This is an optimization exercise on Yosys and OpenROAD, whose aim is small area and a short achievable clock period, not a production implementation. At most, simulation tests tie the RTL to the original design; equivalence was not proved. The series may have gaps, and a smaller design here may also do less where the tests do not look. For runs 7 to 9 and 17 to 21, only the layout was checked, not whether the RTL still works.

==> design.v <==
module FIRLPF(
       input                     Clock,
       input                     Rst_n,
       input      signed  [31:0] InputData1,
       output     signed  [31:0] OutputData
);
reg [5:0] Count;
always @(posedge Clock or negedge Rst_n)
  if (!Rst_n)             Count <= 6'd0;
  else if (Count < 6'd39) Count <= Count + 6'd1;
  else                    Count <= 6'd0;
reg [21:0] rom;
always @* begin
  case (Count)
    6'd0: rom = 22'b0000100010000000000000;
    6'd1: rom = 22'b0000100010000000000000;
    6'd2: rom = 22'b0000100010000000000000;
    6'd3: rom = 22'b0001000000000000000000;
    6'd4: rom = 22'b0000000000100000000000;
    6'd5: rom = 22'b0000010100000000000000;
    6'd6: rom = 22'b0000100000000000000001;
    6'd7: rom = 22'b0000000010000000000001;
    6'd8: rom = 22'b0001001000000000000000;
    6'd9: rom = 22'b0000010010000100000000;
    6'd10: rom = 22'b0001000000000010100001;
    6'd11: rom = 22'b0000011000000100101000;
    6'd12: rom = 22'b0010100001010000000001;
    6'd13: rom = 22'b0100000010000010000000;
    6'd14: rom = 22'b0100000000100100101000;
    6'd15: rom = 22'b1000010000000000011000;
    6'd16: rom = 22'b1000100001000000100100;
    6'd17: rom = 22'b0010001000000101001000;
    6'd18: rom = 22'b0100010000001001000010;
    6'd19: rom = 22'b0100010000100101000001;
    6'd20: rom = 22'b0100010000100101000001;
    6'd21: rom = 22'b0100010000001001000010;
    6'd22: rom = 22'b0010001000000101001000;
    6'd23: rom = 22'b1000100001000000100100;
    6'd24: rom = 22'b1000010000000000011000;
    6'd25: rom = 22'b0100000000100100101000;
    6'd26: rom = 22'b0100000010000010000000;
    6'd27: rom = 22'b0010100001010000000001;
    6'd28: rom = 22'b0000011000000100101000;
    6'd29: rom = 22'b0001000000000010100001;
    6'd30: rom = 22'b0000010010000100000000;
    6'd31: rom = 22'b0001001000000000000000;
    6'd32: rom = 22'b0000000010000000000001;
    6'd33: rom = 22'b0000100000000000000001;
    6'd34: rom = 22'b0000010100000000000000;
    6'd35: rom = 22'b0000000000100000000000;
    6'd36: rom = 22'b0001000000000000000000;
    6'd37: rom = 22'b0000100010000000000000;
    6'd38: rom = 22'b0000100010000000000000;
    6'd39: rom = 22'b0000100010000000000000;
    default: rom = 22'b0;
  endcase
end
reg [31:0] xr;
reg [21:0] ctl;
always @(posedge Clock) begin
  xr  <= InputData1;
  ctl <= rom;
end
wire [31:0] xo = {~xr[31], xr[30:0]};
wire [3:0] sel0 = ctl[3:0];
wire [2:0] sel1 = ctl[6:4];
wire [3:0] sel2 = ctl[10:7];
wire [4:0] sel3 = ctl[15:11];
wire [2:0] sel4 = ctl[18:16];
wire [2:0] sel5 = ctl[21:19];
wire [31:0] n0_0 = ~xo;
wire [31:0] n0_2 = ~xo;
wire [39:0] row0 = ({40{sel0[0]}} & {4'd0, n0_0, 4'd0})
                   | ({40{sel0[1]}} & {4'd0, xo, 4'd0})
                   | ({40{sel0[2]}} & {3'd0, n0_2, 5'd0})
                   | ({40{sel0[3]}} & {3'd0, xo, 5'd0});
wire [31:0] n1_0 = ~xo;
wire [39:0] row1 = ({40{sel1[0]}} & {n1_0, 8'd0})
                   | ({40{sel1[1]}} & {xo, 8'd0})
                   | ({40{sel1[2]}} & {xo[28:0], 11'd0});
wire [31:0] n2_0 = ~xo;
wire [31:0] n2_2 = ~xo;
wire [39:0] row2 = ({40{sel2[0]}} & {2'd0, n2_0, 6'd0})
                   | ({40{sel2[1]}} & {2'd0, xo, 6'd0})
                   | ({40{sel2[2]}} & {1'd0, n2_2, 7'd0})
                   | ({40{sel2[3]}} & {1'd0, xo, 7'd0});
wire [31:0] n3_0 = ~xo;
wire [31:0] n3_1 = ~xo;
wire [31:0] n3_3 = ~xo;
wire [39:0] row3 = ({40{sel3[0]}} & {7'd0, n3_0, 1'd0})
                   | ({40{sel3[1]}} & {6'd0, n3_1, 2'd0})
                   | ({40{sel3[2]}} & {6'd0, xo, 2'd0})
                   | ({40{sel3[3]}} & {5'd0, n3_3, 3'd0})
                   | ({40{sel3[4]}} & {5'd0, xo, 3'd0});
wire [31:0] n4_0 = ~xo;
wire [39:0] row4 = ({40{sel4[0]}} & {8'd0, n4_0})
                   | ({40{sel4[1]}} & {8'd0, xo})
                   | ({40{sel4[2]}} & {7'd0, xo, 1'd0});
wire [39:0] row5 = ({40{sel5[0]}} & {xo[30:0], 9'd0})
                   | ({40{sel5[1]}} & {xo[29:0], 10'd0})
                   | ({40{sel5[2]}} & {xo[28:0], 11'd0});
reg restart, restart_n, restart_s;
always @(posedge Clock or negedge Rst_n)
  if (!Rst_n) restart <= 1'b0;
  else        restart <= (Count == 6'd0);
always @(posedge Clock)
  restart_n <= (Count == 6'd0);
always @(posedge Clock or negedge Rst_n)
  if (!Rst_n) restart_s <= 1'b1;
  else        restart_s <= (Count == 6'd0);
localparam [39:0] K = 40'he800000518;
reg [39:0] Ss, Sc;
wire [39:0] ss = restart_s ? K : Ss;
wire [39:0] sc = restart_n ? 40'd0 : Sc;
wire h0s, h0c;
FIRLPF_ha uh0 (.a(ss[8]), .b(sc[8]), .s(h0s), .co(h0c));
wire f1s, f1c;
FIRLPF_fa uf1 (.a(ss[9]), .b(sc[9]), .c(row0[9]), .s(f1s), .co(f1c));
wire h2s, h2c;
FIRLPF_ha uh2 (.a(row1[9]), .b(row2[9]), .s(h2s), .co(h2c));
wire f3s, f3c;
FIRLPF_fa uf3 (.a(ss[10]), .b(sc[10]), .c(row0[10]), .s(f3s), .co(f3c));
wire f4s, f4c;
FIRLPF_fa uf4 (.a(row1[10]), .b(row2[10]), .c(row3[10]), .s(f4s), .co(f4c));
wire f5s, f5c;
FIRLPF_fa uf5 (.a(ss[11]), .b(sc[11]), .c(row0[11]), .s(f5s), .co(f5c));
wire f6s, f6c;
FIRLPF_fa uf6 (.a(row1[11]), .b(row2[11]), .c(row3[11]), .s(f6s), .co(f6c));
wire f7s, f7c;
FIRLPF_fa uf7 (.a(ss[12]), .b(sc[12]), .c(row0[12]), .s(f7s), .co(f7c));
wire f8s, f8c;
FIRLPF_fa uf8 (.a(row1[12]), .b(row2[12]), .c(row3[12]), .s(f8s), .co(f8c));
wire f9s, f9c;
FIRLPF_fa uf9 (.a(ss[13]), .b(sc[13]), .c(row0[13]), .s(f9s), .co(f9c));
wire f10s, f10c;
FIRLPF_fa uf10 (.a(row1[13]), .b(row2[13]), .c(row3[13]), .s(f10s), .co(f10c));
wire f11s, f11c;
FIRLPF_fa uf11 (.a(ss[14]), .b(sc[14]), .c(row0[14]), .s(f11s), .co(f11c));
wire f12s, f12c;
FIRLPF_fa uf12 (.a(row1[14]), .b(row2[14]), .c(row3[14]), .s(f12s), .co(f12c));
wire f13s, f13c;
FIRLPF_fa uf13 (.a(ss[15]), .b(sc[15]), .c(row0[15]), .s(f13s), .co(f13c));
wire f14s, f14c;
FIRLPF_fa uf14 (.a(row1[15]), .b(row2[15]), .c(row3[15]), .s(f14s), .co(f14c));
wire f15s, f15c;
FIRLPF_fa uf15 (.a(ss[16]), .b(sc[16]), .c(row0[16]), .s(f15s), .co(f15c));
wire f16s, f16c;
FIRLPF_fa uf16 (.a(row1[16]), .b(row2[16]), .c(row3[16]), .s(f16s), .co(f16c));
wire f17s, f17c;
FIRLPF_fa uf17 (.a(ss[17]), .b(sc[17]), .c(row0[17]), .s(f17s), .co(f17c));
wire f18s, f18c;
FIRLPF_fa uf18 (.a(row1[17]), .b(row2[17]), .c(row3[17]), .s(f18s), .co(f18c));
wire f19s, f19c;
FIRLPF_fa uf19 (.a(ss[18]), .b(sc[18]), .c(row0[18]), .s(f19s), .co(f19c));
wire f20s, f20c;
FIRLPF_fa uf20 (.a(row1[18]), .b(row2[18]), .c(row3[18]), .s(f20s), .co(f20c));
wire f21s, f21c;
FIRLPF_fa uf21 (.a(ss[19]), .b(sc[19]), .c(row0[19]), .s(f21s), .co(f21c));
wire f22s, f22c;
FIRLPF_fa uf22 (.a(row1[19]), .b(row2[19]), .c(row3[19]), .s(f22s), .co(f22c));
wire f23s, f23c;
FIRLPF_fa uf23 (.a(ss[20]), .b(sc[20]), .c(row0[20]), .s(f23s), .co(f23c));
wire f24s, f24c;
FIRLPF_fa uf24 (.a(row1[20]), .b(row2[20]), .c(row3[20]), .s(f24s), .co(f24c));
wire f25s, f25c;
FIRLPF_fa uf25 (.a(ss[21]), .b(sc[21]), .c(row0[21]), .s(f25s), .co(f25c));
wire f26s, f26c;
FIRLPF_fa uf26 (.a(row1[21]), .b(row2[21]), .c(row3[21]), .s(f26s), .co(f26c));
wire f27s, f27c;
FIRLPF_fa uf27 (.a(ss[22]), .b(sc[22]), .c(row0[22]), .s(f27s), .co(f27c));
wire f28s, f28c;
FIRLPF_fa uf28 (.a(row1[22]), .b(row2[22]), .c(row3[22]), .s(f28s), .co(f28c));
wire f29s, f29c;
FIRLPF_fa uf29 (.a(ss[23]), .b(sc[23]), .c(row0[23]), .s(f29s), .co(f29c));
wire f30s, f30c;
FIRLPF_fa uf30 (.a(row1[23]), .b(row2[23]), .c(row3[23]), .s(f30s), .co(f30c));
wire f31s, f31c;
FIRLPF_fa uf31 (.a(ss[24]), .b(sc[24]), .c(row0[24]), .s(f31s), .co(f31c));
wire f32s, f32c;
FIRLPF_fa uf32 (.a(row1[24]), .b(row2[24]), .c(row3[24]), .s(f32s), .co(f32c));
wire f33s, f33c;
FIRLPF_fa uf33 (.a(ss[25]), .b(sc[25]), .c(row0[25]), .s(f33s), .co(f33c));
wire f34s, f34c;
FIRLPF_fa uf34 (.a(row1[25]), .b(row2[25]), .c(row3[25]), .s(f34s), .co(f34c));
wire f35s, f35c;
FIRLPF_fa uf35 (.a(ss[26]), .b(sc[26]), .c(row0[26]), .s(f35s), .co(f35c));
wire f36s, f36c;
FIRLPF_fa uf36 (.a(row1[26]), .b(row2[26]), .c(row3[26]), .s(f36s), .co(f36c));
wire f37s, f37c;
FIRLPF_fa uf37 (.a(ss[27]), .b(sc[27]), .c(row0[27]), .s(f37s), .co(f37c));
wire f38s, f38c;
FIRLPF_fa uf38 (.a(row1[27]), .b(row2[27]), .c(row3[27]), .s(f38s), .co(f38c));
wire f39s, f39c;
FIRLPF_fa uf39 (.a(ss[28]), .b(sc[28]), .c(row0[28]), .s(f39s), .co(f39c));
wire f40s, f40c;
FIRLPF_fa uf40 (.a(row1[28]), .b(row2[28]), .c(row3[28]), .s(f40s), .co(f40c));
wire f41s, f41c;
FIRLPF_fa uf41 (.a(ss[29]), .b(sc[29]), .c(row0[29]), .s(f41s), .co(f41c));
wire f42s, f42c;
FIRLPF_fa uf42 (.a(row1[29]), .b(row2[29]), .c(row3[29]), .s(f42s), .co(f42c));
wire f43s, f43c;
FIRLPF_fa uf43 (.a(ss[30]), .b(sc[30]), .c(row0[30]), .s(f43s), .co(f43c));
wire f44s, f44c;
FIRLPF_fa uf44 (.a(row1[30]), .b(row2[30]), .c(row3[30]), .s(f44s), .co(f44c));
wire f45s, f45c;
FIRLPF_fa uf45 (.a(ss[31]), .b(sc[31]), .c(row0[31]), .s(f45s), .co(f45c));
wire f46s, f46c;
FIRLPF_fa uf46 (.a(row1[31]), .b(row2[31]), .c(row3[31]), .s(f46s), .co(f46c));
wire f47s, f47c;
FIRLPF_fa uf47 (.a(ss[32]), .b(sc[32]), .c(row0[32]), .s(f47s), .co(f47c));
wire f48s, f48c;
FIRLPF_fa uf48 (.a(row1[32]), .b(row2[32]), .c(row3[32]), .s(f48s), .co(f48c));
wire f49s, f49c;
FIRLPF_fa uf49 (.a(ss[33]), .b(sc[33]), .c(row0[33]), .s(f49s), .co(f49c));
wire h50s, h50c;
FIRLPF_ha uh50 (.a(row1[33]), .b(row2[33]), .s(h50s), .co(h50c));
wire f51s, f51c;
FIRLPF_fa uf51 (.a(ss[34]), .b(sc[34]), .c(row0[34]), .s(f51s), .co(f51c));
wire h52s, h52c;
FIRLPF_ha uh52 (.a(row1[34]), .b(row2[34]), .s(h52s), .co(h52c));
wire f53s, f53c;
FIRLPF_fa uf53 (.a(ss[35]), .b(sc[35]), .c(row0[35]), .s(f53s), .co(f53c));
wire h54s, h54c;
FIRLPF_ha uh54 (.a(ss[36]), .b(sc[36]), .s(h54s), .co(h54c));
wire h55s, h55c;
FIRLPF_ha uh55 (.a(ss[4]), .b(sc[4]), .s(h55s), .co(h55c));
wire f56s, f56c;
FIRLPF_fa uf56 (.a(ss[5]), .b(sc[5]), .c(row0[5]), .s(f56s), .co(f56c));
wire f57s, f57c;
FIRLPF_fa uf57 (.a(ss[6]), .b(sc[6]), .c(row0[6]), .s(f57s), .co(f57c));
wire h58s, h58c;
FIRLPF_ha uh58 (.a(row2[6]), .b(row3[6]), .s(h58s), .co(h58c));
wire f59s, f59c;
FIRLPF_fa uf59 (.a(ss[7]), .b(sc[7]), .c(row0[7]), .s(f59s), .co(f59c));
wire f60s, f60c;
FIRLPF_fa uf60 (.a(row2[7]), .b(row3[7]), .c(row4[7]), .s(f60s), .co(f60c));
wire f61s, f61c;
FIRLPF_fa uf61 (.a(h0s), .b(row0[8]), .c(row1[8]), .s(f61s), .co(f61c));
wire f62s, f62c;
FIRLPF_fa uf62 (.a(row2[8]), .b(row3[8]), .c(row4[8]), .s(f62s), .co(f62c));
wire f63s, f63c;
FIRLPF_fa uf63 (.a(h0c), .b(row3[9]), .c(row4[9]), .s(f63s), .co(f63c));
wire f64s, f64c;
FIRLPF_fa uf64 (.a(row5[9]), .b(h2s), .c(f1s), .s(f64s), .co(f64c));
wire f65s, f65c;
FIRLPF_fa uf65 (.a(row4[10]), .b(row5[10]), .c(h2c), .s(f65s), .co(f65c));
wire f66s, f66c;
FIRLPF_fa uf66 (.a(f1c), .b(f3s), .c(f4s), .s(f66s), .co(f66c));
wire f67s, f67c;
FIRLPF_fa uf67 (.a(row4[11]), .b(row5[11]), .c(f3c), .s(f67s), .co(f67c));
wire f68s, f68c;
FIRLPF_fa uf68 (.a(f4c), .b(f5s), .c(f6s), .s(f68s), .co(f68c));
wire f69s, f69c;
FIRLPF_fa uf69 (.a(row4[12]), .b(row5[12]), .c(f5c), .s(f69s), .co(f69c));
wire f70s, f70c;
FIRLPF_fa uf70 (.a(f6c), .b(f7s), .c(f8s), .s(f70s), .co(f70c));
wire f71s, f71c;
FIRLPF_fa uf71 (.a(row4[13]), .b(row5[13]), .c(f7c), .s(f71s), .co(f71c));
wire f72s, f72c;
FIRLPF_fa uf72 (.a(f8c), .b(f9s), .c(f10s), .s(f72s), .co(f72c));
wire f73s, f73c;
FIRLPF_fa uf73 (.a(row4[14]), .b(row5[14]), .c(f9c), .s(f73s), .co(f73c));
wire f74s, f74c;
FIRLPF_fa uf74 (.a(f10c), .b(f11s), .c(f12s), .s(f74s), .co(f74c));
wire f75s, f75c;
FIRLPF_fa uf75 (.a(row4[15]), .b(row5[15]), .c(f11c), .s(f75s), .co(f75c));
wire f76s, f76c;
FIRLPF_fa uf76 (.a(f12c), .b(f13s), .c(f14s), .s(f76s), .co(f76c));
wire f77s, f77c;
FIRLPF_fa uf77 (.a(row4[16]), .b(row5[16]), .c(f13c), .s(f77s), .co(f77c));
wire f78s, f78c;
FIRLPF_fa uf78 (.a(f14c), .b(f15s), .c(f16s), .s(f78s), .co(f78c));
wire f79s, f79c;
FIRLPF_fa uf79 (.a(row4[17]), .b(row5[17]), .c(f15c), .s(f79s), .co(f79c));
wire f80s, f80c;
FIRLPF_fa uf80 (.a(f16c), .b(f17s), .c(f18s), .s(f80s), .co(f80c));
wire f81s, f81c;
FIRLPF_fa uf81 (.a(row4[18]), .b(row5[18]), .c(f17c), .s(f81s), .co(f81c));
wire f82s, f82c;
FIRLPF_fa uf82 (.a(f18c), .b(f19s), .c(f20s), .s(f82s), .co(f82c));
wire f83s, f83c;
FIRLPF_fa uf83 (.a(row4[19]), .b(row5[19]), .c(f19c), .s(f83s), .co(f83c));
wire f84s, f84c;
FIRLPF_fa uf84 (.a(f20c), .b(f21s), .c(f22s), .s(f84s), .co(f84c));
wire f85s, f85c;
FIRLPF_fa uf85 (.a(row4[20]), .b(row5[20]), .c(f21c), .s(f85s), .co(f85c));
wire f86s, f86c;
FIRLPF_fa uf86 (.a(f22c), .b(f23s), .c(f24s), .s(f86s), .co(f86c));
wire f87s, f87c;
FIRLPF_fa uf87 (.a(row4[21]), .b(row5[21]), .c(f23c), .s(f87s), .co(f87c));
wire f88s, f88c;
FIRLPF_fa uf88 (.a(f24c), .b(f25s), .c(f26s), .s(f88s), .co(f88c));
wire f89s, f89c;
FIRLPF_fa uf89 (.a(row4[22]), .b(row5[22]), .c(f25c), .s(f89s), .co(f89c));
wire f90s, f90c;
FIRLPF_fa uf90 (.a(f26c), .b(f27s), .c(f28s), .s(f90s), .co(f90c));
wire f91s, f91c;
FIRLPF_fa uf91 (.a(row4[23]), .b(row5[23]), .c(f27c), .s(f91s), .co(f91c));
wire f92s, f92c;
FIRLPF_fa uf92 (.a(f28c), .b(f29s), .c(f30s), .s(f92s), .co(f92c));
wire f93s, f93c;
FIRLPF_fa uf93 (.a(row4[24]), .b(row5[24]), .c(f29c), .s(f93s), .co(f93c));
wire f94s, f94c;
FIRLPF_fa uf94 (.a(f30c), .b(f31s), .c(f32s), .s(f94s), .co(f94c));
wire f95s, f95c;
FIRLPF_fa uf95 (.a(row4[25]), .b(row5[25]), .c(f31c), .s(f95s), .co(f95c));
wire f96s, f96c;
FIRLPF_fa uf96 (.a(f32c), .b(f33s), .c(f34s), .s(f96s), .co(f96c));
wire f97s, f97c;
FIRLPF_fa uf97 (.a(row4[26]), .b(row5[26]), .c(f33c), .s(f97s), .co(f97c));
wire f98s, f98c;
FIRLPF_fa uf98 (.a(f34c), .b(f35s), .c(f36s), .s(f98s), .co(f98c));
wire f99s, f99c;
FIRLPF_fa uf99 (.a(row4[27]), .b(row5[27]), .c(f35c), .s(f99s), .co(f99c));
wire f100s, f100c;
FIRLPF_fa uf100 (.a(f36c), .b(f37s), .c(f38s), .s(f100s), .co(f100c));
wire f101s, f101c;
FIRLPF_fa uf101 (.a(row4[28]), .b(row5[28]), .c(f37c), .s(f101s), .co(f101c));
wire f102s, f102c;
FIRLPF_fa uf102 (.a(f38c), .b(f39s), .c(f40s), .s(f102s), .co(f102c));
wire f103s, f103c;
FIRLPF_fa uf103 (.a(row4[29]), .b(row5[29]), .c(f39c), .s(f103s), .co(f103c));
wire f104s, f104c;
FIRLPF_fa uf104 (.a(f40c), .b(f41s), .c(f42s), .s(f104s), .co(f104c));
wire f105s, f105c;
FIRLPF_fa uf105 (.a(row4[30]), .b(row5[30]), .c(f41c), .s(f105s), .co(f105c));
wire f106s, f106c;
FIRLPF_fa uf106 (.a(f42c), .b(f43s), .c(f44s), .s(f106s), .co(f106c));
wire f107s, f107c;
FIRLPF_fa uf107 (.a(row4[31]), .b(row5[31]), .c(f43c), .s(f107s), .co(f107c));
wire f108s, f108c;
FIRLPF_fa uf108 (.a(f44c), .b(f45s), .c(f46s), .s(f108s), .co(f108c));
wire f109s, f109c;
FIRLPF_fa uf109 (.a(row4[32]), .b(row5[32]), .c(f45c), .s(f109s), .co(f109c));
wire f110s, f110c;
FIRLPF_fa uf110 (.a(f46c), .b(f47s), .c(f48s), .s(f110s), .co(f110c));
wire f111s, f111c;
FIRLPF_fa uf111 (.a(row3[33]), .b(row5[33]), .c(h50s), .s(f111s), .co(f111c));
wire f112s, f112c;
FIRLPF_fa uf112 (.a(f47c), .b(f48c), .c(f49s), .s(f112s), .co(f112c));
wire f113s, f113c;
FIRLPF_fa uf113 (.a(row3[34]), .b(row5[34]), .c(h50c), .s(f113s), .co(f113c));
wire f114s, f114c;
FIRLPF_fa uf114 (.a(h52s), .b(f49c), .c(f51s), .s(f114s), .co(f114c));
wire f115s, f115c;
FIRLPF_fa uf115 (.a(row1[35]), .b(row2[35]), .c(row5[35]), .s(f115s), .co(f115c));
wire f116s, f116c;
FIRLPF_fa uf116 (.a(h52c), .b(f51c), .c(f53s), .s(f116s), .co(f116c));
wire f117s, f117c;
FIRLPF_fa uf117 (.a(h54s), .b(row0[36]), .c(row1[36]), .s(f117s), .co(f117c));
wire f118s, f118c;
FIRLPF_fa uf118 (.a(row2[36]), .b(row5[36]), .c(f53c), .s(f118s), .co(f118c));
wire f119s, f119c;
FIRLPF_fa uf119 (.a(ss[37]), .b(sc[37]), .c(h54c), .s(f119s), .co(f119c));
wire f120s, f120c;
FIRLPF_fa uf120 (.a(row1[37]), .b(row2[37]), .c(row5[37]), .s(f120s), .co(f120c));
wire f121s, f121c;
FIRLPF_fa uf121 (.a(ss[38]), .b(sc[38]), .c(row1[38]), .s(f121s), .co(f121c));
wire h122s, h122c;
FIRLPF_ha uh122 (.a(row2[38]), .b(row5[38]), .s(h122s), .co(h122c));
wire f123s, f123c;
FIRLPF_fa uf123 (.a(ss[39]), .b(sc[39]), .c(row1[39]), .s(f123s), .co(f123c));
wire h124s, h124c;
FIRLPF_ha uh124 (.a(ss[1]), .b(sc[1]), .s(h124s), .co(h124c));
wire f125s, f125c;
FIRLPF_fa uf125 (.a(ss[2]), .b(sc[2]), .c(row3[2]), .s(f125s), .co(f125c));
wire f126s, f126c;
FIRLPF_fa uf126 (.a(ss[3]), .b(sc[3]), .c(row3[3]), .s(f126s), .co(f126c));
wire f127s, f127c;
FIRLPF_fa uf127 (.a(h55s), .b(row0[4]), .c(row3[4]), .s(f127s), .co(f127c));
wire f128s, f128c;
FIRLPF_fa uf128 (.a(h55c), .b(row3[5]), .c(row4[5]), .s(f128s), .co(f128c));
wire f129s, f129c;
FIRLPF_fa uf129 (.a(row4[6]), .b(h58s), .c(f56c), .s(f129s), .co(f129c));
wire f130s, f130c;
FIRLPF_fa uf130 (.a(h58c), .b(f57c), .c(f59s), .s(f130s), .co(f130c));
wire f131s, f131c;
FIRLPF_fa uf131 (.a(f59c), .b(f60c), .c(f61s), .s(f131s), .co(f131c));
wire f132s, f132c;
FIRLPF_fa uf132 (.a(f61c), .b(f62c), .c(f63s), .s(f132s), .co(f132c));
wire f133s, f133c;
FIRLPF_fa uf133 (.a(f63c), .b(f65s), .c(f64c), .s(f133s), .co(f133c));
wire f134s, f134c;
FIRLPF_fa uf134 (.a(f65c), .b(f66c), .c(f67s), .s(f134s), .co(f134c));
wire f135s, f135c;
FIRLPF_fa uf135 (.a(f67c), .b(f68c), .c(f69s), .s(f135s), .co(f135c));
wire f136s, f136c;
FIRLPF_fa uf136 (.a(f69c), .b(f70c), .c(f71s), .s(f136s), .co(f136c));
wire f137s, f137c;
FIRLPF_fa uf137 (.a(f71c), .b(f72c), .c(f73s), .s(f137s), .co(f137c));
wire f138s, f138c;
FIRLPF_fa uf138 (.a(f73c), .b(f74c), .c(f75s), .s(f138s), .co(f138c));
wire f139s, f139c;
FIRLPF_fa uf139 (.a(f75c), .b(f76c), .c(f77s), .s(f139s), .co(f139c));
wire f140s, f140c;
FIRLPF_fa uf140 (.a(f77c), .b(f78c), .c(f79s), .s(f140s), .co(f140c));
wire f141s, f141c;
FIRLPF_fa uf141 (.a(f79c), .b(f80c), .c(f81s), .s(f141s), .co(f141c));
wire f142s, f142c;
FIRLPF_fa uf142 (.a(f81c), .b(f82c), .c(f83s), .s(f142s), .co(f142c));
wire f143s, f143c;
FIRLPF_fa uf143 (.a(f83c), .b(f84c), .c(f85s), .s(f143s), .co(f143c));
wire f144s, f144c;
FIRLPF_fa uf144 (.a(f85c), .b(f86c), .c(f87s), .s(f144s), .co(f144c));
wire f145s, f145c;
FIRLPF_fa uf145 (.a(f87c), .b(f88c), .c(f89s), .s(f145s), .co(f145c));
wire f146s, f146c;
FIRLPF_fa uf146 (.a(f89c), .b(f90c), .c(f91s), .s(f146s), .co(f146c));
wire f147s, f147c;
FIRLPF_fa uf147 (.a(f91c), .b(f92c), .c(f93s), .s(f147s), .co(f147c));
wire f148s, f148c;
FIRLPF_fa uf148 (.a(f93c), .b(f94c), .c(f95s), .s(f148s), .co(f148c));
wire f149s, f149c;
FIRLPF_fa uf149 (.a(f95c), .b(f96c), .c(f97s), .s(f149s), .co(f149c));
wire f150s, f150c;
FIRLPF_fa uf150 (.a(f97c), .b(f98c), .c(f99s), .s(f150s), .co(f150c));
wire f151s, f151c;
FIRLPF_fa uf151 (.a(f99c), .b(f100c), .c(f101s), .s(f151s), .co(f151c));
wire f152s, f152c;
FIRLPF_fa uf152 (.a(f101c), .b(f102c), .c(f103s), .s(f152s), .co(f152c));
wire f153s, f153c;
FIRLPF_fa uf153 (.a(f103c), .b(f104c), .c(f105s), .s(f153s), .co(f153c));
wire f154s, f154c;
FIRLPF_fa uf154 (.a(f105c), .b(f106c), .c(f107s), .s(f154s), .co(f154c));
wire f155s, f155c;
FIRLPF_fa uf155 (.a(f107c), .b(f108c), .c(f109s), .s(f155s), .co(f155c));
wire f156s, f156c;
FIRLPF_fa uf156 (.a(f111s), .b(f109c), .c(f110c), .s(f156s), .co(f156c));
wire f157s, f157c;
FIRLPF_fa uf157 (.a(f113s), .b(f111c), .c(f112c), .s(f157s), .co(f157c));
wire f158s, f158c;
FIRLPF_fa uf158 (.a(f115s), .b(f113c), .c(f114c), .s(f158s), .co(f158c));
wire f159s, f159c;
FIRLPF_fa uf159 (.a(f115c), .b(f117s), .c(f116c), .s(f159s), .co(f159c));
wire f160s, f160c;
FIRLPF_fa uf160 (.a(f119s), .b(f117c), .c(f120s), .s(f160s), .co(f160c));
wire f161s, f161c;
FIRLPF_fa uf161 (.a(f119c), .b(h122s), .c(f120c), .s(f161s), .co(f161c));
wire f162s, f162c;
FIRLPF_fa uf162 (.a(row5[39]), .b(h122c), .c(f121c), .s(f162s), .co(f162c));
wire h163s, h163c;
FIRLPF_ha uh163 (.a(ss[0]), .b(sc[0]), .s(h163s), .co(h163c));
wire f164s, f164c;
FIRLPF_fa uf164 (.a(h124s), .b(row3[1]), .c(row4[1]), .s(f164s), .co(f164c));
wire f165s, f165c;
FIRLPF_fa uf165 (.a(h124c), .b(row4[2]), .c(f125s), .s(f165s), .co(f165c));
wire f166s, f166c;
FIRLPF_fa uf166 (.a(row4[3]), .b(f125c), .c(f126s), .s(f166s), .co(f166c));
wire f167s, f167c;
FIRLPF_fa uf167 (.a(row4[4]), .b(f126c), .c(f127s), .s(f167s), .co(f167c));
wire f168s, f168c;
FIRLPF_fa uf168 (.a(f127c), .b(f56s), .c(f128s), .s(f168s), .co(f168c));
wire f169s, f169c;
FIRLPF_fa uf169 (.a(f128c), .b(f57s), .c(f129s), .s(f169s), .co(f169c));
wire f170s, f170c;
FIRLPF_fa uf170 (.a(f60s), .b(f129c), .c(f130s), .s(f170s), .co(f170c));
wire f171s, f171c;
FIRLPF_fa uf171 (.a(f62s), .b(f130c), .c(f131s), .s(f171s), .co(f171c));
wire f172s, f172c;
FIRLPF_fa uf172 (.a(f131c), .b(f64s), .c(f132s), .s(f172s), .co(f172c));
wire f173s, f173c;
FIRLPF_fa uf173 (.a(f132c), .b(f66s), .c(f133s), .s(f173s), .co(f173c));
wire f174s, f174c;
FIRLPF_fa uf174 (.a(f68s), .b(f133c), .c(f134s), .s(f174s), .co(f174c));
wire f175s, f175c;
FIRLPF_fa uf175 (.a(f70s), .b(f134c), .c(f135s), .s(f175s), .co(f175c));
wire f176s, f176c;
FIRLPF_fa uf176 (.a(f72s), .b(f135c), .c(f136s), .s(f176s), .co(f176c));
wire f177s, f177c;
FIRLPF_fa uf177 (.a(f74s), .b(f136c), .c(f137s), .s(f177s), .co(f177c));
wire f178s, f178c;
FIRLPF_fa uf178 (.a(f76s), .b(f137c), .c(f138s), .s(f178s), .co(f178c));
wire f179s, f179c;
FIRLPF_fa uf179 (.a(f78s), .b(f138c), .c(f139s), .s(f179s), .co(f179c));
wire f180s, f180c;
FIRLPF_fa uf180 (.a(f80s), .b(f139c), .c(f140s), .s(f180s), .co(f180c));
wire f181s, f181c;
FIRLPF_fa uf181 (.a(f82s), .b(f140c), .c(f141s), .s(f181s), .co(f181c));
wire f182s, f182c;
FIRLPF_fa uf182 (.a(f84s), .b(f141c), .c(f142s), .s(f182s), .co(f182c));
wire f183s, f183c;
FIRLPF_fa uf183 (.a(f86s), .b(f142c), .c(f143s), .s(f183s), .co(f183c));
wire f184s, f184c;
FIRLPF_fa uf184 (.a(f88s), .b(f143c), .c(f144s), .s(f184s), .co(f184c));
wire f185s, f185c;
FIRLPF_fa uf185 (.a(f90s), .b(f144c), .c(f145s), .s(f185s), .co(f185c));
wire f186s, f186c;
FIRLPF_fa uf186 (.a(f92s), .b(f145c), .c(f146s), .s(f186s), .co(f186c));
wire f187s, f187c;
FIRLPF_fa uf187 (.a(f94s), .b(f146c), .c(f147s), .s(f187s), .co(f187c));
wire f188s, f188c;
FIRLPF_fa uf188 (.a(f96s), .b(f147c), .c(f148s), .s(f188s), .co(f188c));
wire f189s, f189c;
FIRLPF_fa uf189 (.a(f98s), .b(f148c), .c(f149s), .s(f189s), .co(f189c));
wire f190s, f190c;
FIRLPF_fa uf190 (.a(f100s), .b(f149c), .c(f150s), .s(f190s), .co(f190c));
wire f191s, f191c;
FIRLPF_fa uf191 (.a(f102s), .b(f150c), .c(f151s), .s(f191s), .co(f191c));
wire f192s, f192c;
FIRLPF_fa uf192 (.a(f104s), .b(f151c), .c(f152s), .s(f192s), .co(f192c));
wire f193s, f193c;
FIRLPF_fa uf193 (.a(f106s), .b(f152c), .c(f153s), .s(f193s), .co(f193c));
wire f194s, f194c;
FIRLPF_fa uf194 (.a(f108s), .b(f153c), .c(f154s), .s(f194s), .co(f194c));
wire f195s, f195c;
FIRLPF_fa uf195 (.a(f110s), .b(f154c), .c(f155s), .s(f195s), .co(f195c));
wire f196s, f196c;
FIRLPF_fa uf196 (.a(f112s), .b(f155c), .c(f156s), .s(f196s), .co(f196c));
wire f197s, f197c;
FIRLPF_fa uf197 (.a(f114s), .b(f156c), .c(f157s), .s(f197s), .co(f197c));
wire f198s, f198c;
FIRLPF_fa uf198 (.a(f116s), .b(f157c), .c(f158s), .s(f198s), .co(f198c));
wire f199s, f199c;
FIRLPF_fa uf199 (.a(f118s), .b(f158c), .c(f159s), .s(f199s), .co(f199c));
wire f200s, f200c;
FIRLPF_fa uf200 (.a(f118c), .b(f160s), .c(f159c), .s(f200s), .co(f200c));
wire f201s, f201c;
FIRLPF_fa uf201 (.a(f121s), .b(f160c), .c(f161s), .s(f201s), .co(f201c));
wire f202s, f202c;
FIRLPF_fa uf202 (.a(f123s), .b(f161c), .c(f162s), .s(f202s), .co(f202c));
always @(posedge Clock) begin
  Ss <= {f201c, f200c, f199c, f198c, f197c, f196c, f195c, f194c, f193c, f192c, f191c, f190c, f189c, f188c, f187c, f186c, f185c, f184c, f183c, f182c, f181c, f180c, f179c, f178c, f177c, f176c, f175c, f174c, f173c, f172c, f171c, f170c, f169c, f168c, f167c, f166c, f165c, f164c, h163c, row4[0]};
  Sc <= {f202s, f201s, f200s, f199s, f198s, f197s, f196s, f195s, f194s, f193s, f192s, f191s, f190s, f189s, f188s, f187s, f186s, f185s, f184s, f183s, f182s, f181s, f180s, f179s, f178s, f177s, f176s, f175s, f174s, f173s, f172s, f171s, f170s, f169s, f168s, f167s, f166s, f165s, f164s, h163s};
end
wire [39:0] Ssum = Ss + Sc;
wire [24:0] Sfin = Ssum[39:15];
reg [1:0] nins;
always @(posedge Clock or negedge Rst_n)
  if (!Rst_n)                       nins <= 2'd0;
  else if (restart && nins != 2'd2) nins <= nins + 2'd1;
reg [24:0] R0, R1, R2, R3, R4, R5, R6, R7, R8;
always @(posedge Clock) begin
  R0 <= restart ? (nins == 2'd0 ? 25'd0 : Sfin) : (nins == 2'd2 ? R8 : 25'd0);
  R1 <= R0; R2 <= R1; R3 <= R2; R4 <= R3;
  R5 <= R4; R6 <= R5; R7 <= R6; R8 <= R7;
end
reg upd;
always @(posedge Clock or negedge Rst_n)
  if (!Rst_n) upd <= 1'b0;
  else        upd <= (Count == 6'd39);
reg  [27:0] U;
always @(posedge Clock or negedge Rst_n)
  if (!Rst_n)   U <= 28'd0;
  else if (upd) U <= U + {{3{R2[24]}}, R2} - {{3{R7[24]}}, R7};
assign OutputData = {{7{U[27]}}, U[27:3]};
endmodule
module FIRLPF_fa(input a, input b, input c, output s, output co);
assign s  = a ^ b ^ c;
assign co = (a & b) | (a & c) | (b & c);
endmodule
module FIRLPF_ha(input a, input b, output s, output co);
assign s  = a ^ b;
assign co = a & b;
endmodule
==> flow/run.sh <==
#!/bin/bash
# The standard layout (standard.sh), with two changes to how it is made:
# - the port buffers that global placement inserts use buf_2 instead of the
#   flow's default pick, a slow delay buffer;
# - repair_design also keeps each net's fanout at most 16, with real buffers rather than delay cells (pre_resize.tcl), so
#   high-fanout nets are buffered.
# Everything else, including synthesis, is the standard flow's. Each tool's
# full output goes to standard.log in the work folder (and the ORFS logs).
set -euo pipefail
here=$(cd "$(dirname "$0")" && pwd)
export BUFFER_PORTS_ARGS="-buffer_cell sky130_fd_sc_hd__buf_2"
export PRE_RESIZE_TCL="$here/pre_resize.tcl"
bash standard.sh > standard.log 2>&1
==> flow/pre_resize.tcl <==
# Sourced by ORFS before repair_design (placement resizing step): buffer
# high-fanout nets and keep transitions short, with ordinary buffers rather
# than delay cells.
set_dont_use [get_lib_cells {sky130_fd_sc_hd__clkdlybuf4s* sky130_fd_sc_hd__dlygate* sky130_fd_sc_hd__dlymetal* sky130_fd_sc_hd__buf_1 sky130_fd_sc_hd__clkbuf_1}]
set_max_fanout 10 [current_design]
set_max_transition 0.3 [current_design]
==> standard.sh <==
#!/bin/bash
# synth_recipe.tcl (not shown) runs the flow's synth.tcl, then flattens the netlist and writes it again
# the make line also repeats each setting of config.mk as NAME=value (left out here)
make -C /OpenROAD-flow-scripts/flow DESIGN_CONFIG=/design/flow/config.mk WORK_HOME=/design/flow/orfs CLKGATE_MAP_FILE= SYNTH_SCRIPT=/design/flow/synth_recipe.tcl "${@:-finish}"
==> config.mk <==
export PLATFORM = sky130hd
export DESIGN_NAME = FIRLPF
export DESIGN_NICKNAME = FIRLPF
export VERILOG_FILES = /design/flow/design.v
export SDC_FILE = /design/flow/constraint.sdc
export NUM_CORES = 4
export LEC_CHECK = 0
export CAP_MARGIN = 20
export CELL_PAD_IN_SITES_DETAIL_PLACEMENT = 1
export CORE_MARGIN = 2
export CORE_UTILIZATION = 30
export PLACE_DENSITY = 0.5
export SLEW_MARGIN = 20
export SYNTH_HIERARCHICAL = 1
export SYNTH_MINIMUM_KEEP_SIZE = 0
==> constraint.sdc <==
create_clock -name core_clock -period 11.0 [get_ports {Clock}]
set_input_delay 2.2000 -clock core_clock [delete_from_list [all_inputs] [get_ports {Clock}]]
set_output_delay 2.2000 -clock core_clock [all_outputs]
set_load 0.01 [all_outputs]
==> flow_summary.json, run 1 <==
{
  "status": "no timing/DRC/antenna violations",
  "grt_pass1_vias": 19200,
  "drive_gt1_share_pct": 31.5,
  "fp.dieH_um": 277,
  "clockBufferDepth": 3,
  "num_rows": 99,
  "fin_nets": 2846,
  "synth.distinct_cells": 77,
  "drt-wirelength-per-cell_um": 20.4,
  "arrival_ns": 4.46,
  "clkSlewWorstSetupHoldPaths_ns": 0.06,
  "yosys_warnings": 7,
  "rsz0062_at_grt": "false",
  "grt_pass1_wl_mm": 113,
  "via_per_inst": 4.96,
  "synth-async-reset-ratio_pct": 9.80,
  "cts_resized": 0,
  "fin_worst_skew_ns": 0.0431,
  "post-cts-setup-buffer-count": 0,
  "clock.fmax_mhz": 252,
  "synth.avg_cell_area_um2": 10.8,
  "critical_path_required_ns": 11.48,
  "ys_seq_area_share_pct": 36.6,
  "antenna_cells": 0,
  "holdBufCountCts": 0,
  "drcViolationCount": 0,
  "grt_usage_pct": 18.7,
  "start_util_pct": 30.4,
  "pre_cts_ws_ns": 7.04,
  "drt.antenna.violating_nets": 0,
  "drt_iter0_markers": 1032,
  "antenna_found_initial": 5,
  "synth-seq-cells": 398,
  "final_hold_viol_count": 0,
  "fillCellCount": 8059,
  "num_vias": 17400,
  "syn2layout_area_growth_pct": 28.2,
  "critical_path.startpoint_type": "flip-flop",
  "cts-root-buf": "clkbuf_16",
  "die_width_um": 277,
  "slew_violations": 0,
  "ys.flop_type": "dfxtp_1",
  "pin_count": 66,
  "holdCritPathClass": "reg -> reg",
  "final.setup.worst_slack_ns": 7.02,
  "synth_nets": 2400,
  "setup_viol": 0,
  "cts_tree": "yes",
  "clock_latency_ns": 0.62,
  "synth_edf_count": 0,
  "hpwl_mm": 57.8,
  "syn_inst": 2057,
  "dr.pass1.iters": 9,
  "fin_crit_sh_pct": 36.1,
  "critPathCaptureType": "flip-flop",
  "worstMarginPinSlew_ns": 0.351,
  "drv_cap": 0,
  "numPortBuffers": 65,
  "core_area_um2": 73200,
  "place_congestion": 0.809,
  "critPathKind": "reg -> reg",
  "syn-cell-area_um2": 22300,
  "cts_buffers": 47,
  "grt_max_degree": 15,
  "critPathMaxFanout": 3,
  "dieArea_um2": 76500,
  "grt_overflow_total": 0,
  "slew_headroom_pct": 76.6,
  "postRouteWirelength_mm": 71.5
}
## run 1: layout by cell type (no fill, tap or decap), drive strengths merged, types with 4 or more instances in the layout
cell,Yosys,layout
mux2i,197,197
dfxtp,359,359
a41oi,5,5
a222oi,29,29
or2,10,10
a2111oi,4,4
nor2b,84,84
nand3,11,11
fa,220,220
nor3,6,6
a21boi,4,4
nor2,35,35
o211ai,35,35
nand2b,9,9
clkinvlp,0,5
a21oi,65,65
and3,6,6
a21o,28,28
ha,89,89
mux2,10,10
dfrtp,38,38
nand4,8,8
o21bai,8,8
xor2,23,23
a31oi,8,8
a22o,25,25
o22ai,4,4
inv,160,162
o21ai,112,112
clkbuf,140,62
a211oi,6,6
o21a,7,7
a22oi,60,60
bufinv,0,6
buf,57,594
nand2,122,122
o31ai,4,4
clkinv,1,14
xnor2,33,33
## run 1: synth_stat cells (8+ instances only)
cell type	instances	share of area, %
xnor2_1	33	1.3
or2_2	9	0.25
buf_1	25	0.42
a21o_1	26	0.88
a22oi_1	59	2.0
mux2i_1	197	8.9
inv_1	160	2.7
dfxtp_1	359	32
ha_1	89	5.0
xor2_1	23	0.90
nor2b_1	84	2.4
a222oi_1	29	1.3
dfrtp_1	38	4.3
o21ai_0	110	2.5
clkbuf_1	140	2.4
nand2b_1	9	0.25
buf_4	32	1.1
fa_1	220	20
mux2_2	9	0.45
nor2_1	35	0.59
a21oi_1	61	1.4
o211ai_1	34	1.1
nand3_1	11	0.25
a22o_1	25	0.98
nand2_1	122	2.1
nand4_1	8	0.22
## run 1: per-module statistics from Yosys (local to each module, per instance)
module	cells inside	copies in the design	cell area, um^2	flip-flops and latches
FIRLPF	1854	1	18300	398
FIRLPF_ha	1	10	12.5	0
FIRLPF_fa	1	193	20.0	0
## run 1: worst paths after layout
kind	slack, ns	cells past startpoint	endpoint	from
worst min register to register	0.32	0	R4[11]	R3[11]
min in group asynchronous	1.68	4	Count[2]	Rst_n
worst min-delay path	0.32	0	R4[11]	R3[11]
worst max register to register	7.02	21	R0[24]	Ss[7]
max in group asynchronous	8.71	7	U[18]	Rst_n
worst max-delay path	7.02	21	R0[24]	Ss[7]
## run 1: per-stage QoR
step	hold slack, ns	utilization [%]	std cells	instance area, um^2
2_1_floorplan	0.310	-	2057	22300
4_1_cts	0.321	39.0	3501	28600
5_1_grt	0.324	39.0	3501	28600
3_5_place_dp	0.313	36.7	3413	26900
6_report	0.319	39.0	3501	28600
3_3_place_gp	0.310	31.6	2905	23100
## run 1: flip-flops by register name, indices dropped and copies added, names as in the netlist, 21 cells and up
| name | count |
|---|---|
| R3 | 25 |
| R7 | 25 |
| R1 | 25 |
| R6 | 25 |
| U | 28 |
| ctl | 21 |
| R0 | 25 |
| R2 | 25 |
| Ss | 40 |
| R8 | 25 |
| xr | 32 |
| Sc | 40 |
| R5 | 25 |
| R4 | 25 |
## run 1: cell families (layout without fill, tap and decap cells)
group,count (synthesis),count (layout),share of synthesized area [%]
buf+inv,358,843,6.57
fa+ha+maj,309,309,24.8
compound gates,423,423,13.6
simple gates,306,306,6.85
flops,398,398,36.6
xor+xnor,56,56,2.20
mux,207,207,9.37
## run 1: routing by layer
layer	track usage [%]	share of wire, %	up-vias
li1	-	-	7859
met1	23.9	43	8769
met2	31.4	48	578
met3	3.31	6.0	173
met4	7.36	3.9	0
met5	0	0	-
## run 1: critical path: stages, from the launching register on
cell and delay, ns:
dfxtp_1 0.34, ha_1 0.37, a2111oi_4 0.36, o21a_1 0.21, o32ai_4 0.09, buf_2 0.14
buf_2 0.13, a21boi_4 0.24, o21ai_4 0.07, buf_4 0.16, buf_2 0.15, a22oi_2 0.16
buf_2 0.15, buf_2 0.13, o311ai_4 0.09, buf_2 0.14, buf_2 0.12, buf_2 0.13
o31ai_4 0.22, xnor2_2 0.10, buf_2 0.15, a22o_1 0.19
## run 1: layout make-up
| type | instances | area (um^2) | area share (%) |
|---|---|---|---|
| clock buffer | 62 | 1310 | 4.60 |
| sequential | 398 | 8180 | 28.6 |
| clock inverter | 26 | 363 | 1.27 |
| multi-input combinational | 1301 | 13100 | 45.9 |
| tap | 959 | 1200 | 4.20 |
| timing repair buffer | 594 | 3800 | 13.3 |
| inverter | 161 | 606 | 2.12 |
run_1/critical_path.png
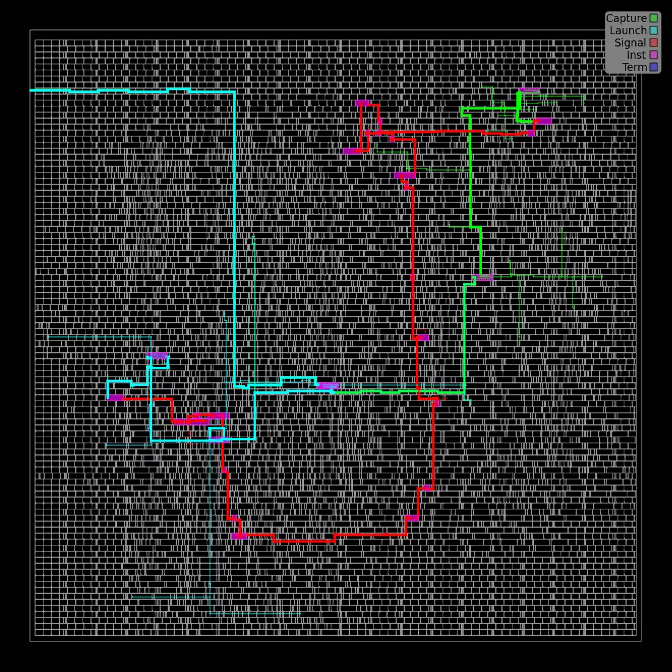
crit path time final: 3.98 ns
post-route insts no fill: 3501
setup_tns: 0 ns

run_1/class_map.png
Fill, decap, tap and diode cells in grey.
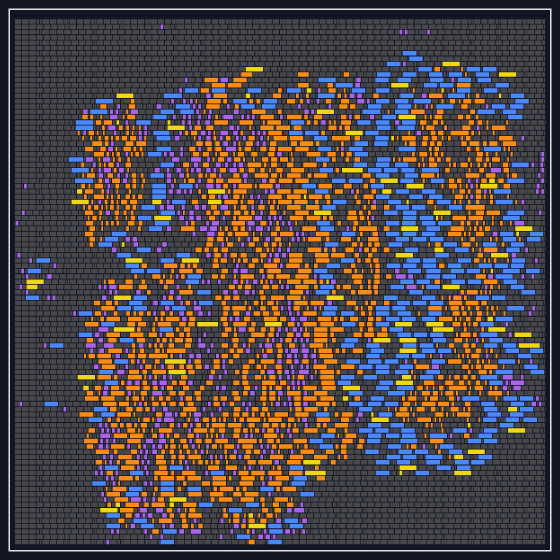
- orange: remaining logic cells (cells 1462; share of their area 50%)
- purple: remaining buffers and delay cells (cells 594; share of their area 14%)
- blue: registers (cells 398; share of their area 30%)
- yellow: clock drivers and dummy loads (cells 88; share of their area 6.1%)

run_1/cts.png
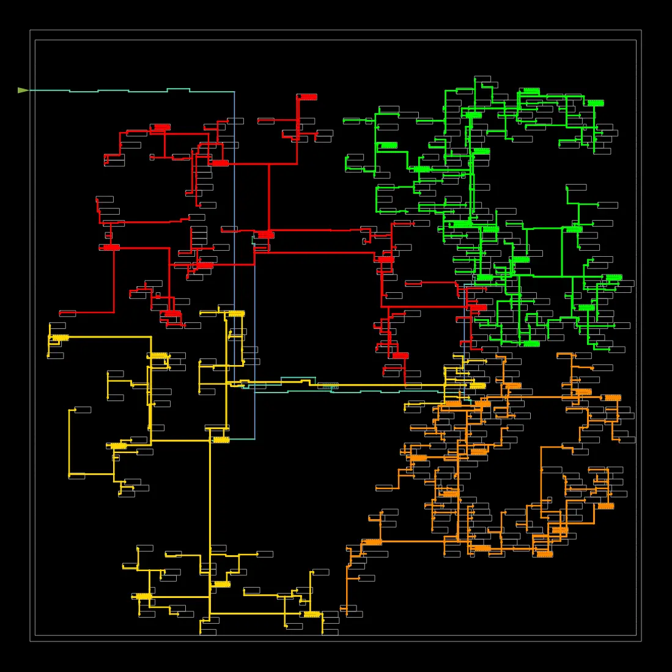
Seq cells: 398
clk sinks: 398
H-Tree Depth: 2

## Run 2: what changed since run 1
==> flow/pre_resize.tcl (replaced) <==
# Sourced by ORFS before repair_design (placement resizing step): buffer
# high-fanout nets and keep transitions short, with ordinary buffers rather
# than delay cells.
set_dont_use [get_lib_cells {sky130_fd_sc_hd__clkdlybuf4s* sky130_fd_sc_hd__dlygate* sky130_fd_sc_hd__dlymetal* sky130_fd_sc_hd__buf_1 sky130_fd_sc_hd__clkbuf_1}]
set_max_fanout 16 [current_design]
set_max_transition 0.2 [current_design]
run_2/class_map.png
Fill, decap, tap and diode cells in grey.
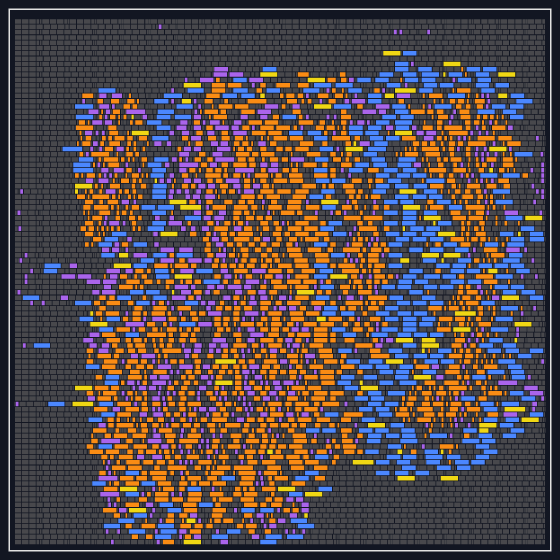
- orange: remaining logic cells (cells 1462; share of their area 50%)
- yellow: clock drivers and dummy loads (cells 84; share of their area 5.3%)
- blue: registers (cells 398; share of their area 27%)
- purple: remaining buffers and delay cells (cells 605; share of their area 17%)

run_2/critical_path.png
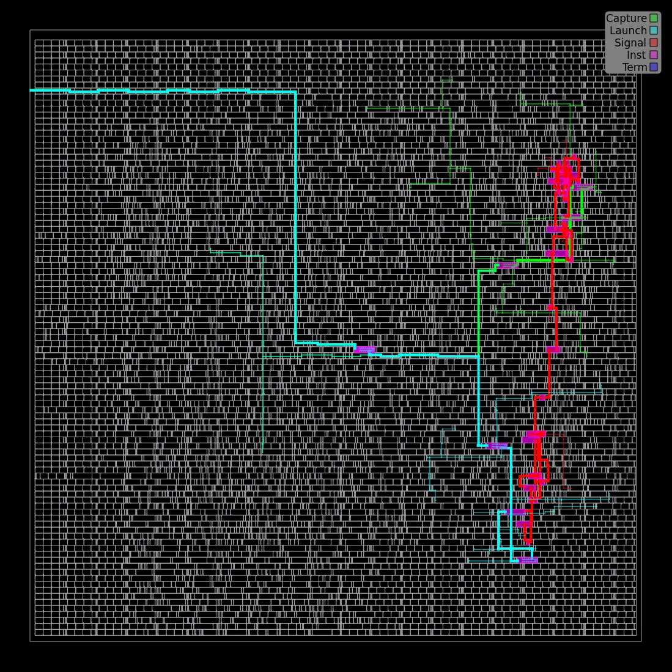
PnR worst setup slack: 5.74 ns
Finished Core Util: 43.4%
crit path time final: 5.26 ns
post-route insts no fill: 3508

==> flow_summary.json, run 2 <==
{
  "multi_input_area_um2": 14700,
  "grt_pass1_wl_mm": 115,
  "synth_top_area_cell": "dfxtp_1",
  "worstMarginPinSlew_ns": 0.582,
  "grt_usage_pct": 18.8,
  "drt-wirelength-per-cell_um": 20.2,
  "layout_common_cells": "buf_2, dfxtp_1, fa_1",
  "pin_count": 66,
  "start_util_pct": 30.4,
  "fin_nets": 2855,
  "h-tree-depth": 2,
  "postRouteWirelength_mm": 70.9,
  "setup_viol": 0,
  "syn-cell-area_um2": 22300,
  "grt_max_degree": 17,
  "clock_latency_ns": 0.62,
  "dr.pass1.iters": 6,
  "yosysMostFrequentCell": "dfxtp_1",
  "hpwl_mm": 57.1,
  "reg_top3": "Sc (40), Ss (40), xr (32)",
  "synth_top_area_share_pct": 32.3,
  "grt_overflow_total": 0,
  "clkSlewWorstSetupHoldPaths_ns": 0.06,
  "rsz0062_at_grt": "false",
  "num_vias": 17200,
  "grt_pass1_vias": 19900,
  "fin_worst_skew_ns": 0.0320,
  "synth_common_cells": "dfxtp_1, fa_1, mux2i_1, inv_1, clkbuf_1",
  "core_area_um2": 73200,
  "holdCritPathClass": "reg -> reg",
  "critPathKind": "reg -> reg",
  "drv_cap": 0,
  "drive_gt1_share_pct": 44.1,
  "placed_area_um2": 30100,
  "cts_resized": 0,
  "tns_ns": 0,
  "cts_buffers": 45,
  "drt.antenna.violating_nets": 0,
  "fillCellCount": 7756,
  "fin_area_um2": 31700,
  "ys_seq_area_share_pct": 36.6,
  "fp.dieH_um": 277,
  "synth_nets": 2400,
  "dieArea_um2": 76500,
  "drcViolationCount": 0,
  "clkSinkCount": 398,
  "arrival_ns": 5.74,
  "fin_crit_sh_pct": 47.8,
  "clockBufferDepth": 3,
  "antenna_cells": 0,
  "critical_path_required_ns": 11.48,
  "numPortBuffers": 65,
  "holdBufCountCts": 0,
  "slew_violations": 0,
  "ys.flop_type": "dfxtp_1",
  "synth.avg_cell_area_um2": 10.8,
  "cts-root-buf": "clkbuf_16",
  "drt_iter0_markers": 911,
  "post-cts-setup-buffer-count": 0,
  "synth.area.top_cells": "dfxtp_1, fa_1, mux2i_1",
  "cts_tree": "yes",
  "final_hold_viol_count": 0,
  "critPathMaxFanout": 3,
  "clock.fmax_mhz": 190,
  "synth_edf_count": 0,
  "critical_path.startpoint_type": "flip-flop",
  "synth-async-reset-ratio_pct": 9.80,
  "status": "no timing/DRC/antenna violations",
  "via_per_inst": 4.90,
  "path_common_cell": "buf_2",
  "num_rows": 99,
  "yosys_warnings": 7,
  "slew_headroom_pct": 60.9,
  "place_congestion": 0.809,
  "max_stage_delay_ns": 0.54,
  "synth-seq-cells": 398,
  "layout.cells.most_common": "buf_2",
  "seqCellArea_um2": 8310,
  "die_width_um": 277,
  "synth.distinct_cells": 77,
  "syn2layout_area_growth_pct": 42.5,
  "critPathCaptureType": "flip-flop",
  "slowest_stage": "fa_1"
}
[run 2: cell counts after synthesis]
Identical to the previous run, type by type.
[run 2: critical path: cells and delay by family, from the launching register on]
family	cells	cell delay [ns]
AND/OR/NAND/NOR	3	0.61
AO/OA/AOI/OAI	7	1.01
buffers and inverters	20	2.33
flip-flops	1	0.35
adder cells (fa/ha/maj)	2	0.83
[run 2: kinds of logic after synthesis]
| group | Yosys count | share of synthesized area, % |
|---|---|---|
| mux | 207 | 9.37 |
| fa+ha+maj | 309 | 24.8 |
| xor+xnor | 56 | 2.20 |
| simple gates | 306 | 6.85 |
| buf+inv | 358 | 6.57 |
| flops | 398 | 36.6 |
| compound gates | 423 | 13.6 |
[run 2: routing by layer]
metal  track usage (%)  wire, um
met1              23.4     30300
met3              2.59      2840
met4              6.61      2250
met2              33.2     35500
met5                 0         0
[run 2: path summary, 6_finish.rpt]
kind | cells after the start | end | from | slack (ns)
max in group asynchronous | 7 | upd | Rst_n | 8.80
min in group asynchronous | 4 | U[25] | Rst_n | 1.68
setup / recovery | 32 | U[26] | U[4] | 5.74
setup reg to reg | 32 | U[26] | U[4] | 5.74
hold reg to reg | 0 | R2[8] | R1[8] | 0.31
hold / removal | 0 | R2[8] | R1[8] | 0.31
[run 2: through the flow]
stage / util (%) / hold WS (ns) / instances / worst slack (ns)
final: 43.4 / 0.314 / 3508 / 5.74
after global routing: 43.4 / 0.323 / 3508 / 5.48
after CTS: 43.4 / 0.315 / 3508 / 5.71
after detailed placement: 41.1 / 0.313 / 3424 / 5.71
after global placement: 31.6 / 0.310 / 2905 / 7.34
after floorplan: - / 0.310 / 2057 / 7.72
[run 2: modules after synthesis (local to each module, per instance)]
module     times used  area [um^2]
FIRLPF_fa         193         20.0
FIRLPF_ha          10         12.5
FIRLPF              1        18300
[run 2: layout make-up]
type / instances / share of cell area (%)
Clock buffer: 63 / 4.18
Sequential cell: 398 / 26.2
Clock inverter: 21 / 0.966
Timing Repair Buffer: 605 / 16.6
Tap cell: 959 / 3.78
Multi-Input combinational cell: 1301 / 46.4
Inverter: 161 / 1.93
## Run 3: what changed since run 2
--- a/flow/run.sh
+++ b/flow/run.sh
@@ -2,7 +2,7 @@
 # The standard layout (standard.sh), with two changes to how it is made:
 # - the port buffers that global placement inserts use buf_2 instead of the
 #   flow's default pick, a slow delay buffer;
-# - repair_design also keeps each net's fanout at most 16, with real buffers rather than delay cells (pre_resize.tcl), so
+# - repair_design also keeps each net's fanout at most 6, with real buffers rather than delay cells (pre_resize.tcl), so
 #   high-fanout nets are buffered.
 # Everything else, including synthesis, is the standard flow's. Each tool's
 # full output goes to standard.log in the work folder (and the ORFS logs).
==> flow/pre_resize.tcl (replaced) <==
# Sourced by ORFS before repair_design (placement resizing step): buffer
# high-fanout nets, and do it with ordinary buffers, not delay cells.
set_dont_use [get_lib_cells {sky130_fd_sc_hd__clkdlybuf4s* sky130_fd_sc_hd__dlygate* sky130_fd_sc_hd__dlymetal* sky130_fd_sc_hd__buf_1 sky130_fd_sc_hd__clkbuf_1}]
set_max_fanout 6 [current_design]
--- a/config.mk
+++ b/config.mk
@@ -9,6 +9,8 @@
 export CELL_PAD_IN_SITES_DETAIL_PLACEMENT = 1
 export CORE_MARGIN = 2
 export CORE_UTILIZATION = 30
+export CTS_CLUSTER_DIAMETER = 60
+export CTS_CLUSTER_SIZE = 30
 export PLACE_DENSITY = 0.5
 export SLEW_MARGIN = 20
 export SYNTH_HIERARCHICAL = 1
run_3/cts.png
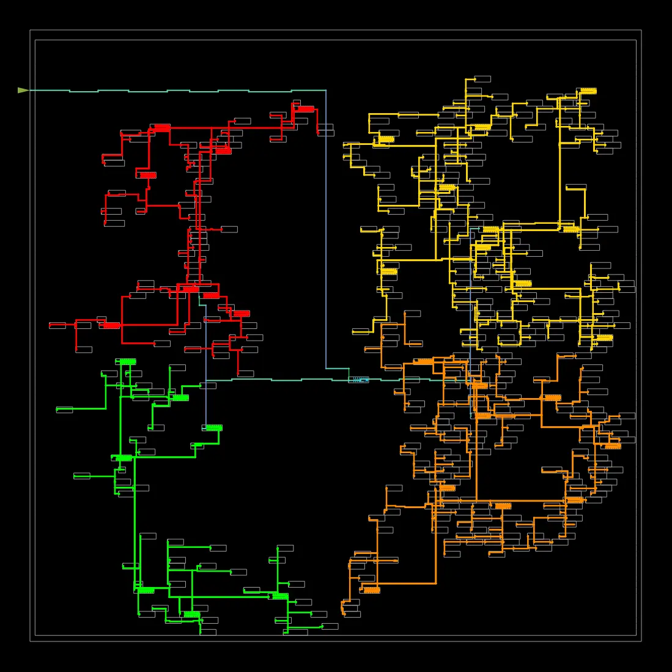
clock tree root driver cell: clkbuf_16
cts bufs inserted: 35

==> flow_summary.json, run 3 <==
{
  "status": "no timing/DRC/antenna violations",
  "cts_resized": 0,
  "drive_gt1_share_pct": 24.3,
  "clock.fmax_mhz": 271,
  "rr_endpoint": "U[26]",
  "slew_violations": 0,
  "hp-start": "R0[2]",
  "synth-seq-cells": 398,
  "critPathKind": "reg -> reg",
  "holdPathStages": 0,
  "cts_tree": "yes",
  "synth.avg_cell_area_um2": 10.8,
  "dr.pass1.iters": 7,
  "post-route-min-period_ns": 3.70,
  "synth_nets": 2400,
  "drv_cap": 0,
  "synth-async-reset-ratio_pct": 9.80,
  "tns_ns": 0,
  "numPortBuffers": 65,
  "drt_iter0_markers": 1112,
  "rr_worst_depth": 14,
  "slew_headroom_pct": 23.3,
  "drt.antenna.violating_nets": 0,
  "layout_common_cells": "buf_2, dfxtp_1, fa_1",
  "start_util_pct": 30.4,
  "r2r_start": "U[1]",
  "arrival_ns": 4.16,
  "ys.flop_type": "dfxtp_1",
  "critPathMaxFanout": 4,
  "pin_count": 66,
  "fin_worst_skew_ns": 0.0551,
  "crit_family": "compound AO/OA/AOI/OAI gates",
  "syn2layout_area_growth_pct": 17.9,
  "worstMarginPinSlew_ns": 1.14,
  "fin_crit_sh_pct": 33.6,
  "setup_viol": 0,
  "min_to": "R1[2]",
  "place_congestion": 0.809,
  "final_hold_viol_count": 0,
  "synth.distinct_cells": 77,
  "grt_pass1_vias": 18700,
  "fin_nets": 2698,
  "die_width_um": 277,
  "via_per_inst": 5.01,
  "grt_overflow_total": 0,
  "fp.dieH_um": 277,
  "reg_top3": "Sc (40), Ss (40), xr (32)",
  "yosys_warnings": 7,
  "synth_edf_count": 0,
  "synth_top_area_cell": "dfxtp_1",
  "fin_area_um2": 26300,
  "worst-r2r-setup-slack_ns": 7.30,
  "postRouteWirelength_mm": 70.0,
  "synth.area.top_cells": "dfxtp_1, fa_1, mux2i_1",
  "num_vias": 16700,
  "max_stage_delay_ns": 0.54,
  "clock_latency_ns": 0.59,
  "hpwl_mm": 57.9,
  "num_rows": 99,
  "clkSlewWorstSetupHoldPaths_ns": 0.10,
  "synth_common_cells": "dfxtp_1, fa_1, mux2i_1, inv_1, clkbuf_1",
  "rsz0062_at_grt": "false",
  "h-tree-depth": 2,
  "ys_seq_area_share_pct": 36.6,
  "clkSinkCount": 398,
  "slowest_stage": "fa_1",
  "synth_top_area_share_pct": 32.3,
  "syn-cell-area_um2": 22300,
  "yosysMostFrequentCell": "dfxtp_1",
  "placed_area_um2": 25000,
  "grt_usage_pct": 18.4,
  "layout.cells.most_common": "buf_2"
}
run_3/util_map.png
The die is cut into 28 by 28 equal tiles; black is low, pale yellow is high, 0 to 100% covered.
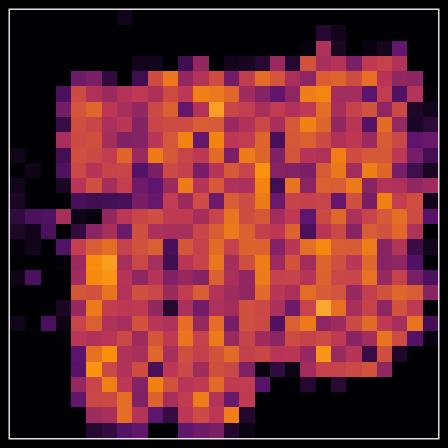
- fullest tile: 81%
- emptiest ninth of the die: north-west
- tiles over 75% full: 1.0%
- mean over tiles: 33%

[run 3: cell counts after synthesis]
No cell type changed its count.
[run 3: stage by stage]
| stage | util, % | hold slack, ns | instances | setup WS (ns) |
|---|---|---|---|---|
| detailed placement | 34.1 | 0.313 | 3277 | 7.33 |
| global placement | 31.6 | 0.310 | 2905 | 7.34 |
| CTS | 35.9 | 0.329 | 3341 | 7.29 |
| global route | 35.9 | 0.333 | 3341 | 7.04 |
| floorplan | - | 0.310 | 2057 | 7.72 |
| finish | 35.9 | 0.329 | 3342 | 7.30 |
[run 3: layout make-up]
type | instances | area, um^2
sequential | 398 | 8170
timing repair buffer | 458 | 2340
antenna | 1 | 2.50
inverter | 161 | 604
tap | 959 | 1200
clock buffer | 36 | 901
clock inverter | 28 | 379
fill | 8222 | 47000
multi-input combinational | 1301 | 12700
[run 3: cells by family (layout without fill, tap and decap cells)]
kind of cell / after synthesis / in the layout / synth area share [%]
DFF: 398 / 398 / 36.6
AOI/OAI and AO/OA: 423 / 423 / 13.6
and+or+nand+nor: 306 / 306 / 6.85
other: 0 / 1 / 0
xor gates and xnor gates: 56 / 56 / 2.20
adders and majority gates: 309 / 309 / 24.8
muxes: 207 / 207 / 9.37
buffers and inverters: 358 / 683 / 6.57
[run 3: worst reg2reg max path, cell delays in order, from the launching register on]
cell      delay [ns]
dfrtp_1         0.34
inv_1           0.06
fa_1            0.54
inv_1           0.07
fa_1            0.41
a21oi_1         0.20
o31ai_1         0.09
a21oi_1         0.31
nand2b_1        0.20
o21ai_2         0.12
o41ai_4         0.31
o22ai_2         0.20
a221oi_2        0.30
nor4bb_1        0.09
or3_1           0.36
[run 3: worst max path at each step]
stage                     start    end  slack [ns]  cells after the start
final                      U[1]  U[26]        7.30                     14
after global routing       U[1]  U[26]        7.04                     14
after CTS                  U[1]  U[26]        7.29                     14
after detailed placement   U[1]  U[26]        7.33                     14
after global placement     U[1]  U[26]        7.34                     14
after floorplan            U[1]  U[26]        7.72                     14
[run 3: metal layers]
metal / up-vias / track usage [%] / wire length, um
met5: - / 0 / 0
met4: 0 / 8.81 / 3450
met3: 197 / 3.55 / 4450
met2: 592 / 30.1 / 32400
met1: 8387 / 23.4 / 29800
li1: 7556 / - / -
[run 3: per-module statistics from Yosys (local to each module, per instance)]
module     area, um^2  cells
FIRLPF_fa        20.0      1
FIRLPF_ha        12.5      1
FIRLPF          18300   1854
run_3/route_heat.png
The die is cut into 28 by 28 equal tiles; black is low, pale yellow is high, scaled to the fullest tile. Values are wire area over tile area, all layers added.
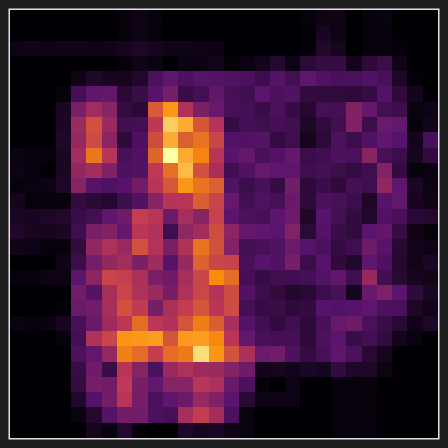

## Run 4: what changed since run 3
--- a/config.mk
+++ b/config.mk
@@ -9,8 +9,6 @@
 export CELL_PAD_IN_SITES_DETAIL_PLACEMENT = 1
 export CORE_MARGIN = 2
 export CORE_UTILIZATION = 30
-export CTS_CLUSTER_DIAMETER = 60
-export CTS_CLUSTER_SIZE = 30
 export PLACE_DENSITY = 0.5
 export SLEW_MARGIN = 20
 export SYNTH_HIERARCHICAL = 1
run_4/route_heat.png
The die is cut into 28 by 28 equal tiles; black is low, pale yellow is high, scaled to the fullest tile. Values are wire area over tile area, all layers added.
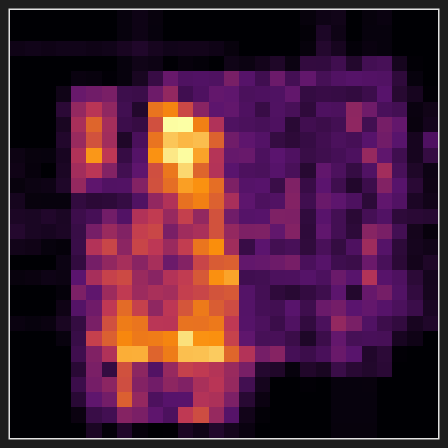
- densest ninth of the die: centre
- fullest tile: 0.71
- mean over tiles: 0.15
- tiles over half the peak: 12%
- emptiest ninth of the die: south-east

==> flow_summary.json, run 4 <==
{
  "num_rows": 99,
  "finalNonFillerCells": 3363,
  "cts-root-buf": "clkbuf_16",
  "clkSlewWorstSetupHoldPaths_ns": 0.06,
  "critPathKind": "reg -> reg",
  "placed_area_um2": 25000,
  "tns_ns": 0,
  "layout_common_cells": "buf_2, dfxtp_1, fa_1",
  "drt_iter0_markers": 954,
  "h-tree-depth": 2,
  "synth_common_cells": "dfxtp_1, fa_1, mux2i_1, inv_1, clkbuf_1",
  "pin_count": 66,
  "fin_area_um2": 26500,
  "synth.area.top_cells": "dfxtp_1, fa_1, mux2i_1",
  "synth.distinct_cells": 77,
  "worstMarginPinSlew_ns": 1.08,
  "yosys_warnings": 7,
  "status": "no timing/DRC/antenna violations",
  "layout.cells.most_common": "buf_2",
  "setup_viol": 0,
  "crit_family": "compound AO/OA/AOI/OAI gates",
  "slowest_stage": "fa_1",
  "postRouteWirelength_mm": 70.8,
  "post-place-cells": 3277,
  "max_stage_delay_ns": 0.54,
  "rr_endpoint": "U[26]",
  "clock_latency_ns": 0.60,
  "synth_top_area_share_pct": 32.3,
  "grt_pass1_vias": 18700,
  "grt_overflow_total": 0,
  "drv_cap": 0,
  "clock.fmax_mhz": 271,
  "die_width_um": 277,
  "yosysMostFrequentCell": "dfxtp_1",
  "synth_nets": 2400,
  "min_to": "R2[3]",
  "drt.antenna.violating_nets": 0,
  "worst-r2r-setup-slack_ns": 7.31,
  "slew_headroom_pct": 27.7,
  "synth-seq-cells": 398,
  "clkSinkCount": 398,
  "r2r_start": "U[1]",
  "drive_gt1_share_pct": 24.7,
  "cts_tree": "yes",
  "num_vias": 16800,
  "synth_edf_count": 0,
  "synth-async-reset-ratio_pct": 9.80,
  "fin_crit_sh_pct": 33.5,
  "fp.dieH_um": 277,
  "synth_top_area_cell": "dfxtp_1",
  "fillCellCount": 8197,
  "critPathMaxFanout": 4,
  "syn-cell-area_um2": 22300,
  "holdPathStages": 0,
  "reg_top3": "Sc (40), Ss (40), xr (32)",
  "dr.pass1.iters": 6,
  "cts_buffers": 45,
  "cp_num_cells": 14,
  "slew_violations": 0,
  "synth.avg_cell_area_um2": 10.8,
  "grt_usage_pct": 18.6,
  "place_congestion": 0.809,
  "start_util_pct": 30.4,
  "numPortBuffers": 65,
  "cts_resized": 0,
  "fin_worst_skew_ns": 0.0348,
  "hp-start": "R1[3]",
  "rr_worst_depth": 14,
  "via_per_inst": 4.99,
  "rsz0062_at_grt": "false",
  "hpwl_mm": 57.9,
  "holdWs_ns": 0.308,
  "ys.flop_type": "dfxtp_1",
  "dieArea_um2": 76500,
  "final_hold_viol_count": 0,
  "ys_seq_area_share_pct": 36.6
}
run_4/critical_path.png
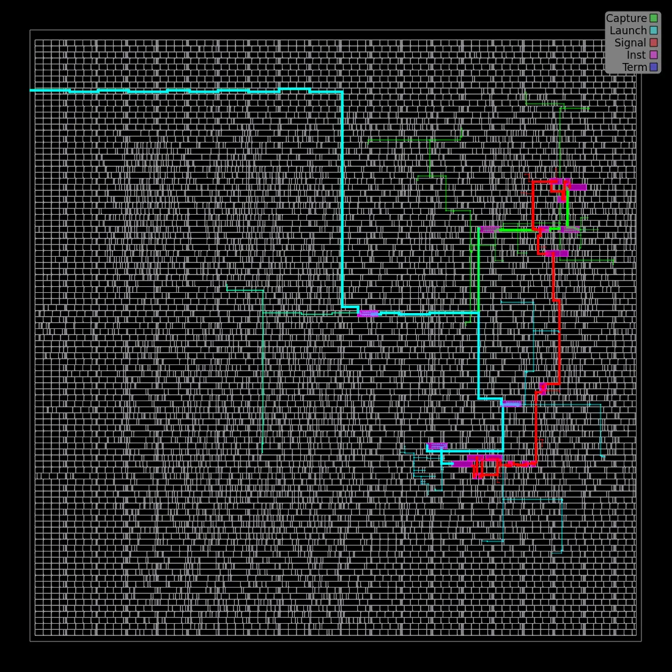
Finished Core Util: 36.2%
crit path time final: 3.69 ns

-- run 4: cell counts after synthesis --
Identical to the previous run, type by type.
-- run 4: how the worst max path moves through the flow --
stage,from,end,slack [ns]
2_1_floorplan,U[1],U[26],7.72
3_3_place_gp,U[1],U[26],7.34
3_5_place_dp,U[1],U[26],7.33
4_1_cts,U[1],U[26],7.30
5_1_grt,U[1],U[26],7.08
6_report,U[1],U[26],7.31
-- run 4: layer usage --
layer  routed length [um]  global-route usage (%)  up-vias  share of wire, %
met3                 4670                    3.78      182               6.6
met1                29900                    23.4     8362                42
met2                33000                    30.5      638                47
met4                 3210                    8.50        0               4.5
met5                    0                       0        -                 0
li1                     -                       -     7590                 -
-- run 4: layout make-up --
type / count / area (um^2) / area share, %
Antenna cell: 3 / 7.51 / 0.0283
Sequential cell: 398 / 8170 / 30.8
Clock buffer: 53 / 1210 / 4.55
Inverter: 161 / 604 / 2.28
Tap cell: 959 / 1200 / 4.53
Timing Repair Buffer: 458 / 2340 / 8.85
Clock inverter: 30 / 320 / 1.21
Multi-Input combinational cell: 1301 / 12700 / 47.7
-- run 4: through the flow --
step / utilization, % / worst slack [ns]
floorplan: - / 7.72
global placement: 31.6 / 7.34
detailed placement: 34.1 / 7.33
CTS: 36.2 / 7.30
global route: 36.2 / 7.08
finish: 36.2 / 7.31
-- run 4: Yosys stat by module, one instance, submodules excluded --
module	times used	area, um^2	flops+latches	cells inside
FIRLPF_ha	10	12.5	0	1
FIRLPF	1	18300	398	1854
FIRLPF_fa	193	20.0	0	1
-- run 4: cells by family (layout without fill, tap and decap cells) --
logic type / Yosys count / count (layout) / synth area share (%)
AND/OR/NAND/NOR: 306 / 306 / 6.85
adder cells (fa/ha/maj): 309 / 309 / 24.8
multiplexers: 207 / 207 / 9.37
buffers and inverters: 358 / 702 / 6.57
XOR/XNOR: 56 / 56 / 2.20
flip-flops: 398 / 398 / 36.6
other: 0 / 3 / 0
AO/OA/AOI/OAI: 423 / 423 / 13.6
## Run 5: what changed since run 4
==> run.sh (new file) <==
#!/bin/bash
# synth_recipe.tcl (not shown) runs the flow's synth.tcl, then flattens the netlist and writes it again
# the make line also repeats each setting of config.mk as NAME=value (left out here)
make -C /OpenROAD-flow-scripts/flow DESIGN_CONFIG=/design/flow/config.mk WORK_HOME=/design/flow/orfs CLKGATE_MAP_FILE= SYNTH_SCRIPT=/design/flow/synth_recipe.tcl finish
removed: flow/run.sh
removed: flow/pre_resize.tcl
removed: standard.sh
run_5/route_heat.png
The die is cut into 28 by 28 equal tiles; black is low, pale yellow is high, scaled to the fullest tile. Values are wire area over tile area, all layers added.
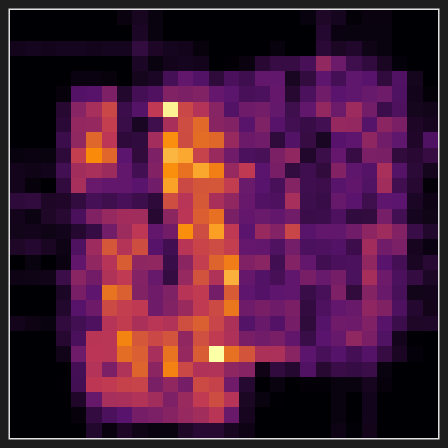
- mean over tiles: 0.12
- nearly empty tiles: 21%
- fullest tile: 0.55
- tiles over half the peak: 11%
- densest ninth of the die: centre

==> flow_summary.json, run 5 <==
{
  "status": "no timing/DRC/antenna violations",
  "start_util_pct": 30.4,
  "tns_ns": 0,
  "max_stage_delay_ns": 0.59,
  "worst-r2r-setup-slack_ns": 7.22,
  "critPathKind": "reg -> out",
  "final.setup.worst_slack_ns": 7.17,
  "hpwl_mm": 40.7,
  "layout.cells.most_common": "dfxtp_1",
  "clock.fmax_mhz": 261,
  "ys_seq_area_share_pct": 36.6,
  "rr_endpoint": "U[26]",
  "grt_overflow_total": 0,
  "synth.distinct_cells": 77,
  "clkSlewWorstSetupHoldPaths_ns": 0.06,
  "layout_common_cells": "dfxtp_1, fa_1, mux2i_1",
  "grt_usage_pct": 15.7,
  "yosysMostFrequentCell": "dfxtp_1",
  "cp_num_cells": 1,
  "fin_worst_skew_ns": 0.0491,
  "yosys_warnings": 7,
  "holdWs_ns": 0.303,
  "cts-root-buf": "clkbuf_16",
  "hp-start": "R1[12]",
  "die_width_um": 277,
  "drv_cap": 0,
  "finalNonFillerCells": 2987,
  "drive_gt1_share_pct": 7.50,
  "h-tree-depth": 2,
  "pre_cts_ws_ns": 7.26,
  "synth.area.top_cells": "dfxtp_1, fa_1, mux2i_1",
  "slew_headroom_pct": 28.3,
  "place_congestion": 0.805,
  "fillCellCount": 7944,
  "cts_tree": "yes",
  "synth_top_area_share_pct": 32.3,
  "post-route-min-period_ns": 3.83,
  "cp-startpoint": "U[27]",
  "rsz0062_at_grt": "false",
  "drt_iter0_markers": 907
}
run_5/port_trees.png
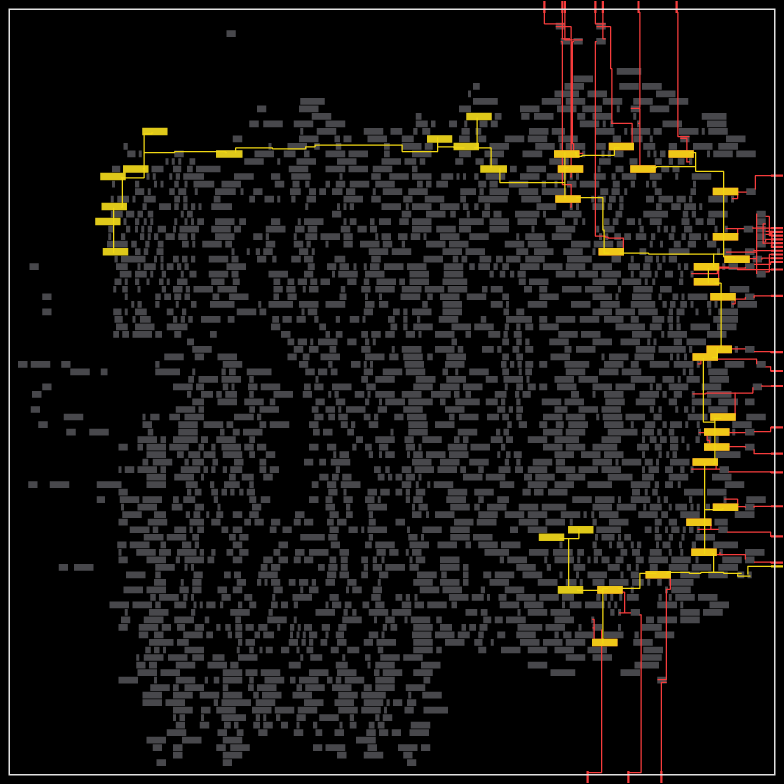
- red: OutputData (bits 32; direction output; end cells 25; buffers 32; wire 1150 um)
- yellow: Rst_n (bits 1; direction input; end cells 39; buffers 2; wire 673 um)

## run 5: cell count changes in the layout (fill, tap and decap cells not counted), sizes merged
cell / change
buf: -436
clkdlybuf4s50: +64
diode: -3
inv: -3
clkinv: -6
clkbuf: +8
## run 5: per-module statistics from Yosys, one instance, submodules excluded
module,area [um^2],flip-flops and latches,cells inside
FIRLPF_fa,20.0,0,1
FIRLPF,18300,398,1854
FIRLPF_ha,12.5,0,1
## run 5: per-stage QoR
stage                     cell area (um^2)  util (%)
after floorplan                      22300         -
after global placement               23400      32.0
after detailed placement             23400      32.0
after CTS                            24900      34.1
after global routing                 24900      34.1
final                                24900      34.1
## run 5: cells by family after synthesis
family          share of synthesized area (%)
flops                                    36.6
fa+ha+maj                                24.8
simple gates                             6.85
mux                                      9.37
xor+xnor                                 2.20
compound gates                           13.6
buf+inv                                  6.57
## run 5: worst min path at each step
stage | end | slack (ns) | cells after the start
global placement | R2[21] | 0.31 | 0
CTS | R2[12] | 0.32 | 0
floorplan | R1[0] | 0.31 | 0
global route | R2[12] | 0.31 | 0
detailed placement | R1[13] | 0.31 | 0
finish | R2[12] | 0.30 | 0
## run 5: layout make-up
cell class                 count  area (um^2)  area share, %
tap                          959         1200           4.81
timing repair buffer          86          803           3.22
clock buffer                  61         1250           5.00
clock inverter                21          259           1.04
sequential                   398         8170           32.8
multi-input combinational   1301        12700           50.7
inverter                     161          604           2.42
## run 5: layer usage
layer | global-route usage [%] | up-vias | wire length (um)
met5 | 0 | - | 16
met4 | 4.72 | 2 | 1390
met2 | 26.2 | 324 | 27800
met3 | 2.77 | 100 | 2870
met1 | 20.8 | 7488 | 27300
li1 | - | 6813 | -
## Run 6: what changed since run 5
==> flow/run.sh (new file) <==
#!/bin/bash
# The standard layout (standard.sh) with one change to how it is made:
# the port buffers that global placement inserts use buf_2 instead of the
# flow's default pick, a slow delay buffer. Everything else, including
# synthesis, is the standard flow's. The tools' full output goes to
# standard.log in the work folder (and to the ORFS logs under orfs/logs).
set -euo pipefail
export BUFFER_PORTS_ARGS="-buffer_cell sky130_fd_sc_hd__buf_2"
bash standard.sh > standard.log 2>&1
==> standard.sh (new file) <==
#!/bin/bash
# synth_recipe.tcl (not shown) runs the flow's synth.tcl, then flattens the netlist and writes it again
# the make line also repeats each setting of config.mk as NAME=value (left out here)
make -C /OpenROAD-flow-scripts/flow DESIGN_CONFIG=/design/flow/config.mk WORK_HOME=/design/flow/orfs CLKGATE_MAP_FILE= SYNTH_SCRIPT=/design/flow/synth_recipe.tcl "${@:-finish}"
removed: run.sh
run_6/route_heat.png
The die is cut into 28 by 28 equal tiles; black is low, pale yellow is high, scaled to the fullest tile. Values are wire area over tile area, all layers added.
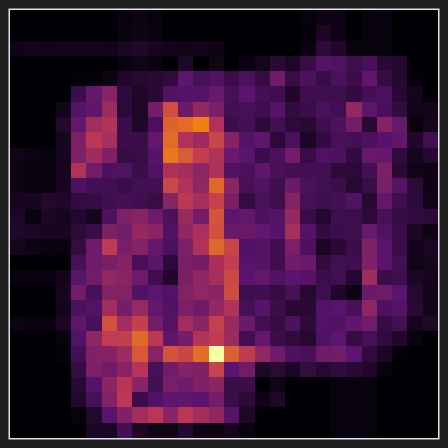
routed len/inst: 19.7 um
Total Wirelength: 58.9 mm
Via Count: 14.8k

run_6/cts.png
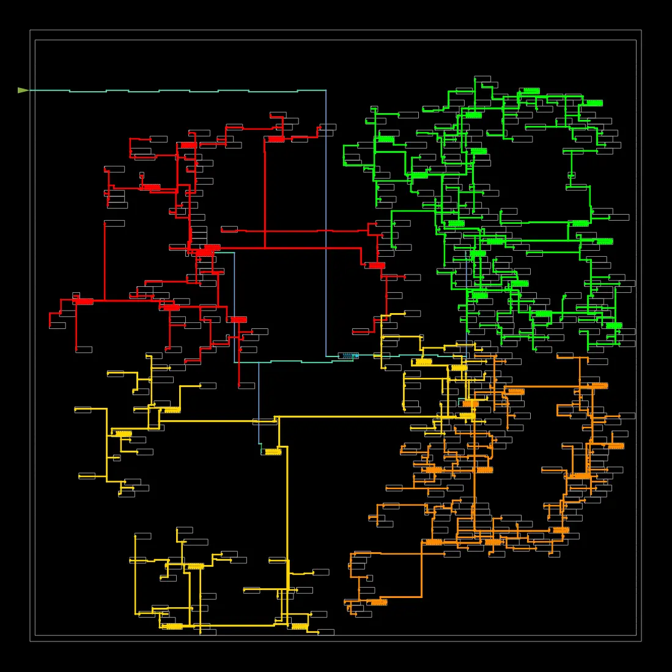
cts bufs inserted: 45

==> flow_summary.json, run 6 <==
{
  "status": "no timing/DRC/antenna violations",
  "placed_area_um2": 23100,
  "critical_path_required_ns": 11.47,
  "drive_gt1_share_pct": 10.8,
  "synth.distinct_cells": 77,
  "synth.area.top_cells": "dfxtp_1, fa_1, mux2i_1",
  "reg_top3": "Sc (40), Ss (40), xr (32)",
  "fin_area_um2": 24700,
  "syn-cell-area_um2": 22300,
  "grt_pass1_wl_mm": 94.8,
  "fin_nets": 2336,
  "grt_pass1_vias": 16400,
  "slowest_stage": "fa_1",
  "synth_top_area_share_pct": 32.3,
  "drv_cap": 0,
  "clkSlewWorstSetupHoldPaths_ns": 0.06,
  "layout_common_cells": "dfxtp_1, fa_1, mux2i_1",
  "dr_wl_met2_mm": 27.5,
  "start_util_pct": 30.4,
  "critPathKind": "reg -> reg",
  "post-route-min-period_ns": 3.67,
  "holdCritPathClass": "reg -> reg",
  "core_area_um2": 73200,
  "drt_iter0_markers": 914,
  "critPathMaxFanout": 4,
  "antenna_found_initial": 1,
  "grt_overflow_total": 0,
  "slew_headroom_pct": 30.2,
  "wl_met1_mm": 27.3,
  "dieArea_um2": 76500,
  "fillCellCount": 8031,
  "finalNonFillerCells": 2988,
  "pin_count": 66,
  "synth_edf_count": 0,
  "synth_nets": 2400,
  "grt_usage_pct": 15.5,
  "fp.dieH_um": 277,
  "drcViolationCount": 0,
  "rsz0062_at_grt": "false",
  "cts_resized": 0,
  "cts_tree": "yes",
  "synth_top_area_cell": "dfxtp_1",
  "cts-root-buf": "clkbuf_16",
  "syn_inst": 2057,
  "via_per_inst": 4.94,
  "synth-async-reset-ratio_pct": 9.80,
  "tns_ns": 0,
  "clockBufferDepth": 3,
  "synth.avg_cell_area_um2": 10.8,
  "clock.fmax_mhz": 273,
  "drt.antenna.violating_nets": 0,
  "max_stage_delay_ns": 0.53,
  "yosysMostFrequentCell": "dfxtp_1",
  "pre_cts_ws_ns": 7.35,
  "antenna_cells": 0,
  "hpwl_mm": 40.6,
  "h-tree-depth": 2,
  "critPathCaptureType": "flip-flop",
  "clkSinkCount": 398,
  "timing.critical_path.cells": "inv_1 -> fa_1 -> inv_1 -> fa_1 -> a21oi_1 -> o31ai_1 -> a21oi_1 -> nand2b_1 -> o21ai_2 -> o41ai_4 -> o22ai_2 -> a221oi_2 -> nor4bb_1 -> or3_1",
  "ys_seq_area_share_pct": 36.6,
  "top_layer": "met4",
  "final_util_pct": 33.7,
  "die_width_um": 277,
  "final_hold_viol_count": 0,
  "layout.cells.most_common": "dfxtp_1",
  "dr.pass1.iters": 6,
  "place_congestion": 0.809,
  "wl_met3_mm": 2.77,
  "critical_path.startpoint_type": "flip-flop",
  "fin_crit_sh_pct": 33.3,
  "fin_worst_skew_ns": 0.0229,
  "yosys_warnings": 7,
  "post-cts-setup-buffer-count": 0,
  "ys.flop_type": "dfxtp_1",
  "holdBufCountCts": 0,
  "worstMarginPinSlew_ns": 1.05,
  "final.setup.worst_slack_ns": 7.33
}
[run 6: kinds of logic (layout without fill, tap and decap cells)]
kind of cell | count (synthesis) | in the layout | share of synthesized area, %
buffers and inverters | 358 | 330 | 6.57
muxes | 207 | 207 | 9.37
xor gates and xnor gates | 56 | 56 | 2.20
adders and majority gates | 309 | 309 | 24.8
DFF | 398 | 398 | 36.6
and+or+nand+nor | 306 | 306 | 6.85
AOI/OAI and AO/OA | 423 | 423 | 13.6
[run 6: final timing paths]
check	startpoint	endpoint	slack (ns)	cells after the start
setup / recovery	U[1]	U[26]	7.33	14
hold / removal	R6[17]	R7[17]	0.32	0
setup reg to reg	U[1]	U[26]	7.33	14
hold reg to reg	R6[17]	R7[17]	0.32	0
max in group asynchronous	Rst_n	upd	8.82	2
min in group asynchronous	Rst_n	U[8]	1.70	2
[run 6: area by class of cell]
class,count,area [um^2],share of cell area [%]
flip-flops and latches,398,8170,33.1
repair buffers,86,483,1.96
well taps,959,1200,4.86
clock inverters,27,335,1.36
multi-input cells,1301,12700,51.3
inverters,161,604,2.45
clock buffers,56,1220,4.94
[run 6: per-module statistics from Yosys, one instance, submodules excluded]
module     flops+latches  cells
FIRLPF_ha              0      1
FIRLPF_fa              0      1
FIRLPF               398   1854
[run 6: per-stage QoR]
step           hold WS [ns]
2_1_floorplan         0.310
3_3_place_gp          0.310
3_5_place_dp          0.313
4_1_cts               0.322
5_1_grt               0.323
6_report              0.322
[run 6: routing by layer]
metal | global-route usage (%) | vias to the layer above
met1 | 20.6 | 7502
met3 | 2.69 | 92
met4 | 4.55 | 0
met2 | 25.7 | 347
li1 | - | 6819
met5 | 0 | -
[run 6: worst max-delay path: cells and delay by family, from the launching register on]
kind	cells	cell delay, ns
and+or+nand+nor	3	0.65
adders and majority gates	2	0.94
AOI/OAI and AO/OA	7	1.52
DFF	1	0.32
buffers and inverters	2	0.13
run_6/class_map.png
Fill, decap, tap and diode cells in grey.
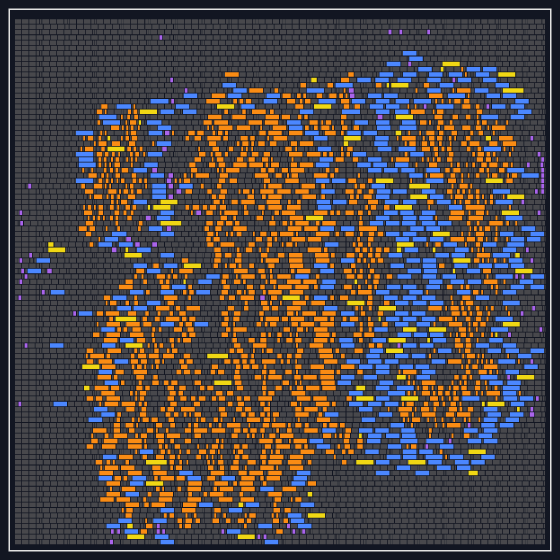

## Run 7: what changed since run 6
--- a/design.v
+++ b/design.v
@@ -539,10 +539,282 @@
   if (!Rst_n) upd <= 1'b0;
   else        upd <= (Count == 6'd39);
 reg  [27:0] U;
+wire [27:0] Unext;
+wire [27:0] ua = U;
+wire [27:0] ub = {{3{R2[24]}}, R2};
+wire [27:0] uc = ~{{3{R7[24]}}, R7};
+wire us0, uk0;
+FIRLPF_fa uu0 (.a(ua[0]), .b(ub[0]), .c(uc[0]), .s(us0), .co(uk0));
+wire us1, uk1;
+FIRLPF_fa uu1 (.a(ua[1]), .b(ub[1]), .c(uc[1]), .s(us1), .co(uk1));
+wire us2, uk2;
+FIRLPF_fa uu2 (.a(ua[2]), .b(ub[2]), .c(uc[2]), .s(us2), .co(uk2));
+wire us3, uk3;
+FIRLPF_fa uu3 (.a(ua[3]), .b(ub[3]), .c(uc[3]), .s(us3), .co(uk3));
+wire us4, uk4;
+FIRLPF_fa uu4 (.a(ua[4]), .b(ub[4]), .c(uc[4]), .s(us4), .co(uk4));
+wire us5, uk5;
+FIRLPF_fa uu5 (.a(ua[5]), .b(ub[5]), .c(uc[5]), .s(us5), .co(uk5));
+wire us6, uk6;
+FIRLPF_fa uu6 (.a(ua[6]), .b(ub[6]), .c(uc[6]), .s(us6), .co(uk6));
+wire us7, uk7;
+FIRLPF_fa uu7 (.a(ua[7]), .b(ub[7]), .c(uc[7]), .s(us7), .co(uk7));
+wire us8, uk8;
+FIRLPF_fa uu8 (.a(ua[8]), .b(ub[8]), .c(uc[8]), .s(us8), .co(uk8));
+wire us9, uk9;
+FIRLPF_fa uu9 (.a(ua[9]), .b(ub[9]), .c(uc[9]), .s(us9), .co(uk9));
+wire us10, uk10;
+FIRLPF_fa uu10 (.a(ua[10]), .b(ub[10]), .c(uc[10]), .s(us10), .co(uk10));
+wire us11, uk11;
+FIRLPF_fa uu11 (.a(ua[11]), .b(ub[11]), .c(uc[11]), .s(us11), .co(uk11));
+wire us12, uk12;
+FIRLPF_fa uu12 (.a(ua[12]), .b(ub[12]), .c(uc[12]), .s(us12), .co(uk12));
+wire us13, uk13;
+FIRLPF_fa uu13 (.a(ua[13]), .b(ub[13]), .c(uc[13]), .s(us13), .co(uk13));
+wire us14, uk14;
+FIRLPF_fa uu14 (.a(ua[14]), .b(ub[14]), .c(uc[14]), .s(us14), .co(uk14));
+wire us15, uk15;
+FIRLPF_fa uu15 (.a(ua[15]), .b(ub[15]), .c(uc[15]), .s(us15), .co(uk15));
+wire us16, uk16;
+FIRLPF_fa uu16 (.a(ua[16]), .b(ub[16]), .c(uc[16]), .s(us16), .co(uk16));
+wire us17, uk17;
+FIRLPF_fa uu17 (.a(ua[17]), .b(ub[17]), .c(uc[17]), .s(us17), .co(uk17));
+wire us18, uk18;
+FIRLPF_fa uu18 (.a(ua[18]), .b(ub[18]), .c(uc[18]), .s(us18), .co(uk18));
+wire us19, uk19;
+FIRLPF_fa uu19 (.a(ua[19]), .b(ub[19]), .c(uc[19]), .s(us19), .co(uk19));
+wire us20, uk20;
+FIRLPF_fa uu20 (.a(ua[20]), .b(ub[20]), .c(uc[20]), .s(us20), .co(uk20));
+wire us21, uk21;
+FIRLPF_fa uu21 (.a(ua[21]), .b(ub[21]), .c(uc[21]), .s(us21), .co(uk21));
+wire us22, uk22;
+FIRLPF_fa uu22 (.a(ua[22]), .b(ub[22]), .c(uc[22]), .s(us22), .co(uk22));
+wire us23, uk23;
+FIRLPF_fa uu23 (.a(ua[23]), .b(ub[23]), .c(uc[23]), .s(us23), .co(uk23));
+wire us24, uk24;
+FIRLPF_fa uu24 (.a(ua[24]), .b(ub[24]), .c(uc[24]), .s(us24), .co(uk24));
+wire us25, uk25;
+FIRLPF_fa uu25 (.a(ua[25]), .b(ub[25]), .c(uc[25]), .s(us25), .co(uk25));
+wire us26, uk26;
+FIRLPF_fa uu26 (.a(ua[26]), .b(ub[26]), .c(uc[26]), .s(us26), .co(uk26));
+wire us27, uk27;
+FIRLPF_fa uu27 (.a(ua[27]), .b(ub[27]), .c(uc[27]), .s(us27), .co(uk27));
+wire uap0, uag0;
+FIRLPF_ha uuah0 (.a(us0), .b(1'b1), .s(uap0), .co(uag0));
+wire uap1, uag1;
+FIRLPF_ha uuah1 (.a(us1), .b(uk0), .s(uap1), .co(uag1));
+wire uap2, uag2;
+FIRLPF_ha uuah2 (.a(us2), .b(uk1), .s(uap2), .co(uag2));
+wire uap3, uag3;
+FIRLPF_ha uuah3 (.a(us3), .b(uk2), .s(uap3), .co(uag3));
+wire uap4, uag4;
+FIRLPF_ha uuah4 (.a(us4), .b(uk3), .s(uap4), .co(uag4));
+wire uap5, uag5;
+FIRLPF_ha uuah5 (.a(us5), .b(uk4), .s(uap5), .co(uag5));
+wire uap6, uag6;
+FIRLPF_ha uuah6 (.a(us6), .b(uk5), .s(uap6), .co(uag6));
+wire uap7, uag7;
+FIRLPF_ha uuah7 (.a(us7), .b(uk6), .s(uap7), .co(uag7));
+wire uap8, uag8;
+FIRLPF_ha uuah8 (.a(us8), .b(uk7), .s(uap8), .co(uag8));
+wire uap9, uag9;
+FIRLPF_ha uuah9 (.a(us9), .b(uk8), .s(uap9), .co(uag9));
+wire uap10, uag10;
+FIRLPF_ha uuah10 (.a(us10), .b(uk9), .s(uap10), .co(uag10));
+wire uap11, uag11;
+FIRLPF_ha uuah11 (.a(us11), .b(uk10), .s(uap11), .co(uag11));
+wire uap12, uag12;
+FIRLPF_ha uuah12 (.a(us12), .b(uk11), .s(uap12), .co(uag12));
+wire uap13, uag13;
+FIRLPF_ha uuah13 (.a(us13), .b(uk12), .s(uap13), .co(uag13));
+wire uap14, uag14;
+FIRLPF_ha uuah14 (.a(us14), .b(uk13), .s(uap14), .co(uag14));
+wire uap15, uag15;
+FIRLPF_ha uuah15 (.a(us15), .b(uk14), .s(uap15), .co(uag15));
+wire uap16, uag16;
+FIRLPF_ha uuah16 (.a(us16), .b(uk15), .s(uap16), .co(uag16));
+wire uap17, uag17;
+FIRLPF_ha uuah17 (.a(us17), .b(uk16), .s(uap17), .co(uag17));
+wire uap18, uag18;
+FIRLPF_ha uuah18 (.a(us18), .b(uk17), .s(uap18), .co(uag18));
+wire uap19, uag19;
+FIRLPF_ha uuah19 (.a(us19), .b(uk18), .s(uap19), .co(uag19));
+wire uap20, uag20;
+FIRLPF_ha uuah20 (.a(us20), .b(uk19), .s(uap20), .co(uag20));
+wire uap21, uag21;
+FIRLPF_ha uuah21 (.a(us21), .b(uk20), .s(uap21), .co(uag21));
+wire uap22, uag22;
+FIRLPF_ha uuah22 (.a(us22), .b(uk21), .s(uap22), .co(uag22));
+wire uap23, uag23;
+FIRLPF_ha uuah23 (.a(us23), .b(uk22), .s(uap23), .co(uag23));
+wire uap24, uag24;
+FIRLPF_ha uuah24 (.a(us24), .b(uk23), .s(uap24), .co(uag24));
+wire uap25, uag25;
+FIRLPF_ha uuah25 (.a(us25), .b(uk24), .s(uap25), .co(uag25));
+wire uap26, uag26;
+FIRLPF_ha uuah26 (.a(us26), .b(uk25), .s(uap26), .co(uag26));
+wire uap27, uag27;
+FIRLPF_ha uuah27 (.a(us27), .b(uk26), .s(uap27), .co(uag27));
+wire uaG0_1g, uaG0_1p;
+FIRLPF_gp uuaG0_1 (.gh(uag1), .ph(uap1), .gl(uag0), .pl(uap0), .g(uaG0_1g), .p(uaG0_1p));
+wire uaG0_3g, uaG0_3p;
+FIRLPF_gp uuaG0_3 (.gh(uag3), .ph(uap3), .gl(uag2), .pl(uap2), .g(uaG0_3g), .p(uaG0_3p));
+wire uaG0_5g, uaG0_5p;
+FIRLPF_gp uuaG0_5 (.gh(uag5), .ph(uap5), .gl(uag4), .pl(uap4), .g(uaG0_5g), .p(uaG0_5p));
+wire uaG0_7g, uaG0_7p;
+FIRLPF_gp uuaG0_7 (.gh(uag7), .ph(uap7), .gl(uag6), .pl(uap6), .g(uaG0_7g), .p(uaG0_7p));
+wire uaG0_9g, uaG0_9p;
+FIRLPF_gp uuaG0_9 (.gh(uag9), .ph(uap9), .gl(uag8), .pl(uap8), .g(uaG0_9g), .p(uaG0_9p));
+wire uaG0_11g, uaG0_11p;
+FIRLPF_gp uuaG0_11 (.gh(uag11), .ph(uap11), .gl(uag10), .pl(uap10), .g(uaG0_11g), .p(uaG0_11p));
+wire uaG0_13g, uaG0_13p;
+FIRLPF_gp uuaG0_13 (.gh(uag13), .ph(uap13), .gl(uag12), .pl(uap12), .g(uaG0_13g), .p(uaG0_13p));
+wire uaG0_15g, uaG0_15p;
+FIRLPF_gp uuaG0_15 (.gh(uag15), .ph(uap15), .gl(uag14), .pl(uap14), .g(uaG0_15g), .p(uaG0_15p));
+wire uaG0_17g, uaG0_17p;
+FIRLPF_gp uuaG0_17 (.gh(uag17), .ph(uap17), .gl(uag16), .pl(uap16), .g(uaG0_17g), .p(uaG0_17p));
+wire uaG0_19g, uaG0_19p;
+FIRLPF_gp uuaG0_19 (.gh(uag19), .ph(uap19), .gl(uag18), .pl(uap18), .g(uaG0_19g), .p(uaG0_19p));
+wire uaG0_21g, uaG0_21p;
+FIRLPF_gp uuaG0_21 (.gh(uag21), .ph(uap21), .gl(uag20), .pl(uap20), .g(uaG0_21g), .p(uaG0_21p));
+wire uaG0_23g, uaG0_23p;
+FIRLPF_gp uuaG0_23 (.gh(uag23), .ph(uap23), .gl(uag22), .pl(uap22), .g(uaG0_23g), .p(uaG0_23p));
+wire uaG0_25g, uaG0_25p;
+FIRLPF_gp uuaG0_25 (.gh(uag25), .ph(uap25), .gl(uag24), .pl(uap24), .g(uaG0_25g), .p(uaG0_25p));
+wire uaG0_27g, uaG0_27p;
+FIRLPF_gp uuaG0_27 (.gh(uag27), .ph(uap27), .gl(uag26), .pl(uap26), .g(uaG0_27g), .p(uaG0_27p));
+wire uaG1_2g, uaG1_2p;
+FIRLPF_gp uuaG1_2 (.gh(uag2), .ph(uap2), .gl(uaG0_1g), .pl(uaG0_1p), .g(uaG1_2g), .p(uaG1_2p));
+wire uaG1_3g, uaG1_3p;
+FIRLPF_gp uuaG1_3 (.gh(uaG0_3g), .ph(uaG0_3p), .gl(uaG0_1g), .pl(uaG0_1p), .g(uaG1_3g), .p(uaG1_3p));
+wire uaG1_6g, uaG1_6p;
+FIRLPF_gp uuaG1_6 (.gh(uag6), .ph(uap6), .gl(uaG0_5g), .pl(uaG0_5p), .g(uaG1_6g), .p(uaG1_6p));
+wire uaG1_7g, uaG1_7p;
+FIRLPF_gp uuaG1_7 (.gh(uaG0_7g), .ph(uaG0_7p), .gl(uaG0_5g), .pl(uaG0_5p), .g(uaG1_7g), .p(uaG1_7p));
+wire uaG1_10g, uaG1_10p;
+FIRLPF_gp uuaG1_10 (.gh(uag10), .ph(uap10), .gl(uaG0_9g), .pl(uaG0_9p), .g(uaG1_10g), .p(uaG1_10p));
+wire uaG1_11g, uaG1_11p;
+FIRLPF_gp uuaG1_11 (.gh(uaG0_11g), .ph(uaG0_11p), .gl(uaG0_9g), .pl(uaG0_9p), .g(uaG1_11g), .p(uaG1_11p));
+wire uaG1_14g, uaG1_14p;
+FIRLPF_gp uuaG1_14 (.gh(uag14), .ph(uap14), .gl(uaG0_13g), .pl(uaG0_13p), .g(uaG1_14g), .p(uaG1_14p));
+wire uaG1_15g, uaG1_15p;
+FIRLPF_gp uuaG1_15 (.gh(uaG0_15g), .ph(uaG0_15p), .gl(uaG0_13g), .pl(uaG0_13p), .g(uaG1_15g), .p(uaG1_15p));
+wire uaG1_18g, uaG1_18p;
+FIRLPF_gp uuaG1_18 (.gh(uag18), .ph(uap18), .gl(uaG0_17g), .pl(uaG0_17p), .g(uaG1_18g), .p(uaG1_18p));
+wire uaG1_19g, uaG1_19p;
+FIRLPF_gp uuaG1_19 (.gh(uaG0_19g), .ph(uaG0_19p), .gl(uaG0_17g), .pl(uaG0_17p), .g(uaG1_19g), .p(uaG1_19p));
+wire uaG1_22g, uaG1_22p;
+FIRLPF_gp uuaG1_22 (.gh(uag22), .ph(uap22), .gl(uaG0_21g), .pl(uaG0_21p), .g(uaG1_22g), .p(uaG1_22p));
+wire uaG1_23g, uaG1_23p;
+FIRLPF_gp uuaG1_23 (.gh(uaG0_23g), .ph(uaG0_23p), .gl(uaG0_21g), .pl(uaG0_21p), .g(uaG1_23g), .p(uaG1_23p));
+wire uaG1_26g, uaG1_26p;
+FIRLPF_gp uuaG1_26 (.gh(uag26), .ph(uap26), .gl(uaG0_25g), .pl(uaG0_25p), .g(uaG1_26g), .p(uaG1_26p));
+wire uaG1_27g, uaG1_27p;
+FIRLPF_gp uuaG1_27 (.gh(uaG0_27g), .ph(uaG0_27p), .gl(uaG0_25g), .pl(uaG0_25p), .g(uaG1_27g), .p(uaG1_27p));
+wire uaG2_4g, uaG2_4p;
+FIRLPF_gp uuaG2_4 (.gh(uag4), .ph(uap4), .gl(uaG1_3g), .pl(uaG1_3p), .g(uaG2_4g), .p(uaG2_4p));
+wire uaG2_5g, uaG2_5p;
+FIRLPF_gp uuaG2_5 (.gh(uaG0_5g), .ph(uaG0_5p), .gl(uaG1_3g), .pl(uaG1_3p), .g(uaG2_5g), .p(uaG2_5p));
+wire uaG2_6g, uaG2_6p;
+FIRLPF_gp uuaG2_6 (.gh(uaG1_6g), .ph(uaG1_6p), .gl(uaG1_3g), .pl(uaG1_3p), .g(uaG2_6g), .p(uaG2_6p));
+wire uaG2_7g, uaG2_7p;
+FIRLPF_gp uuaG2_7 (.gh(uaG1_7g), .ph(uaG1_7p), .gl(uaG1_3g), .pl(uaG1_3p), .g(uaG2_7g), .p(uaG2_7p));
+wire uaG2_12g, uaG2_12p;
+FIRLPF_gp uuaG2_12 (.gh(uag12), .ph(uap12), .gl(uaG1_11g), .pl(uaG1_11p), .g(uaG2_12g), .p(uaG2_12p));
+wire uaG2_13g, uaG2_13p;
+FIRLPF_gp uuaG2_13 (.gh(uaG0_13g), .ph(uaG0_13p), .gl(uaG1_11g), .pl(uaG1_11p), .g(uaG2_13g), .p(uaG2_13p));
+wire uaG2_14g, uaG2_14p;
+FIRLPF_gp uuaG2_14 (.gh(uaG1_14g), .ph(uaG1_14p), .gl(uaG1_11g), .pl(uaG1_11p), .g(uaG2_14g), .p(uaG2_14p));
+wire uaG2_15g, uaG2_15p;
+FIRLPF_gp uuaG2_15 (.gh(uaG1_15g), .ph(uaG1_15p), .gl(uaG1_11g), .pl(uaG1_11p), .g(uaG2_15g), .p(uaG2_15p));
+wire uaG2_20g, uaG2_20p;
+FIRLPF_gp uuaG2_20 (.gh(uag20), .ph(uap20), .gl(uaG1_19g), .pl(uaG1_19p), .g(uaG2_20g), .p(uaG2_20p));
+wire uaG2_21g, uaG2_21p;
+FIRLPF_gp uuaG2_21 (.gh(uaG0_21g), .ph(uaG0_21p), .gl(uaG1_19g), .pl(uaG1_19p), .g(uaG2_21g), .p(uaG2_21p));
+wire uaG2_22g, uaG2_22p;
+FIRLPF_gp uuaG2_22 (.gh(uaG1_22g), .ph(uaG1_22p), .gl(uaG1_19g), .pl(uaG1_19p), .g(uaG2_22g), .p(uaG2_22p));
+wire uaG2_23g, uaG2_23p;
+FIRLPF_gp uuaG2_23 (.gh(uaG1_23g), .ph(uaG1_23p), .gl(uaG1_19g), .pl(uaG1_19p), .g(uaG2_23g), .p(uaG2_23p));
+wire uaG3_8g, uaG3_8p;
+FIRLPF_gp uuaG3_8 (.gh(uag8), .ph(uap8), .gl(uaG2_7g), .pl(uaG2_7p), .g(uaG3_8g), .p(uaG3_8p));
+wire uaG3_9g, uaG3_9p;
+FIRLPF_gp uuaG3_9 (.gh(uaG0_9g), .ph(uaG0_9p), .gl(uaG2_7g), .pl(uaG2_7p), .g(uaG3_9g), .p(uaG3_9p));
+wire uaG3_10g, uaG3_10p;
+FIRLPF_gp uuaG3_10 (.gh(uaG1_10g), .ph(uaG1_10p), .gl(uaG2_7g), .pl(uaG2_7p), .g(uaG3_10g), .p(uaG3_10p));
+wire uaG3_11g, uaG3_11p;
+FIRLPF_gp uuaG3_11 (.gh(uaG1_11g), .ph(uaG1_11p), .gl(uaG2_7g), .pl(uaG2_7p), .g(uaG3_11g), .p(uaG3_11p));
+wire uaG3_12g, uaG3_12p;
+FIRLPF_gp uuaG3_12 (.gh(uaG2_12g), .ph(uaG2_12p), .gl(uaG2_7g), .pl(uaG2_7p), .g(uaG3_12g), .p(uaG3_12p));
+wire uaG3_13g, uaG3_13p;
+FIRLPF_gp uuaG3_13 (.gh(uaG2_13g), .ph(uaG2_13p), .gl(uaG2_7g), .pl(uaG2_7p), .g(uaG3_13g), .p(uaG3_13p));
+wire uaG3_14g, uaG3_14p;
+FIRLPF_gp uuaG3_14 (.gh(uaG2_14g), .ph(uaG2_14p), .gl(uaG2_7g), .pl(uaG2_7p), .g(uaG3_14g), .p(uaG3_14p));
+wire uaG3_15g, uaG3_15p;
+FIRLPF_gp uuaG3_15 (.gh(uaG2_15g), .ph(uaG2_15p), .gl(uaG2_7g), .pl(uaG2_7p), .g(uaG3_15g), .p(uaG3_15p));
+wire uaG3_24g, uaG3_24p;
+FIRLPF_gp uuaG3_24 (.gh(uag24), .ph(uap24), .gl(uaG2_23g), .pl(uaG2_23p), .g(uaG3_24g), .p(uaG3_24p));
+wire uaG3_25g, uaG3_25p;
+FIRLPF_gp uuaG3_25 (.gh(uaG0_25g), .ph(uaG0_25p), .gl(uaG2_23g), .pl(uaG2_23p), .g(uaG3_25g), .p(uaG3_25p));
+wire uaG3_26g, uaG3_26p;
+FIRLPF_gp uuaG3_26 (.gh(uaG1_26g), .ph(uaG1_26p), .gl(uaG2_23g), .pl(uaG2_23p), .g(uaG3_26g), .p(uaG3_26p));
+wire uaG3_27g, uaG3_27p;
+FIRLPF_gp uuaG3_27 (.gh(uaG1_27g), .ph(uaG1_27p), .gl(uaG2_23g), .pl(uaG2_23p), .g(uaG3_27g), .p(uaG3_27p));
+wire uaG4_16g, uaG4_16p;
+FIRLPF_gp uuaG4_16 (.gh(uag16), .ph(uap16), .gl(uaG3_15g), .pl(uaG3_15p), .g(uaG4_16g), .p(uaG4_16p));
+wire uaG4_17g, uaG4_17p;
+FIRLPF_gp uuaG4_17 (.gh(uaG0_17g), .ph(uaG0_17p), .gl(uaG3_15g), .pl(uaG3_15p), .g(uaG4_17g), .p(uaG4_17p));
+wire uaG4_18g, uaG4_18p;
+FIRLPF_gp uuaG4_18 (.gh(uaG1_18g), .ph(uaG1_18p), .gl(uaG3_15g), .pl(uaG3_15p), .g(uaG4_18g), .p(uaG4_18p));
+wire uaG4_19g, uaG4_19p;
+FIRLPF_gp uuaG4_19 (.gh(uaG1_19g), .ph(uaG1_19p), .gl(uaG3_15g), .pl(uaG3_15p), .g(uaG4_19g), .p(uaG4_19p));
+wire uaG4_20g, uaG4_20p;
+FIRLPF_gp uuaG4_20 (.gh(uaG2_20g), .ph(uaG2_20p), .gl(uaG3_15g), .pl(uaG3_15p), .g(uaG4_20g), .p(uaG4_20p));
+wire uaG4_21g, uaG4_21p;
+FIRLPF_gp uuaG4_21 (.gh(uaG2_21g), .ph(uaG2_21p), .gl(uaG3_15g), .pl(uaG3_15p), .g(uaG4_21g), .p(uaG4_21p));
+wire uaG4_22g, uaG4_22p;
+FIRLPF_gp uuaG4_22 (.gh(uaG2_22g), .ph(uaG2_22p), .gl(uaG3_15g), .pl(uaG3_15p), .g(uaG4_22g), .p(uaG4_22p));
+wire uaG4_23g, uaG4_23p;
+FIRLPF_gp uuaG4_23 (.gh(uaG2_23g), .ph(uaG2_23p), .gl(uaG3_15g), .pl(uaG3_15p), .g(uaG4_23g), .p(uaG4_23p));
+wire uaG4_24g, uaG4_24p;
+FIRLPF_gp uuaG4_24 (.gh(uaG3_24g), .ph(uaG3_24p), .gl(uaG3_15g), .pl(uaG3_15p), .g(uaG4_24g), .p(uaG4_24p));
+wire uaG4_25g, uaG4_25p;
+FIRLPF_gp uuaG4_25 (.gh(uaG3_25g), .ph(uaG3_25p), .gl(uaG3_15g), .pl(uaG3_15p), .g(uaG4_25g), .p(uaG4_25p));
+wire uaG4_26g, uaG4_26p;
+FIRLPF_gp uuaG4_26 (.gh(uaG3_26g), .ph(uaG3_26p), .gl(uaG3_15g), .pl(uaG3_15p), .g(uaG4_26g), .p(uaG4_26p));
+wire uaG4_27g, uaG4_27p;
+FIRLPF_gp uuaG4_27 (.gh(uaG3_27g), .ph(uaG3_27p), .gl(uaG3_15g), .pl(uaG3_15p), .g(uaG4_27g), .p(uaG4_27p));
+wire uas1 = uap1 ^ uag0;
+wire uas2 = uap2 ^ uaG0_1g;
+wire uas3 = uap3 ^ uaG1_2g;
+wire uas4 = uap4 ^ uaG1_3g;
+wire uas5 = uap5 ^ uaG2_4g;
+wire uas6 = uap6 ^ uaG2_5g;
+wire uas7 = uap7 ^ uaG2_6g;
+wire uas8 = uap8 ^ uaG2_7g;
+wire uas9 = uap9 ^ uaG3_8g;
+wire uas10 = uap10 ^ uaG3_9g;
+wire uas11 = uap11 ^ uaG3_10g;
+wire uas12 = uap12 ^ uaG3_11g;
+wire uas13 = uap13 ^ uaG3_12g;
+wire uas14 = uap14 ^ uaG3_13g;
+wire uas15 = uap15 ^ uaG3_14g;
+wire uas16 = uap16 ^ uaG3_15g;
+wire uas17 = uap17 ^ uaG4_16g;
+wire uas18 = uap18 ^ uaG4_17g;
+wire uas19 = uap19 ^ uaG4_18g;
+wire uas20 = uap20 ^ uaG4_19g;
+wire uas21 = uap21 ^ uaG4_20g;
+wire uas22 = uap22 ^ uaG4_21g;
+wire uas23 = uap23 ^ uaG4_22g;
+wire uas24 = uap24 ^ uaG4_23g;
+wire uas25 = uap25 ^ uaG4_24g;
+wire uas26 = uap26 ^ uaG4_25g;
+wire uas27 = uap27 ^ uaG4_26g;
+assign Unext = {uas27, uas26, uas25, uas24, uas23, uas22, uas21, uas20, uas19, uas18, uas17, uas16, uas15, uas14, uas13, uas12, uas11, uas10, uas9, uas8, uas7, uas6, uas5, uas4, uas3, uas2, uas1, uap0};
 always @(posedge Clock or negedge Rst_n)
   if (!Rst_n)   U <= 28'd0;
-  else if (upd) U <= U + {{3{R2[24]}}, R2} - {{3{R7[24]}}, R7};
-assign OutputData = {{7{U[27]}}, U[27:3]};
+  else if (upd) U <= Unext;
+assign OutputData = {U[27], U[27], U[27], U[27], U[27], U[27], U[27], U[27], U[26:3]};
 endmodule
 module FIRLPF_fa(input a, input b, input c, output s, output co);
 assign s  = a ^ b ^ c;
@@ -552,3 +824,7 @@
 assign s  = a ^ b;
 assign co = a & b;
 endmodule
+module FIRLPF_gp(input gh, input ph, input gl, input pl, output g, output p);
+assign g = gh | (ph & gl);
+assign p = ph & pl;
+endmodule
==> flow/run.sh (replaced) <==
#!/bin/bash
# The standard layout (standard.sh) with two changes to how it is made:
# - the port buffers that global placement inserts use buf_2 instead of the
#   flow's default pick, a slow delay buffer;
# - after placement resizing (repair_design), cells that drive many loads
#   get a stronger drive strength of the same cell (post_resize.tcl);
#   detailed placement then legalizes them as usual.
# Everything else, including synthesis, is the standard flow's. The tools'
# full output goes to standard.log in the work folder (and to the ORFS logs
# under orfs/logs).
set -euo pipefail
here=$(cd "$(dirname "$0")" && pwd)
export BUFFER_PORTS_ARGS="-buffer_cell sky130_fd_sc_hd__buf_2"
export POST_RESIZE_TCL="$here/post_resize.tcl"
bash standard.sh > standard.log 2>&1
==> flow/post_resize.tcl (new file) <==
# Sourced by ORFS after repair_design in the placement resizing step.
# Cells whose output drives more than 6 pins get the _4 drive strength of the
# same cell, more than 3 pins the _2 one, where the library has it (same
# function; flip-flops stay the same type of flip-flop).
set n_up 0
foreach inst [get_cells *] {
  set master [get_property $inst ref_name]
  if {![regexp {^(sky130_fd_sc_hd__[a-z0-9]+)_([0-9]+)$} $master -> base drive]} { continue }
  if {[string match "*clkbuf*" $base] || [string match "*dly*" $base] || [string match "*tap*" $base]} { continue }
  set fo 0
  foreach pin [get_pins -of_objects $inst -filter "direction == output"] {
    set net [get_nets -of_objects $pin]
    if {$net eq ""} { continue }
    incr fo [llength [get_pins -of_objects $net -filter "direction == input"]]
  }
  if {$fo > 6} { set want 4 } elseif {$fo > 3} { set want 2 } else { continue }
  if {$drive >= $want} { continue }
  if {[llength [get_lib_cells -quiet ${base}_$want]] == 0} { continue }
  replace_cell $inst ${base}_$want
  incr n_up
}
puts "post_resize.tcl: upsized $n_up cells"
--- a/config.mk
+++ b/config.mk
@@ -9,6 +9,8 @@
 export CELL_PAD_IN_SITES_DETAIL_PLACEMENT = 1
 export CORE_MARGIN = 2
 export CORE_UTILIZATION = 30
+export CTS_CLUSTER_DIAMETER = 60
+export CTS_CLUSTER_SIZE = 30
 export PLACE_DENSITY = 0.5
 export SLEW_MARGIN = 20
 export SYNTH_HIERARCHICAL = 1
run_7/class_map.png
Fill, decap, tap and diode cells in grey.
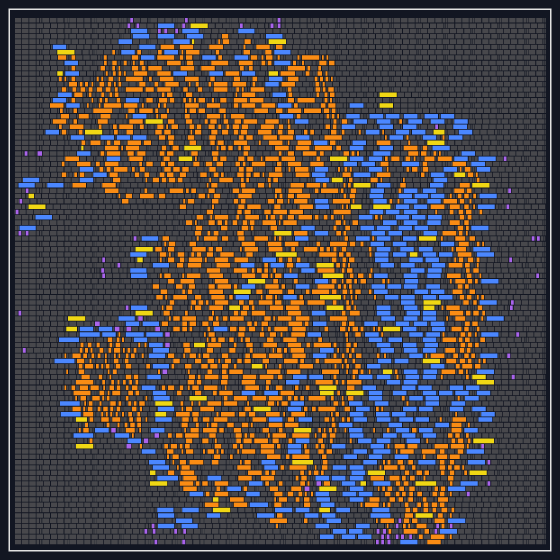
- yellow: clock drivers and dummy loads (cells 72; share of their area 6.4%)
- orange: remaining logic cells (cells 1457; share of their area 57%)
- blue: registers (cells 398; share of their area 35%)
- purple: remaining buffers and delay cells (cells 80; share of their area 1.8%)

==> flow_summary.json, run 7 <==
{
  "timing.critical_path.cells": "buf_2",
  "pin_count": 66,
  "fillCellCount": 7970,
  "syn-cell-area_um2": 22200,
  "start_util_pct": 30.4,
  "cts-root-buf": "clkbuf_16",
  "critical_path_required_ns": 8.80,
  "post-cts-setup-buffer-count": 0,
  "critical_path.startpoint_type": "flip-flop",
  "max_stage_delay_ns": 0.53,
  "fin_worst_skew_ns": 0.0463,
  "rsz0062_at_grt": "false",
  "grt_overflow_total": 0,
  "core_area_um2": 73100,
  "fin_nets": 2320,
  "grt_usage_pct": 16.3,
  "fp.dieH_um": 276,
  "fin_crit_sh_pct": 31.6,
  "post-route-min-period_ns": 3.48,
  "crit_family": "flip-flops",
  "cts_tree": "yes",
  "cts_resized": 0,
  "synth.avg_cell_area_um2": 10.8,
  "clkSlewWorstSetupHoldPaths_ns": 0.09,
  "crit_buf_inv": 1,
  "num_vias": 14900,
  "grt_pass1_vias": 16800,
  "dr.pass1.iters": 18,
  "worstMarginPinSlew_ns": 0.894,
  "layout.cells.most_common": "dfxtp_1",
  "slowest_stage": "dfrtp_4",
  "drcViolationCount": 0,
  "synth_nets": 2400,
  "syn_inst": 2056,
  "final_hold_viol_count": 0,
  "antenna_found_initial": 7,
  "postRouteWirelength_mm": 61.0,
  "die_width_um": 276,
  "clockBufferDepth": 3,
  "h-tree-depth": 2,
  "layout_common_cells": "dfxtp_1, fa_1, mux2i_1",
  "drive_gt1_share_pct": 15.9,
  "dieArea_um2": 76100,
  "status": "no timing/DRC/antenna violations",
  "via_per_inst": 5.04
}
run_7/util_map.png
The die is cut into 28 by 28 equal tiles; black is low, pale yellow is high, 0 to 100% covered.
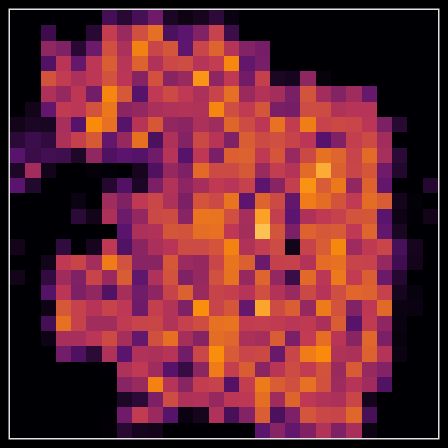
- tiles over 75% full: 1.0%
- mean over tiles: 32%
- nearly empty tiles: 27%
- fullest tile: 87%
- densest ninth of the die: centre
- emptiest ninth of the die: north-east

==> run 7: final cells by class <==
type	instances	area, um^2	share of cell area, %
inverter	74	293	1.16
clock buffer	42	1010	3.99
clock inverter	30	523	2.07
timing repair buffer	80	438	1.74
antenna	1	2.50	0.00992
sequential	398	8350	33.1
tap	959	1200	4.76
multi-input combinational	1383	13400	53.2
==> run 7: final timing paths <==
kind / from / end / slack (ns) / cells past startpoint
hold reg to reg: R0[9] / R1[9] / 0.32 / 0
setup reg to reg: ctl[9] / Sc[22] / 7.68 / 7
setup / recovery: U[27] / OutputData[25] / 7.52 / 1
min in group asynchronous: Rst_n / U[1] / 1.74 / 2
hold / removal: R0[9] / R1[9] / 0.32 / 0
max in group asynchronous: Rst_n / Count[4] / 8.69 / 2
==> run 7: per-stage QoR <==
step                hold WS (ns)  util, %  setup WS (ns)  std cells
CTS                        0.306     34.5           7.47       2966
floorplan                  0.310        -           7.92       2056
detailed placement         0.313     32.4           7.69       2894
finish                     0.315     34.5           7.52       2967
global placement           0.310     31.4           7.50       2894
global route               0.312     34.5           7.46       2967
==> run 7: layer usage <==
metal	track usage [%]	wire length, um
met1	21.1	27000
met2	27.2	29200
met3	3.49	3310
met4	5.12	1480
met5	0	70
## Run 8: what changed since run 7
--- a/design.v
+++ b/design.v
@@ -522,8 +522,273 @@
   Ss <= {f201c, f200c, f199c, f198c, f197c, f196c, f195c, f194c, f193c, f192c, f191c, f190c, f189c, f188c, f187c, f186c, f185c, f184c, f183c, f182c, f181c, f180c, f179c, f178c, f177c, f176c, f175c, f174c, f173c, f172c, f171c, f170c, f169c, f168c, f167c, f166c, f165c, f164c, h163c, row4[0]};
   Sc <= {f202s, f201s, f200s, f199s, f198s, f197s, f196s, f195s, f194s, f193s, f192s, f191s, f190s, f189s, f188s, f187s, f186s, f185s, f184s, f183s, f182s, f181s, f180s, f179s, f178s, f177s, f176s, f175s, f174s, f173s, f172s, f171s, f170s, f169s, f168s, f167s, f166s, f165s, f164s, h163s};
 end
-wire [39:0] Ssum = Ss + Sc;
-wire [24:0] Sfin = Ssum[39:15];
+wire lp0, lg0;
+FIRLPF_ha ulh0 (.a(Ss[0]), .b(Sc[0]), .s(lp0), .co(lg0));
+wire lp1, lg1;
+FIRLPF_ha ulh1 (.a(Ss[1]), .b(Sc[1]), .s(lp1), .co(lg1));
+wire lp2, lg2;
+FIRLPF_ha ulh2 (.a(Ss[2]), .b(Sc[2]), .s(lp2), .co(lg2));
+wire lp3, lg3;
+FIRLPF_ha ulh3 (.a(Ss[3]), .b(Sc[3]), .s(lp3), .co(lg3));
+wire lp4, lg4;
+FIRLPF_ha ulh4 (.a(Ss[4]), .b(Sc[4]), .s(lp4), .co(lg4));
+wire lp5, lg5;
+FIRLPF_ha ulh5 (.a(Ss[5]), .b(Sc[5]), .s(lp5), .co(lg5));
+wire lp6, lg6;
+FIRLPF_ha ulh6 (.a(Ss[6]), .b(Sc[6]), .s(lp6), .co(lg6));
+wire lp7, lg7;
+FIRLPF_ha ulh7 (.a(Ss[7]), .b(Sc[7]), .s(lp7), .co(lg7));
+wire lp8, lg8;
+FIRLPF_ha ulh8 (.a(Ss[8]), .b(Sc[8]), .s(lp8), .co(lg8));
+wire lp9, lg9;
+FIRLPF_ha ulh9 (.a(Ss[9]), .b(Sc[9]), .s(lp9), .co(lg9));
+wire lp10, lg10;
+FIRLPF_ha ulh10 (.a(Ss[10]), .b(Sc[10]), .s(lp10), .co(lg10));
+wire lp11, lg11;
+FIRLPF_ha ulh11 (.a(Ss[11]), .b(Sc[11]), .s(lp11), .co(lg11));
+wire lp12, lg12;
+FIRLPF_ha ulh12 (.a(Ss[12]), .b(Sc[12]), .s(lp12), .co(lg12));
+wire lp13, lg13;
+FIRLPF_ha ulh13 (.a(Ss[13]), .b(Sc[13]), .s(lp13), .co(lg13));
+wire lp14, lg14;
+FIRLPF_ha ulh14 (.a(Ss[14]), .b(Sc[14]), .s(lp14), .co(lg14));
+wire lt0g, lt0p;
+FIRLPF_gp ult0 (.gh(lg1), .ph(lp1), .gl(lg0), .pl(lp0), .g(lt0g), .p(lt0p));
+wire lt1g, lt1p;
+FIRLPF_gp ult1 (.gh(lg3), .ph(lp3), .gl(lg2), .pl(lp2), .g(lt1g), .p(lt1p));
+wire lt2g, lt2p;
+FIRLPF_gp ult2 (.gh(lg5), .ph(lp5), .gl(lg4), .pl(lp4), .g(lt2g), .p(lt2p));
+wire lt3g, lt3p;
+FIRLPF_gp ult3 (.gh(lg7), .ph(lp7), .gl(lg6), .pl(lp6), .g(lt3g), .p(lt3p));
+wire lt4g, lt4p;
+FIRLPF_gp ult4 (.gh(lg9), .ph(lp9), .gl(lg8), .pl(lp8), .g(lt4g), .p(lt4p));
+wire lt5g, lt5p;
+FIRLPF_gp ult5 (.gh(lg11), .ph(lp11), .gl(lg10), .pl(lp10), .g(lt5g), .p(lt5p));
+wire lt6g, lt6p;
+FIRLPF_gp ult6 (.gh(lg13), .ph(lp13), .gl(lg12), .pl(lp12), .g(lt6g), .p(lt6p));
+wire lt7g, lt7p;
+FIRLPF_gp ult7 (.gh(lt1g), .ph(lt1p), .gl(lt0g), .pl(lt0p), .g(lt7g), .p(lt7p));
+wire lt8g, lt8p;
+FIRLPF_gp ult8 (.gh(lt3g), .ph(lt3p), .gl(lt2g), .pl(lt2p), .g(lt8g), .p(lt8p));
+wire lt9g, lt9p;
+FIRLPF_gp ult9 (.gh(lt5g), .ph(lt5p), .gl(lt4g), .pl(lt4p), .g(lt9g), .p(lt9p));
+wire lt10g, lt10p;
+FIRLPF_gp ult10 (.gh(lg14), .ph(lp14), .gl(lt6g), .pl(lt6p), .g(lt10g), .p(lt10p));
+wire lt11g, lt11p;
+FIRLPF_gp ult11 (.gh(lt8g), .ph(lt8p), .gl(lt7g), .pl(lt7p), .g(lt11g), .p(lt11p));
+wire lt12g, lt12p;
+FIRLPF_gp ult12 (.gh(lt10g), .ph(lt10p), .gl(lt9g), .pl(lt9p), .g(lt12g), .p(lt12p));
+wire lt13g, lt13p;
+FIRLPF_gp ult13 (.gh(lt12g), .ph(lt12p), .gl(lt11g), .pl(lt11p), .g(lt13g), .p(lt13p));
+wire sap0, sag0;
+FIRLPF_ha usah0 (.a(Ss[15]), .b(Sc[15]), .s(sap0), .co(sag0));
+wire sap1, sag1;
+FIRLPF_ha usah1 (.a(Ss[16]), .b(Sc[16]), .s(sap1), .co(sag1));
+wire sap2, sag2;
+FIRLPF_ha usah2 (.a(Ss[17]), .b(Sc[17]), .s(sap2), .co(sag2));
+wire sap3, sag3;
+FIRLPF_ha usah3 (.a(Ss[18]), .b(Sc[18]), .s(sap3), .co(sag3));
+wire sap4, sag4;
+FIRLPF_ha usah4 (.a(Ss[19]), .b(Sc[19]), .s(sap4), .co(sag4));
+wire sap5, sag5;
+FIRLPF_ha usah5 (.a(Ss[20]), .b(Sc[20]), .s(sap5), .co(sag5));
+wire sap6, sag6;
+FIRLPF_ha usah6 (.a(Ss[21]), .b(Sc[21]), .s(sap6), .co(sag6));
+wire sap7, sag7;
+FIRLPF_ha usah7 (.a(Ss[22]), .b(Sc[22]), .s(sap7), .co(sag7));
+wire sap8, sag8;
+FIRLPF_ha usah8 (.a(Ss[23]), .b(Sc[23]), .s(sap8), .co(sag8));
+wire sap9, sag9;
+FIRLPF_ha usah9 (.a(Ss[24]), .b(Sc[24]), .s(sap9), .co(sag9));
+wire sap10, sag10;
+FIRLPF_ha usah10 (.a(Ss[25]), .b(Sc[25]), .s(sap10), .co(sag10));
+wire sap11, sag11;
+FIRLPF_ha usah11 (.a(Ss[26]), .b(Sc[26]), .s(sap11), .co(sag11));
+wire sap12, sag12;
+FIRLPF_ha usah12 (.a(Ss[27]), .b(Sc[27]), .s(sap12), .co(sag12));
+wire sap13, sag13;
+FIRLPF_ha usah13 (.a(Ss[28]), .b(Sc[28]), .s(sap13), .co(sag13));
+wire sap14, sag14;
+FIRLPF_ha usah14 (.a(Ss[29]), .b(Sc[29]), .s(sap14), .co(sag14));
+wire sap15, sag15;
+FIRLPF_ha usah15 (.a(Ss[30]), .b(Sc[30]), .s(sap15), .co(sag15));
+wire sap16, sag16;
+FIRLPF_ha usah16 (.a(Ss[31]), .b(Sc[31]), .s(sap16), .co(sag16));
+wire sap17, sag17;
+FIRLPF_ha usah17 (.a(Ss[32]), .b(Sc[32]), .s(sap17), .co(sag17));
+wire sap18, sag18;
+FIRLPF_ha usah18 (.a(Ss[33]), .b(Sc[33]), .s(sap18), .co(sag18));
+wire sap19, sag19;
+FIRLPF_ha usah19 (.a(Ss[34]), .b(Sc[34]), .s(sap19), .co(sag19));
+wire sap20, sag20;
+FIRLPF_ha usah20 (.a(Ss[35]), .b(Sc[35]), .s(sap20), .co(sag20));
+wire sap21, sag21;
+FIRLPF_ha usah21 (.a(Ss[36]), .b(Sc[36]), .s(sap21), .co(sag21));
+wire sap22, sag22;
+FIRLPF_ha usah22 (.a(Ss[37]), .b(Sc[37]), .s(sap22), .co(sag22));
+wire sap23, sag23;
+FIRLPF_ha usah23 (.a(Ss[38]), .b(Sc[38]), .s(sap23), .co(sag23));
+wire sap24, sag24;
+FIRLPF_ha usah24 (.a(Ss[39]), .b(Sc[39]), .s(sap24), .co(sag24));
+wire saG0_1g, saG0_1p;
+FIRLPF_gp usaG0_1 (.gh(sag1), .ph(sap1), .gl(sag0), .pl(sap0), .g(saG0_1g), .p(saG0_1p));
+wire saG0_3g, saG0_3p;
+FIRLPF_gp usaG0_3 (.gh(sag3), .ph(sap3), .gl(sag2), .pl(sap2), .g(saG0_3g), .p(saG0_3p));
+wire saG0_5g, saG0_5p;
+FIRLPF_gp usaG0_5 (.gh(sag5), .ph(sap5), .gl(sag4), .pl(sap4), .g(saG0_5g), .p(saG0_5p));
+wire saG0_7g, saG0_7p;
+FIRLPF_gp usaG0_7 (.gh(sag7), .ph(sap7), .gl(sag6), .pl(sap6), .g(saG0_7g), .p(saG0_7p));
+wire saG0_9g, saG0_9p;
+FIRLPF_gp usaG0_9 (.gh(sag9), .ph(sap9), .gl(sag8), .pl(sap8), .g(saG0_9g), .p(saG0_9p));
+wire saG0_11g, saG0_11p;
+FIRLPF_gp usaG0_11 (.gh(sag11), .ph(sap11), .gl(sag10), .pl(sap10), .g(saG0_11g), .p(saG0_11p));
+wire saG0_13g, saG0_13p;
+FIRLPF_gp usaG0_13 (.gh(sag13), .ph(sap13), .gl(sag12), .pl(sap12), .g(saG0_13g), .p(saG0_13p));
+wire saG0_15g, saG0_15p;
+FIRLPF_gp usaG0_15 (.gh(sag15), .ph(sap15), .gl(sag14), .pl(sap14), .g(saG0_15g), .p(saG0_15p));
+wire saG0_17g, saG0_17p;
+FIRLPF_gp usaG0_17 (.gh(sag17), .ph(sap17), .gl(sag16), .pl(sap16), .g(saG0_17g), .p(saG0_17p));
+wire saG0_19g, saG0_19p;
+FIRLPF_gp usaG0_19 (.gh(sag19), .ph(sap19), .gl(sag18), .pl(sap18), .g(saG0_19g), .p(saG0_19p));
+wire saG0_21g, saG0_21p;
+FIRLPF_gp usaG0_21 (.gh(sag21), .ph(sap21), .gl(sag20), .pl(sap20), .g(saG0_21g), .p(saG0_21p));
+wire saG0_23g, saG0_23p;
+FIRLPF_gp usaG0_23 (.gh(sag23), .ph(sap23), .gl(sag22), .pl(sap22), .g(saG0_23g), .p(saG0_23p));
+wire saG1_2g, saG1_2p;
+FIRLPF_gp usaG1_2 (.gh(sag2), .ph(sap2), .gl(saG0_1g), .pl(saG0_1p), .g(saG1_2g), .p(saG1_2p));
+wire saG1_3g, saG1_3p;
+FIRLPF_gp usaG1_3 (.gh(saG0_3g), .ph(saG0_3p), .gl(saG0_1g), .pl(saG0_1p), .g(saG1_3g), .p(saG1_3p));
+wire saG1_6g, saG1_6p;
+FIRLPF_gp usaG1_6 (.gh(sag6), .ph(sap6), .gl(saG0_5g), .pl(saG0_5p), .g(saG1_6g), .p(saG1_6p));
+wire saG1_7g, saG1_7p;
+FIRLPF_gp usaG1_7 (.gh(saG0_7g), .ph(saG0_7p), .gl(saG0_5g), .pl(saG0_5p), .g(saG1_7g), .p(saG1_7p));
+wire saG1_10g, saG1_10p;
+FIRLPF_gp usaG1_10 (.gh(sag10), .ph(sap10), .gl(saG0_9g), .pl(saG0_9p), .g(saG1_10g), .p(saG1_10p));
+wire saG1_11g, saG1_11p;
+FIRLPF_gp usaG1_11 (.gh(saG0_11g), .ph(saG0_11p), .gl(saG0_9g), .pl(saG0_9p), .g(saG1_11g), .p(saG1_11p));
+wire saG1_14g, saG1_14p;
+FIRLPF_gp usaG1_14 (.gh(sag14), .ph(sap14), .gl(saG0_13g), .pl(saG0_13p), .g(saG1_14g), .p(saG1_14p));
+wire saG1_15g, saG1_15p;
+FIRLPF_gp usaG1_15 (.gh(saG0_15g), .ph(saG0_15p), .gl(saG0_13g), .pl(saG0_13p), .g(saG1_15g), .p(saG1_15p));
+wire saG1_18g, saG1_18p;
+FIRLPF_gp usaG1_18 (.gh(sag18), .ph(sap18), .gl(saG0_17g), .pl(saG0_17p), .g(saG1_18g), .p(saG1_18p));
+wire saG1_19g, saG1_19p;
+FIRLPF_gp usaG1_19 (.gh(saG0_19g), .ph(saG0_19p), .gl(saG0_17g), .pl(saG0_17p), .g(saG1_19g), .p(saG1_19p));
+wire saG1_22g, saG1_22p;
+FIRLPF_gp usaG1_22 (.gh(sag22), .ph(sap22), .gl(saG0_21g), .pl(saG0_21p), .g(saG1_22g), .p(saG1_22p));
+wire saG1_23g, saG1_23p;
+FIRLPF_gp usaG1_23 (.gh(saG0_23g), .ph(saG0_23p), .gl(saG0_21g), .pl(saG0_21p), .g(saG1_23g), .p(saG1_23p));
+wire saG2_4g, saG2_4p;
+FIRLPF_gp usaG2_4 (.gh(sag4), .ph(sap4), .gl(saG1_3g), .pl(saG1_3p), .g(saG2_4g), .p(saG2_4p));
+wire saG2_5g, saG2_5p;
+FIRLPF_gp usaG2_5 (.gh(saG0_5g), .ph(saG0_5p), .gl(saG1_3g), .pl(saG1_3p), .g(saG2_5g), .p(saG2_5p));
+wire saG2_6g, saG2_6p;
+FIRLPF_gp usaG2_6 (.gh(saG1_6g), .ph(saG1_6p), .gl(saG1_3g), .pl(saG1_3p), .g(saG2_6g), .p(saG2_6p));
+wire saG2_7g, saG2_7p;
+FIRLPF_gp usaG2_7 (.gh(saG1_7g), .ph(saG1_7p), .gl(saG1_3g), .pl(saG1_3p), .g(saG2_7g), .p(saG2_7p));
+wire saG2_12g, saG2_12p;
+FIRLPF_gp usaG2_12 (.gh(sag12), .ph(sap12), .gl(saG1_11g), .pl(saG1_11p), .g(saG2_12g), .p(saG2_12p));
+wire saG2_13g, saG2_13p;
+FIRLPF_gp usaG2_13 (.gh(saG0_13g), .ph(saG0_13p), .gl(saG1_11g), .pl(saG1_11p), .g(saG2_13g), .p(saG2_13p));
+wire saG2_14g, saG2_14p;
+FIRLPF_gp usaG2_14 (.gh(saG1_14g), .ph(saG1_14p), .gl(saG1_11g), .pl(saG1_11p), .g(saG2_14g), .p(saG2_14p));
+wire saG2_15g, saG2_15p;
+FIRLPF_gp usaG2_15 (.gh(saG1_15g), .ph(saG1_15p), .gl(saG1_11g), .pl(saG1_11p), .g(saG2_15g), .p(saG2_15p));
+wire saG2_20g, saG2_20p;
+FIRLPF_gp usaG2_20 (.gh(sag20), .ph(sap20), .gl(saG1_19g), .pl(saG1_19p), .g(saG2_20g), .p(saG2_20p));
+wire saG2_21g, saG2_21p;
+FIRLPF_gp usaG2_21 (.gh(saG0_21g), .ph(saG0_21p), .gl(saG1_19g), .pl(saG1_19p), .g(saG2_21g), .p(saG2_21p));
+wire saG2_22g, saG2_22p;
+FIRLPF_gp usaG2_22 (.gh(saG1_22g), .ph(saG1_22p), .gl(saG1_19g), .pl(saG1_19p), .g(saG2_22g), .p(saG2_22p));
+wire saG2_23g, saG2_23p;
+FIRLPF_gp usaG2_23 (.gh(saG1_23g), .ph(saG1_23p), .gl(saG1_19g), .pl(saG1_19p), .g(saG2_23g), .p(saG2_23p));
+wire saG3_8g, saG3_8p;
+FIRLPF_gp usaG3_8 (.gh(sag8), .ph(sap8), .gl(saG2_7g), .pl(saG2_7p), .g(saG3_8g), .p(saG3_8p));
+wire saG3_9g, saG3_9p;
+FIRLPF_gp usaG3_9 (.gh(saG0_9g), .ph(saG0_9p), .gl(saG2_7g), .pl(saG2_7p), .g(saG3_9g), .p(saG3_9p));
+wire saG3_10g, saG3_10p;
+FIRLPF_gp usaG3_10 (.gh(saG1_10g), .ph(saG1_10p), .gl(saG2_7g), .pl(saG2_7p), .g(saG3_10g), .p(saG3_10p));
+wire saG3_11g, saG3_11p;
+FIRLPF_gp usaG3_11 (.gh(saG1_11g), .ph(saG1_11p), .gl(saG2_7g), .pl(saG2_7p), .g(saG3_11g), .p(saG3_11p));
+wire saG3_12g, saG3_12p;
+FIRLPF_gp usaG3_12 (.gh(saG2_12g), .ph(saG2_12p), .gl(saG2_7g), .pl(saG2_7p), .g(saG3_12g), .p(saG3_12p));
+wire saG3_13g, saG3_13p;
+FIRLPF_gp usaG3_13 (.gh(saG2_13g), .ph(saG2_13p), .gl(saG2_7g), .pl(saG2_7p), .g(saG3_13g), .p(saG3_13p));
+wire saG3_14g, saG3_14p;
+FIRLPF_gp usaG3_14 (.gh(saG2_14g), .ph(saG2_14p), .gl(saG2_7g), .pl(saG2_7p), .g(saG3_14g), .p(saG3_14p));
+wire saG3_15g, saG3_15p;
+FIRLPF_gp usaG3_15 (.gh(saG2_15g), .ph(saG2_15p), .gl(saG2_7g), .pl(saG2_7p), .g(saG3_15g), .p(saG3_15p));
+wire saG3_24g, saG3_24p;
+FIRLPF_gp usaG3_24 (.gh(sag24), .ph(sap24), .gl(saG2_23g), .pl(saG2_23p), .g(saG3_24g), .p(saG3_24p));
+wire saG4_16g, saG4_16p;
+FIRLPF_gp usaG4_16 (.gh(sag16), .ph(sap16), .gl(saG3_15g), .pl(saG3_15p), .g(saG4_16g), .p(saG4_16p));
+wire saG4_17g, saG4_17p;
+FIRLPF_gp usaG4_17 (.gh(saG0_17g), .ph(saG0_17p), .gl(saG3_15g), .pl(saG3_15p), .g(saG4_17g), .p(saG4_17p));
+wire saG4_18g, saG4_18p;
+FIRLPF_gp usaG4_18 (.gh(saG1_18g), .ph(saG1_18p), .gl(saG3_15g), .pl(saG3_15p), .g(saG4_18g), .p(saG4_18p));
+wire saG4_19g, saG4_19p;
+FIRLPF_gp usaG4_19 (.gh(saG1_19g), .ph(saG1_19p), .gl(saG3_15g), .pl(saG3_15p), .g(saG4_19g), .p(saG4_19p));
+wire saG4_20g, saG4_20p;
+FIRLPF_gp usaG4_20 (.gh(saG2_20g), .ph(saG2_20p), .gl(saG3_15g), .pl(saG3_15p), .g(saG4_20g), .p(saG4_20p));
+wire saG4_21g, saG4_21p;
+FIRLPF_gp usaG4_21 (.gh(saG2_21g), .ph(saG2_21p), .gl(saG3_15g), .pl(saG3_15p), .g(saG4_21g), .p(saG4_21p));
+wire saG4_22g, saG4_22p;
+FIRLPF_gp usaG4_22 (.gh(saG2_22g), .ph(saG2_22p), .gl(saG3_15g), .pl(saG3_15p), .g(saG4_22g), .p(saG4_22p));
+wire saG4_23g, saG4_23p;
+FIRLPF_gp usaG4_23 (.gh(saG2_23g), .ph(saG2_23p), .gl(saG3_15g), .pl(saG3_15p), .g(saG4_23g), .p(saG4_23p));
+wire saG4_24g, saG4_24p;
+FIRLPF_gp usaG4_24 (.gh(saG3_24g), .ph(saG3_24p), .gl(saG3_15g), .pl(saG3_15p), .g(saG4_24g), .p(saG4_24p));
+wire sac0 = sag0 | (sap0 & lt13g);
+wire sac1 = saG0_1g | (saG0_1p & lt13g);
+wire sac2 = saG1_2g | (saG1_2p & lt13g);
+wire sac3 = saG1_3g | (saG1_3p & lt13g);
+wire sac4 = saG2_4g | (saG2_4p & lt13g);
+wire sac5 = saG2_5g | (saG2_5p & lt13g);
+wire sac6 = saG2_6g | (saG2_6p & lt13g);
+wire sac7 = saG2_7g | (saG2_7p & lt13g);
+wire sac8 = saG3_8g | (saG3_8p & lt13g);
+wire sac9 = saG3_9g | (saG3_9p & lt13g);
+wire sac10 = saG3_10g | (saG3_10p & lt13g);
+wire sac11 = saG3_11g | (saG3_11p & lt13g);
+wire sac12 = saG3_12g | (saG3_12p & lt13g);
+wire sac13 = saG3_13g | (saG3_13p & lt13g);
+wire sac14 = saG3_14g | (saG3_14p & lt13g);
+wire sac15 = saG3_15g | (saG3_15p & lt13g);
+wire sac16 = saG4_16g | (saG4_16p & lt13g);
+wire sac17 = saG4_17g | (saG4_17p & lt13g);
+wire sac18 = saG4_18g | (saG4_18p & lt13g);
+wire sac19 = saG4_19g | (saG4_19p & lt13g);
+wire sac20 = saG4_20g | (saG4_20p & lt13g);
+wire sac21 = saG4_21g | (saG4_21p & lt13g);
+wire sac22 = saG4_22g | (saG4_22p & lt13g);
+wire sac23 = saG4_23g | (saG4_23p & lt13g);
+wire sac24 = saG4_24g | (saG4_24p & lt13g);
+wire sas0 = sap0 ^ lt13g;
+wire sas1 = sap1 ^ sac0;
+wire sas2 = sap2 ^ sac1;
+wire sas3 = sap3 ^ sac2;
+wire sas4 = sap4 ^ sac3;
+wire sas5 = sap5 ^ sac4;
+wire sas6 = sap6 ^ sac5;
+wire sas7 = sap7 ^ sac6;
+wire sas8 = sap8 ^ sac7;
+wire sas9 = sap9 ^ sac8;
+wire sas10 = sap10 ^ sac9;
+wire sas11 = sap11 ^ sac10;
+wire sas12 = sap12 ^ sac11;
+wire sas13 = sap13 ^ sac12;
+wire sas14 = sap14 ^ sac13;
+wire sas15 = sap15 ^ sac14;
+wire sas16 = sap16 ^ sac15;
+wire sas17 = sap17 ^ sac16;
+wire sas18 = sap18 ^ sac17;
+wire sas19 = sap19 ^ sac18;
+wire sas20 = sap20 ^ sac19;
+wire sas21 = sap21 ^ sac20;
+wire sas22 = sap22 ^ sac21;
+wire sas23 = sap23 ^ sac22;
+wire sas24 = sap24 ^ sac23;
+wire [24:0] Sfin = {sas24, sas23, sas22, sas21, sas20, sas19, sas18, sas17, sas16, sas15, sas14, sas13, sas12, sas11, sas10, sas9, sas8, sas7, sas6, sas5, sas4, sas3, sas2, sas1, sas0};
 reg [1:0] nins;
 always @(posedge Clock or negedge Rst_n)
   if (!Rst_n)                       nins <= 2'd0;
@@ -814,7 +1079,7 @@
 always @(posedge Clock or negedge Rst_n)
   if (!Rst_n)   U <= 28'd0;
   else if (upd) U <= Unext;
-assign OutputData = {U[27], U[27], U[27], U[27], U[27], U[27], U[27], U[27], U[26:3]};
+assign OutputData = {{7{U[27]}}, U[27:3]};
 endmodule
 module FIRLPF_fa(input a, input b, input c, output s, output co);
 assign s  = a ^ b ^ c;
--- a/config.mk
+++ b/config.mk
@@ -9,8 +9,6 @@
 export CELL_PAD_IN_SITES_DETAIL_PLACEMENT = 1
 export CORE_MARGIN = 2
 export CORE_UTILIZATION = 30
-export CTS_CLUSTER_DIAMETER = 60
-export CTS_CLUSTER_SIZE = 30
 export PLACE_DENSITY = 0.5
 export SLEW_MARGIN = 20
 export SYNTH_HIERARCHICAL = 1
==> flow_summary.json, run 8 <==
{
  "status": "no timing/DRC/antenna violations",
  "post-route-min-period_ns": 3.44,
  "holdPathStages": 0,
  "rr_worst_depth": 7,
  "drcViolationCount": 0,
  "die_width_um": 277,
  "crit_buf_inv": 1,
  "tns_ns": 0,
  "timing.critical_path.cells": "buf_2",
  "cts-root-buf": "clkbuf_16",
  "slew_headroom_pct": 33.2,
  "via_per_inst": 4.86,
  "final_util_pct": 34.1,
  "slowest_stage": "dfrtp_4",
  "syn-cell-area_um2": 22300,
  "post-cts-setup-buffer-count": 0,
  "clockBufferDepth": 3,
  "critical_path_required_ns": 8.80,
  "fp.dieH_um": 277,
  "core_area_um2": 73200,
  "fin_nets": 2281,
  "postRouteWirelength_mm": 55.7,
  "max_stage_delay_ns": 0.52,
  "grt_overflow_total": 0,
  "layout.cells.most_common": "dfxtp_1",
  "antenna_found_initial": 2,
  "reg_top3": "Sc (40), Ss (40), xr (32)",
  "drt_iter0_markers": 812,
  "fin_worst_skew_ns": 0.0217,
  "fin_crit_sh_pct": 31.3,
  "grt_usage_pct": 14.8,
  "crit_family": "flip-flops",
  "syn_inst": 1995,
  "rsz0062_at_grt": "false",
  "place_congestion": 0.780,
  "num_vias": 14200,
  "cp_num_cells": 1,
  "h-tree-depth": 2,
  "dieArea_um2": 76500,
  "grt_pass1_vias": 15900,
  "dr.pass1.iters": 6,
  "final_hold_viol_count": 0,
  "synth.avg_cell_area_um2": 11.2,
  "clkSlewWorstSetupHoldPaths_ns": 0.06,
  "layout_common_cells": "dfxtp_1, fa_1, mux2i_1",
  "worstMarginPinSlew_ns": 0.993,
  "cts_resized": 0,
  "cts_tree": "yes"
}
==> run 8: cell type report <==
type / instances / area (um^2)
clock buffers: 63 / 1340
clock inverters: 16 / 174
inverters: 64 / 253
fillers: 7887 / 48300
diodes: 1 / 2.50
flip-flops and latches: 398 / 8350
well taps: 959 / 1200
multi-input cells: 1339 / 13100
repair buffers: 86 / 483
==> run 8: layer usage <==
| metal | routed length [um] | part of all wire, % | GRT usage, % |
|---|---|---|---|
| met1 | 26000 | 47 | 20.3 |
| met4 | 1040 | 1.9 | 3.60 |
| met2 | 26400 | 47 | 24.5 |
| met3 | 2210 | 4.0 | 2.09 |
| met5 | 0 | 0 | 0 |
==> run 8: path summary, 6_finish.rpt <==
path	start	endpoint	slack, ns
max in group asynchronous	Rst_n	U[27]	8.73
min	R3[19]	R4[19]	0.32
max	U[27]	OutputData[27]	7.56
max reg2reg	ctl[9]	Sc[27]	7.75
min reg2reg	R3[19]	R4[19]	0.32
min in group asynchronous	Rst_n	Count[4]	1.72
==> run 8: metrics by stage <==
stage	setup WS (ns)	hold slack (ns)	cells
CTS	7.51	0.320	2925
global route	7.50	0.324	2925
floorplan	8.14	0.310	1995
detailed placement	7.74	0.313	2846
global placement	7.45	0.310	2846
finish	7.56	0.320	2926
run_8/port_trees.png
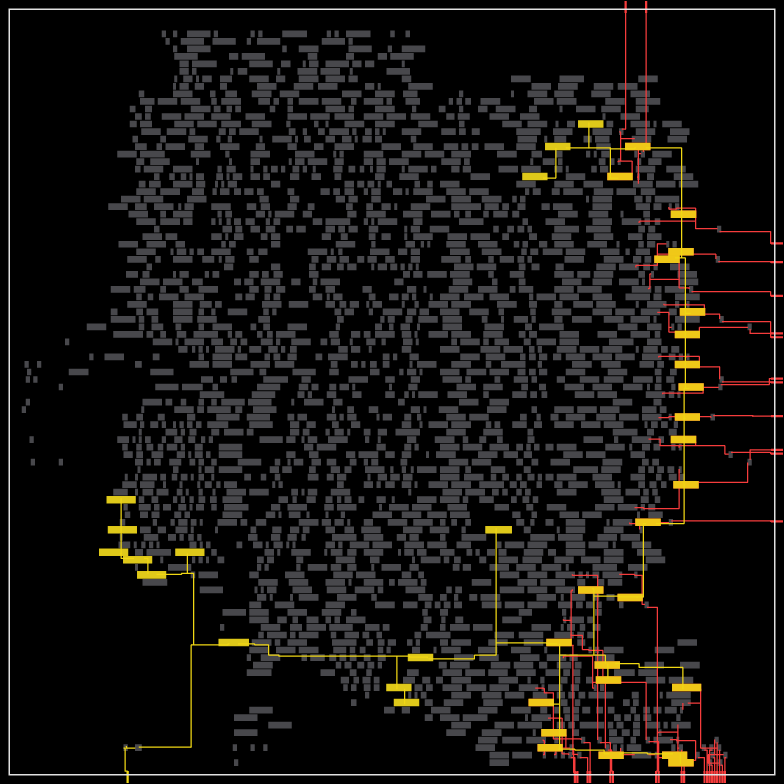
- yellow: Rst_n (bits 1; direction input; end cells 39; buffers 2; wire 796 um)
- red: OutputData (bits 32; direction output; end cells 25; buffers 32; wire 1440 um)

run_8/util_map.png
The die is cut into 28 by 28 equal tiles; black is low, pale yellow is high, 0 to 100% covered.
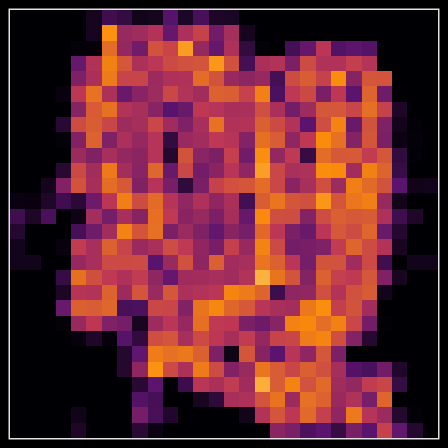
- tiles over 75% full: 1.5%
- emptiest ninth of the die: south-west
- densest ninth of the die: centre
- fullest tile: 83%

## Run 9: what changed since run 8
--- a/config.mk
+++ b/config.mk
@@ -9,6 +9,7 @@
 export CELL_PAD_IN_SITES_DETAIL_PLACEMENT = 1
 export CORE_MARGIN = 2
 export CORE_UTILIZATION = 30
+export CTS_BUF_LIST = sky130_fd_sc_hd__clkbuf_8
 export PLACE_DENSITY = 0.5
 export SLEW_MARGIN = 20
 export SYNTH_HIERARCHICAL = 1
run_9/class_map.png
Fill, decap, tap and diode cells in grey.
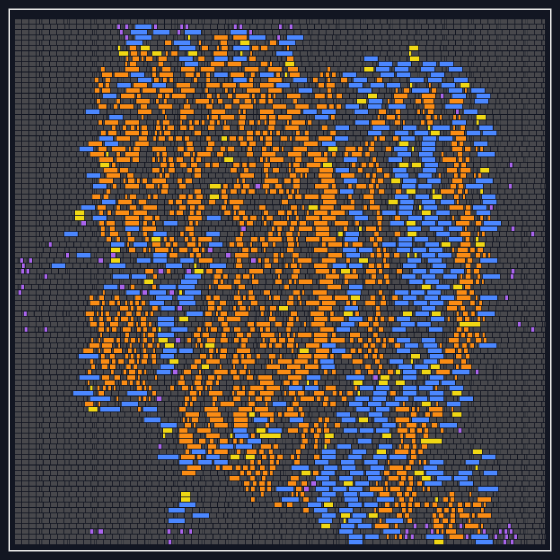
- blue: registers (cells 398; share of their area 35%)
- purple: remaining buffers and delay cells (cells 86; share of their area 2.0%)
- orange: remaining logic cells (cells 1403; share of their area 57%)
- yellow: clock drivers and dummy loads (cells 125; share of their area 6.1%)

==> flow_summary.json, run 9 <==
{
  "status": "no timing/DRC/antenna violations",
  "reg_top3": "Sc (40), Ss (40), xr (32)",
  "clkSlewWorstSetupHoldPaths_ns": 0.05,
  "r2r_start": "ctl[9]",
  "tns_ns": 0,
  "fin_crit_sh_pct": 32.0,
  "min_to": "R2[0]",
  "layout_common_cells": "dfxtp_1, fa_1, mux2i_1",
  "critical_path_required_ns": 8.80,
  "max_stage_delay_ns": 0.52,
  "dr.pass1.iters": 7,
  "layout.cells.most_common": "dfxtp_1",
  "synth.avg_cell_area_um2": 11.2,
  "worstMarginPinSlew_ns": 0.975,
  "cts_resized": 0,
  "pre_cts_ws_ns": 7.74,
  "holdWs_ns": 0.305,
  "hp-start": "R1[0]",
  "cts-root-buf": "clkbuf_8",
  "worst-r2r-setup-slack_ns": 7.75,
  "syn-cell-area_um2": 22300,
  "antenna_found_initial": 3,
  "holdPathStages": 0,
  "rr_worst_depth": 7,
  "rsz0062_at_grt": "false",
  "slew_headroom_pct": 34.4,
  "crit_buf_inv": 1,
  "drt_iter0_markers": 812,
  "cts_tree": "yes",
  "grt_overflow_total": 0,
  "clockBufferDepth": 3,
  "die_width_um": 277,
  "place_congestion": 0.780,
  "core_area_um2": 73200,
  "final.setup.worst_slack_ns": 7.48,
  "timing.critical_path.cells": "buf_2",
  "drcViolationCount": 0,
  "postRouteWirelength_mm": 56.0,
  "fin_nets": 2307,
  "grt_pass1_vias": 16100,
  "num_vias": 14400,
  "fin_worst_skew_ns": 0.0391,
  "slowest_stage": "dfrtp_4",
  "cp_num_cells": 1,
  "post-route-min-period_ns": 3.52
}
run_9/port_trees.png
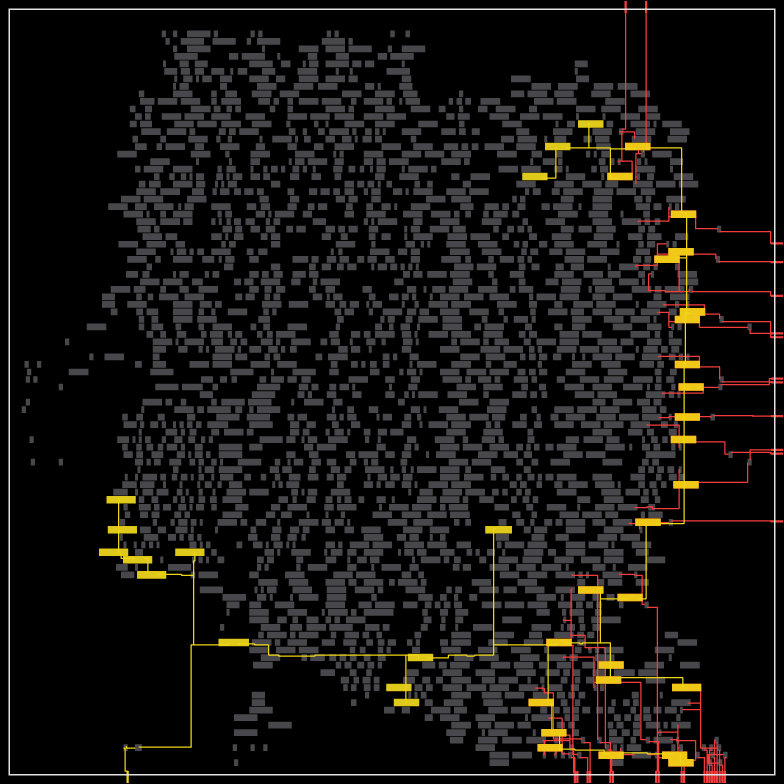
- yellow: Rst_n (bits 1; direction input; end cells 39; buffers 2; wire 784 um)
- red: OutputData (bits 32; direction output; end cells 25; buffers 32; wire 1450 um)

-- run 9: how the worst max path moves through the flow --
stage                           to  slack (ns)      start
floorplan                   Sc[12]        8.14  restart_s
global placement            Sc[14]        7.45  restart_n
detailed placement          Sc[18]        7.74     ctl[9]
CTS                 OutputData[27]        7.41      U[27]
global route        OutputData[27]        7.42      U[27]
finish              OutputData[27]        7.48      U[27]
-- run 9: per-stage QoR --
stage	std cells	area [um^2]	util (%)
floorplan	1995	22300	-
global placement	2846	23000	31.4
detailed placement	2846	23400	32.0
CTS	2971	24900	34.0
global route	2972	24900	34.0
finish	2973	24900	34.0
-- run 9: final cells by class --
type                       count  area [um^2]  area share [%]
clock inverter                39          269            1.08
timing repair buffer          86          483            1.94
clock buffer                  86         1180            4.76
sequential                   398         8350            33.6
multi-input combinational   1339        13100            52.8
inverter                      64          253            1.02
tap                          959         1200            4.82
antenna                        2         5.00          0.0201
-- run 9: layer usage --
metal | vias up | share of wire (%) | GRT usage (%) | routed length [um]
li1 | 6711 | - | - | -
met4 | 0 | 2.1 | 4.88 | 1160
met3 | 86 | 4.3 | 2.30 | 2430
met1 | 7295 | 46 | 20.4 | 26000
met2 | 332 | 47 | 24.4 | 26400
met5 | - | 0 | 0 | 0
run_9/critical_path.png
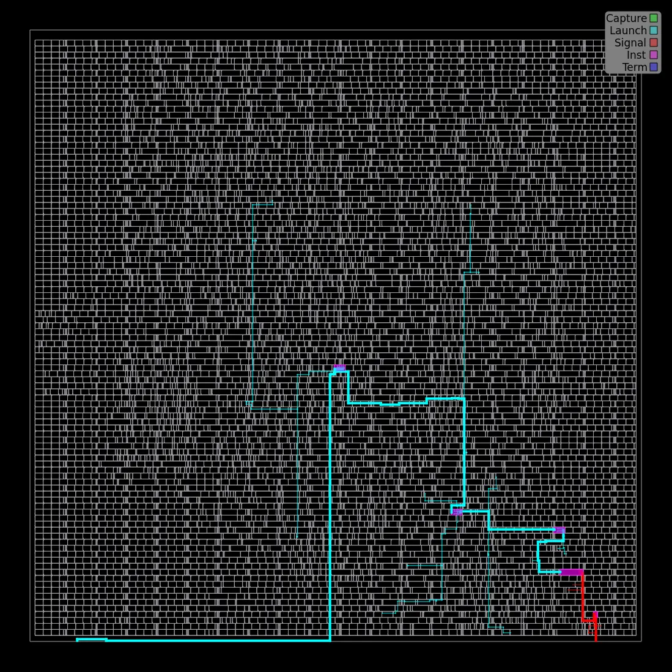

## Run 10: what changed since run 9
--- a/design.v
+++ b/design.v
@@ -1079,7 +1079,7 @@
 always @(posedge Clock or negedge Rst_n)
   if (!Rst_n)   U <= 28'd0;
   else if (upd) U <= Unext;
-assign OutputData = {{7{U[27]}}, U[27:3]};
+assign OutputData = {U[27], U[27], U[27], U[27], U[27], U[27], U[27], U[27], U[26:3]};
 endmodule
 module FIRLPF_fa(input a, input b, input c, output s, output co);
 assign s  = a ^ b ^ c;
--- a/config.mk
+++ b/config.mk
@@ -9,7 +9,6 @@
 export CELL_PAD_IN_SITES_DETAIL_PLACEMENT = 1
 export CORE_MARGIN = 2
 export CORE_UTILIZATION = 30
-export CTS_BUF_LIST = sky130_fd_sc_hd__clkbuf_8
 export PLACE_DENSITY = 0.5
 export SLEW_MARGIN = 20
 export SYNTH_HIERARCHICAL = 1
run_10/critical_path.png
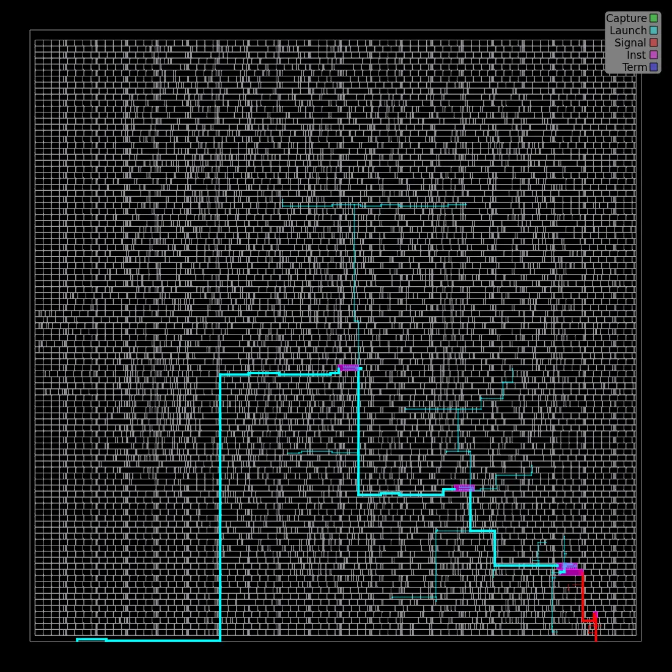
PnR worst setup slack: 7.56 ns
crit path time final: 3.44 ns
Finished Core Util: 34.1%
post-route insts no fill: 2926

==> flow_summary.json, run 10 <==
{
  "status": "no timing/DRC/antenna violations",
  "hp-start": "R3[19]",
  "worst-r2r-setup-slack_ns": 7.75,
  "drt_iter0_markers": 812,
  "clkSlewWorstSetupHoldPaths_ns": 0.06,
  "use_met2_pct": 24.5,
  "fin_crit_sh_pct": 31.3,
  "fp.dieH_um": 277,
  "core_area_um2": 73200,
  "top_usage_layer": "met2",
  "slew_headroom_pct": 33.2,
  "fin_area_um2": 24900,
  "setup_viol": 0,
  "clockBufferDepth": 3,
  "clock_latency_ns": 0.59,
  "yosys_warnings": 7,
  "syn2layout_area_growth_pct": 11.9,
  "start_util_pct": 30.4,
  "fin_nets": 2281,
  "place_congestion": 0.780,
  "synth_nets": 2343,
  "grt_overflow_total": 0,
  "num_rows": 99,
  "post-cts-setup-buffer-count": 0,
  "drive_gt1_share_pct": 16.7,
  "drv_cap": 0,
  "synth.avg_cell_area_um2": 11.2,
  "layout.cells.most_common": "dfxtp_1",
  "critPathKind": "reg -> out",
  "worstMarginPinSlew_ns": 0.993,
  "rr_endpoint": "Sc[27]",
  "grt_pass1_vias": 15900,
  "hpwl_mm": 39.0,
  "syn_inst": 1995,
  "placed_area_um2": 23400,
  "max_stage_delay_ns": 0.52,
  "grtUsageMet3_pct": 2.09,
  "min_to": "R4[19]",
  "tns_ns": 0,
  "grt_max_degree": 65,
  "clkSinkCount": 398,
  "via_per_inst": 4.86,
  "timing.critical_path.cells": "buf_2",
  "slowest_stage": "dfrtp_4",
  "fin_worst_skew_ns": 0.0217,
  "syn-cell-area_um2": 22300,
  "clock.fmax_mhz": 291,
  "cts-root-buf": "clkbuf_16",
  "critPathCaptureType": "output pin",
  "use_met1_pct": 20.3,
  "rr_worst_depth": 7,
  "antenna_found_initial": 2,
  "cts_resized": 0,
  "critPathMaxFanout": 10,
  "die_width_um": 277,
  "holdPathStages": 0,
  "cts_buffers": 44,
  "rsz0062_at_grt": "false",
  "grt_pass1_wl_mm": 91.6,
  "drcViolationCount": 0,
  "crit_buf_inv": 1,
  "r2r_start": "ctl[9]",
  "numPortBuffers": 65,
  "reg_top3": "Sc (40), Ss (40), xr (32)",
  "holdBufCountCts": 0,
  "dr.pass1.iters": 6,
  "critical_path_required_ns": 8.80,
  "cts_tree": "yes",
  "layout_common_cells": "dfxtp_1, fa_1, mux2i_1"
}
run_10/route_heat.png
The die is cut into 28 by 28 equal tiles; black is low, pale yellow is high, scaled to the fullest tile. Values are wire area over tile area, all layers added.
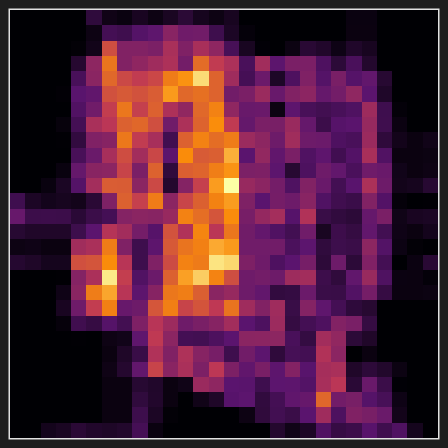
Total Wirelength: 55.7 mm
Via Count: 14.2k
routed len/inst: 19.0 um
GRT Overall Usage: 14.8%

-- run 10: worst max path at each step --
stage               slack (ns)             end       from  cells after the start
global route              7.50  OutputData[27]      U[27]                      1
detailed placement        7.74          Sc[18]     ctl[9]                      7
finish                    7.56  OutputData[27]      U[27]                      1
CTS                       7.51  OutputData[27]      U[27]                      1
floorplan                 8.14          Sc[12]  restart_s                      6
global placement          7.45          Sc[14]  restart_n                      6
-- run 10: per-stage QoR --
step	setup slack, ns	hold WS, ns	instances	util [%]
global placement	7.45	0.310	2846	31.4
detailed placement	7.74	0.313	2846	32.0
CTS	7.51	0.320	2925	34.1
floorplan	8.14	0.310	1995	-
global route	7.50	0.324	2925	34.1
finish	7.56	0.320	2926	34.1
-- run 10: final cells by class --
| class | instances | area [um^2] |
|---|---|---|
| clock buffers | 63 | 1340 |
| clock inverters | 16 | 174 |
| fillers | 7887 | 48300 |
| flip-flops and latches | 398 | 8350 |
| repair buffers | 86 | 483 |
| multi-input cells | 1339 | 13100 |
| inverters | 64 | 253 |
| well taps | 959 | 1200 |
| diodes | 1 | 2.50 |
-- run 10: routing by layer --
metal / up-vias / share of wire, %
li1: 6643 / -
met1: 7214 / 47
met2: 302 / 47
met3: 65 / 4.0
met4: 0 / 1.9
met5: - / 0
run_10/cts.png
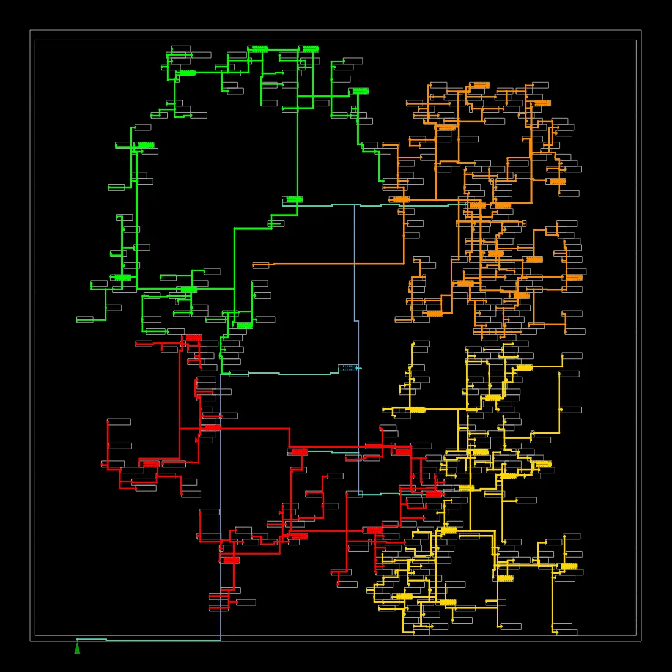

## Run 11: what changed since run 10
--- a/config.mk
+++ b/config.mk
@@ -9,6 +9,8 @@
 export CELL_PAD_IN_SITES_DETAIL_PLACEMENT = 1
 export CORE_MARGIN = 2
 export CORE_UTILIZATION = 30
+export CTS_CLUSTER_DIAMETER = 60
+export CTS_CLUSTER_SIZE = 30
 export PLACE_DENSITY = 0.5
 export SLEW_MARGIN = 20
 export SYNTH_HIERARCHICAL = 1
run_11/cts.png
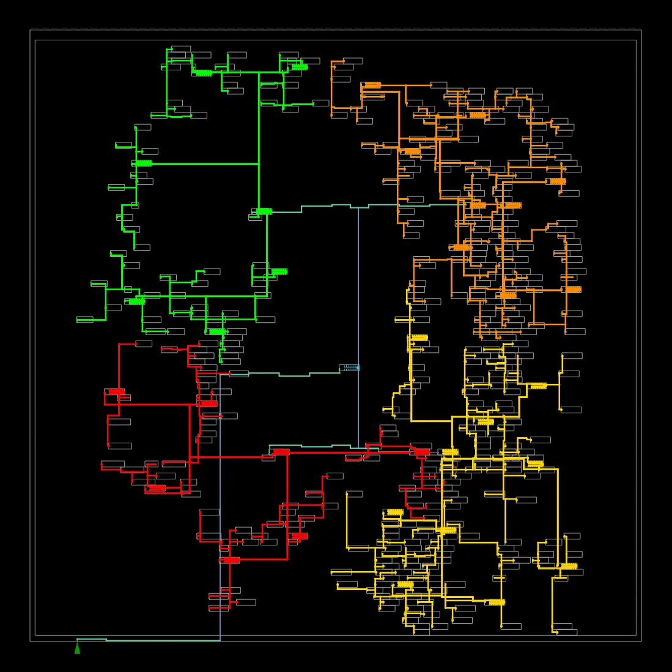
cts bufs inserted: 34

run_11/class_map.png
Fill, decap, tap and diode cells in grey.
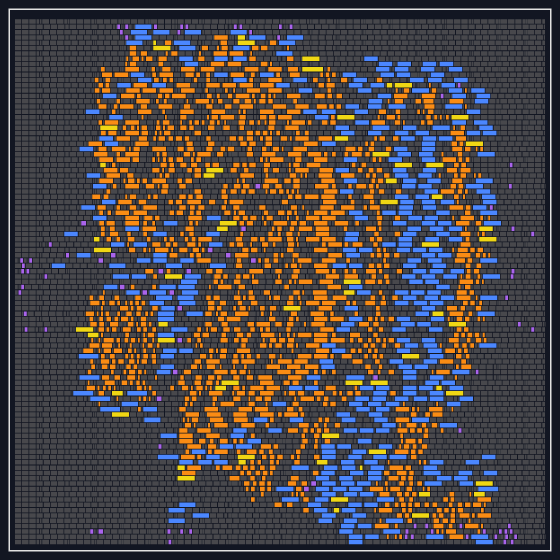
- orange: remaining logic cells (cells 1403; share of their area 57%)
- yellow: clock drivers and dummy loads (cells 62; share of their area 5.4%)
- purple: remaining buffers and delay cells (cells 86; share of their area 2.1%)
- blue: registers (cells 398; share of their area 36%)

==> flow_summary.json, run 11 <==
{
  "antenna_found_initial": 2,
  "tns_ns": 0,
  "synth.avg_cell_area_um2": 11.2,
  "slowest_stage": "dfrtp_4",
  "num_vias": 14200,
  "top_layer": "met4",
  "critPathMaxFanout": 10,
  "grt_pass1_wl_mm": 90.7,
  "dieArea_um2": 76500,
  "dr.pass1.iters": 6,
  "layout.cells.most_common": "dfxtp_1",
  "clock_latency_ns": 0.58,
  "reg_top3": "Sc (40), Ss (40), xr (32)",
  "crit_buf_inv": 1,
  "drt-wirelength-per-cell_um": 18.9,
  "critical_path_required_ns": 8.80,
  "max_stage_delay_ns": 0.52,
  "start_util_pct": 30.4,
  "yosys_warnings": 7,
  "cp_num_cells": 1,
  "holdBufCountCts": 0,
  "grt_pass1_vias": 15700,
  "numPortBuffers": 65,
  "holdWs_ns": 0.306,
  "clockBufferDepth": 3,
  "grt_max_degree": 65,
  "cts-root-buf": "clkbuf_16",
  "die_width_um": 277,
  "critPathKind": "reg -> out",
  "r2r_start": "ctl[9]",
  "drcViolationCount": 0,
  "holdCritPathClass": "reg -> reg",
  "cts_resized": 0,
  "endpoint": "OutputData[27]",
  "wl_met1_mm": 25.6,
  "holdPathStages": 0,
  "post-cts-setup-buffer-count": 0,
  "status": "no timing/DRC/antenna violations",
  "core_area_um2": 73200,
  "clkSlewWorstSetupHoldPaths_ns": 0.08,
  "final_util_pct": 33.7,
  "fp.dieH_um": 277,
  "grt_usage_pct": 14.6,
  "rr_worst_depth": 7,
  "drv_cap": 0,
  "grt_overflow_total": 0,
  "hpwl_mm": 39.0,
  "rsz0062_at_grt": "false",
  "rr_endpoint": "Sc[11]",
  "cts_tree": "yes",
  "fin_nets": 2271,
  "post-route-min-period_ns": 3.45,
  "worst-r2r-setup-slack_ns": 7.75,
  "setup_viol": 0,
  "fin_crit_sh_pct": 31.3,
  "cp-startpoint": "U[27]",
  "timing.critical_path.cells": "buf_2",
  "dr_wl_met2_mm": 26.1,
  "clock.fmax_mhz": 290,
  "drt_iter0_markers": 767,
  "layout_common_cells": "dfxtp_1, fa_1, mux2i_1",
  "worstMarginPinSlew_ns": 0.954,
  "num_rows": 99,
  "slew_headroom_pct": 35.8,
  "postRouteWirelength_mm": 55.0,
  "syn2layout_area_growth_pct": 10.8,
  "syn-cell-area_um2": 22300,
  "clkSinkCount": 398,
  "critPathCaptureType": "output pin",
  "syn_inst": 1995,
  "place_congestion": 0.780,
  "synth_nets": 2343
}
run 11: layer usage:
metal / global-route usage, % / up-vias
met2: 24.1 / 279
met5: 0 / -
li1: - / 6633
met4: 3.49 / 0
met1: 20.3 / 7221
met3: 2.05 / 60
run 11: metrics by stage:
| stage | area [um^2] | worst slack [ns] | instances |
|---|---|---|---|
| after floorplan | 22300 | 8.14 | 1995 |
| after global placement | 23000 | 7.45 | 2846 |
| after detailed placement | 23400 | 7.74 | 2846 |
| after CTS | 24700 | 7.50 | 2908 |
| after global routing | 24700 | 7.49 | 2908 |
| final | 24700 | 7.55 | 2909 |
run 11: worst min path at each step:
stage / to / from
6_report: R7[17] / R6[17]
2_1_floorplan: R1[0] / R0[0]
5_1_grt: R7[17] / R6[17]
3_3_place_gp: R4[7] / R3[7]
3_5_place_dp: R1[1] / R0[1]
4_1_cts: R7[17] / R6[17]
run 11: layout make-up:
cell class	instances	area (um^2)
antenna	1	2.50
clock buffer	37	915
clock inverter	25	353
fill	7889	48500
inverter	64	253
multi-input combinational	1339	13100
sequential	398	8350
tap	959	1200
timing repair buffer	86	483
## Run 12: what changed since run 11
--- a/flow/post_resize.tcl
+++ b/flow/post_resize.tcl
@@ -1,12 +1,15 @@
 # Sourced by ORFS after repair_design in the placement resizing step.
 # Cells whose output drives more than 6 pins get the _4 drive strength of the
 # same cell, more than 3 pins the _2 one, where the library has it (same
-# function; flip-flops stay the same type of flip-flop).
+# function; flip-flops stay the same type of flip-flop). Adder cells are
+# left alone.
 set n_up 0
 foreach inst [get_cells *] {
   set master [get_property $inst ref_name]
   if {![regexp {^(sky130_fd_sc_hd__[a-z0-9]+)_([0-9]+)$} $master -> base drive]} { continue }
   if {[string match "*clkbuf*" $base] || [string match "*dly*" $base] || [string match "*tap*" $base]} { continue }
+  # the adders' cells (half adders and prefix cells) are left as they are
+  if {[regexp {__(ha|fa|a21o)$} $base]} { continue }
   set fo 0
   foreach pin [get_pins -of_objects $inst -filter "direction == output"] {
     set net [get_nets -of_objects $pin]
==> flow_summary.json, run 12 <==
{
  "dieArea_um2": 76500,
  "num_vias": 14300,
  "drv_cap": 0,
  "dr.pass1.iters": 9,
  "slew_violations": 0,
  "yosys_warnings": 7,
  "grt_max_degree": 65,
  "cp_num_cells": 1,
  "grt_pass1_vias": 15700,
  "min_to": "R6[18]",
  "fin_crit_sh_pct": 31.4,
  "place_congestion": 0.780,
  "r2r_start": "ctl[9]",
  "die_width_um": 277,
  "critical_path.startpoint_type": "flip-flop",
  "clock_latency_ns": 0.58,
  "start_util_pct": 30.4,
  "finalNonFillerCells": 2910,
  "final.setup.worst_slack_ns": 7.55,
  "syn_inst": 1995,
  "critPathMaxFanout": 10,
  "status": "no timing/DRC/antenna violations",
  "grt_overflow_total": 0,
  "holdCritPathClass": "reg -> reg",
  "cts_tree": "yes",
  "clock.fmax_mhz": 290,
  "drt_iter0_markers": 905,
  "fin_nets": 2272,
  "h-tree-depth": 2,
  "fp.dieH_um": 277,
  "max_stage_delay_ns": 0.52,
  "grt_pass1_wl_mm": 90.1,
  "core_area_um2": 73200,
  "drive_gt1_share_pct": 13.0,
  "drcViolationCount": 0,
  "critical_path_required_ns": 8.80,
  "grt_usage_pct": 14.6,
  "cp-startpoint": "U[27]",
  "post-cts-setup-buffer-count": 0,
  "clkSlewWorstSetupHoldPaths_ns": 0.09,
  "syn-cell-area_um2": 22300,
  "syn2layout_area_growth_pct": 10.0,
  "synth_nets": 2343,
  "timing.critical_path.cells": "buf_2",
  "slowest_stage": "dfrtp_4",
  "antenna_found_initial": 2,
  "tns_ns": 0,
  "holdBufCountCts": 0,
  "hp-start": "R5[18]",
  "critPathCaptureType": "output pin",
  "fillCellCount": 7887,
  "post-route-min-period_ns": 3.45,
  "postRouteWirelength_mm": 55.1,
  "layout_common_cells": "dfxtp_1, fa_1, mux2i_1",
  "slew_headroom_pct": 25.2,
  "antenna_cells": 0,
  "numPortBuffers": 65,
  "rr_endpoint": "Sc[11]",
  "cts_resized": 0,
  "synth.avg_cell_area_um2": 11.2,
  "reg_top3": "Sc (40), Ss (40), xr (32)",
  "pre_cts_ws_ns": 7.74,
  "rsz0062_at_grt": "false",
  "hpwl_mm": 38.9,
  "drt-wirelength-per-cell_um": 18.9,
  "arrival_ns": 1.25,
  "clockBufferDepth": 3,
  "worstMarginPinSlew_ns": 1.12,
  "crit_buf_inv": 1,
  "crit_family": "flip-flops",
  "num_rows": 99,
  "clkSinkCount": 398,
  "cts-root-buf": "clkbuf_16",
  "via_per_inst": 4.90,
  "rr_worst_depth": 7,
  "post-place-cells": 2846,
  "holdPathStages": 0,
  "worst-r2r-setup-slack_ns": 7.75,
  "layout.cells.most_common": "dfxtp_1",
  "critPathKind": "reg -> out",
  "holdWs_ns": 0.307,
  "setup_viol": 0
}
run 12: how the worst max path moves through the flow:
stage                           to  slack (ns)
detailed placement          Sc[11]        7.74
CTS                 OutputData[27]        7.49
finish              OutputData[27]        7.55
floorplan                   Sc[12]        8.14
global route        OutputData[27]        7.49
global placement            Sc[14]        7.45
run 12: area by class of cell:
type,instances,area (um^2),share of cell area (%)
clock buffers,41,961,3.92
inverters,64,253,1.03
well taps,959,1200,4.89
clock inverters,23,319,1.30
multi-input cells,1339,13000,52.8
repair buffers,86,483,1.97
flip-flops and latches,398,8350,34.1
run 12: metal layers:
layer  track usage (%)  routed length (um)  vias up
met2              24.2               26200      262
met1              19.9               25600     7288
met4              3.70                1120        0
li1                  -                   -     6630
met3              2.15                2170       78
met5                 0                   0        -
run 12: through the flow:
stage | cell area (um^2) | utilization [%]
2_1_floorplan | 22300 | -
3_3_place_gp | 23000 | 31.4
3_5_place_dp | 23200 | 31.7
4_1_cts | 24500 | 33.5
5_1_grt | 24500 | 33.5
6_report | 24500 | 33.5
run_12/cts.png
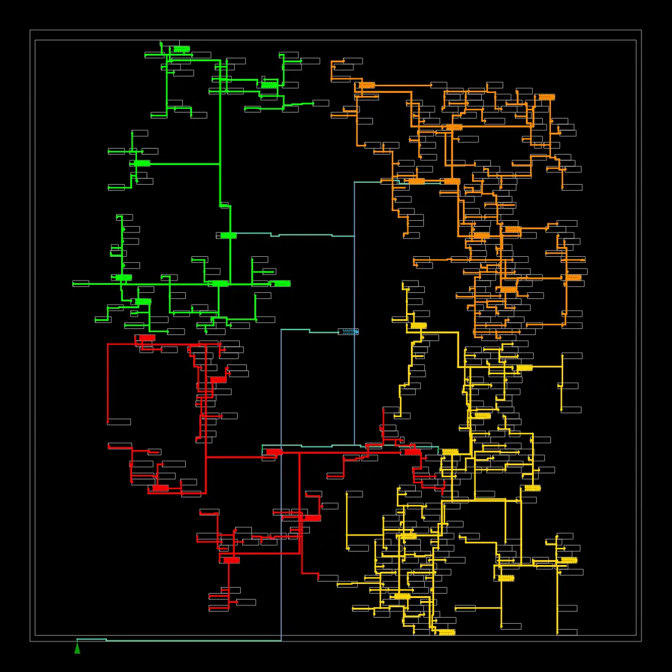
cts bufs inserted: 35

run_12/port_trees.png
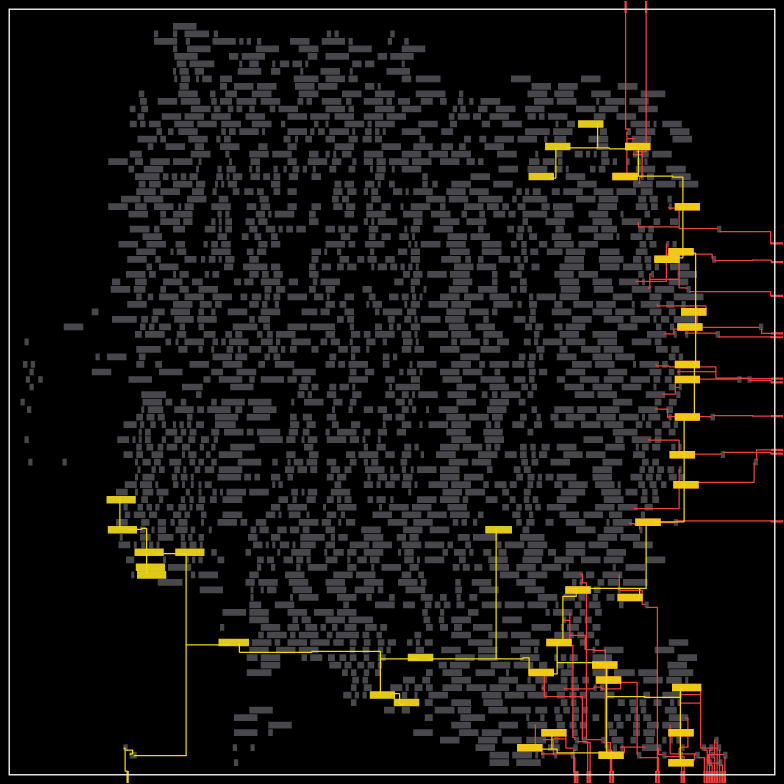
- yellow: Rst_n (bits 1; direction input; end cells 39; buffers 2; wire 804 um)
- red: OutputData (bits 32; direction output; end cells 25; buffers 32; wire 1460 um)

## Run 13: what changed since run 12
--- a/flow/run.sh
+++ b/flow/run.sh
@@ -3,7 +3,8 @@
 # - the port buffers that global placement inserts use buf_2 instead of the
 #   flow's default pick, a slow delay buffer;
 # - after placement resizing (repair_design), cells that drive many loads
-#   get a stronger drive strength of the same cell (post_resize.tcl);
+#   get a stronger drive strength of the same cell, adder cells excepted
+#   (post_resize.tcl);
 #   detailed placement then legalizes them as usual.
 # Everything else, including synthesis, is the standard flow's. The tools'
 # full output goes to standard.log in the work folder (and to the ORFS logs
run_13/class_map.png
Fill, decap, tap and diode cells in grey.
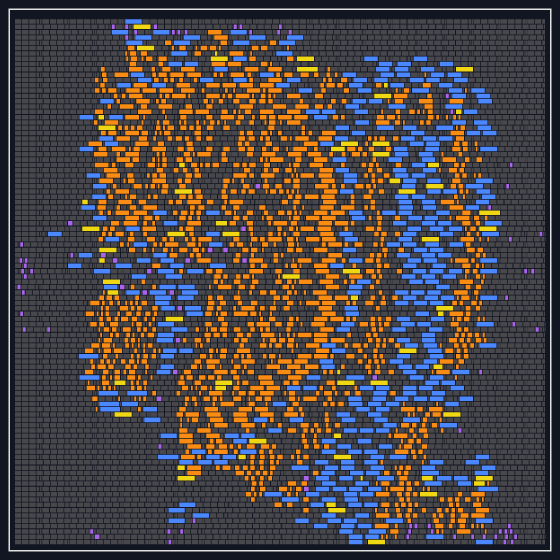
- purple: remaining buffers and delay cells (cells 86; share of their area 2.1%)
- yellow: clock drivers and dummy loads (cells 64; share of their area 5.5%)
- blue: registers (cells 398; share of their area 36%)
- orange: remaining logic cells (cells 1403; share of their area 57%)

run_13/util_map.png
The die is cut into 28 by 28 equal tiles; black is low, pale yellow is high, 0 to 100% covered.
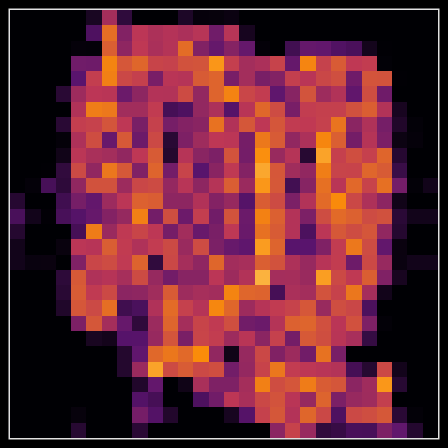
- fullest tile: 83%
- densest ninth of the die: centre
- nearly empty tiles: 29%
- emptiest ninth of the die: south-west
- mean over tiles: 31%
- tiles over 75% full: 1.3%

==> flow_summary.json, run 13 <==
{
  "status": "no timing/DRC/antenna violations",
  "clkSinkCount": 398,
  "post-route-min-period_ns": 3.45,
  "cts_resized": 0,
  "timing.critical_path.cells": "buf_2",
  "clock.fmax_mhz": 290,
  "final_hold_viol_count": 0,
  "clockBufferDepth": 3,
  "antenna_cells": 0,
  "postRouteWirelength_mm": 55.1,
  "fillCellCount": 7887,
  "syn2layout_area_growth_pct": 10.0,
  "drcViolationCount": 0,
  "setup_viol": 0,
  "core_area_um2": 73200,
  "numPortBuffers": 65,
  "post-cts-setup-buffer-count": 0,
  "fin_nets": 2272,
  "layout_common_cells": "dfxtp_1, fa_1, mux2i_1",
  "syn-cell-area_um2": 22300,
  "holdBufCountCts": 0,
  "cts_tree": "yes",
  "cts_buffers": 35,
  "critPathCaptureType": "output pin",
  "num_rows": 99,
  "holdCritPathClass": "reg -> reg",
  "num_vias": 14300,
  "layout.cells.most_common": "dfxtp_1",
  "h-tree-depth": 2,
  "cts-root-buf": "clkbuf_16",
  "grt_max_degree": 65,
  "drv_cap": 0,
  "critPathKind": "reg -> out",
  "drive_gt1_share_pct": 13.0,
  "clock_latency_ns": 0.58,
  "crit_buf_inv": 1,
  "die_width_um": 277,
  "max_stage_delay_ns": 0.52,
  "via_per_inst": 4.90,
  "place_congestion": 0.780,
  "fp.dieH_um": 277,
  "worstMarginPinSlew_ns": 1.12,
  "dr.pass1.iters": 9,
  "slew_headroom_pct": 25.2,
  "rsz0062_at_grt": "false",
  "pin_count": 66,
  "yosys_warnings": 7,
  "clkSlewWorstSetupHoldPaths_ns": 0.09,
  "grt_pass1_wl_mm": 90.1,
  "crit_family": "flip-flops",
  "synth_nets": 2343,
  "start_util_pct": 30.4,
  "antenna_found_initial": 2,
  "slew_violations": 0,
  "critPathMaxFanout": 10,
  "grt_usage_pct": 14.6,
  "grt_overflow_total": 0,
  "grt_pass1_vias": 15700,
  "dieArea_um2": 76500,
  "synth.avg_cell_area_um2": 11.2,
  "arrival_ns": 1.25,
  "syn_inst": 1995,
  "reg_top3": "Sc (40), Ss (40), xr (32)",
  "critical_path_required_ns": 8.80,
  "critical_path.startpoint_type": "flip-flop",
  "tns_ns": 0,
  "hpwl_mm": 38.9,
  "slowest_stage": "dfrtp_4",
  "drt-wirelength-per-cell_um": 18.9,
  "drt_iter0_markers": 905,
  "fin_crit_sh_pct": 31.4
}
[run 13: path summary, 6_finish.rpt]
path / start / endpoint / slack [ns] / depth (start not counted)
max in group asynchronous: Rst_n / U[27] / 8.73 / 2
max reg2reg: ctl[9] / Sc[11] / 7.75 / 7
min reg2reg: R5[18] / R6[18] / 0.31 / 0
min in group asynchronous: Rst_n / nins[0] / 1.75 / 2
max: U[27] / OutputData[27] / 7.55 / 1
min: R5[18] / R6[18] / 0.31 / 0
[run 13: worst register-to-register path, stage by stage, from the launching register on]
cell	delay (ns)
dfxtp_2	0.32
buf_4	0.62
mux2i_1	0.19
nand2_1	0.13
fa_1	0.45
fa_1	0.45
fa_1	0.55
fa_1	0.42
[run 13: area by class of cell]
type                       instances  area, um^2  area share (%)
sequential                       398        8350            34.1
clock buffer                      41         961            3.92
tap                              959        1200            4.89
multi-input combinational       1339       13000            52.8
clock inverter                    23         319            1.30
inverter                          64         253            1.03
timing repair buffer              86         483            1.97
[run 13: stage by stage]
step	worst slack, ns	cell area, um^2	std cells	hold WS (ns)	utilization (%)
6_report	7.55	24500	2910	0.307	33.5
2_1_floorplan	8.14	22300	1995	0.310	-
3_5_place_dp	7.74	23200	2846	0.313	31.7
5_1_grt	7.49	24500	2910	0.326	33.5
4_1_cts	7.49	24500	2910	0.312	33.5
3_3_place_gp	7.45	23000	2846	0.310	31.4
[run 13: layer usage]
metal / routed length, um / global-route usage, %
met5: 0 / 0
met4: 1120 / 3.70
met3: 2170 / 2.15
met2: 26200 / 24.2
met1: 25600 / 19.9
run_13/critical_path.png
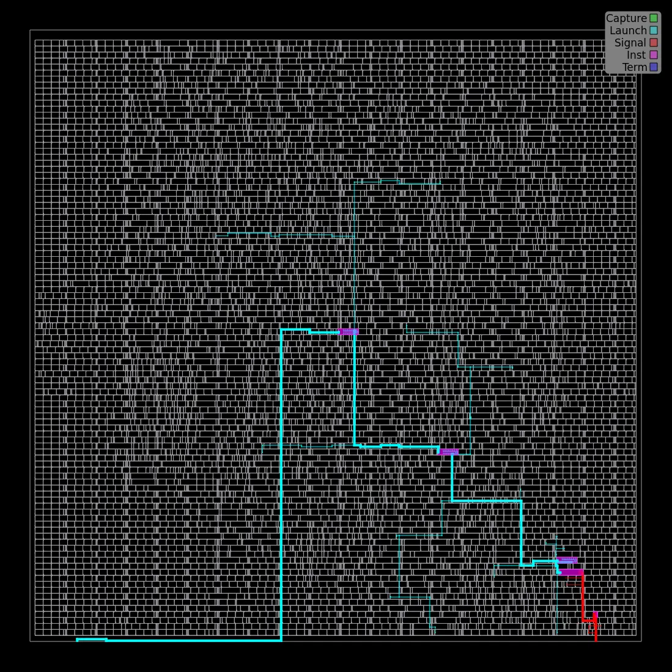

## Run 14: what changed since run 13
--- a/flow/run.sh
+++ b/flow/run.sh
@@ -3,8 +3,7 @@
 # - the port buffers that global placement inserts use buf_2 instead of the
 #   flow's default pick, a slow delay buffer;
 # - after placement resizing (repair_design), cells that drive many loads
-#   get a stronger drive strength of the same cell, adder cells excepted
-#   (post_resize.tcl);
+#   get a stronger drive strength of the same cell (post_resize.tcl);
 #   detailed placement then legalizes them as usual.
 # Everything else, including synthesis, is the standard flow's. The tools'
 # full output goes to standard.log in the work folder (and to the ORFS logs
==> flow/post_resize.tcl (replaced) <==
set n_up 0
foreach inst [get_cells *] {
  set master [get_property $inst ref_name]
  if {![regexp {^(sky130_fd_sc_hd__[a-z0-9]+)_([0-9]+)$} $master -> base drive]} { continue }
  if {[string match "*clkbuf*" $base] || [string match "*dly*" $base] || [string match "*tap*" $base]} { continue }
  set fo 0
  foreach pin [get_pins -of_objects $inst -filter "direction == output"] {
    set net [get_nets -of_objects $pin]
    if {$net eq ""} { continue }
    incr fo [llength [get_pins -of_objects $net -filter "direction == input"]]
  }
  if {$fo > 8} { set want 4 } elseif {$fo > 4} { set want 2 } else { continue }
  if {$drive >= $want} { continue }
  if {[llength [get_lib_cells -quiet ${base}_$want]] == 0} { continue }
  replace_cell $inst ${base}_$want
  incr n_up
}
puts "post_resize.tcl: upsized $n_up cells"
run_14/critical_path.png
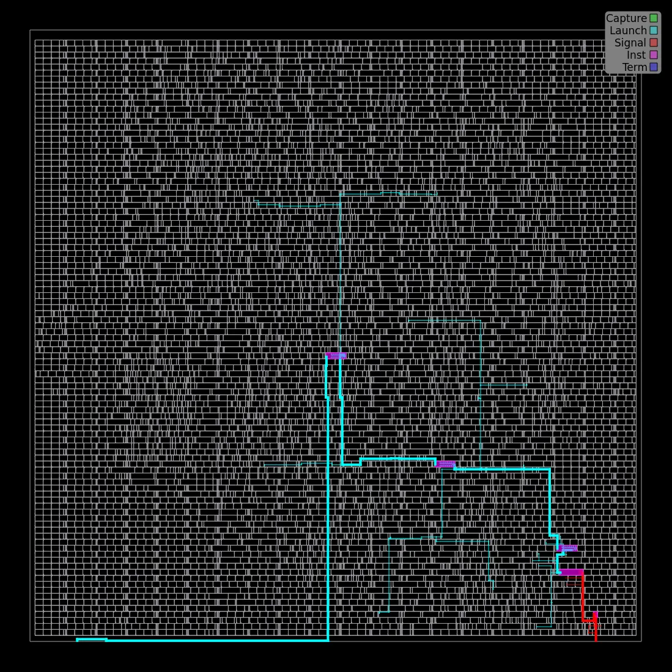
post-route insts no fill: 2913
PnR worst setup slack: 7.54 ns

==> flow_summary.json, run 14 <==
{
  "status": "no timing/DRC/antenna violations",
  "numPortBuffers": 65,
  "rsz0062_at_grt": "false",
  "crit_buf_inv": 1,
  "syn_inst": 1995,
  "post-place-cells": 2846,
  "dieArea_um2": 76500,
  "core_area_um2": 73200,
  "fin_nets": 2274,
  "num_rows": 99,
  "clock_latency_ns": 0.60,
  "synth.avg_cell_area_um2": 11.2,
  "critical_path_required_ns": 8.80,
  "synth_nets": 2343,
  "clock.fmax_mhz": 289,
  "fp.dieH_um": 277,
  "reg_top3": "Sc (40), Ss (40), xr (32)",
  "fillCellCount": 7868,
  "critPathMaxFanout": 10,
  "cts_tree": "yes",
  "timing.critical_path.cells": "buf_2",
  "drv_cap": 0,
  "drive_gt1_share_pct": 14.4,
  "fin_crit_sh_pct": 31.5,
  "slew_violations": 0,
  "layout_common_cells": "dfxtp_1, fa_1, mux2i_1",
  "post-route-min-period_ns": 3.46,
  "holdBufCountCts": 0,
  "clkSinkCount": 398,
  "cts_resized": 0,
  "fin_worst_skew_ns": 0.0435,
  "pin_count": 66,
  "hpwl_mm": 39.2,
  "h-tree-depth": 2,
  "tns_ns": 0,
  "critical_path.startpoint_type": "flip-flop",
  "drcViolationCount": 0,
  "yosys_warnings": 7,
  "start_util_pct": 30.4,
  "cp-startpoint": "U[27]",
  "slowest_stage": "dfrtp_4",
  "syn2layout_area_growth_pct": 11.2,
  "antenna_found_initial": 4,
  "drt_iter0_markers": 811,
  "place_congestion": 0.780,
  "grt_usage_pct": 14.7,
  "clkSlewWorstSetupHoldPaths_ns": 0.11,
  "holdCritPathClass": "reg -> reg",
  "setup_viol": 0,
  "drt-wirelength-per-cell_um": 19.0,
  "grt_pass1_wl_mm": 91.2,
  "grt_overflow_total": 0,
  "critPathKind": "reg -> out",
  "grt_pass1_vias": 15800,
  "post-cts-setup-buffer-count": 0,
  "die_width_um": 277,
  "critPathCaptureType": "output pin",
  "postRouteWirelength_mm": 55.4,
  "num_vias": 14300,
  "clockBufferDepth": 3,
  "worstMarginPinSlew_ns": 0.944,
  "syn-cell-area_um2": 22300,
  "cts-root-buf": "clkbuf_16",
  "cts_buffers": 37,
  "crit_family": "flip-flops",
  "max_stage_delay_ns": 0.53,
  "layout.cells.most_common": "dfxtp_1",
  "r2r_start": "ctl[9]",
  "via_per_inst": 4.89,
  "slew_headroom_pct": 36.5
}
run_14/util_map.png
The die is cut into 28 by 28 equal tiles; black is low, pale yellow is high, 0 to 100% covered.
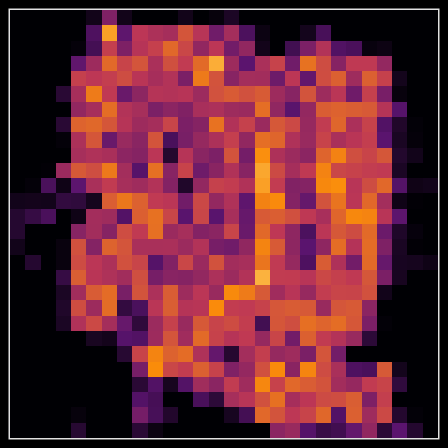
- fullest tile: 83%
- tiles over 75% full: 0.90%
- nearly empty tiles: 28%
- mean over tiles: 31%
- emptiest ninth of the die: south-west

## run 14: cell types whose count changed in the layout (fill, tap and decap cells not counted), sizes merged
cell / delta
clkinv: +2
clkbuf: -3
bufinv: +3
inv: +1
## run 14: worst paths after layout
| kind | cells after the start | slack [ns] | to |
|---|---|---|---|
| max | 1 | 7.54 | OutputData[27] |
| min | 0 | 0.31 | R1[1] |
| max reg2reg | 7 | 7.73 | Sc[25] |
| min reg2reg | 0 | 0.31 | R1[1] |
| max in group asynchronous | 2 | 8.73 | U[27] |
| min in group asynchronous | 2 | 1.74 | Count[5] |
## run 14: metal layers
| metal | GRT usage, % | vias up | share of wire [%] |
|---|---|---|---|
| met5 | 0 | - | 0.018 |
| met4 | 3.76 | 2 | 1.9 |
| met3 | 2.16 | 69 | 3.8 |
| met2 | 24.3 | 270 | 48 |
| met1 | 20.2 | 7281 | 47 |
| li1 | - | 6631 | - |
## run 14: area by class of cell
class                           count  area (um^2)  share of cell area, %
Timing Repair Buffer               86          483                   1.95
Tap cell                          959         1200                   4.84
Inverter                           64          248                   1.00
Clock buffer                       38          951                   3.84
Multi-Input combinational cell   1339        13000                   52.7
Sequential cell                   398         8350                   33.7
Clock inverter                     29          500                   2.02
## run 14: stage by stage
step / setup slack [ns] / util [%] / cell area (um^2) / hold slack [ns]
2_1_floorplan: 8.14 / - / 22300 / 0.310
3_3_place_gp: 7.45 / 31.4 / 23000 / 0.310
3_5_place_dp: 7.72 / 31.9 / 23300 / 0.313
4_1_cts: 7.49 / 33.8 / 24800 / 0.308
5_1_grt: 7.48 / 33.8 / 24800 / 0.312
6_report: 7.54 / 33.8 / 24800 / 0.307
## Run 15: what changed since run 14
--- a/flow/run.sh
+++ b/flow/run.sh
@@ -3,7 +3,8 @@
 # - the port buffers that global placement inserts use buf_2 instead of the
 #   flow's default pick, a slow delay buffer;
 # - after placement resizing (repair_design), cells that drive many loads
-#   get a stronger drive strength of the same cell (post_resize.tcl);
+#   and flip-flops that feed output ports get a stronger drive strength of
+#   the same cell (post_resize.tcl);
 #   detailed placement then legalizes them as usual.
 # Everything else, including synthesis, is the standard flow's. The tools'
 # full output goes to standard.log in the work folder (and to the ORFS logs
--- a/flow/post_resize.tcl
+++ b/flow/post_resize.tcl
@@ -1,3 +1,8 @@
+# Sourced by ORFS after repair_design in the placement resizing step.
+# Cells whose output drives more than 6 pins, and flip-flops that drive an
+# output port's buffer, get the _4 drive strength of the same cell; cells
+# driving more than 3 pins the _2 one, where the library has it (same
+# function; flip-flops stay the same type of flip-flop).
 set n_up 0
 foreach inst [get_cells *] {
   set master [get_property $inst ref_name]
@@ -9,7 +14,18 @@
     if {$net eq ""} { continue }
     incr fo [llength [get_pins -of_objects $net -filter "direction == input"]]
   }
-  if {$fo > 8} { set want 4 } elseif {$fo > 4} { set want 2 } else { continue }
+  # flip-flops that feed an output port's buffer get the strongest drive
+  set to_port 0
+  if {[regexp {^sky130_fd_sc_hd__df} $base]} {
+    foreach pin [get_pins -of_objects $inst -filter "direction == output"] {
+      set net [get_nets -of_objects $pin]
+      if {$net eq ""} { continue }
+      foreach ld [get_pins -of_objects $net -filter "direction == input"] {
+        if {[string match "output*" [get_name [get_cells -of_objects $ld]]]} { set to_port 1 }
+      }
+    }
+  }
+  if {$fo > 6 || $to_port} { set want 4 } elseif {$fo > 3} { set want 2 } else { continue }
   if {$drive >= $want} { continue }
   if {[llength [get_lib_cells -quiet ${base}_$want]] == 0} { continue }
   replace_cell $inst ${base}_$want
--- a/config.mk
+++ b/config.mk
@@ -9,8 +9,6 @@
 export CELL_PAD_IN_SITES_DETAIL_PLACEMENT = 1
 export CORE_MARGIN = 2
 export CORE_UTILIZATION = 30
-export CTS_CLUSTER_DIAMETER = 60
-export CTS_CLUSTER_SIZE = 30
 export PLACE_DENSITY = 0.5
 export SLEW_MARGIN = 20
 export SYNTH_HIERARCHICAL = 1
run_15/critical_path.png
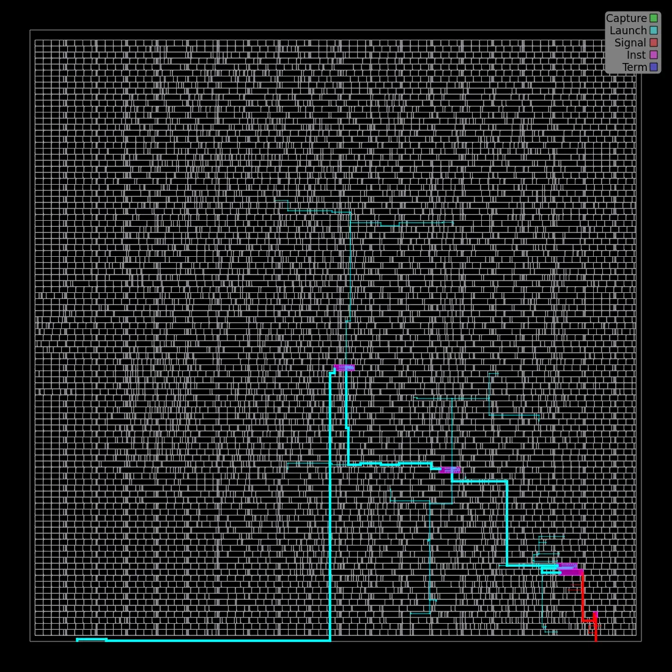
crit path time final: 3.46 ns
post-route insts no fill: 2932

==> flow_summary.json, run 15 <==
{
  "status": "no timing/DRC/antenna violations",
  "worstMarginPinSlew_ns": 0.980,
  "place_congestion": 0.780,
  "holdCritPathClass": "reg -> reg",
  "post-cts-setup-buffer-count": 0,
  "rsz0062_at_grt": "false",
  "die_width_um": 277,
  "num_vias": 14400,
  "fp.dieH_um": 277,
  "grt_pass1_vias": 16000,
  "drt.antenna.violating_nets": 0,
  "cts_resized": 0,
  "via_per_inst": 4.91,
  "grt_max_degree": 65,
  "numPortBuffers": 65,
  "post-place-cells": 2846,
  "grt_usage_pct": 14.8,
  "r2r_start": "ctl[9]",
  "drt_iter0_markers": 898,
  "fin_nets": 2282,
  "max_stage_delay_ns": 0.52,
  "cts-root-buf": "clkbuf_16",
  "drv_cap": 0,
  "fillCellCount": 7826,
  "critPathKind": "reg -> out",
  "dieArea_um2": 76500,
  "rr_endpoint": "Sc[25]",
  "drive_gt1_share_pct": 18.2,
  "synth.avg_cell_area_um2": 11.2,
  "layout_common_cells": "dfxtp_1, fa_1, mux2i_1",
  "hpwl_mm": 39.2,
  "slew_violations": 0,
  "endpoint": "OutputData[27]",
  "crit_family": "flip-flops",
  "clkSinkCount": 398,
  "grt_pass1_wl_mm": 91.9,
  "final_hold_viol_count": 0,
  "pin_count": 66,
  "cp_num_cells": 1,
  "drt-wirelength-per-cell_um": 19.2,
  "cts_buffers": 45,
  "slew_headroom_pct": 34.1,
  "clockBufferDepth": 3,
  "postRouteWirelength_mm": 56.2,
  "cts_tree": "yes",
  "dr.pass1.iters": 5,
  "clock.fmax_mhz": 289,
  "holdBufCountCts": 0,
  "synth_nets": 2343,
  "fin_worst_skew_ns": 0.0219,
  "layout.cells.most_common": "dfxtp_1",
  "clkSlewWorstSetupHoldPaths_ns": 0.06,
  "crit_buf_inv": 1,
  "core_area_um2": 73200,
  "arrival_ns": 1.26,
  "drcViolationCount": 0,
  "timing.critical_path.cells": "buf_2",
  "clock_latency_ns": 0.59,
  "cp-startpoint": "U[27]",
  "worst-r2r-setup-slack_ns": 7.75,
  "tns_ns": 0,
  "pre_cts_ws_ns": 7.74,
  "critPathCaptureType": "output pin",
  "final.setup.worst_slack_ns": 7.54,
  "critPathMaxFanout": 10,
  "start_util_pct": 30.4,
  "critical_path_required_ns": 8.80,
  "h-tree-depth": 2,
  "slowest_stage": "dfrtp_4",
  "num_rows": 99,
  "syn2layout_area_growth_pct": 12.6,
  "critical_path.startpoint_type": "flip-flop",
  "fin_crit_sh_pct": 31.4,
  "antenna_found_initial": 1,
  "grt_overflow_total": 0,
  "syn_inst": 1995,
  "holdPathStages": 0,
  "yosys_warnings": 7,
  "setup_viol": 0,
  "rr_worst_depth": 7,
  "reg_top3": "Sc (40), Ss (40), xr (32)",
  "syn-cell-area_um2": 22300
}
run_15/port_trees.png
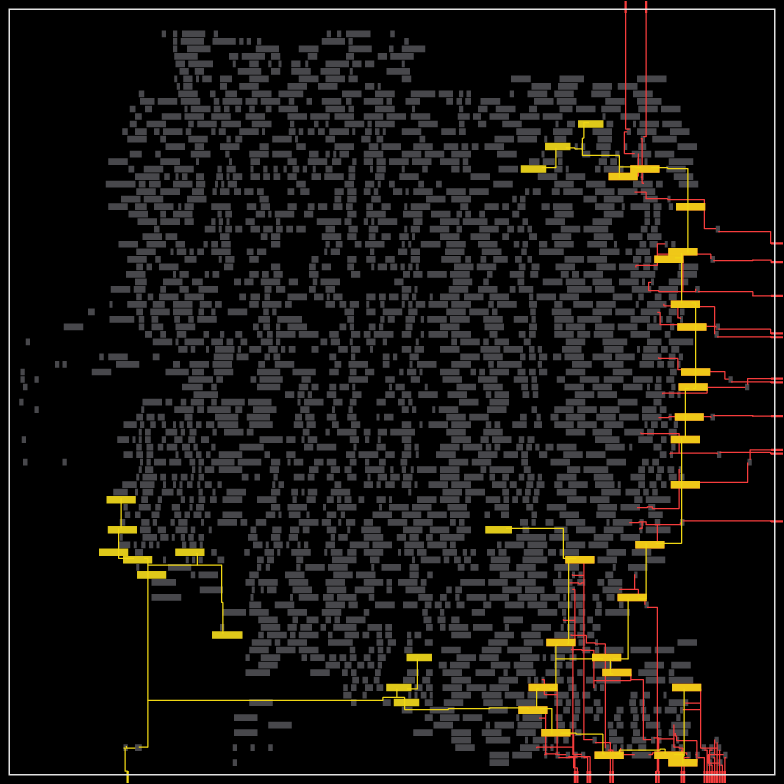
- yellow: Rst_n (bits 1; direction input; end cells 39; buffers 2; wire 818 um)
- red: OutputData (bits 32; direction output; end cells 25; buffers 32; wire 1500 um)

## run 15: metrics by stage
stage	cell area [um^2]	hold slack, ns	utilization (%)
6_report	25100	0.323	34.3
5_1_grt	25100	0.326	34.3
4_1_cts	25100	0.321	34.3
3_5_place_dp	23500	0.313	32.1
3_3_place_gp	23000	0.310	31.4
2_1_floorplan	22300	0.310	-
## run 15: worst min-delay path by stage
stage                     slack [ns]  endpoint  startpoint
after global routing            0.33    R2[10]      R1[10]
final                           0.32     R1[2]       R0[2]
after CTS                       0.32     R1[2]       R0[2]
after detailed placement        0.31     R1[1]       R0[1]
after floorplan                 0.31     R1[0]       R0[0]
after global placement          0.31     R4[7]       R3[7]
## run 15: final cells by class
class | instances | area (um^2) | area share, %
multi-input cells | 1339 | 13100 | 52.4
flip-flops and latches | 398 | 8440 | 33.6
clock buffers | 58 | 1290 | 5.13
well taps | 959 | 1200 | 4.78
repair buffers | 86 | 483 | 1.93
clock inverters | 25 | 284 | 1.13
inverters | 64 | 253 | 1.01
diodes | 3 | 7.51 | 0.0299
## run 15: metal layers
| layer | part of all wire, % | GRT usage (%) | up-vias |
|---|---|---|---|
| met4 | 2.0 | 3.87 | 0 |
| met1 | 47 | 20.4 | 7352 |
| met3 | 4.0 | 2.12 | 85 |
| li1 | - | - | 6643 |
| met2 | 47 | 24.5 | 303 |
| met5 | 0 | 0 | - |
## Run 16: what changed since run 15
--- a/config.mk
+++ b/config.mk
@@ -9,6 +9,8 @@
 export CELL_PAD_IN_SITES_DETAIL_PLACEMENT = 1
 export CORE_MARGIN = 2
 export CORE_UTILIZATION = 30
+export CTS_CLUSTER_DIAMETER = 60
+export CTS_CLUSTER_SIZE = 30
 export PLACE_DENSITY = 0.5
 export SLEW_MARGIN = 20
 export SYNTH_HIERARCHICAL = 1
run_16/cts.png
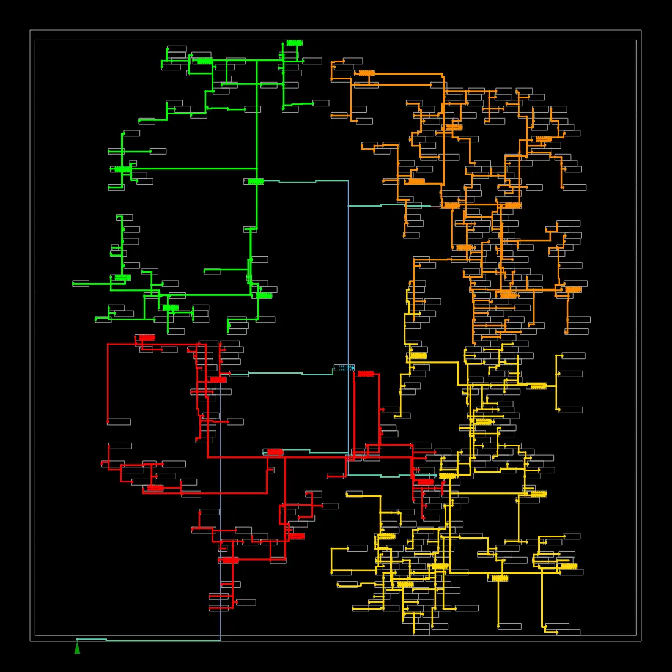

==> flow_summary.json, run 16 <==
{
  "drt_iter0_markers": 984,
  "layout_common_cells": "dfxtp_1, fa_1, mux2i_1",
  "holdCritPathClass": "reg -> reg",
  "cts-root-buf": "clkbuf_16",
  "clkSinkCount": 398,
  "final_hold_viol_count": 0,
  "fp.dieH_um": 277,
  "rsz0062_at_grt": "false",
  "crit_family": "flip-flops",
  "syn-cell-area_um2": 22300,
  "synth_nets": 2343,
  "endpoint": "OutputData[27]",
  "timing.critical_path.cells": "buf_2",
  "arrival_ns": 1.26,
  "dieArea_um2": 76500,
  "cp-startpoint": "U[27]",
  "critPathCaptureType": "output pin",
  "worst-r2r-setup-slack_ns": 7.73,
  "synth.avg_cell_area_um2": 11.2,
  "cts_tree": "yes",
  "clkSlewWorstSetupHoldPaths_ns": 0.10,
  "layout.cells.most_common": "dfxtp_1",
  "rr_endpoint": "Sc[11]",
  "critical_path.startpoint_type": "flip-flop",
  "post-cts-setup-buffer-count": 0,
  "status": "no timing/DRC/antenna violations",
  "num_rows": 99,
  "holdWs_ns": 0.315,
  "syn_inst": 1995,
  "start_util_pct": 30.4,
  "fin_worst_skew_ns": 0.0378,
  "critPathMaxFanout": 10,
  "syn2layout_area_growth_pct": 11.6,
  "h-tree-depth": 2,
  "grt_usage_pct": 14.8,
  "grt_overflow_total": 0,
  "crit_buf_inv": 1
}
run_16/port_trees.png
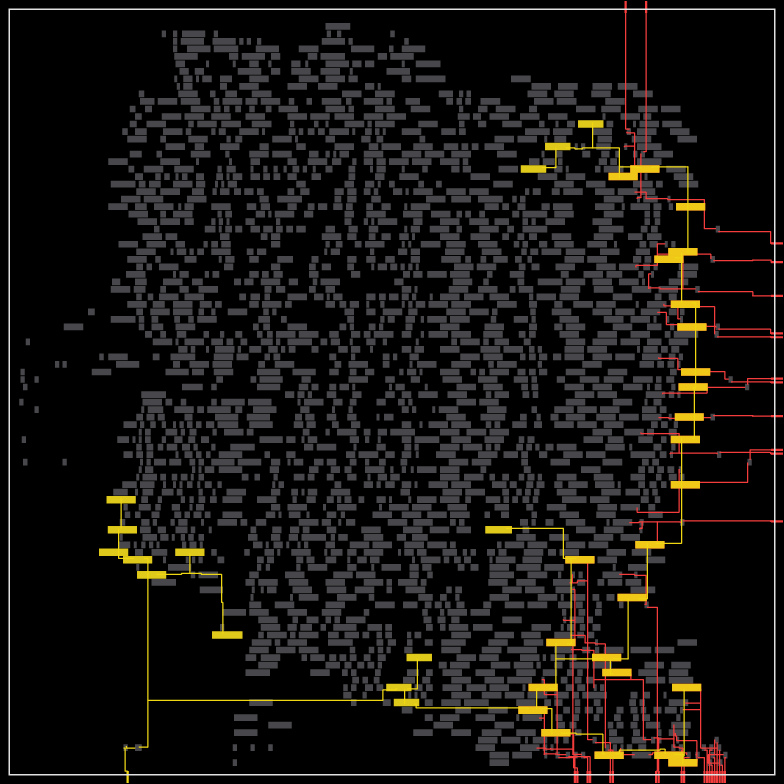
# port buffers: 65
I/O Pins: 66

## run 16: routing by layer
layer	GRT usage (%)	share of wire, %	vias up
met5	0	0	-
met4	3.76	1.8	0
met3	2.11	4.2	69
met2	24.3	47	323
met1	20.3	47	7309
li1	-	-	6625
## run 16: how the worst min path moves through the flow
stage	from	endpoint	slack (ns)	cells past startpoint
global placement	R3[7]	R4[7]	0.31	0
CTS	R6[17]	R7[17]	0.31	0
finish	R6[17]	R7[17]	0.31	0
detailed placement	R0[1]	R1[1]	0.31	0
global route	R0[0]	R1[0]	0.32	0
floorplan	R0[0]	R1[0]	0.31	0
## run 16: per-stage QoR
| step | worst slack [ns] | util, % | area (um^2) | instances |
|---|---|---|---|---|
| 2_1_floorplan | 8.14 | - | 22300 | 1995 |
| 6_report | 7.54 | 34.0 | 24900 | 2911 |
| 4_1_cts | 7.50 | 34.0 | 24900 | 2910 |
| 5_1_grt | 7.49 | 34.0 | 24900 | 2910 |
| 3_5_place_dp | 7.74 | 32.1 | 23500 | 2846 |
| 3_3_place_gp | 7.45 | 31.4 | 23000 | 2846 |
## run 16: cell type report
| type | instances | share of cell area (%) |
|---|---|---|
| inverters | 64 | 1.02 |
| flip-flops and latches | 398 | 33.9 |
| well taps | 959 | 4.83 |
| clock inverters | 25 | 1.59 |
| repair buffers | 86 | 1.94 |
| diodes | 1 | 0.0101 |
| clock buffers | 39 | 3.84 |
| multi-input cells | 1339 | 52.8 |
## Run 17: what changed since run 16
--- a/design.v
+++ b/design.v
@@ -803,11 +803,11 @@
 always @(posedge Clock or negedge Rst_n)
   if (!Rst_n) upd <= 1'b0;
   else        upd <= (Count == 6'd39);
-reg  [27:0] U;
-wire [27:0] Unext;
-wire [27:0] ua = U;
-wire [27:0] ub = {{3{R2[24]}}, R2};
-wire [27:0] uc = ~{{3{R7[24]}}, R7};
+reg  [29:0] U;
+wire [29:0] Unext;
+wire [29:0] ua = U;
+wire [29:0] ub = {{5{R2[24]}}, R2};
+wire [29:0] uc = ~{{5{R7[24]}}, R7};
 wire us0, uk0;
 FIRLPF_fa uu0 (.a(ua[0]), .b(ub[0]), .c(uc[0]), .s(us0), .co(uk0));
 wire us1, uk1;
@@ -864,6 +864,10 @@
 FIRLPF_fa uu26 (.a(ua[26]), .b(ub[26]), .c(uc[26]), .s(us26), .co(uk26));
 wire us27, uk27;
 FIRLPF_fa uu27 (.a(ua[27]), .b(ub[27]), .c(uc[27]), .s(us27), .co(uk27));
+wire us28, uk28;
+FIRLPF_fa uu28 (.a(ua[28]), .b(ub[28]), .c(uc[28]), .s(us28), .co(uk28));
+wire us29, uk29;
+FIRLPF_fa uu29 (.a(ua[29]), .b(ub[29]), .c(uc[29]), .s(us29), .co(uk29));
 wire uap0, uag0;
 FIRLPF_ha uuah0 (.a(us0), .b(1'b1), .s(uap0), .co(uag0));
 wire uap1, uag1;
@@ -920,6 +924,10 @@
 FIRLPF_ha uuah26 (.a(us26), .b(uk25), .s(uap26), .co(uag26));
 wire uap27, uag27;
 FIRLPF_ha uuah27 (.a(us27), .b(uk26), .s(uap27), .co(uag27));
+wire uap28, uag28;
+FIRLPF_ha uuah28 (.a(us28), .b(uk27), .s(uap28), .co(uag28));
+wire uap29, uag29;
+FIRLPF_ha uuah29 (.a(us29), .b(uk28), .s(uap29), .co(uag29));
 wire uaG0_1g, uaG0_1p;
 FIRLPF_gp uuaG0_1 (.gh(uag1), .ph(uap1), .gl(uag0), .pl(uap0), .g(uaG0_1g), .p(uaG0_1p));
 wire uaG0_3g, uaG0_3p;
@@ -948,6 +956,8 @@
 FIRLPF_gp uuaG0_25 (.gh(uag25), .ph(uap25), .gl(uag24), .pl(uap24), .g(uaG0_25g), .p(uaG0_25p));
 wire uaG0_27g, uaG0_27p;
 FIRLPF_gp uuaG0_27 (.gh(uag27), .ph(uap27), .gl(uag26), .pl(uap26), .g(uaG0_27g), .p(uaG0_27p));
+wire uaG0_29g, uaG0_29p;
+FIRLPF_gp uuaG0_29 (.gh(uag29), .ph(uap29), .gl(uag28), .pl(uap28), .g(uaG0_29g), .p(uaG0_29p));
 wire uaG1_2g, uaG1_2p;
 FIRLPF_gp uuaG1_2 (.gh(uag2), .ph(uap2), .gl(uaG0_1g), .pl(uaG0_1p), .g(uaG1_2g), .p(uaG1_2p));
 wire uaG1_3g, uaG1_3p;
@@ -1000,6 +1010,10 @@
 FIRLPF_gp uuaG2_22 (.gh(uaG1_22g), .ph(uaG1_22p), .gl(uaG1_19g), .pl(uaG1_19p), .g(uaG2_22g), .p(uaG2_22p));
 wire uaG2_23g, uaG2_23p;
 FIRLPF_gp uuaG2_23 (.gh(uaG1_23g), .ph(uaG1_23p), .gl(uaG1_19g), .pl(uaG1_19p), .g(uaG2_23g), .p(uaG2_23p));
+wire uaG2_28g, uaG2_28p;
+FIRLPF_gp uuaG2_28 (.gh(uag28), .ph(uap28), .gl(uaG1_27g), .pl(uaG1_27p), .g(uaG2_28g), .p(uaG2_28p));
+wire uaG2_29g, uaG2_29p;
+FIRLPF_gp uuaG2_29 (.gh(uaG0_29g), .ph(uaG0_29p), .gl(uaG1_27g), .pl(uaG1_27p), .g(uaG2_29g), .p(uaG2_29p));
 wire uaG3_8g, uaG3_8p;
 FIRLPF_gp uuaG3_8 (.gh(uag8), .ph(uap8), .gl(uaG2_7g), .pl(uaG2_7p), .g(uaG3_8g), .p(uaG3_8p));
 wire uaG3_9g, uaG3_9p;
@@ -1024,6 +1038,10 @@
 FIRLPF_gp uuaG3_26 (.gh(uaG1_26g), .ph(uaG1_26p), .gl(uaG2_23g), .pl(uaG2_23p), .g(uaG3_26g), .p(uaG3_26p));
 wire uaG3_27g, uaG3_27p;
 FIRLPF_gp uuaG3_27 (.gh(uaG1_27g), .ph(uaG1_27p), .gl(uaG2_23g), .pl(uaG2_23p), .g(uaG3_27g), .p(uaG3_27p));
+wire uaG3_28g, uaG3_28p;
+FIRLPF_gp uuaG3_28 (.gh(uaG2_28g), .ph(uaG2_28p), .gl(uaG2_23g), .pl(uaG2_23p), .g(uaG3_28g), .p(uaG3_28p));
+wire uaG3_29g, uaG3_29p;
+FIRLPF_gp uuaG3_29 (.gh(uaG2_29g), .ph(uaG2_29p), .gl(uaG2_23g), .pl(uaG2_23p), .g(uaG3_29g), .p(uaG3_29p));
 wire uaG4_16g, uaG4_16p;
 FIRLPF_gp uuaG4_16 (.gh(uag16), .ph(uap16), .gl(uaG3_15g), .pl(uaG3_15p), .g(uaG4_16g), .p(uaG4_16p));
 wire uaG4_17g, uaG4_17p;
@@ -1048,6 +1066,10 @@
 FIRLPF_gp uuaG4_26 (.gh(uaG3_26g), .ph(uaG3_26p), .gl(uaG3_15g), .pl(uaG3_15p), .g(uaG4_26g), .p(uaG4_26p));
 wire uaG4_27g, uaG4_27p;
 FIRLPF_gp uuaG4_27 (.gh(uaG3_27g), .ph(uaG3_27p), .gl(uaG3_15g), .pl(uaG3_15p), .g(uaG4_27g), .p(uaG4_27p));
+wire uaG4_28g, uaG4_28p;
+FIRLPF_gp uuaG4_28 (.gh(uaG3_28g), .ph(uaG3_28p), .gl(uaG3_15g), .pl(uaG3_15p), .g(uaG4_28g), .p(uaG4_28p));
+wire uaG4_29g, uaG4_29p;
+FIRLPF_gp uuaG4_29 (.gh(uaG3_29g), .ph(uaG3_29p), .gl(uaG3_15g), .pl(uaG3_15p), .g(uaG4_29g), .p(uaG4_29p));
 wire uas1 = uap1 ^ uag0;
 wire uas2 = uap2 ^ uaG0_1g;
 wire uas3 = uap3 ^ uaG1_2g;
@@ -1075,11 +1097,13 @@
 wire uas25 = uap25 ^ uaG4_24g;
 wire uas26 = uap26 ^ uaG4_25g;
 wire uas27 = uap27 ^ uaG4_26g;
-assign Unext = {uas27, uas26, uas25, uas24, uas23, uas22, uas21, uas20, uas19, uas18, uas17, uas16, uas15, uas14, uas13, uas12, uas11, uas10, uas9, uas8, uas7, uas6, uas5, uas4, uas3, uas2, uas1, uap0};
+wire uas28 = uap28 ^ uaG4_27g;
+wire uas29 = uap29 ^ uaG4_28g;
+assign Unext = {uas29, uas28, uas27, uas26, uas25, uas24, uas23, uas22, uas21, uas20, uas19, uas18, uas17, uas16, uas15, uas14, uas13, uas12, uas11, uas10, uas9, uas8, uas7, uas6, uas5, uas4, uas3, uas2, uas1, uap0};
 always @(posedge Clock or negedge Rst_n)
-  if (!Rst_n)   U <= 28'd0;
+  if (!Rst_n)   U <= 30'd0;
   else if (upd) U <= Unext;
-assign OutputData = {U[27], U[27], U[27], U[27], U[27], U[27], U[27], U[27], U[26:3]};
+assign OutputData = {U[29], U[29], U[28], U[28], U[28], U[27], U[27], U[27], U[26:3]};
 endmodule
 module FIRLPF_fa(input a, input b, input c, output s, output co);
 assign s  = a ^ b ^ c;
--- a/config.mk
+++ b/config.mk
@@ -9,8 +9,6 @@
 export CELL_PAD_IN_SITES_DETAIL_PLACEMENT = 1
 export CORE_MARGIN = 2
 export CORE_UTILIZATION = 30
-export CTS_CLUSTER_DIAMETER = 60
-export CTS_CLUSTER_SIZE = 30
 export PLACE_DENSITY = 0.5
 export SLEW_MARGIN = 20
 export SYNTH_HIERARCHICAL = 1
run_17/port_trees.png
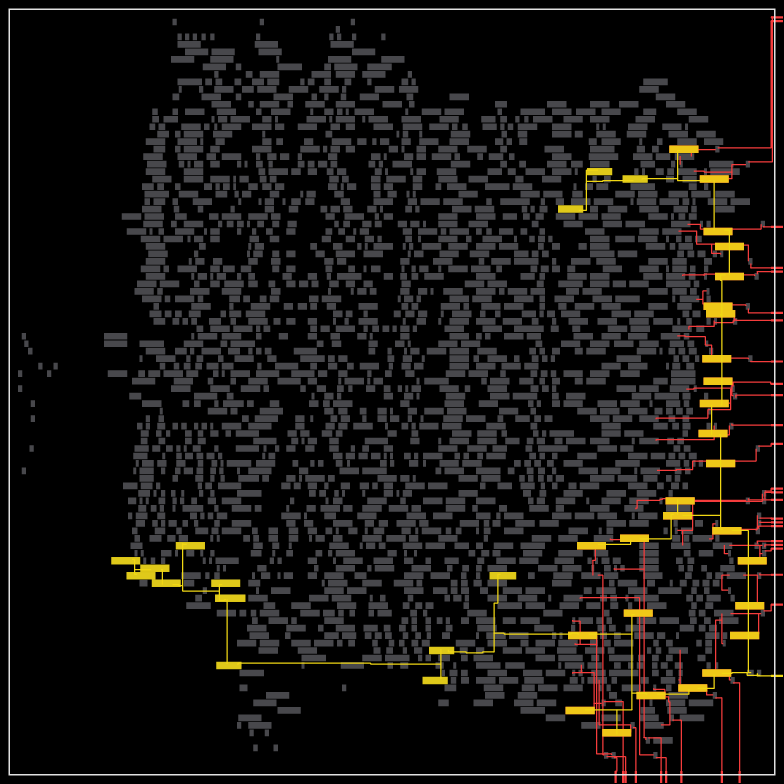
- yellow: Rst_n (bits 1; direction input; end cells 41; buffers 2; wire 706 um)
- red: OutputData (bits 32; direction output; end cells 27; buffers 32; wire 1530 um)

==> flow_summary.json, run 17 <==
{
  "antenna_cells": 0,
  "fin_worst_skew_ns": 0.0183,
  "syn2layout_area_growth_pct": 12.8,
  "status": "no timing/DRC/antenna violations",
  "critPathMaxFanout": 3,
  "timing.critical_path.cells": "buf_2",
  "layout_common_cells": "dfxtp_1, fa_1, mux2i_1",
  "slew_headroom_pct": 47.5,
  "rsz0062_at_grt": "false",
  "min_to": "R2[6]",
  "start_util_pct": 30.2,
  "final_hold_viol_count": 0,
  "dr.pass1.iters": 7,
  "synth_nets": 2368,
  "cts-root-buf": "clkbuf_16",
  "layout.cells.most_common": "dfxtp_1",
  "crit_family": "flip-flops",
  "grt_usage_pct": 14.7,
  "fp.dieH_um": 278,
  "holdCritPathClass": "reg -> reg",
  "drt_iter0_markers": 909,
  "dieArea_um2": 77100,
  "grt_pass1_wl_mm": 91.8,
  "pin_count": 66,
  "crit_buf_inv": 1,
  "holdPathStages": 0,
  "clock.fmax_mhz": 290,
  "synth.avg_cell_area_um2": 11.1,
  "syn_inst": 2016,
  "syn-cell-area_um2": 22500,
  "num_rows": 100,
  "clockBufferDepth": 3,
  "arrival_ns": 1.25,
  "numPortBuffers": 65,
  "rr_endpoint": "Sc[14]",
  "clkSinkCount": 400,
  "holdWs_ns": 0.323,
  "r2r_start": "ctl[9]",
  "hp-start": "R1[6]",
  "yosys_warnings": 7,
  "h-tree-depth": 2,
  "drive_gt1_share_pct": 17.9,
  "final_util_pct": 34.1,
  "critPathCaptureType": "output pin",
  "grt_overflow_total": 0,
  "worst-r2r-setup-slack_ns": 7.79,
  "cts_tree": "yes",
  "clkSlewWorstSetupHoldPaths_ns": 0.06,
  "post-cts-setup-buffer-count": 0,
  "critical_path.startpoint_type": "flip-flop"
}
run_17/class_map.png
Fill, decap, tap and diode cells in grey.
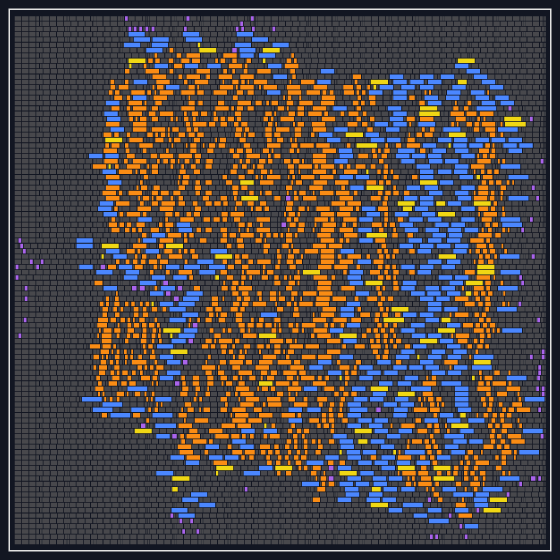
- blue: registers (cells 400; share of their area 35%)
- orange: remaining logic cells (cells 1422; share of their area 56%)
- yellow: clock drivers and dummy loads (cells 83; share of their area 6.6%)
- purple: remaining buffers and delay cells (cells 85; share of their area 2.0%)

-- run 17: area by class of cell --
type | instances | area (um^2)
clock buffer | 65 | 1300
clock inverter | 18 | 283
fill | 8098 | 49000
inverter | 63 | 244
multi-input combinational | 1359 | 13300
sequential | 400 | 8500
tap | 969 | 1210
timing repair buffer | 85 | 475
-- run 17: stage by stage --
stage	worst slack, ns	instances	area (um^2)
after floorplan	8.04	2016	22500
after global placement	7.57	2876	23200
after CTS	7.51	2959	25400
after global routing	7.50	2959	25400
final	7.55	2959	25400
after detailed placement	7.80	2876	23800
-- run 17: layer usage --
metal	track usage (%)	wire (um)	part of all wire (%)
met5	0	0	0
met2	23.9	26100	47
met1	20.4	26500	47
met4	4.44	1170	2.1
met3	2.13	2420	4.3
-- run 17: worst max-delay path by stage --
stage | startpoint | to | slack, ns | depth (start not counted)
3_5_place_dp | ctl[9] | Sc[31] | 7.80 | 7
5_1_grt | U[16] | OutputData[13] | 7.50 | 1
3_3_place_gp | restart_s | Sc[33] | 7.57 | 5
2_1_floorplan | xr[5] | Sc[11] | 8.04 | 8
4_1_cts | U[16] | OutputData[13] | 7.51 | 1
6_report | U[16] | OutputData[13] | 7.55 | 1
## Run 18: what changed since run 17
--- a/config.mk
+++ b/config.mk
@@ -8,8 +8,8 @@
 export CAP_MARGIN = 20
 export CELL_PAD_IN_SITES_DETAIL_PLACEMENT = 1
 export CORE_MARGIN = 2
-export CORE_UTILIZATION = 30
-export PLACE_DENSITY = 0.5
+export CORE_UTILIZATION = 45
+export PLACE_DENSITY = 0.65
 export SLEW_MARGIN = 20
 export SYNTH_HIERARCHICAL = 1
 export SYNTH_MINIMUM_KEEP_SIZE = 0
==> flow_summary.json, run 18 <==
{
  "fin_area_um2": 24800,
  "yosys_warnings": 7,
  "cts-root-buf": "clkbuf_16",
  "timing.critical_path.cells": "buf_2",
  "synth.avg_cell_area_um2": 11.1,
  "critPathMaxFanout": 3,
  "crit_family": "flip-flops",
  "clkSinkCount": 400,
  "pin_count": 66,
  "cts_tree": "yes",
  "final_hold_viol_count": 0,
  "critPathCaptureType": "output pin",
  "arrival_ns": 1.24,
  "clock.fmax_mhz": 291,
  "numPortBuffers": 65,
  "slew_headroom_pct": 50.6,
  "fp.dieH_um": 227,
  "antenna_found_initial": 0,
  "layout.cells.most_common": "dfxtp_1",
  "h-tree-depth": 2,
  "clkSlewWorstSetupHoldPaths_ns": 0.06,
  "slowest_stage": "dfrtp_4",
  "post-cts-setup-buffer-count": 0,
  "crit_buf_inv": 1,
  "syn2layout_area_growth_pct": 10.5,
  "layout_common_cells": "dfxtp_1, fa_1, mux2i_1",
  "drive_gt1_share_pct": 18.0,
  "rsz0062_at_grt": "false",
  "holdWs_ns": 0.313,
  "reg_top3": "Sc (40), Ss (40), xr (32)",
  "critical_path.startpoint_type": "flip-flop",
  "holdCritPathClass": "reg -> reg",
  "clockBufferDepth": 3,
  "dr.pass1.iters": 10,
  "syn-cell-area_um2": 22500,
  "status": "no timing/DRC/antenna violations",
  "num_vias": 14800,
  "grt_pass1_wl_mm": 94.4,
  "fin_worst_skew_ns": 0.0358,
  "antenna_cells": 0,
  "drt.antenna.violating_nets": 0,
  "num_rows": 81,
  "drt_iter0_markers": 996,
  "syn_inst": 2016,
  "synth_nets": 2368,
  "start_util_pct": 45.7,
  "place_congestion": 0.839,
  "grt_overflow_total": 0,
  "drt-wirelength-per-cell_um": 21.9,
  "dieArea_um2": 51700
}
## run 18: changes by cell type in the layout (fill, tap and decap cells not counted), moves of 3 or more
cell,change
clkbuf_1,-6
buf_4,-5
dfxtp_1,-3
dfxtp_4,+5
clkinvlp_4,+5
clkbuf_8,+3
clkbuf_16,-5
## run 18: final cells by class
cell class                      count  area (um^2)
Clock inverter                     21          268
Clock buffer                       57         1200
Timing Repair Buffer               80          438
Fill cell                        5088        24300
Sequential cell                   400         8510
Multi-Input combinational cell   1359        13400
Tap cell                          664          831
Inverter                           63          246
## run 18: metrics by stage
stage | setup slack, ns | instances
after floorplan | 8.04 | 2016
final | 7.56 | 2644
after global routing | 7.53 | 2644
after global placement | 7.51 | 2566
after CTS | 7.53 | 2644
after detailed placement | 7.71 | 2566
## run 18: per-layer routing
metal  vias to the layer above  global-route usage, %  share of wire (%)
met2                       398                   39.6                 49
met4                         0                   7.00                2.1
met5                         -                      0                  0
met3                        85                   3.55                5.0
li1                       6710                      -                  -
met1                      7619                   30.6                 43
## run 18: final timing paths
path | start | endpoint | slack (ns) | depth (start not counted)
max | U[18] | OutputData[15] | 7.56 | 1
min | R1[8] | R2[8] | 0.31 | 0
max reg2reg | ctl[9] | Sc[26] | 7.69 | 7
min reg2reg | R1[8] | R2[8] | 0.31 | 0
max in group asynchronous | Rst_n | U[5] | 8.74 | 2
min in group asynchronous | Rst_n | U[28] | 1.74 | 2
run_18/critical_path.png
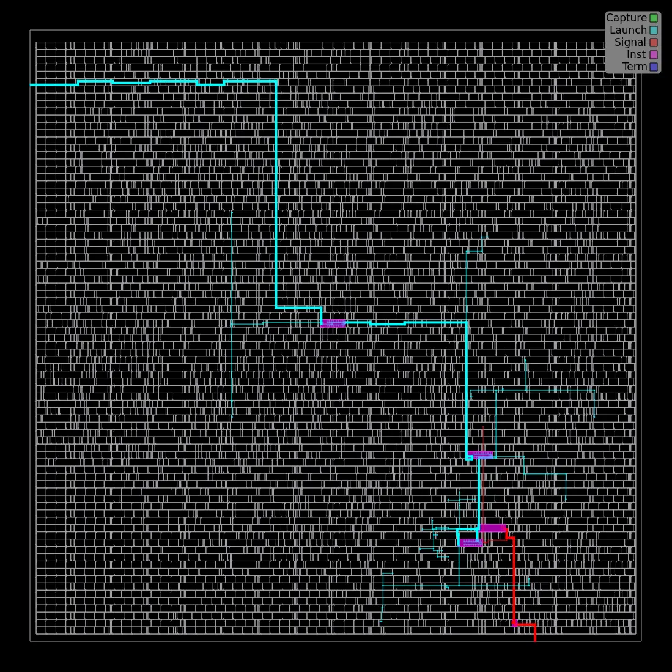
crit path time final: 3.44 ns
Finished Core Util: 50.5%

run_18/class_map.png
Fill, decap, tap and diode cells in grey.
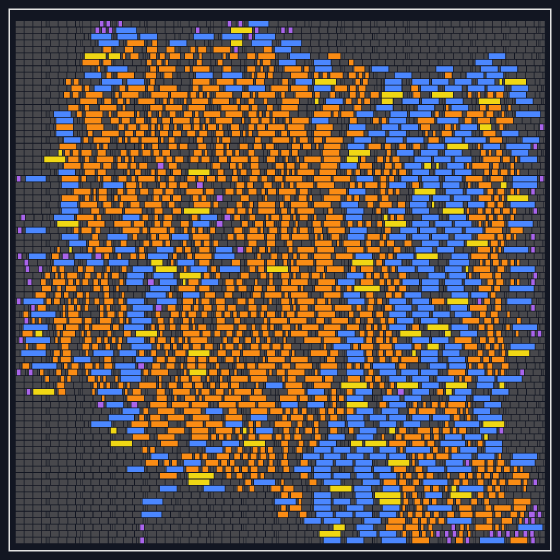
- purple: remaining buffers and delay cells (cells 80; share of their area 1.8%)
- orange: remaining logic cells (cells 1422; share of their area 57%)
- yellow: clock drivers and dummy loads (cells 78; share of their area 6.1%)
- blue: registers (cells 400; share of their area 35%)

## Run 19: what changed since run 18
--- a/flow/run.sh
+++ b/flow/run.sh
@@ -3,8 +3,7 @@
 # - the port buffers that global placement inserts use buf_2 instead of the
 #   flow's default pick, a slow delay buffer;
 # - after placement resizing (repair_design), cells that drive many loads
-#   and flip-flops that feed output ports get a stronger drive strength of
-#   the same cell (post_resize.tcl);
+#   get a stronger drive strength of the same cell (post_resize.tcl);
 #   detailed placement then legalizes them as usual.
 # Everything else, including synthesis, is the standard flow's. The tools'
 # full output goes to standard.log in the work folder (and to the ORFS logs
==> flow/post_resize.tcl (replaced) <==
# Sourced by ORFS after repair_design in the placement resizing step.
# Cells whose output drives more than 6 pins get the _4 drive strength of the
# same cell, more than 3 pins the _2 one, where the library has it (same
# function; flip-flops stay the same type of flip-flop).
set n_up 0
foreach inst [get_cells *] {
  set master [get_property $inst ref_name]
  if {![regexp {^(sky130_fd_sc_hd__[a-z0-9]+)_([0-9]+)$} $master -> base drive]} { continue }
  if {[string match "*clkbuf*" $base] || [string match "*dly*" $base] || [string match "*tap*" $base]} { continue }
  set fo 0
  foreach pin [get_pins -of_objects $inst -filter "direction == output"] {
    set net [get_nets -of_objects $pin]
    if {$net eq ""} { continue }
    incr fo [llength [get_pins -of_objects $net -filter "direction == input"]]
  }
  if {$fo > 6} { set want 4 } elseif {$fo > 3} { set want 2 } else { continue }
  if {$drive >= $want} { continue }
  if {[llength [get_lib_cells -quiet ${base}_$want]] == 0} { continue }
  replace_cell $inst ${base}_$want
  incr n_up
}
puts "post_resize.tcl: upsized $n_up cells"
--- a/config.mk
+++ b/config.mk
@@ -8,8 +8,8 @@
 export CAP_MARGIN = 20
 export CELL_PAD_IN_SITES_DETAIL_PLACEMENT = 1
 export CORE_MARGIN = 2
-export CORE_UTILIZATION = 45
-export PLACE_DENSITY = 0.65
+export CORE_UTILIZATION = 30
+export PLACE_DENSITY = 0.5
 export SLEW_MARGIN = 20
 export SYNTH_HIERARCHICAL = 1
 export SYNTH_MINIMUM_KEEP_SIZE = 0
run_19/util_map.png
The die is cut into 28 by 28 equal tiles; black is low, pale yellow is high, 0 to 100% covered.
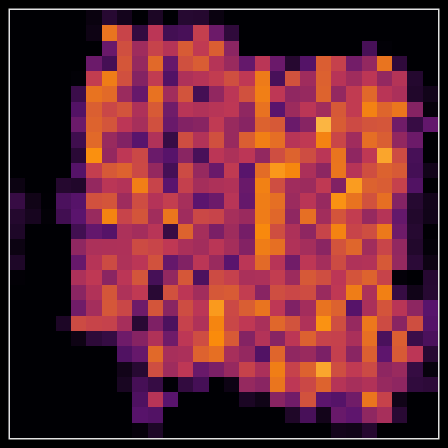
- tiles over 75% full: 1.1%
- emptiest ninth of the die: south-west
- mean over tiles: 31%
- fullest tile: 84%

==> flow_summary.json, run 19 <==
{
  "status": "no timing/DRC/antenna violations",
  "clkSlewWorstSetupHoldPaths_ns": 0.06,
  "holdBufCountCts": 0,
  "critical_path.startpoint_type": "flip-flop",
  "slew_headroom_pct": 47.1,
  "timing.critical_path.cells": "buf_2",
  "num_rows": 100,
  "grt_usage_pct": 14.8,
  "clockBufferDepth": 3,
  "fin_worst_skew_ns": 0.0298,
  "layout_common_cells": "dfxtp_1, fa_1, mux2i_1",
  "start_util_pct": 30.2,
  "holdPathStages": 0,
  "critPathCaptureType": "output pin",
  "top_layer": "met4",
  "pin_count": 66,
  "crit_buf_inv": 1,
  "worstMarginPinSlew_ns": 0.793,
  "dr_wl_met2_mm": 26.6,
  "syn2layout_area_growth_pct": 12.5,
  "grt_pass1_wl_mm": 91.7,
  "pre_cts_ws_ns": 7.80,
  "arrival_ns": 1.20,
  "slowest_stage": "dfrtp_1",
  "fillCellCount": 8110,
  "rr_worst_depth": 7,
  "syn_inst": 2016,
  "grt_overflow_total": 0,
  "post-place-cells": 2876,
  "final_hold_viol_count": 0,
  "drt.antenna.violating_nets": 0,
  "yosys_warnings": 7,
  "antenna_cells": 0,
  "wl_met1_mm": 26.3,
  "holdCritPathClass": "reg -> reg",
  "drt_iter0_markers": 861,
  "cts-root-buf": "clkbuf_16",
  "antenna_found_initial": 2,
  "fp.dieH_um": 278,
  "crit_family": "flip-flops",
  "clock.fmax_mhz": 294,
  "layout.cells.most_common": "dfxtp_1",
  "place_congestion": 0.764,
  "synth_nets": 2368,
  "reg_top3": "Sc (40), Ss (40), xr (32)",
  "h-tree-depth": 2,
  "post-cts-setup-buffer-count": 0,
  "fin_area_um2": 25300,
  "num_vias": 14500,
  "synth.avg_cell_area_um2": 11.1,
  "syn-cell-area_um2": 22500,
  "cp_num_cells": 1,
  "seqCellArea_um2": 8400,
  "drv_cap": 0,
  "final.setup.worst_slack_ns": 7.60,
  "wl_met3_mm": 2.41,
  "rsz0062_at_grt": "false",
  "finalNonFillerCells": 2962,
  "post-route-min-period_ns": 3.40,
  "multi_input_area_um2": 13300,
  "drive_gt1_share_pct": 17.0,
  "dieArea_um2": 77100,
  "critPathMaxFanout": 3,
  "drt-wirelength-per-cell_um": 19.0,
  "cts_tree": "yes",
  "numPortBuffers": 65
}
run_19/cts.png
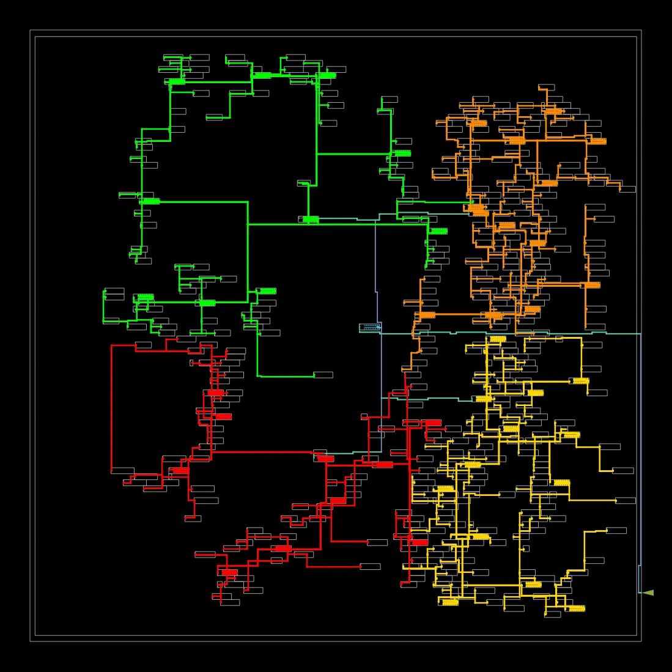
Seq cells: 400
clk sinks: 400

==> run 19: cell count changes in the layout (fill, tap and decap cells not counted), sizes merged <==
cell | previous run | this run
buf | 80 | 85
bufinv | 4 | 2
clkbuf | 57 | 70
clkinv | 8 | 9
clkinvlp | 5 | 3
inv | 67 | 65
==> run 19: worst paths after layout <==
path / to / start / slack [ns]
min reg2reg: R1[5] / R0[5] / 0.30
max in group asynchronous: Count[0] / Rst_n / 8.76
min in group asynchronous: U[24] / Rst_n / 1.74
max: OutputData[13] / U[16] / 7.60
max reg2reg: Sc[24] / ctl[9] / 7.78
min: R1[5] / R0[5] / 0.30
==> run 19: stage by stage <==
stage	hold slack (ns)	utilization, %
3_5_place_dp	0.313	31.9
4_1_cts	0.313	34.0
3_3_place_gp	0.310	31.3
5_1_grt	0.316	34.0
6_report	0.300	34.0
2_1_floorplan	0.310	-
==> run 19: cell type report <==
cell class / instances / share of cell area, %
clock buffer: 70 / 5.64
clock inverter: 16 / 0.698
inverter: 63 / 0.965
multi-input combinational: 1359 / 52.8
sequential: 400 / 33.2
tap: 969 / 4.80
timing repair buffer: 85 / 1.88
==> run 19: layer usage <==
layer / vias up / GRT usage [%]
met5: - / 0
met4: 0 / 3.35
met3: 64 / 2.39
met2: 286 / 24.3
met1: 7401 / 20.3
li1: 6718 / -
run_19/port_trees.png
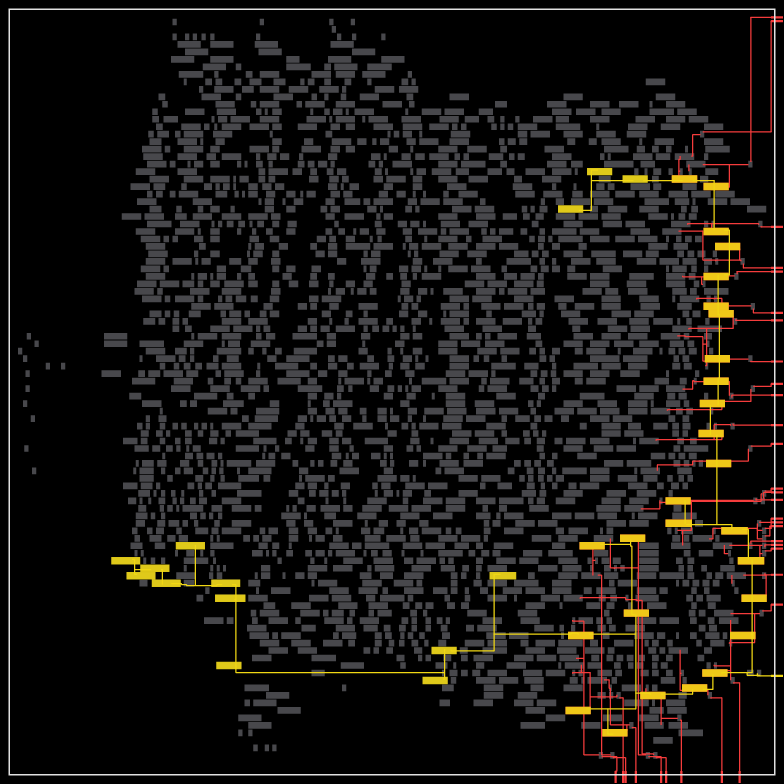

==> run 20: too many edits to list; what changed since run 19 <==
design.v: 1119 -> 1148 lines; modules unchanged: 3
  FIRLPF: edited, 1107 -> 1136 lines
==> flow/run.sh (replaced) <==
#!/bin/bash
# The standard layout (standard.sh) with one change to how it is made:
# the port buffers that global placement inserts use buf_2 instead of the
# flow's default pick, a slow delay buffer. Everything else, including
# synthesis, is the standard flow's. The tools' full output goes to
# standard.log in the work folder (and to the ORFS logs under orfs/logs).
set -euo pipefail
export BUFFER_PORTS_ARGS="-buffer_cell sky130_fd_sc_hd__buf_2"
bash standard.sh > standard.log 2>&1
removed: flow/post_resize.tcl
run_20/port_trees.png
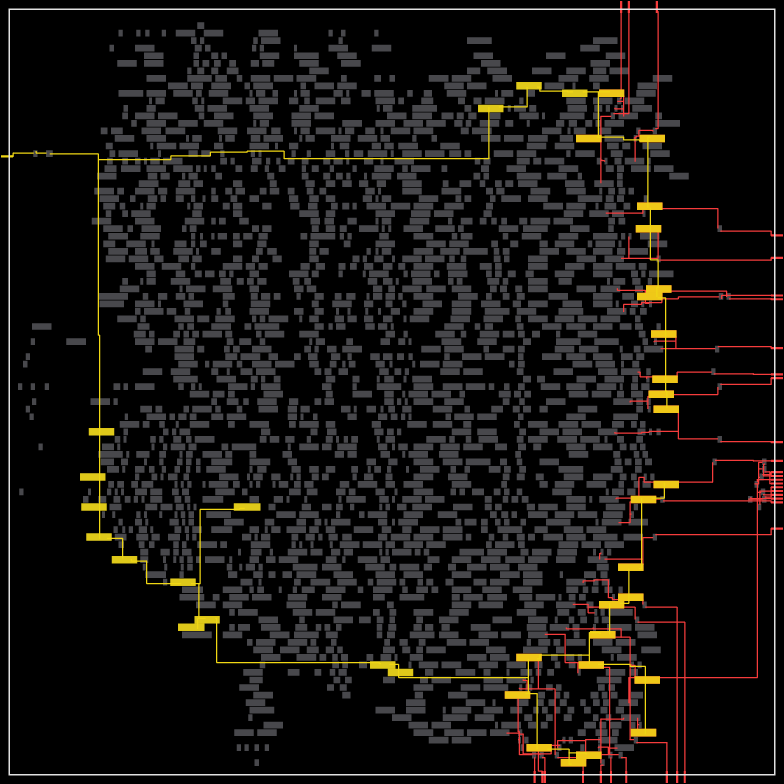

run_20/critical_path.png
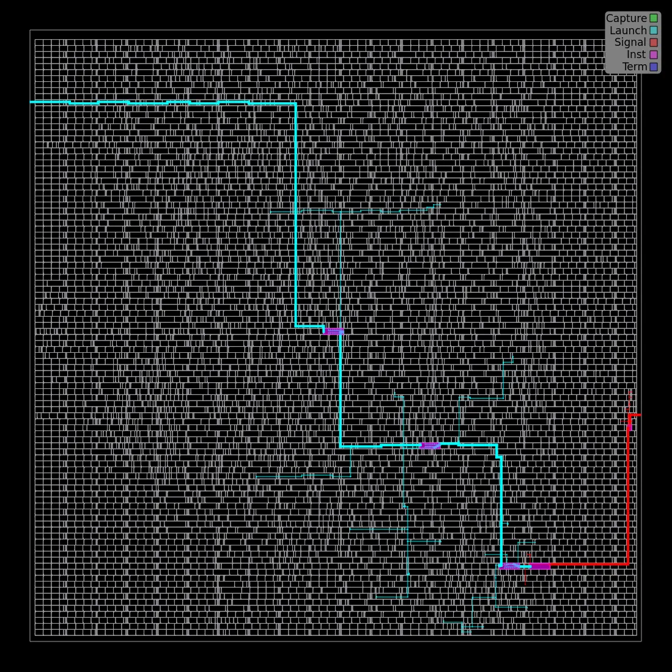
PnR worst setup slack: 7.44 ns
crit path time final: 3.56 ns
post-route insts no fill: 2909
Finished Core Util: 33.4%

==> flow_summary.json, run 20 <==
{
  "fp.dieH_um": 276,
  "grt_pass1_wl_mm": 89.8,
  "critical_path.startpoint_type": "flip-flop",
  "cp-startpoint": "U[27]",
  "grt_overflow_total": 0,
  "clkSinkCount": 398,
  "numPortBuffers": 65,
  "holdBufCountCts": 0,
  "final_hold_viol_count": 0,
  "antenna_found_initial": 4,
  "critPathCaptureType": "output pin",
  "holdCritPathClass": "reg -> reg",
  "cts-root-buf": "clkbuf_16",
  "arrival_ns": 1.36,
  "clockBufferDepth": 3,
  "drive_gt1_share_pct": 10.0,
  "holdWs_ns": 0.318,
  "syn2layout_area_growth_pct": 10.0,
  "drt_iter0_markers": 784,
  "clock.fmax_mhz": 281,
  "cp_num_cells": 1,
  "reg_top3": "Sc (40), Ss (40), xr (32)",
  "slew_headroom_pct": 29.3,
  "grt_usage_pct": 14.6,
  "clkSlewWorstSetupHoldPaths_ns": 0.06,
  "rsz0062_at_grt": "false",
  "critPathMaxFanout": 10,
  "slowest_stage": "dfrtp_1",
  "layout.cells.most_common": "dfxtp_1",
  "holdPathStages": 0,
  "r2r_start": "ctl[9]",
  "status": "no timing/DRC/antenna violations",
  "crit_family": "flip-flops",
  "timing.critical_path.cells": "buf_2",
  "drt-wirelength-per-cell_um": 19.1,
  "syn_inst": 1975,
  "drt.antenna.violating_nets": 0,
  "synth_nets": 2322,
  "layout_common_cells": "dfxtp_1, fa_1, mux2i_1",
  "num_vias": 14200
}
## run 20: path summary, 6_finish.rpt
| check | slack [ns] | to |
|---|---|---|
| max in group asynchronous | 8.68 | upd |
| min in group asynchronous | 1.78 | U[0] |
| min | 0.32 | R7[17] |
| min reg2reg | 0.32 | R7[17] |
| max reg2reg | 7.49 | Sc[15] |
| max | 7.44 | OutputData[31] |
## run 20: layout make-up
type | count | area [um^2] | area share, %
repair buffers | 86 | 483 | 1.97
inverters | 63 | 239 | 0.976
flip-flops and latches | 398 | 8170 | 33.4
clock inverters | 19 | 200 | 0.818
well taps | 959 | 1200 | 4.90
multi-input cells | 1321 | 12800 | 52.5
clock buffers | 62 | 1330 | 5.44
diodes | 1 | 2.50 | 0.0102
## run 20: worst reg2reg max path, cell delays in order (launching register included)
cell and delay [ns]:
dfxtp_2 0.79, buf_4 0.49, mux2i_1 0.15, nand2_1 0.12, fa_1 0.44, fa_1 0.44
fa_1 0.54, fa_1 0.42
## run 20: through the flow
stage               setup WS [ns]  std cells
finish                       7.44       2909
global route                 7.34       2908
CTS                          7.36       2908
detailed placement           7.49       2827
global placement             7.48       2827
floorplan                    8.14       1975
## run 20: metal layers
metal	vias to the layer above	global-route usage, %	wire length [um]	part of all wire [%]
met3	74	2.43	2220	4.0
met5	-	0	11	0.020
met1	7256	19.6	25800	46
met2	276	24.4	26600	48
li1	6573	-	-	-
met4	2	3.69	919	1.7
run_20/class_map.png
Fill, decap, tap and diode cells in grey.
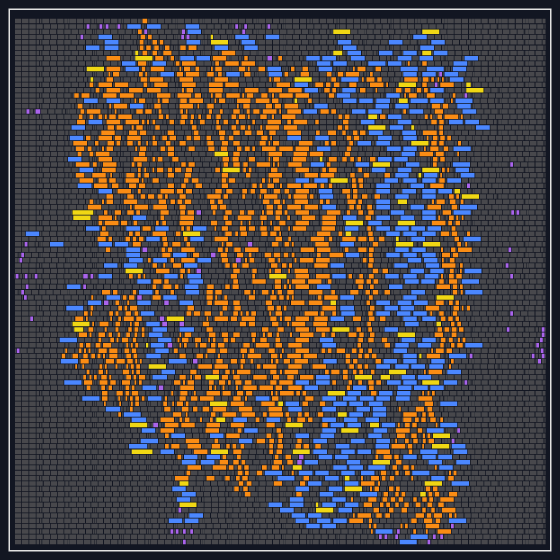

## Run 21: what changed since run 20
==> flow/run.sh (replaced) <==
#!/bin/bash
# The standard layout (standard.sh) with two changes to how it is made:
# - the port buffers that global placement inserts use buf_2 instead of the
#   flow's default pick, a slow delay buffer;
# - after placement resizing (repair_design), flip-flops that drive many
#   loads get their strongest drive strength of the same cell type
#   (post_resize.tcl); detailed placement then legalizes them as usual.
# Everything else, including synthesis, is the standard flow's. The tools'
# full output goes to standard.log in the work folder (and to the ORFS logs
# under orfs/logs).
set -euo pipefail
here=$(cd "$(dirname "$0")" && pwd)
export BUFFER_PORTS_ARGS="-buffer_cell sky130_fd_sc_hd__buf_2"
export POST_RESIZE_TCL="$here/post_resize.tcl"
bash standard.sh > standard.log 2>&1
==> flow/post_resize.tcl (new file) <==
# Sourced by ORFS after repair_design in the placement resizing step.
# Upsize flip-flops whose output drives more than 6 pins to the _4 drive
# strength of the same cell (same function, same type of flip-flop).
set n_up 0
foreach inst [get_cells *] {
  set master [get_property $inst ref_name]
  if {![regexp {^(sky130_fd_sc_hd__(dfxtp|dfrtp|dfstp))_[12]$} $master -> base]} { continue }
  set fo 0
  foreach pin [get_pins -of_objects $inst -filter "direction == output"] {
    set net [get_nets -of_objects $pin]
    if {$net eq ""} { continue }
    incr fo [llength [get_pins -of_objects $net -filter "direction == input"]]
  }
  if {$fo > 6} {
    replace_cell $inst ${base}_4
    incr n_up
  }
}
puts "post_resize.tcl: upsized $n_up flip-flops"
run_21/class_map.png
Fill, decap, tap and diode cells in grey.
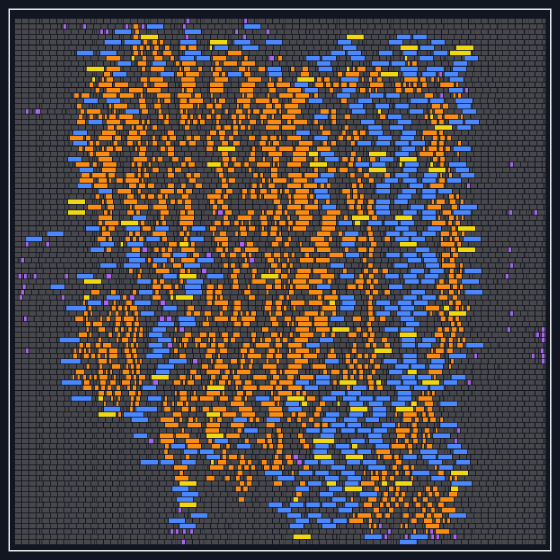
Finished Cell Area: 24600 um^2
Core Box Area: 73200 um^2
Finished Core Util: 33.7%

run_21/port_trees.png
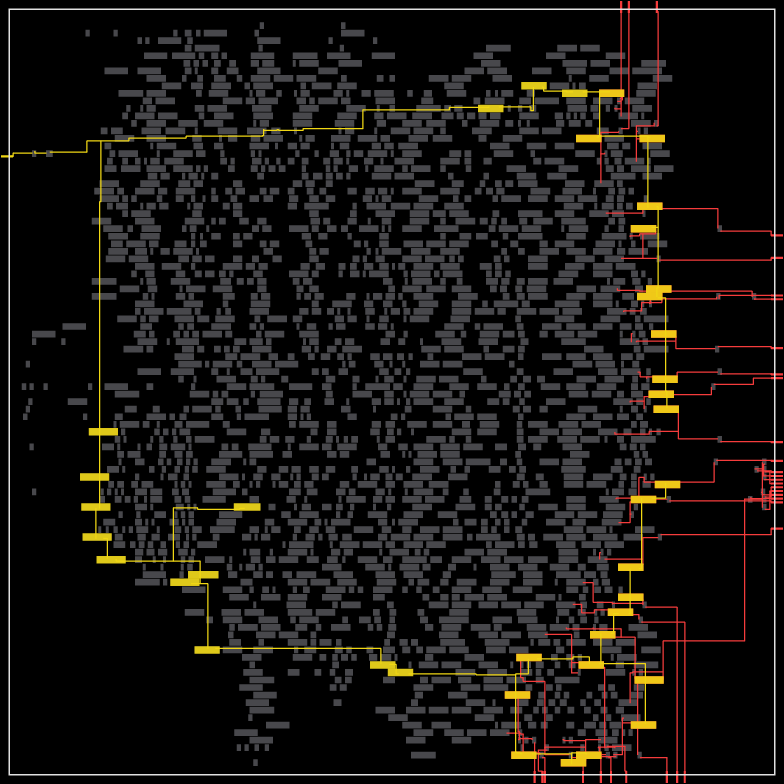

==> flow_summary.json, run 21 <==
{
  "use_met2_pct": 24.8,
  "top_layer": "met4",
  "grt_pass1_wl_mm": 90.7,
  "critPathMaxFanout": 31,
  "clock.fmax_mhz": 285,
  "rsz0062_at_grt": "false",
  "finalNonFillerCells": 2908,
  "dr_wl_met2_mm": 26.6,
  "post-route-min-period_ns": 3.50,
  "final.setup.worst_slack_ns": 7.50,
  "arrival_ns": 3.95,
  "cts-root-buf": "clkbuf_16",
  "numPortBuffers": 65,
  "holdPathStages": 0,
  "critical_path.startpoint_type": "flip-flop",
  "status": "no timing/DRC/antenna violations",
  "syn2layout_area_growth_pct": 10.8,
  "antenna_cells": 0,
  "multi_input_area_um2": 12800,
  "fp.dieH_um": 276,
  "final_hold_viol_count": 0,
  "top_usage_layer": "met2",
  "holdBufCountCts": 0,
  "grt_usage_pct": 14.8,
  "use_met1_pct": 19.9,
  "slew_headroom_pct": 29.9,
  "clkSlewWorstSetupHoldPaths_ns": 0.07,
  "post-place-cells": 2827,
  "wl_met3_mm": 2.22,
  "synth_nets": 2322,
  "grt_overflow_total": 0,
  "seqCellArea_um2": 8350,
  "drt.antenna.violating_nets": 0,
  "holdCritPathClass": "reg -> reg"
}
-- run 21: changes by cell type in the layout (fill, tap and decap cells not counted), moves of 2 or more --
cell and change:
clkbuf_8 -8, clkbuf_16 +2, dfrtp_1 -7, dfxtp_1 -35, dfxtp_2 -6, dfrtp_4 +7
dfxtp_4 +41, clkinv_4 +2, inv_6 +2
-- run 21: worst paths after layout --
kind	startpoint	to	slack, ns
worst max-delay path	ctl[4]	Sc[24]	7.50
worst min-delay path	R6[15]	R7[15]	0.32
worst max register to register	ctl[4]	Sc[24]	7.50
worst min register to register	R6[15]	R7[15]	0.32
max in group asynchronous	Rst_n	U[27]	8.64
min in group asynchronous	Rst_n	Count[2]	1.77
-- run 21: layout make-up --
cell class,count,share of cell area (%)
timing repair buffer,86,1.96
sequential,398,33.9
multi-input combinational,1321,52.1
inverter,63,0.970
clock buffer,57,5.17
clock inverter,24,0.990
tap,959,4.87
-- run 21: stage by stage --
stage                     hold slack (ns)
after global routing                0.328
final                               0.321
after global placement              0.310
after detailed placement            0.313
after CTS                           0.324
after floorplan                     0.310
-- run 21: critical path: stages, from the launching register on --
cell and delay (ns):
dfxtp_1 0.31, inv_1 0.74, o21ai_0 0.29, fa_1 0.58, fa_1 0.48, fa_1 0.54
fa_1 0.41

## Gallery

Wire density map.
The die is cut into 28 by 28 equal tiles; black is low, pale yellow is high, scaled to the fullest tile. Values are wire area over tile area, all layers added.
shot_01.png
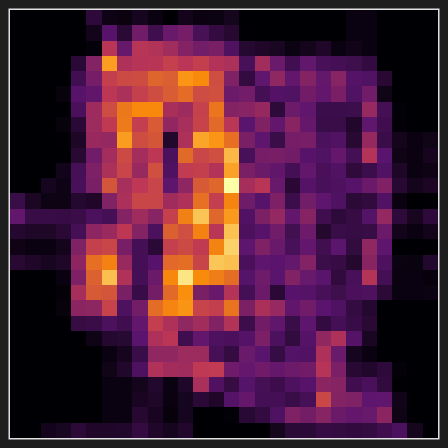
shot_02.png
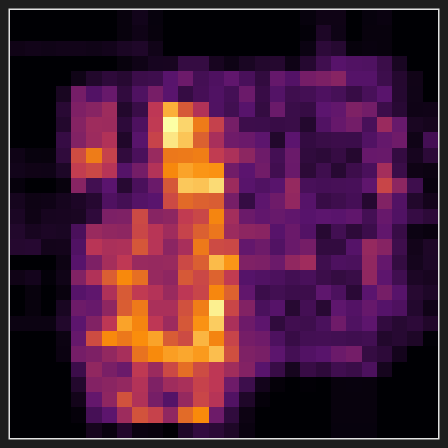
For run 1, see shot_02.png.
For run 13, see shot_01.png.

Key to shot_02.png:
- fullest tile: 0.68
- nearly empty tiles: 21%
- mean over tiles: 0.15

## what the ideal ports hide
In the flow no input, the clock included, has a driving cell. The finished layouts below were timed again as built, in two steps. Step 1: set_driving_cell puts a clkbuf_16 on Clock and a buf_2 on each other input, an assumption about the parent block. Step 2 moves the port delays by t, midway between the first and last clock arrival at a register: inputs arrive t later, outputs are due t later. That takes back most of the time a late clock gives input paths. Slacks: ideal / step 1 / step 2; pairs: ideal / step 1.
run	t, ns	slack for setup (ns)	hold slack, ns
run 1	0.661	7.024 / 7.024 / 7.024	0.319 / 0.319 / 0.319
run 2	0.667	5.741 / 5.741 / 5.741	0.314 / 0.314 / 0.314
run 3	0.625	7.304 / 7.304 / 7.304	0.329 / 0.329 / 0.329
run 4	0.642	7.313 / 7.313 / 7.313	0.308 / 0.308 / 0.308
run 5	0.652	7.172 / 7.110 / 7.224	0.303 / 0.303 / 0.303
run 6	0.647	7.332 / 7.332 / 7.332	0.322 / 0.322 / 0.322
run 7	0.654	7.521 / 7.457 / 7.680	0.315 / 0.315 / 0.315
run 8	0.637	7.559 / 7.499 / 7.753	0.320 / 0.320 / 0.320
run 9	0.696	7.484 / 7.432 / 7.751	0.305 / 0.305 / 0.305
run 10	0.637	7.559 / 7.499 / 7.753	0.320 / 0.320 / 0.320
run 11	0.620	7.553 / 7.492 / 7.753	0.306 / 0.306 / 0.306
run 12	0.623	7.550 / 7.489 / 7.746	0.307 / 0.307 / 0.307
run 13	0.623	7.550 / 7.489 / 7.746	0.307 / 0.307 / 0.307
run 14	0.630	7.537 / 7.483 / 7.726	0.307 / 0.307 / 0.307
run 15	0.639	7.545 / 7.490 / 7.751	0.323 / 0.323 / 0.323
run 16	0.629	7.535 / 7.475 / 7.727	0.315 / 0.315 / 0.315
run 17	0.637	7.552 / 7.491 / 7.793	0.323 / 0.323 / 0.323
run 18	0.630	7.565 / 7.507 / 7.693	0.313 / 0.313 / 0.313
run 19	0.627	7.598 / 7.538 / 7.778	0.300 / 0.300 / 0.300
run 20	0.641	7.445 / 7.381 / 7.488	0.318 / 0.318 / 0.318
run 21	0.642	7.496 / 7.455 / 7.496	0.321 / 0.321 / 0.321
After both steps setup and hold are still met in every run listed.
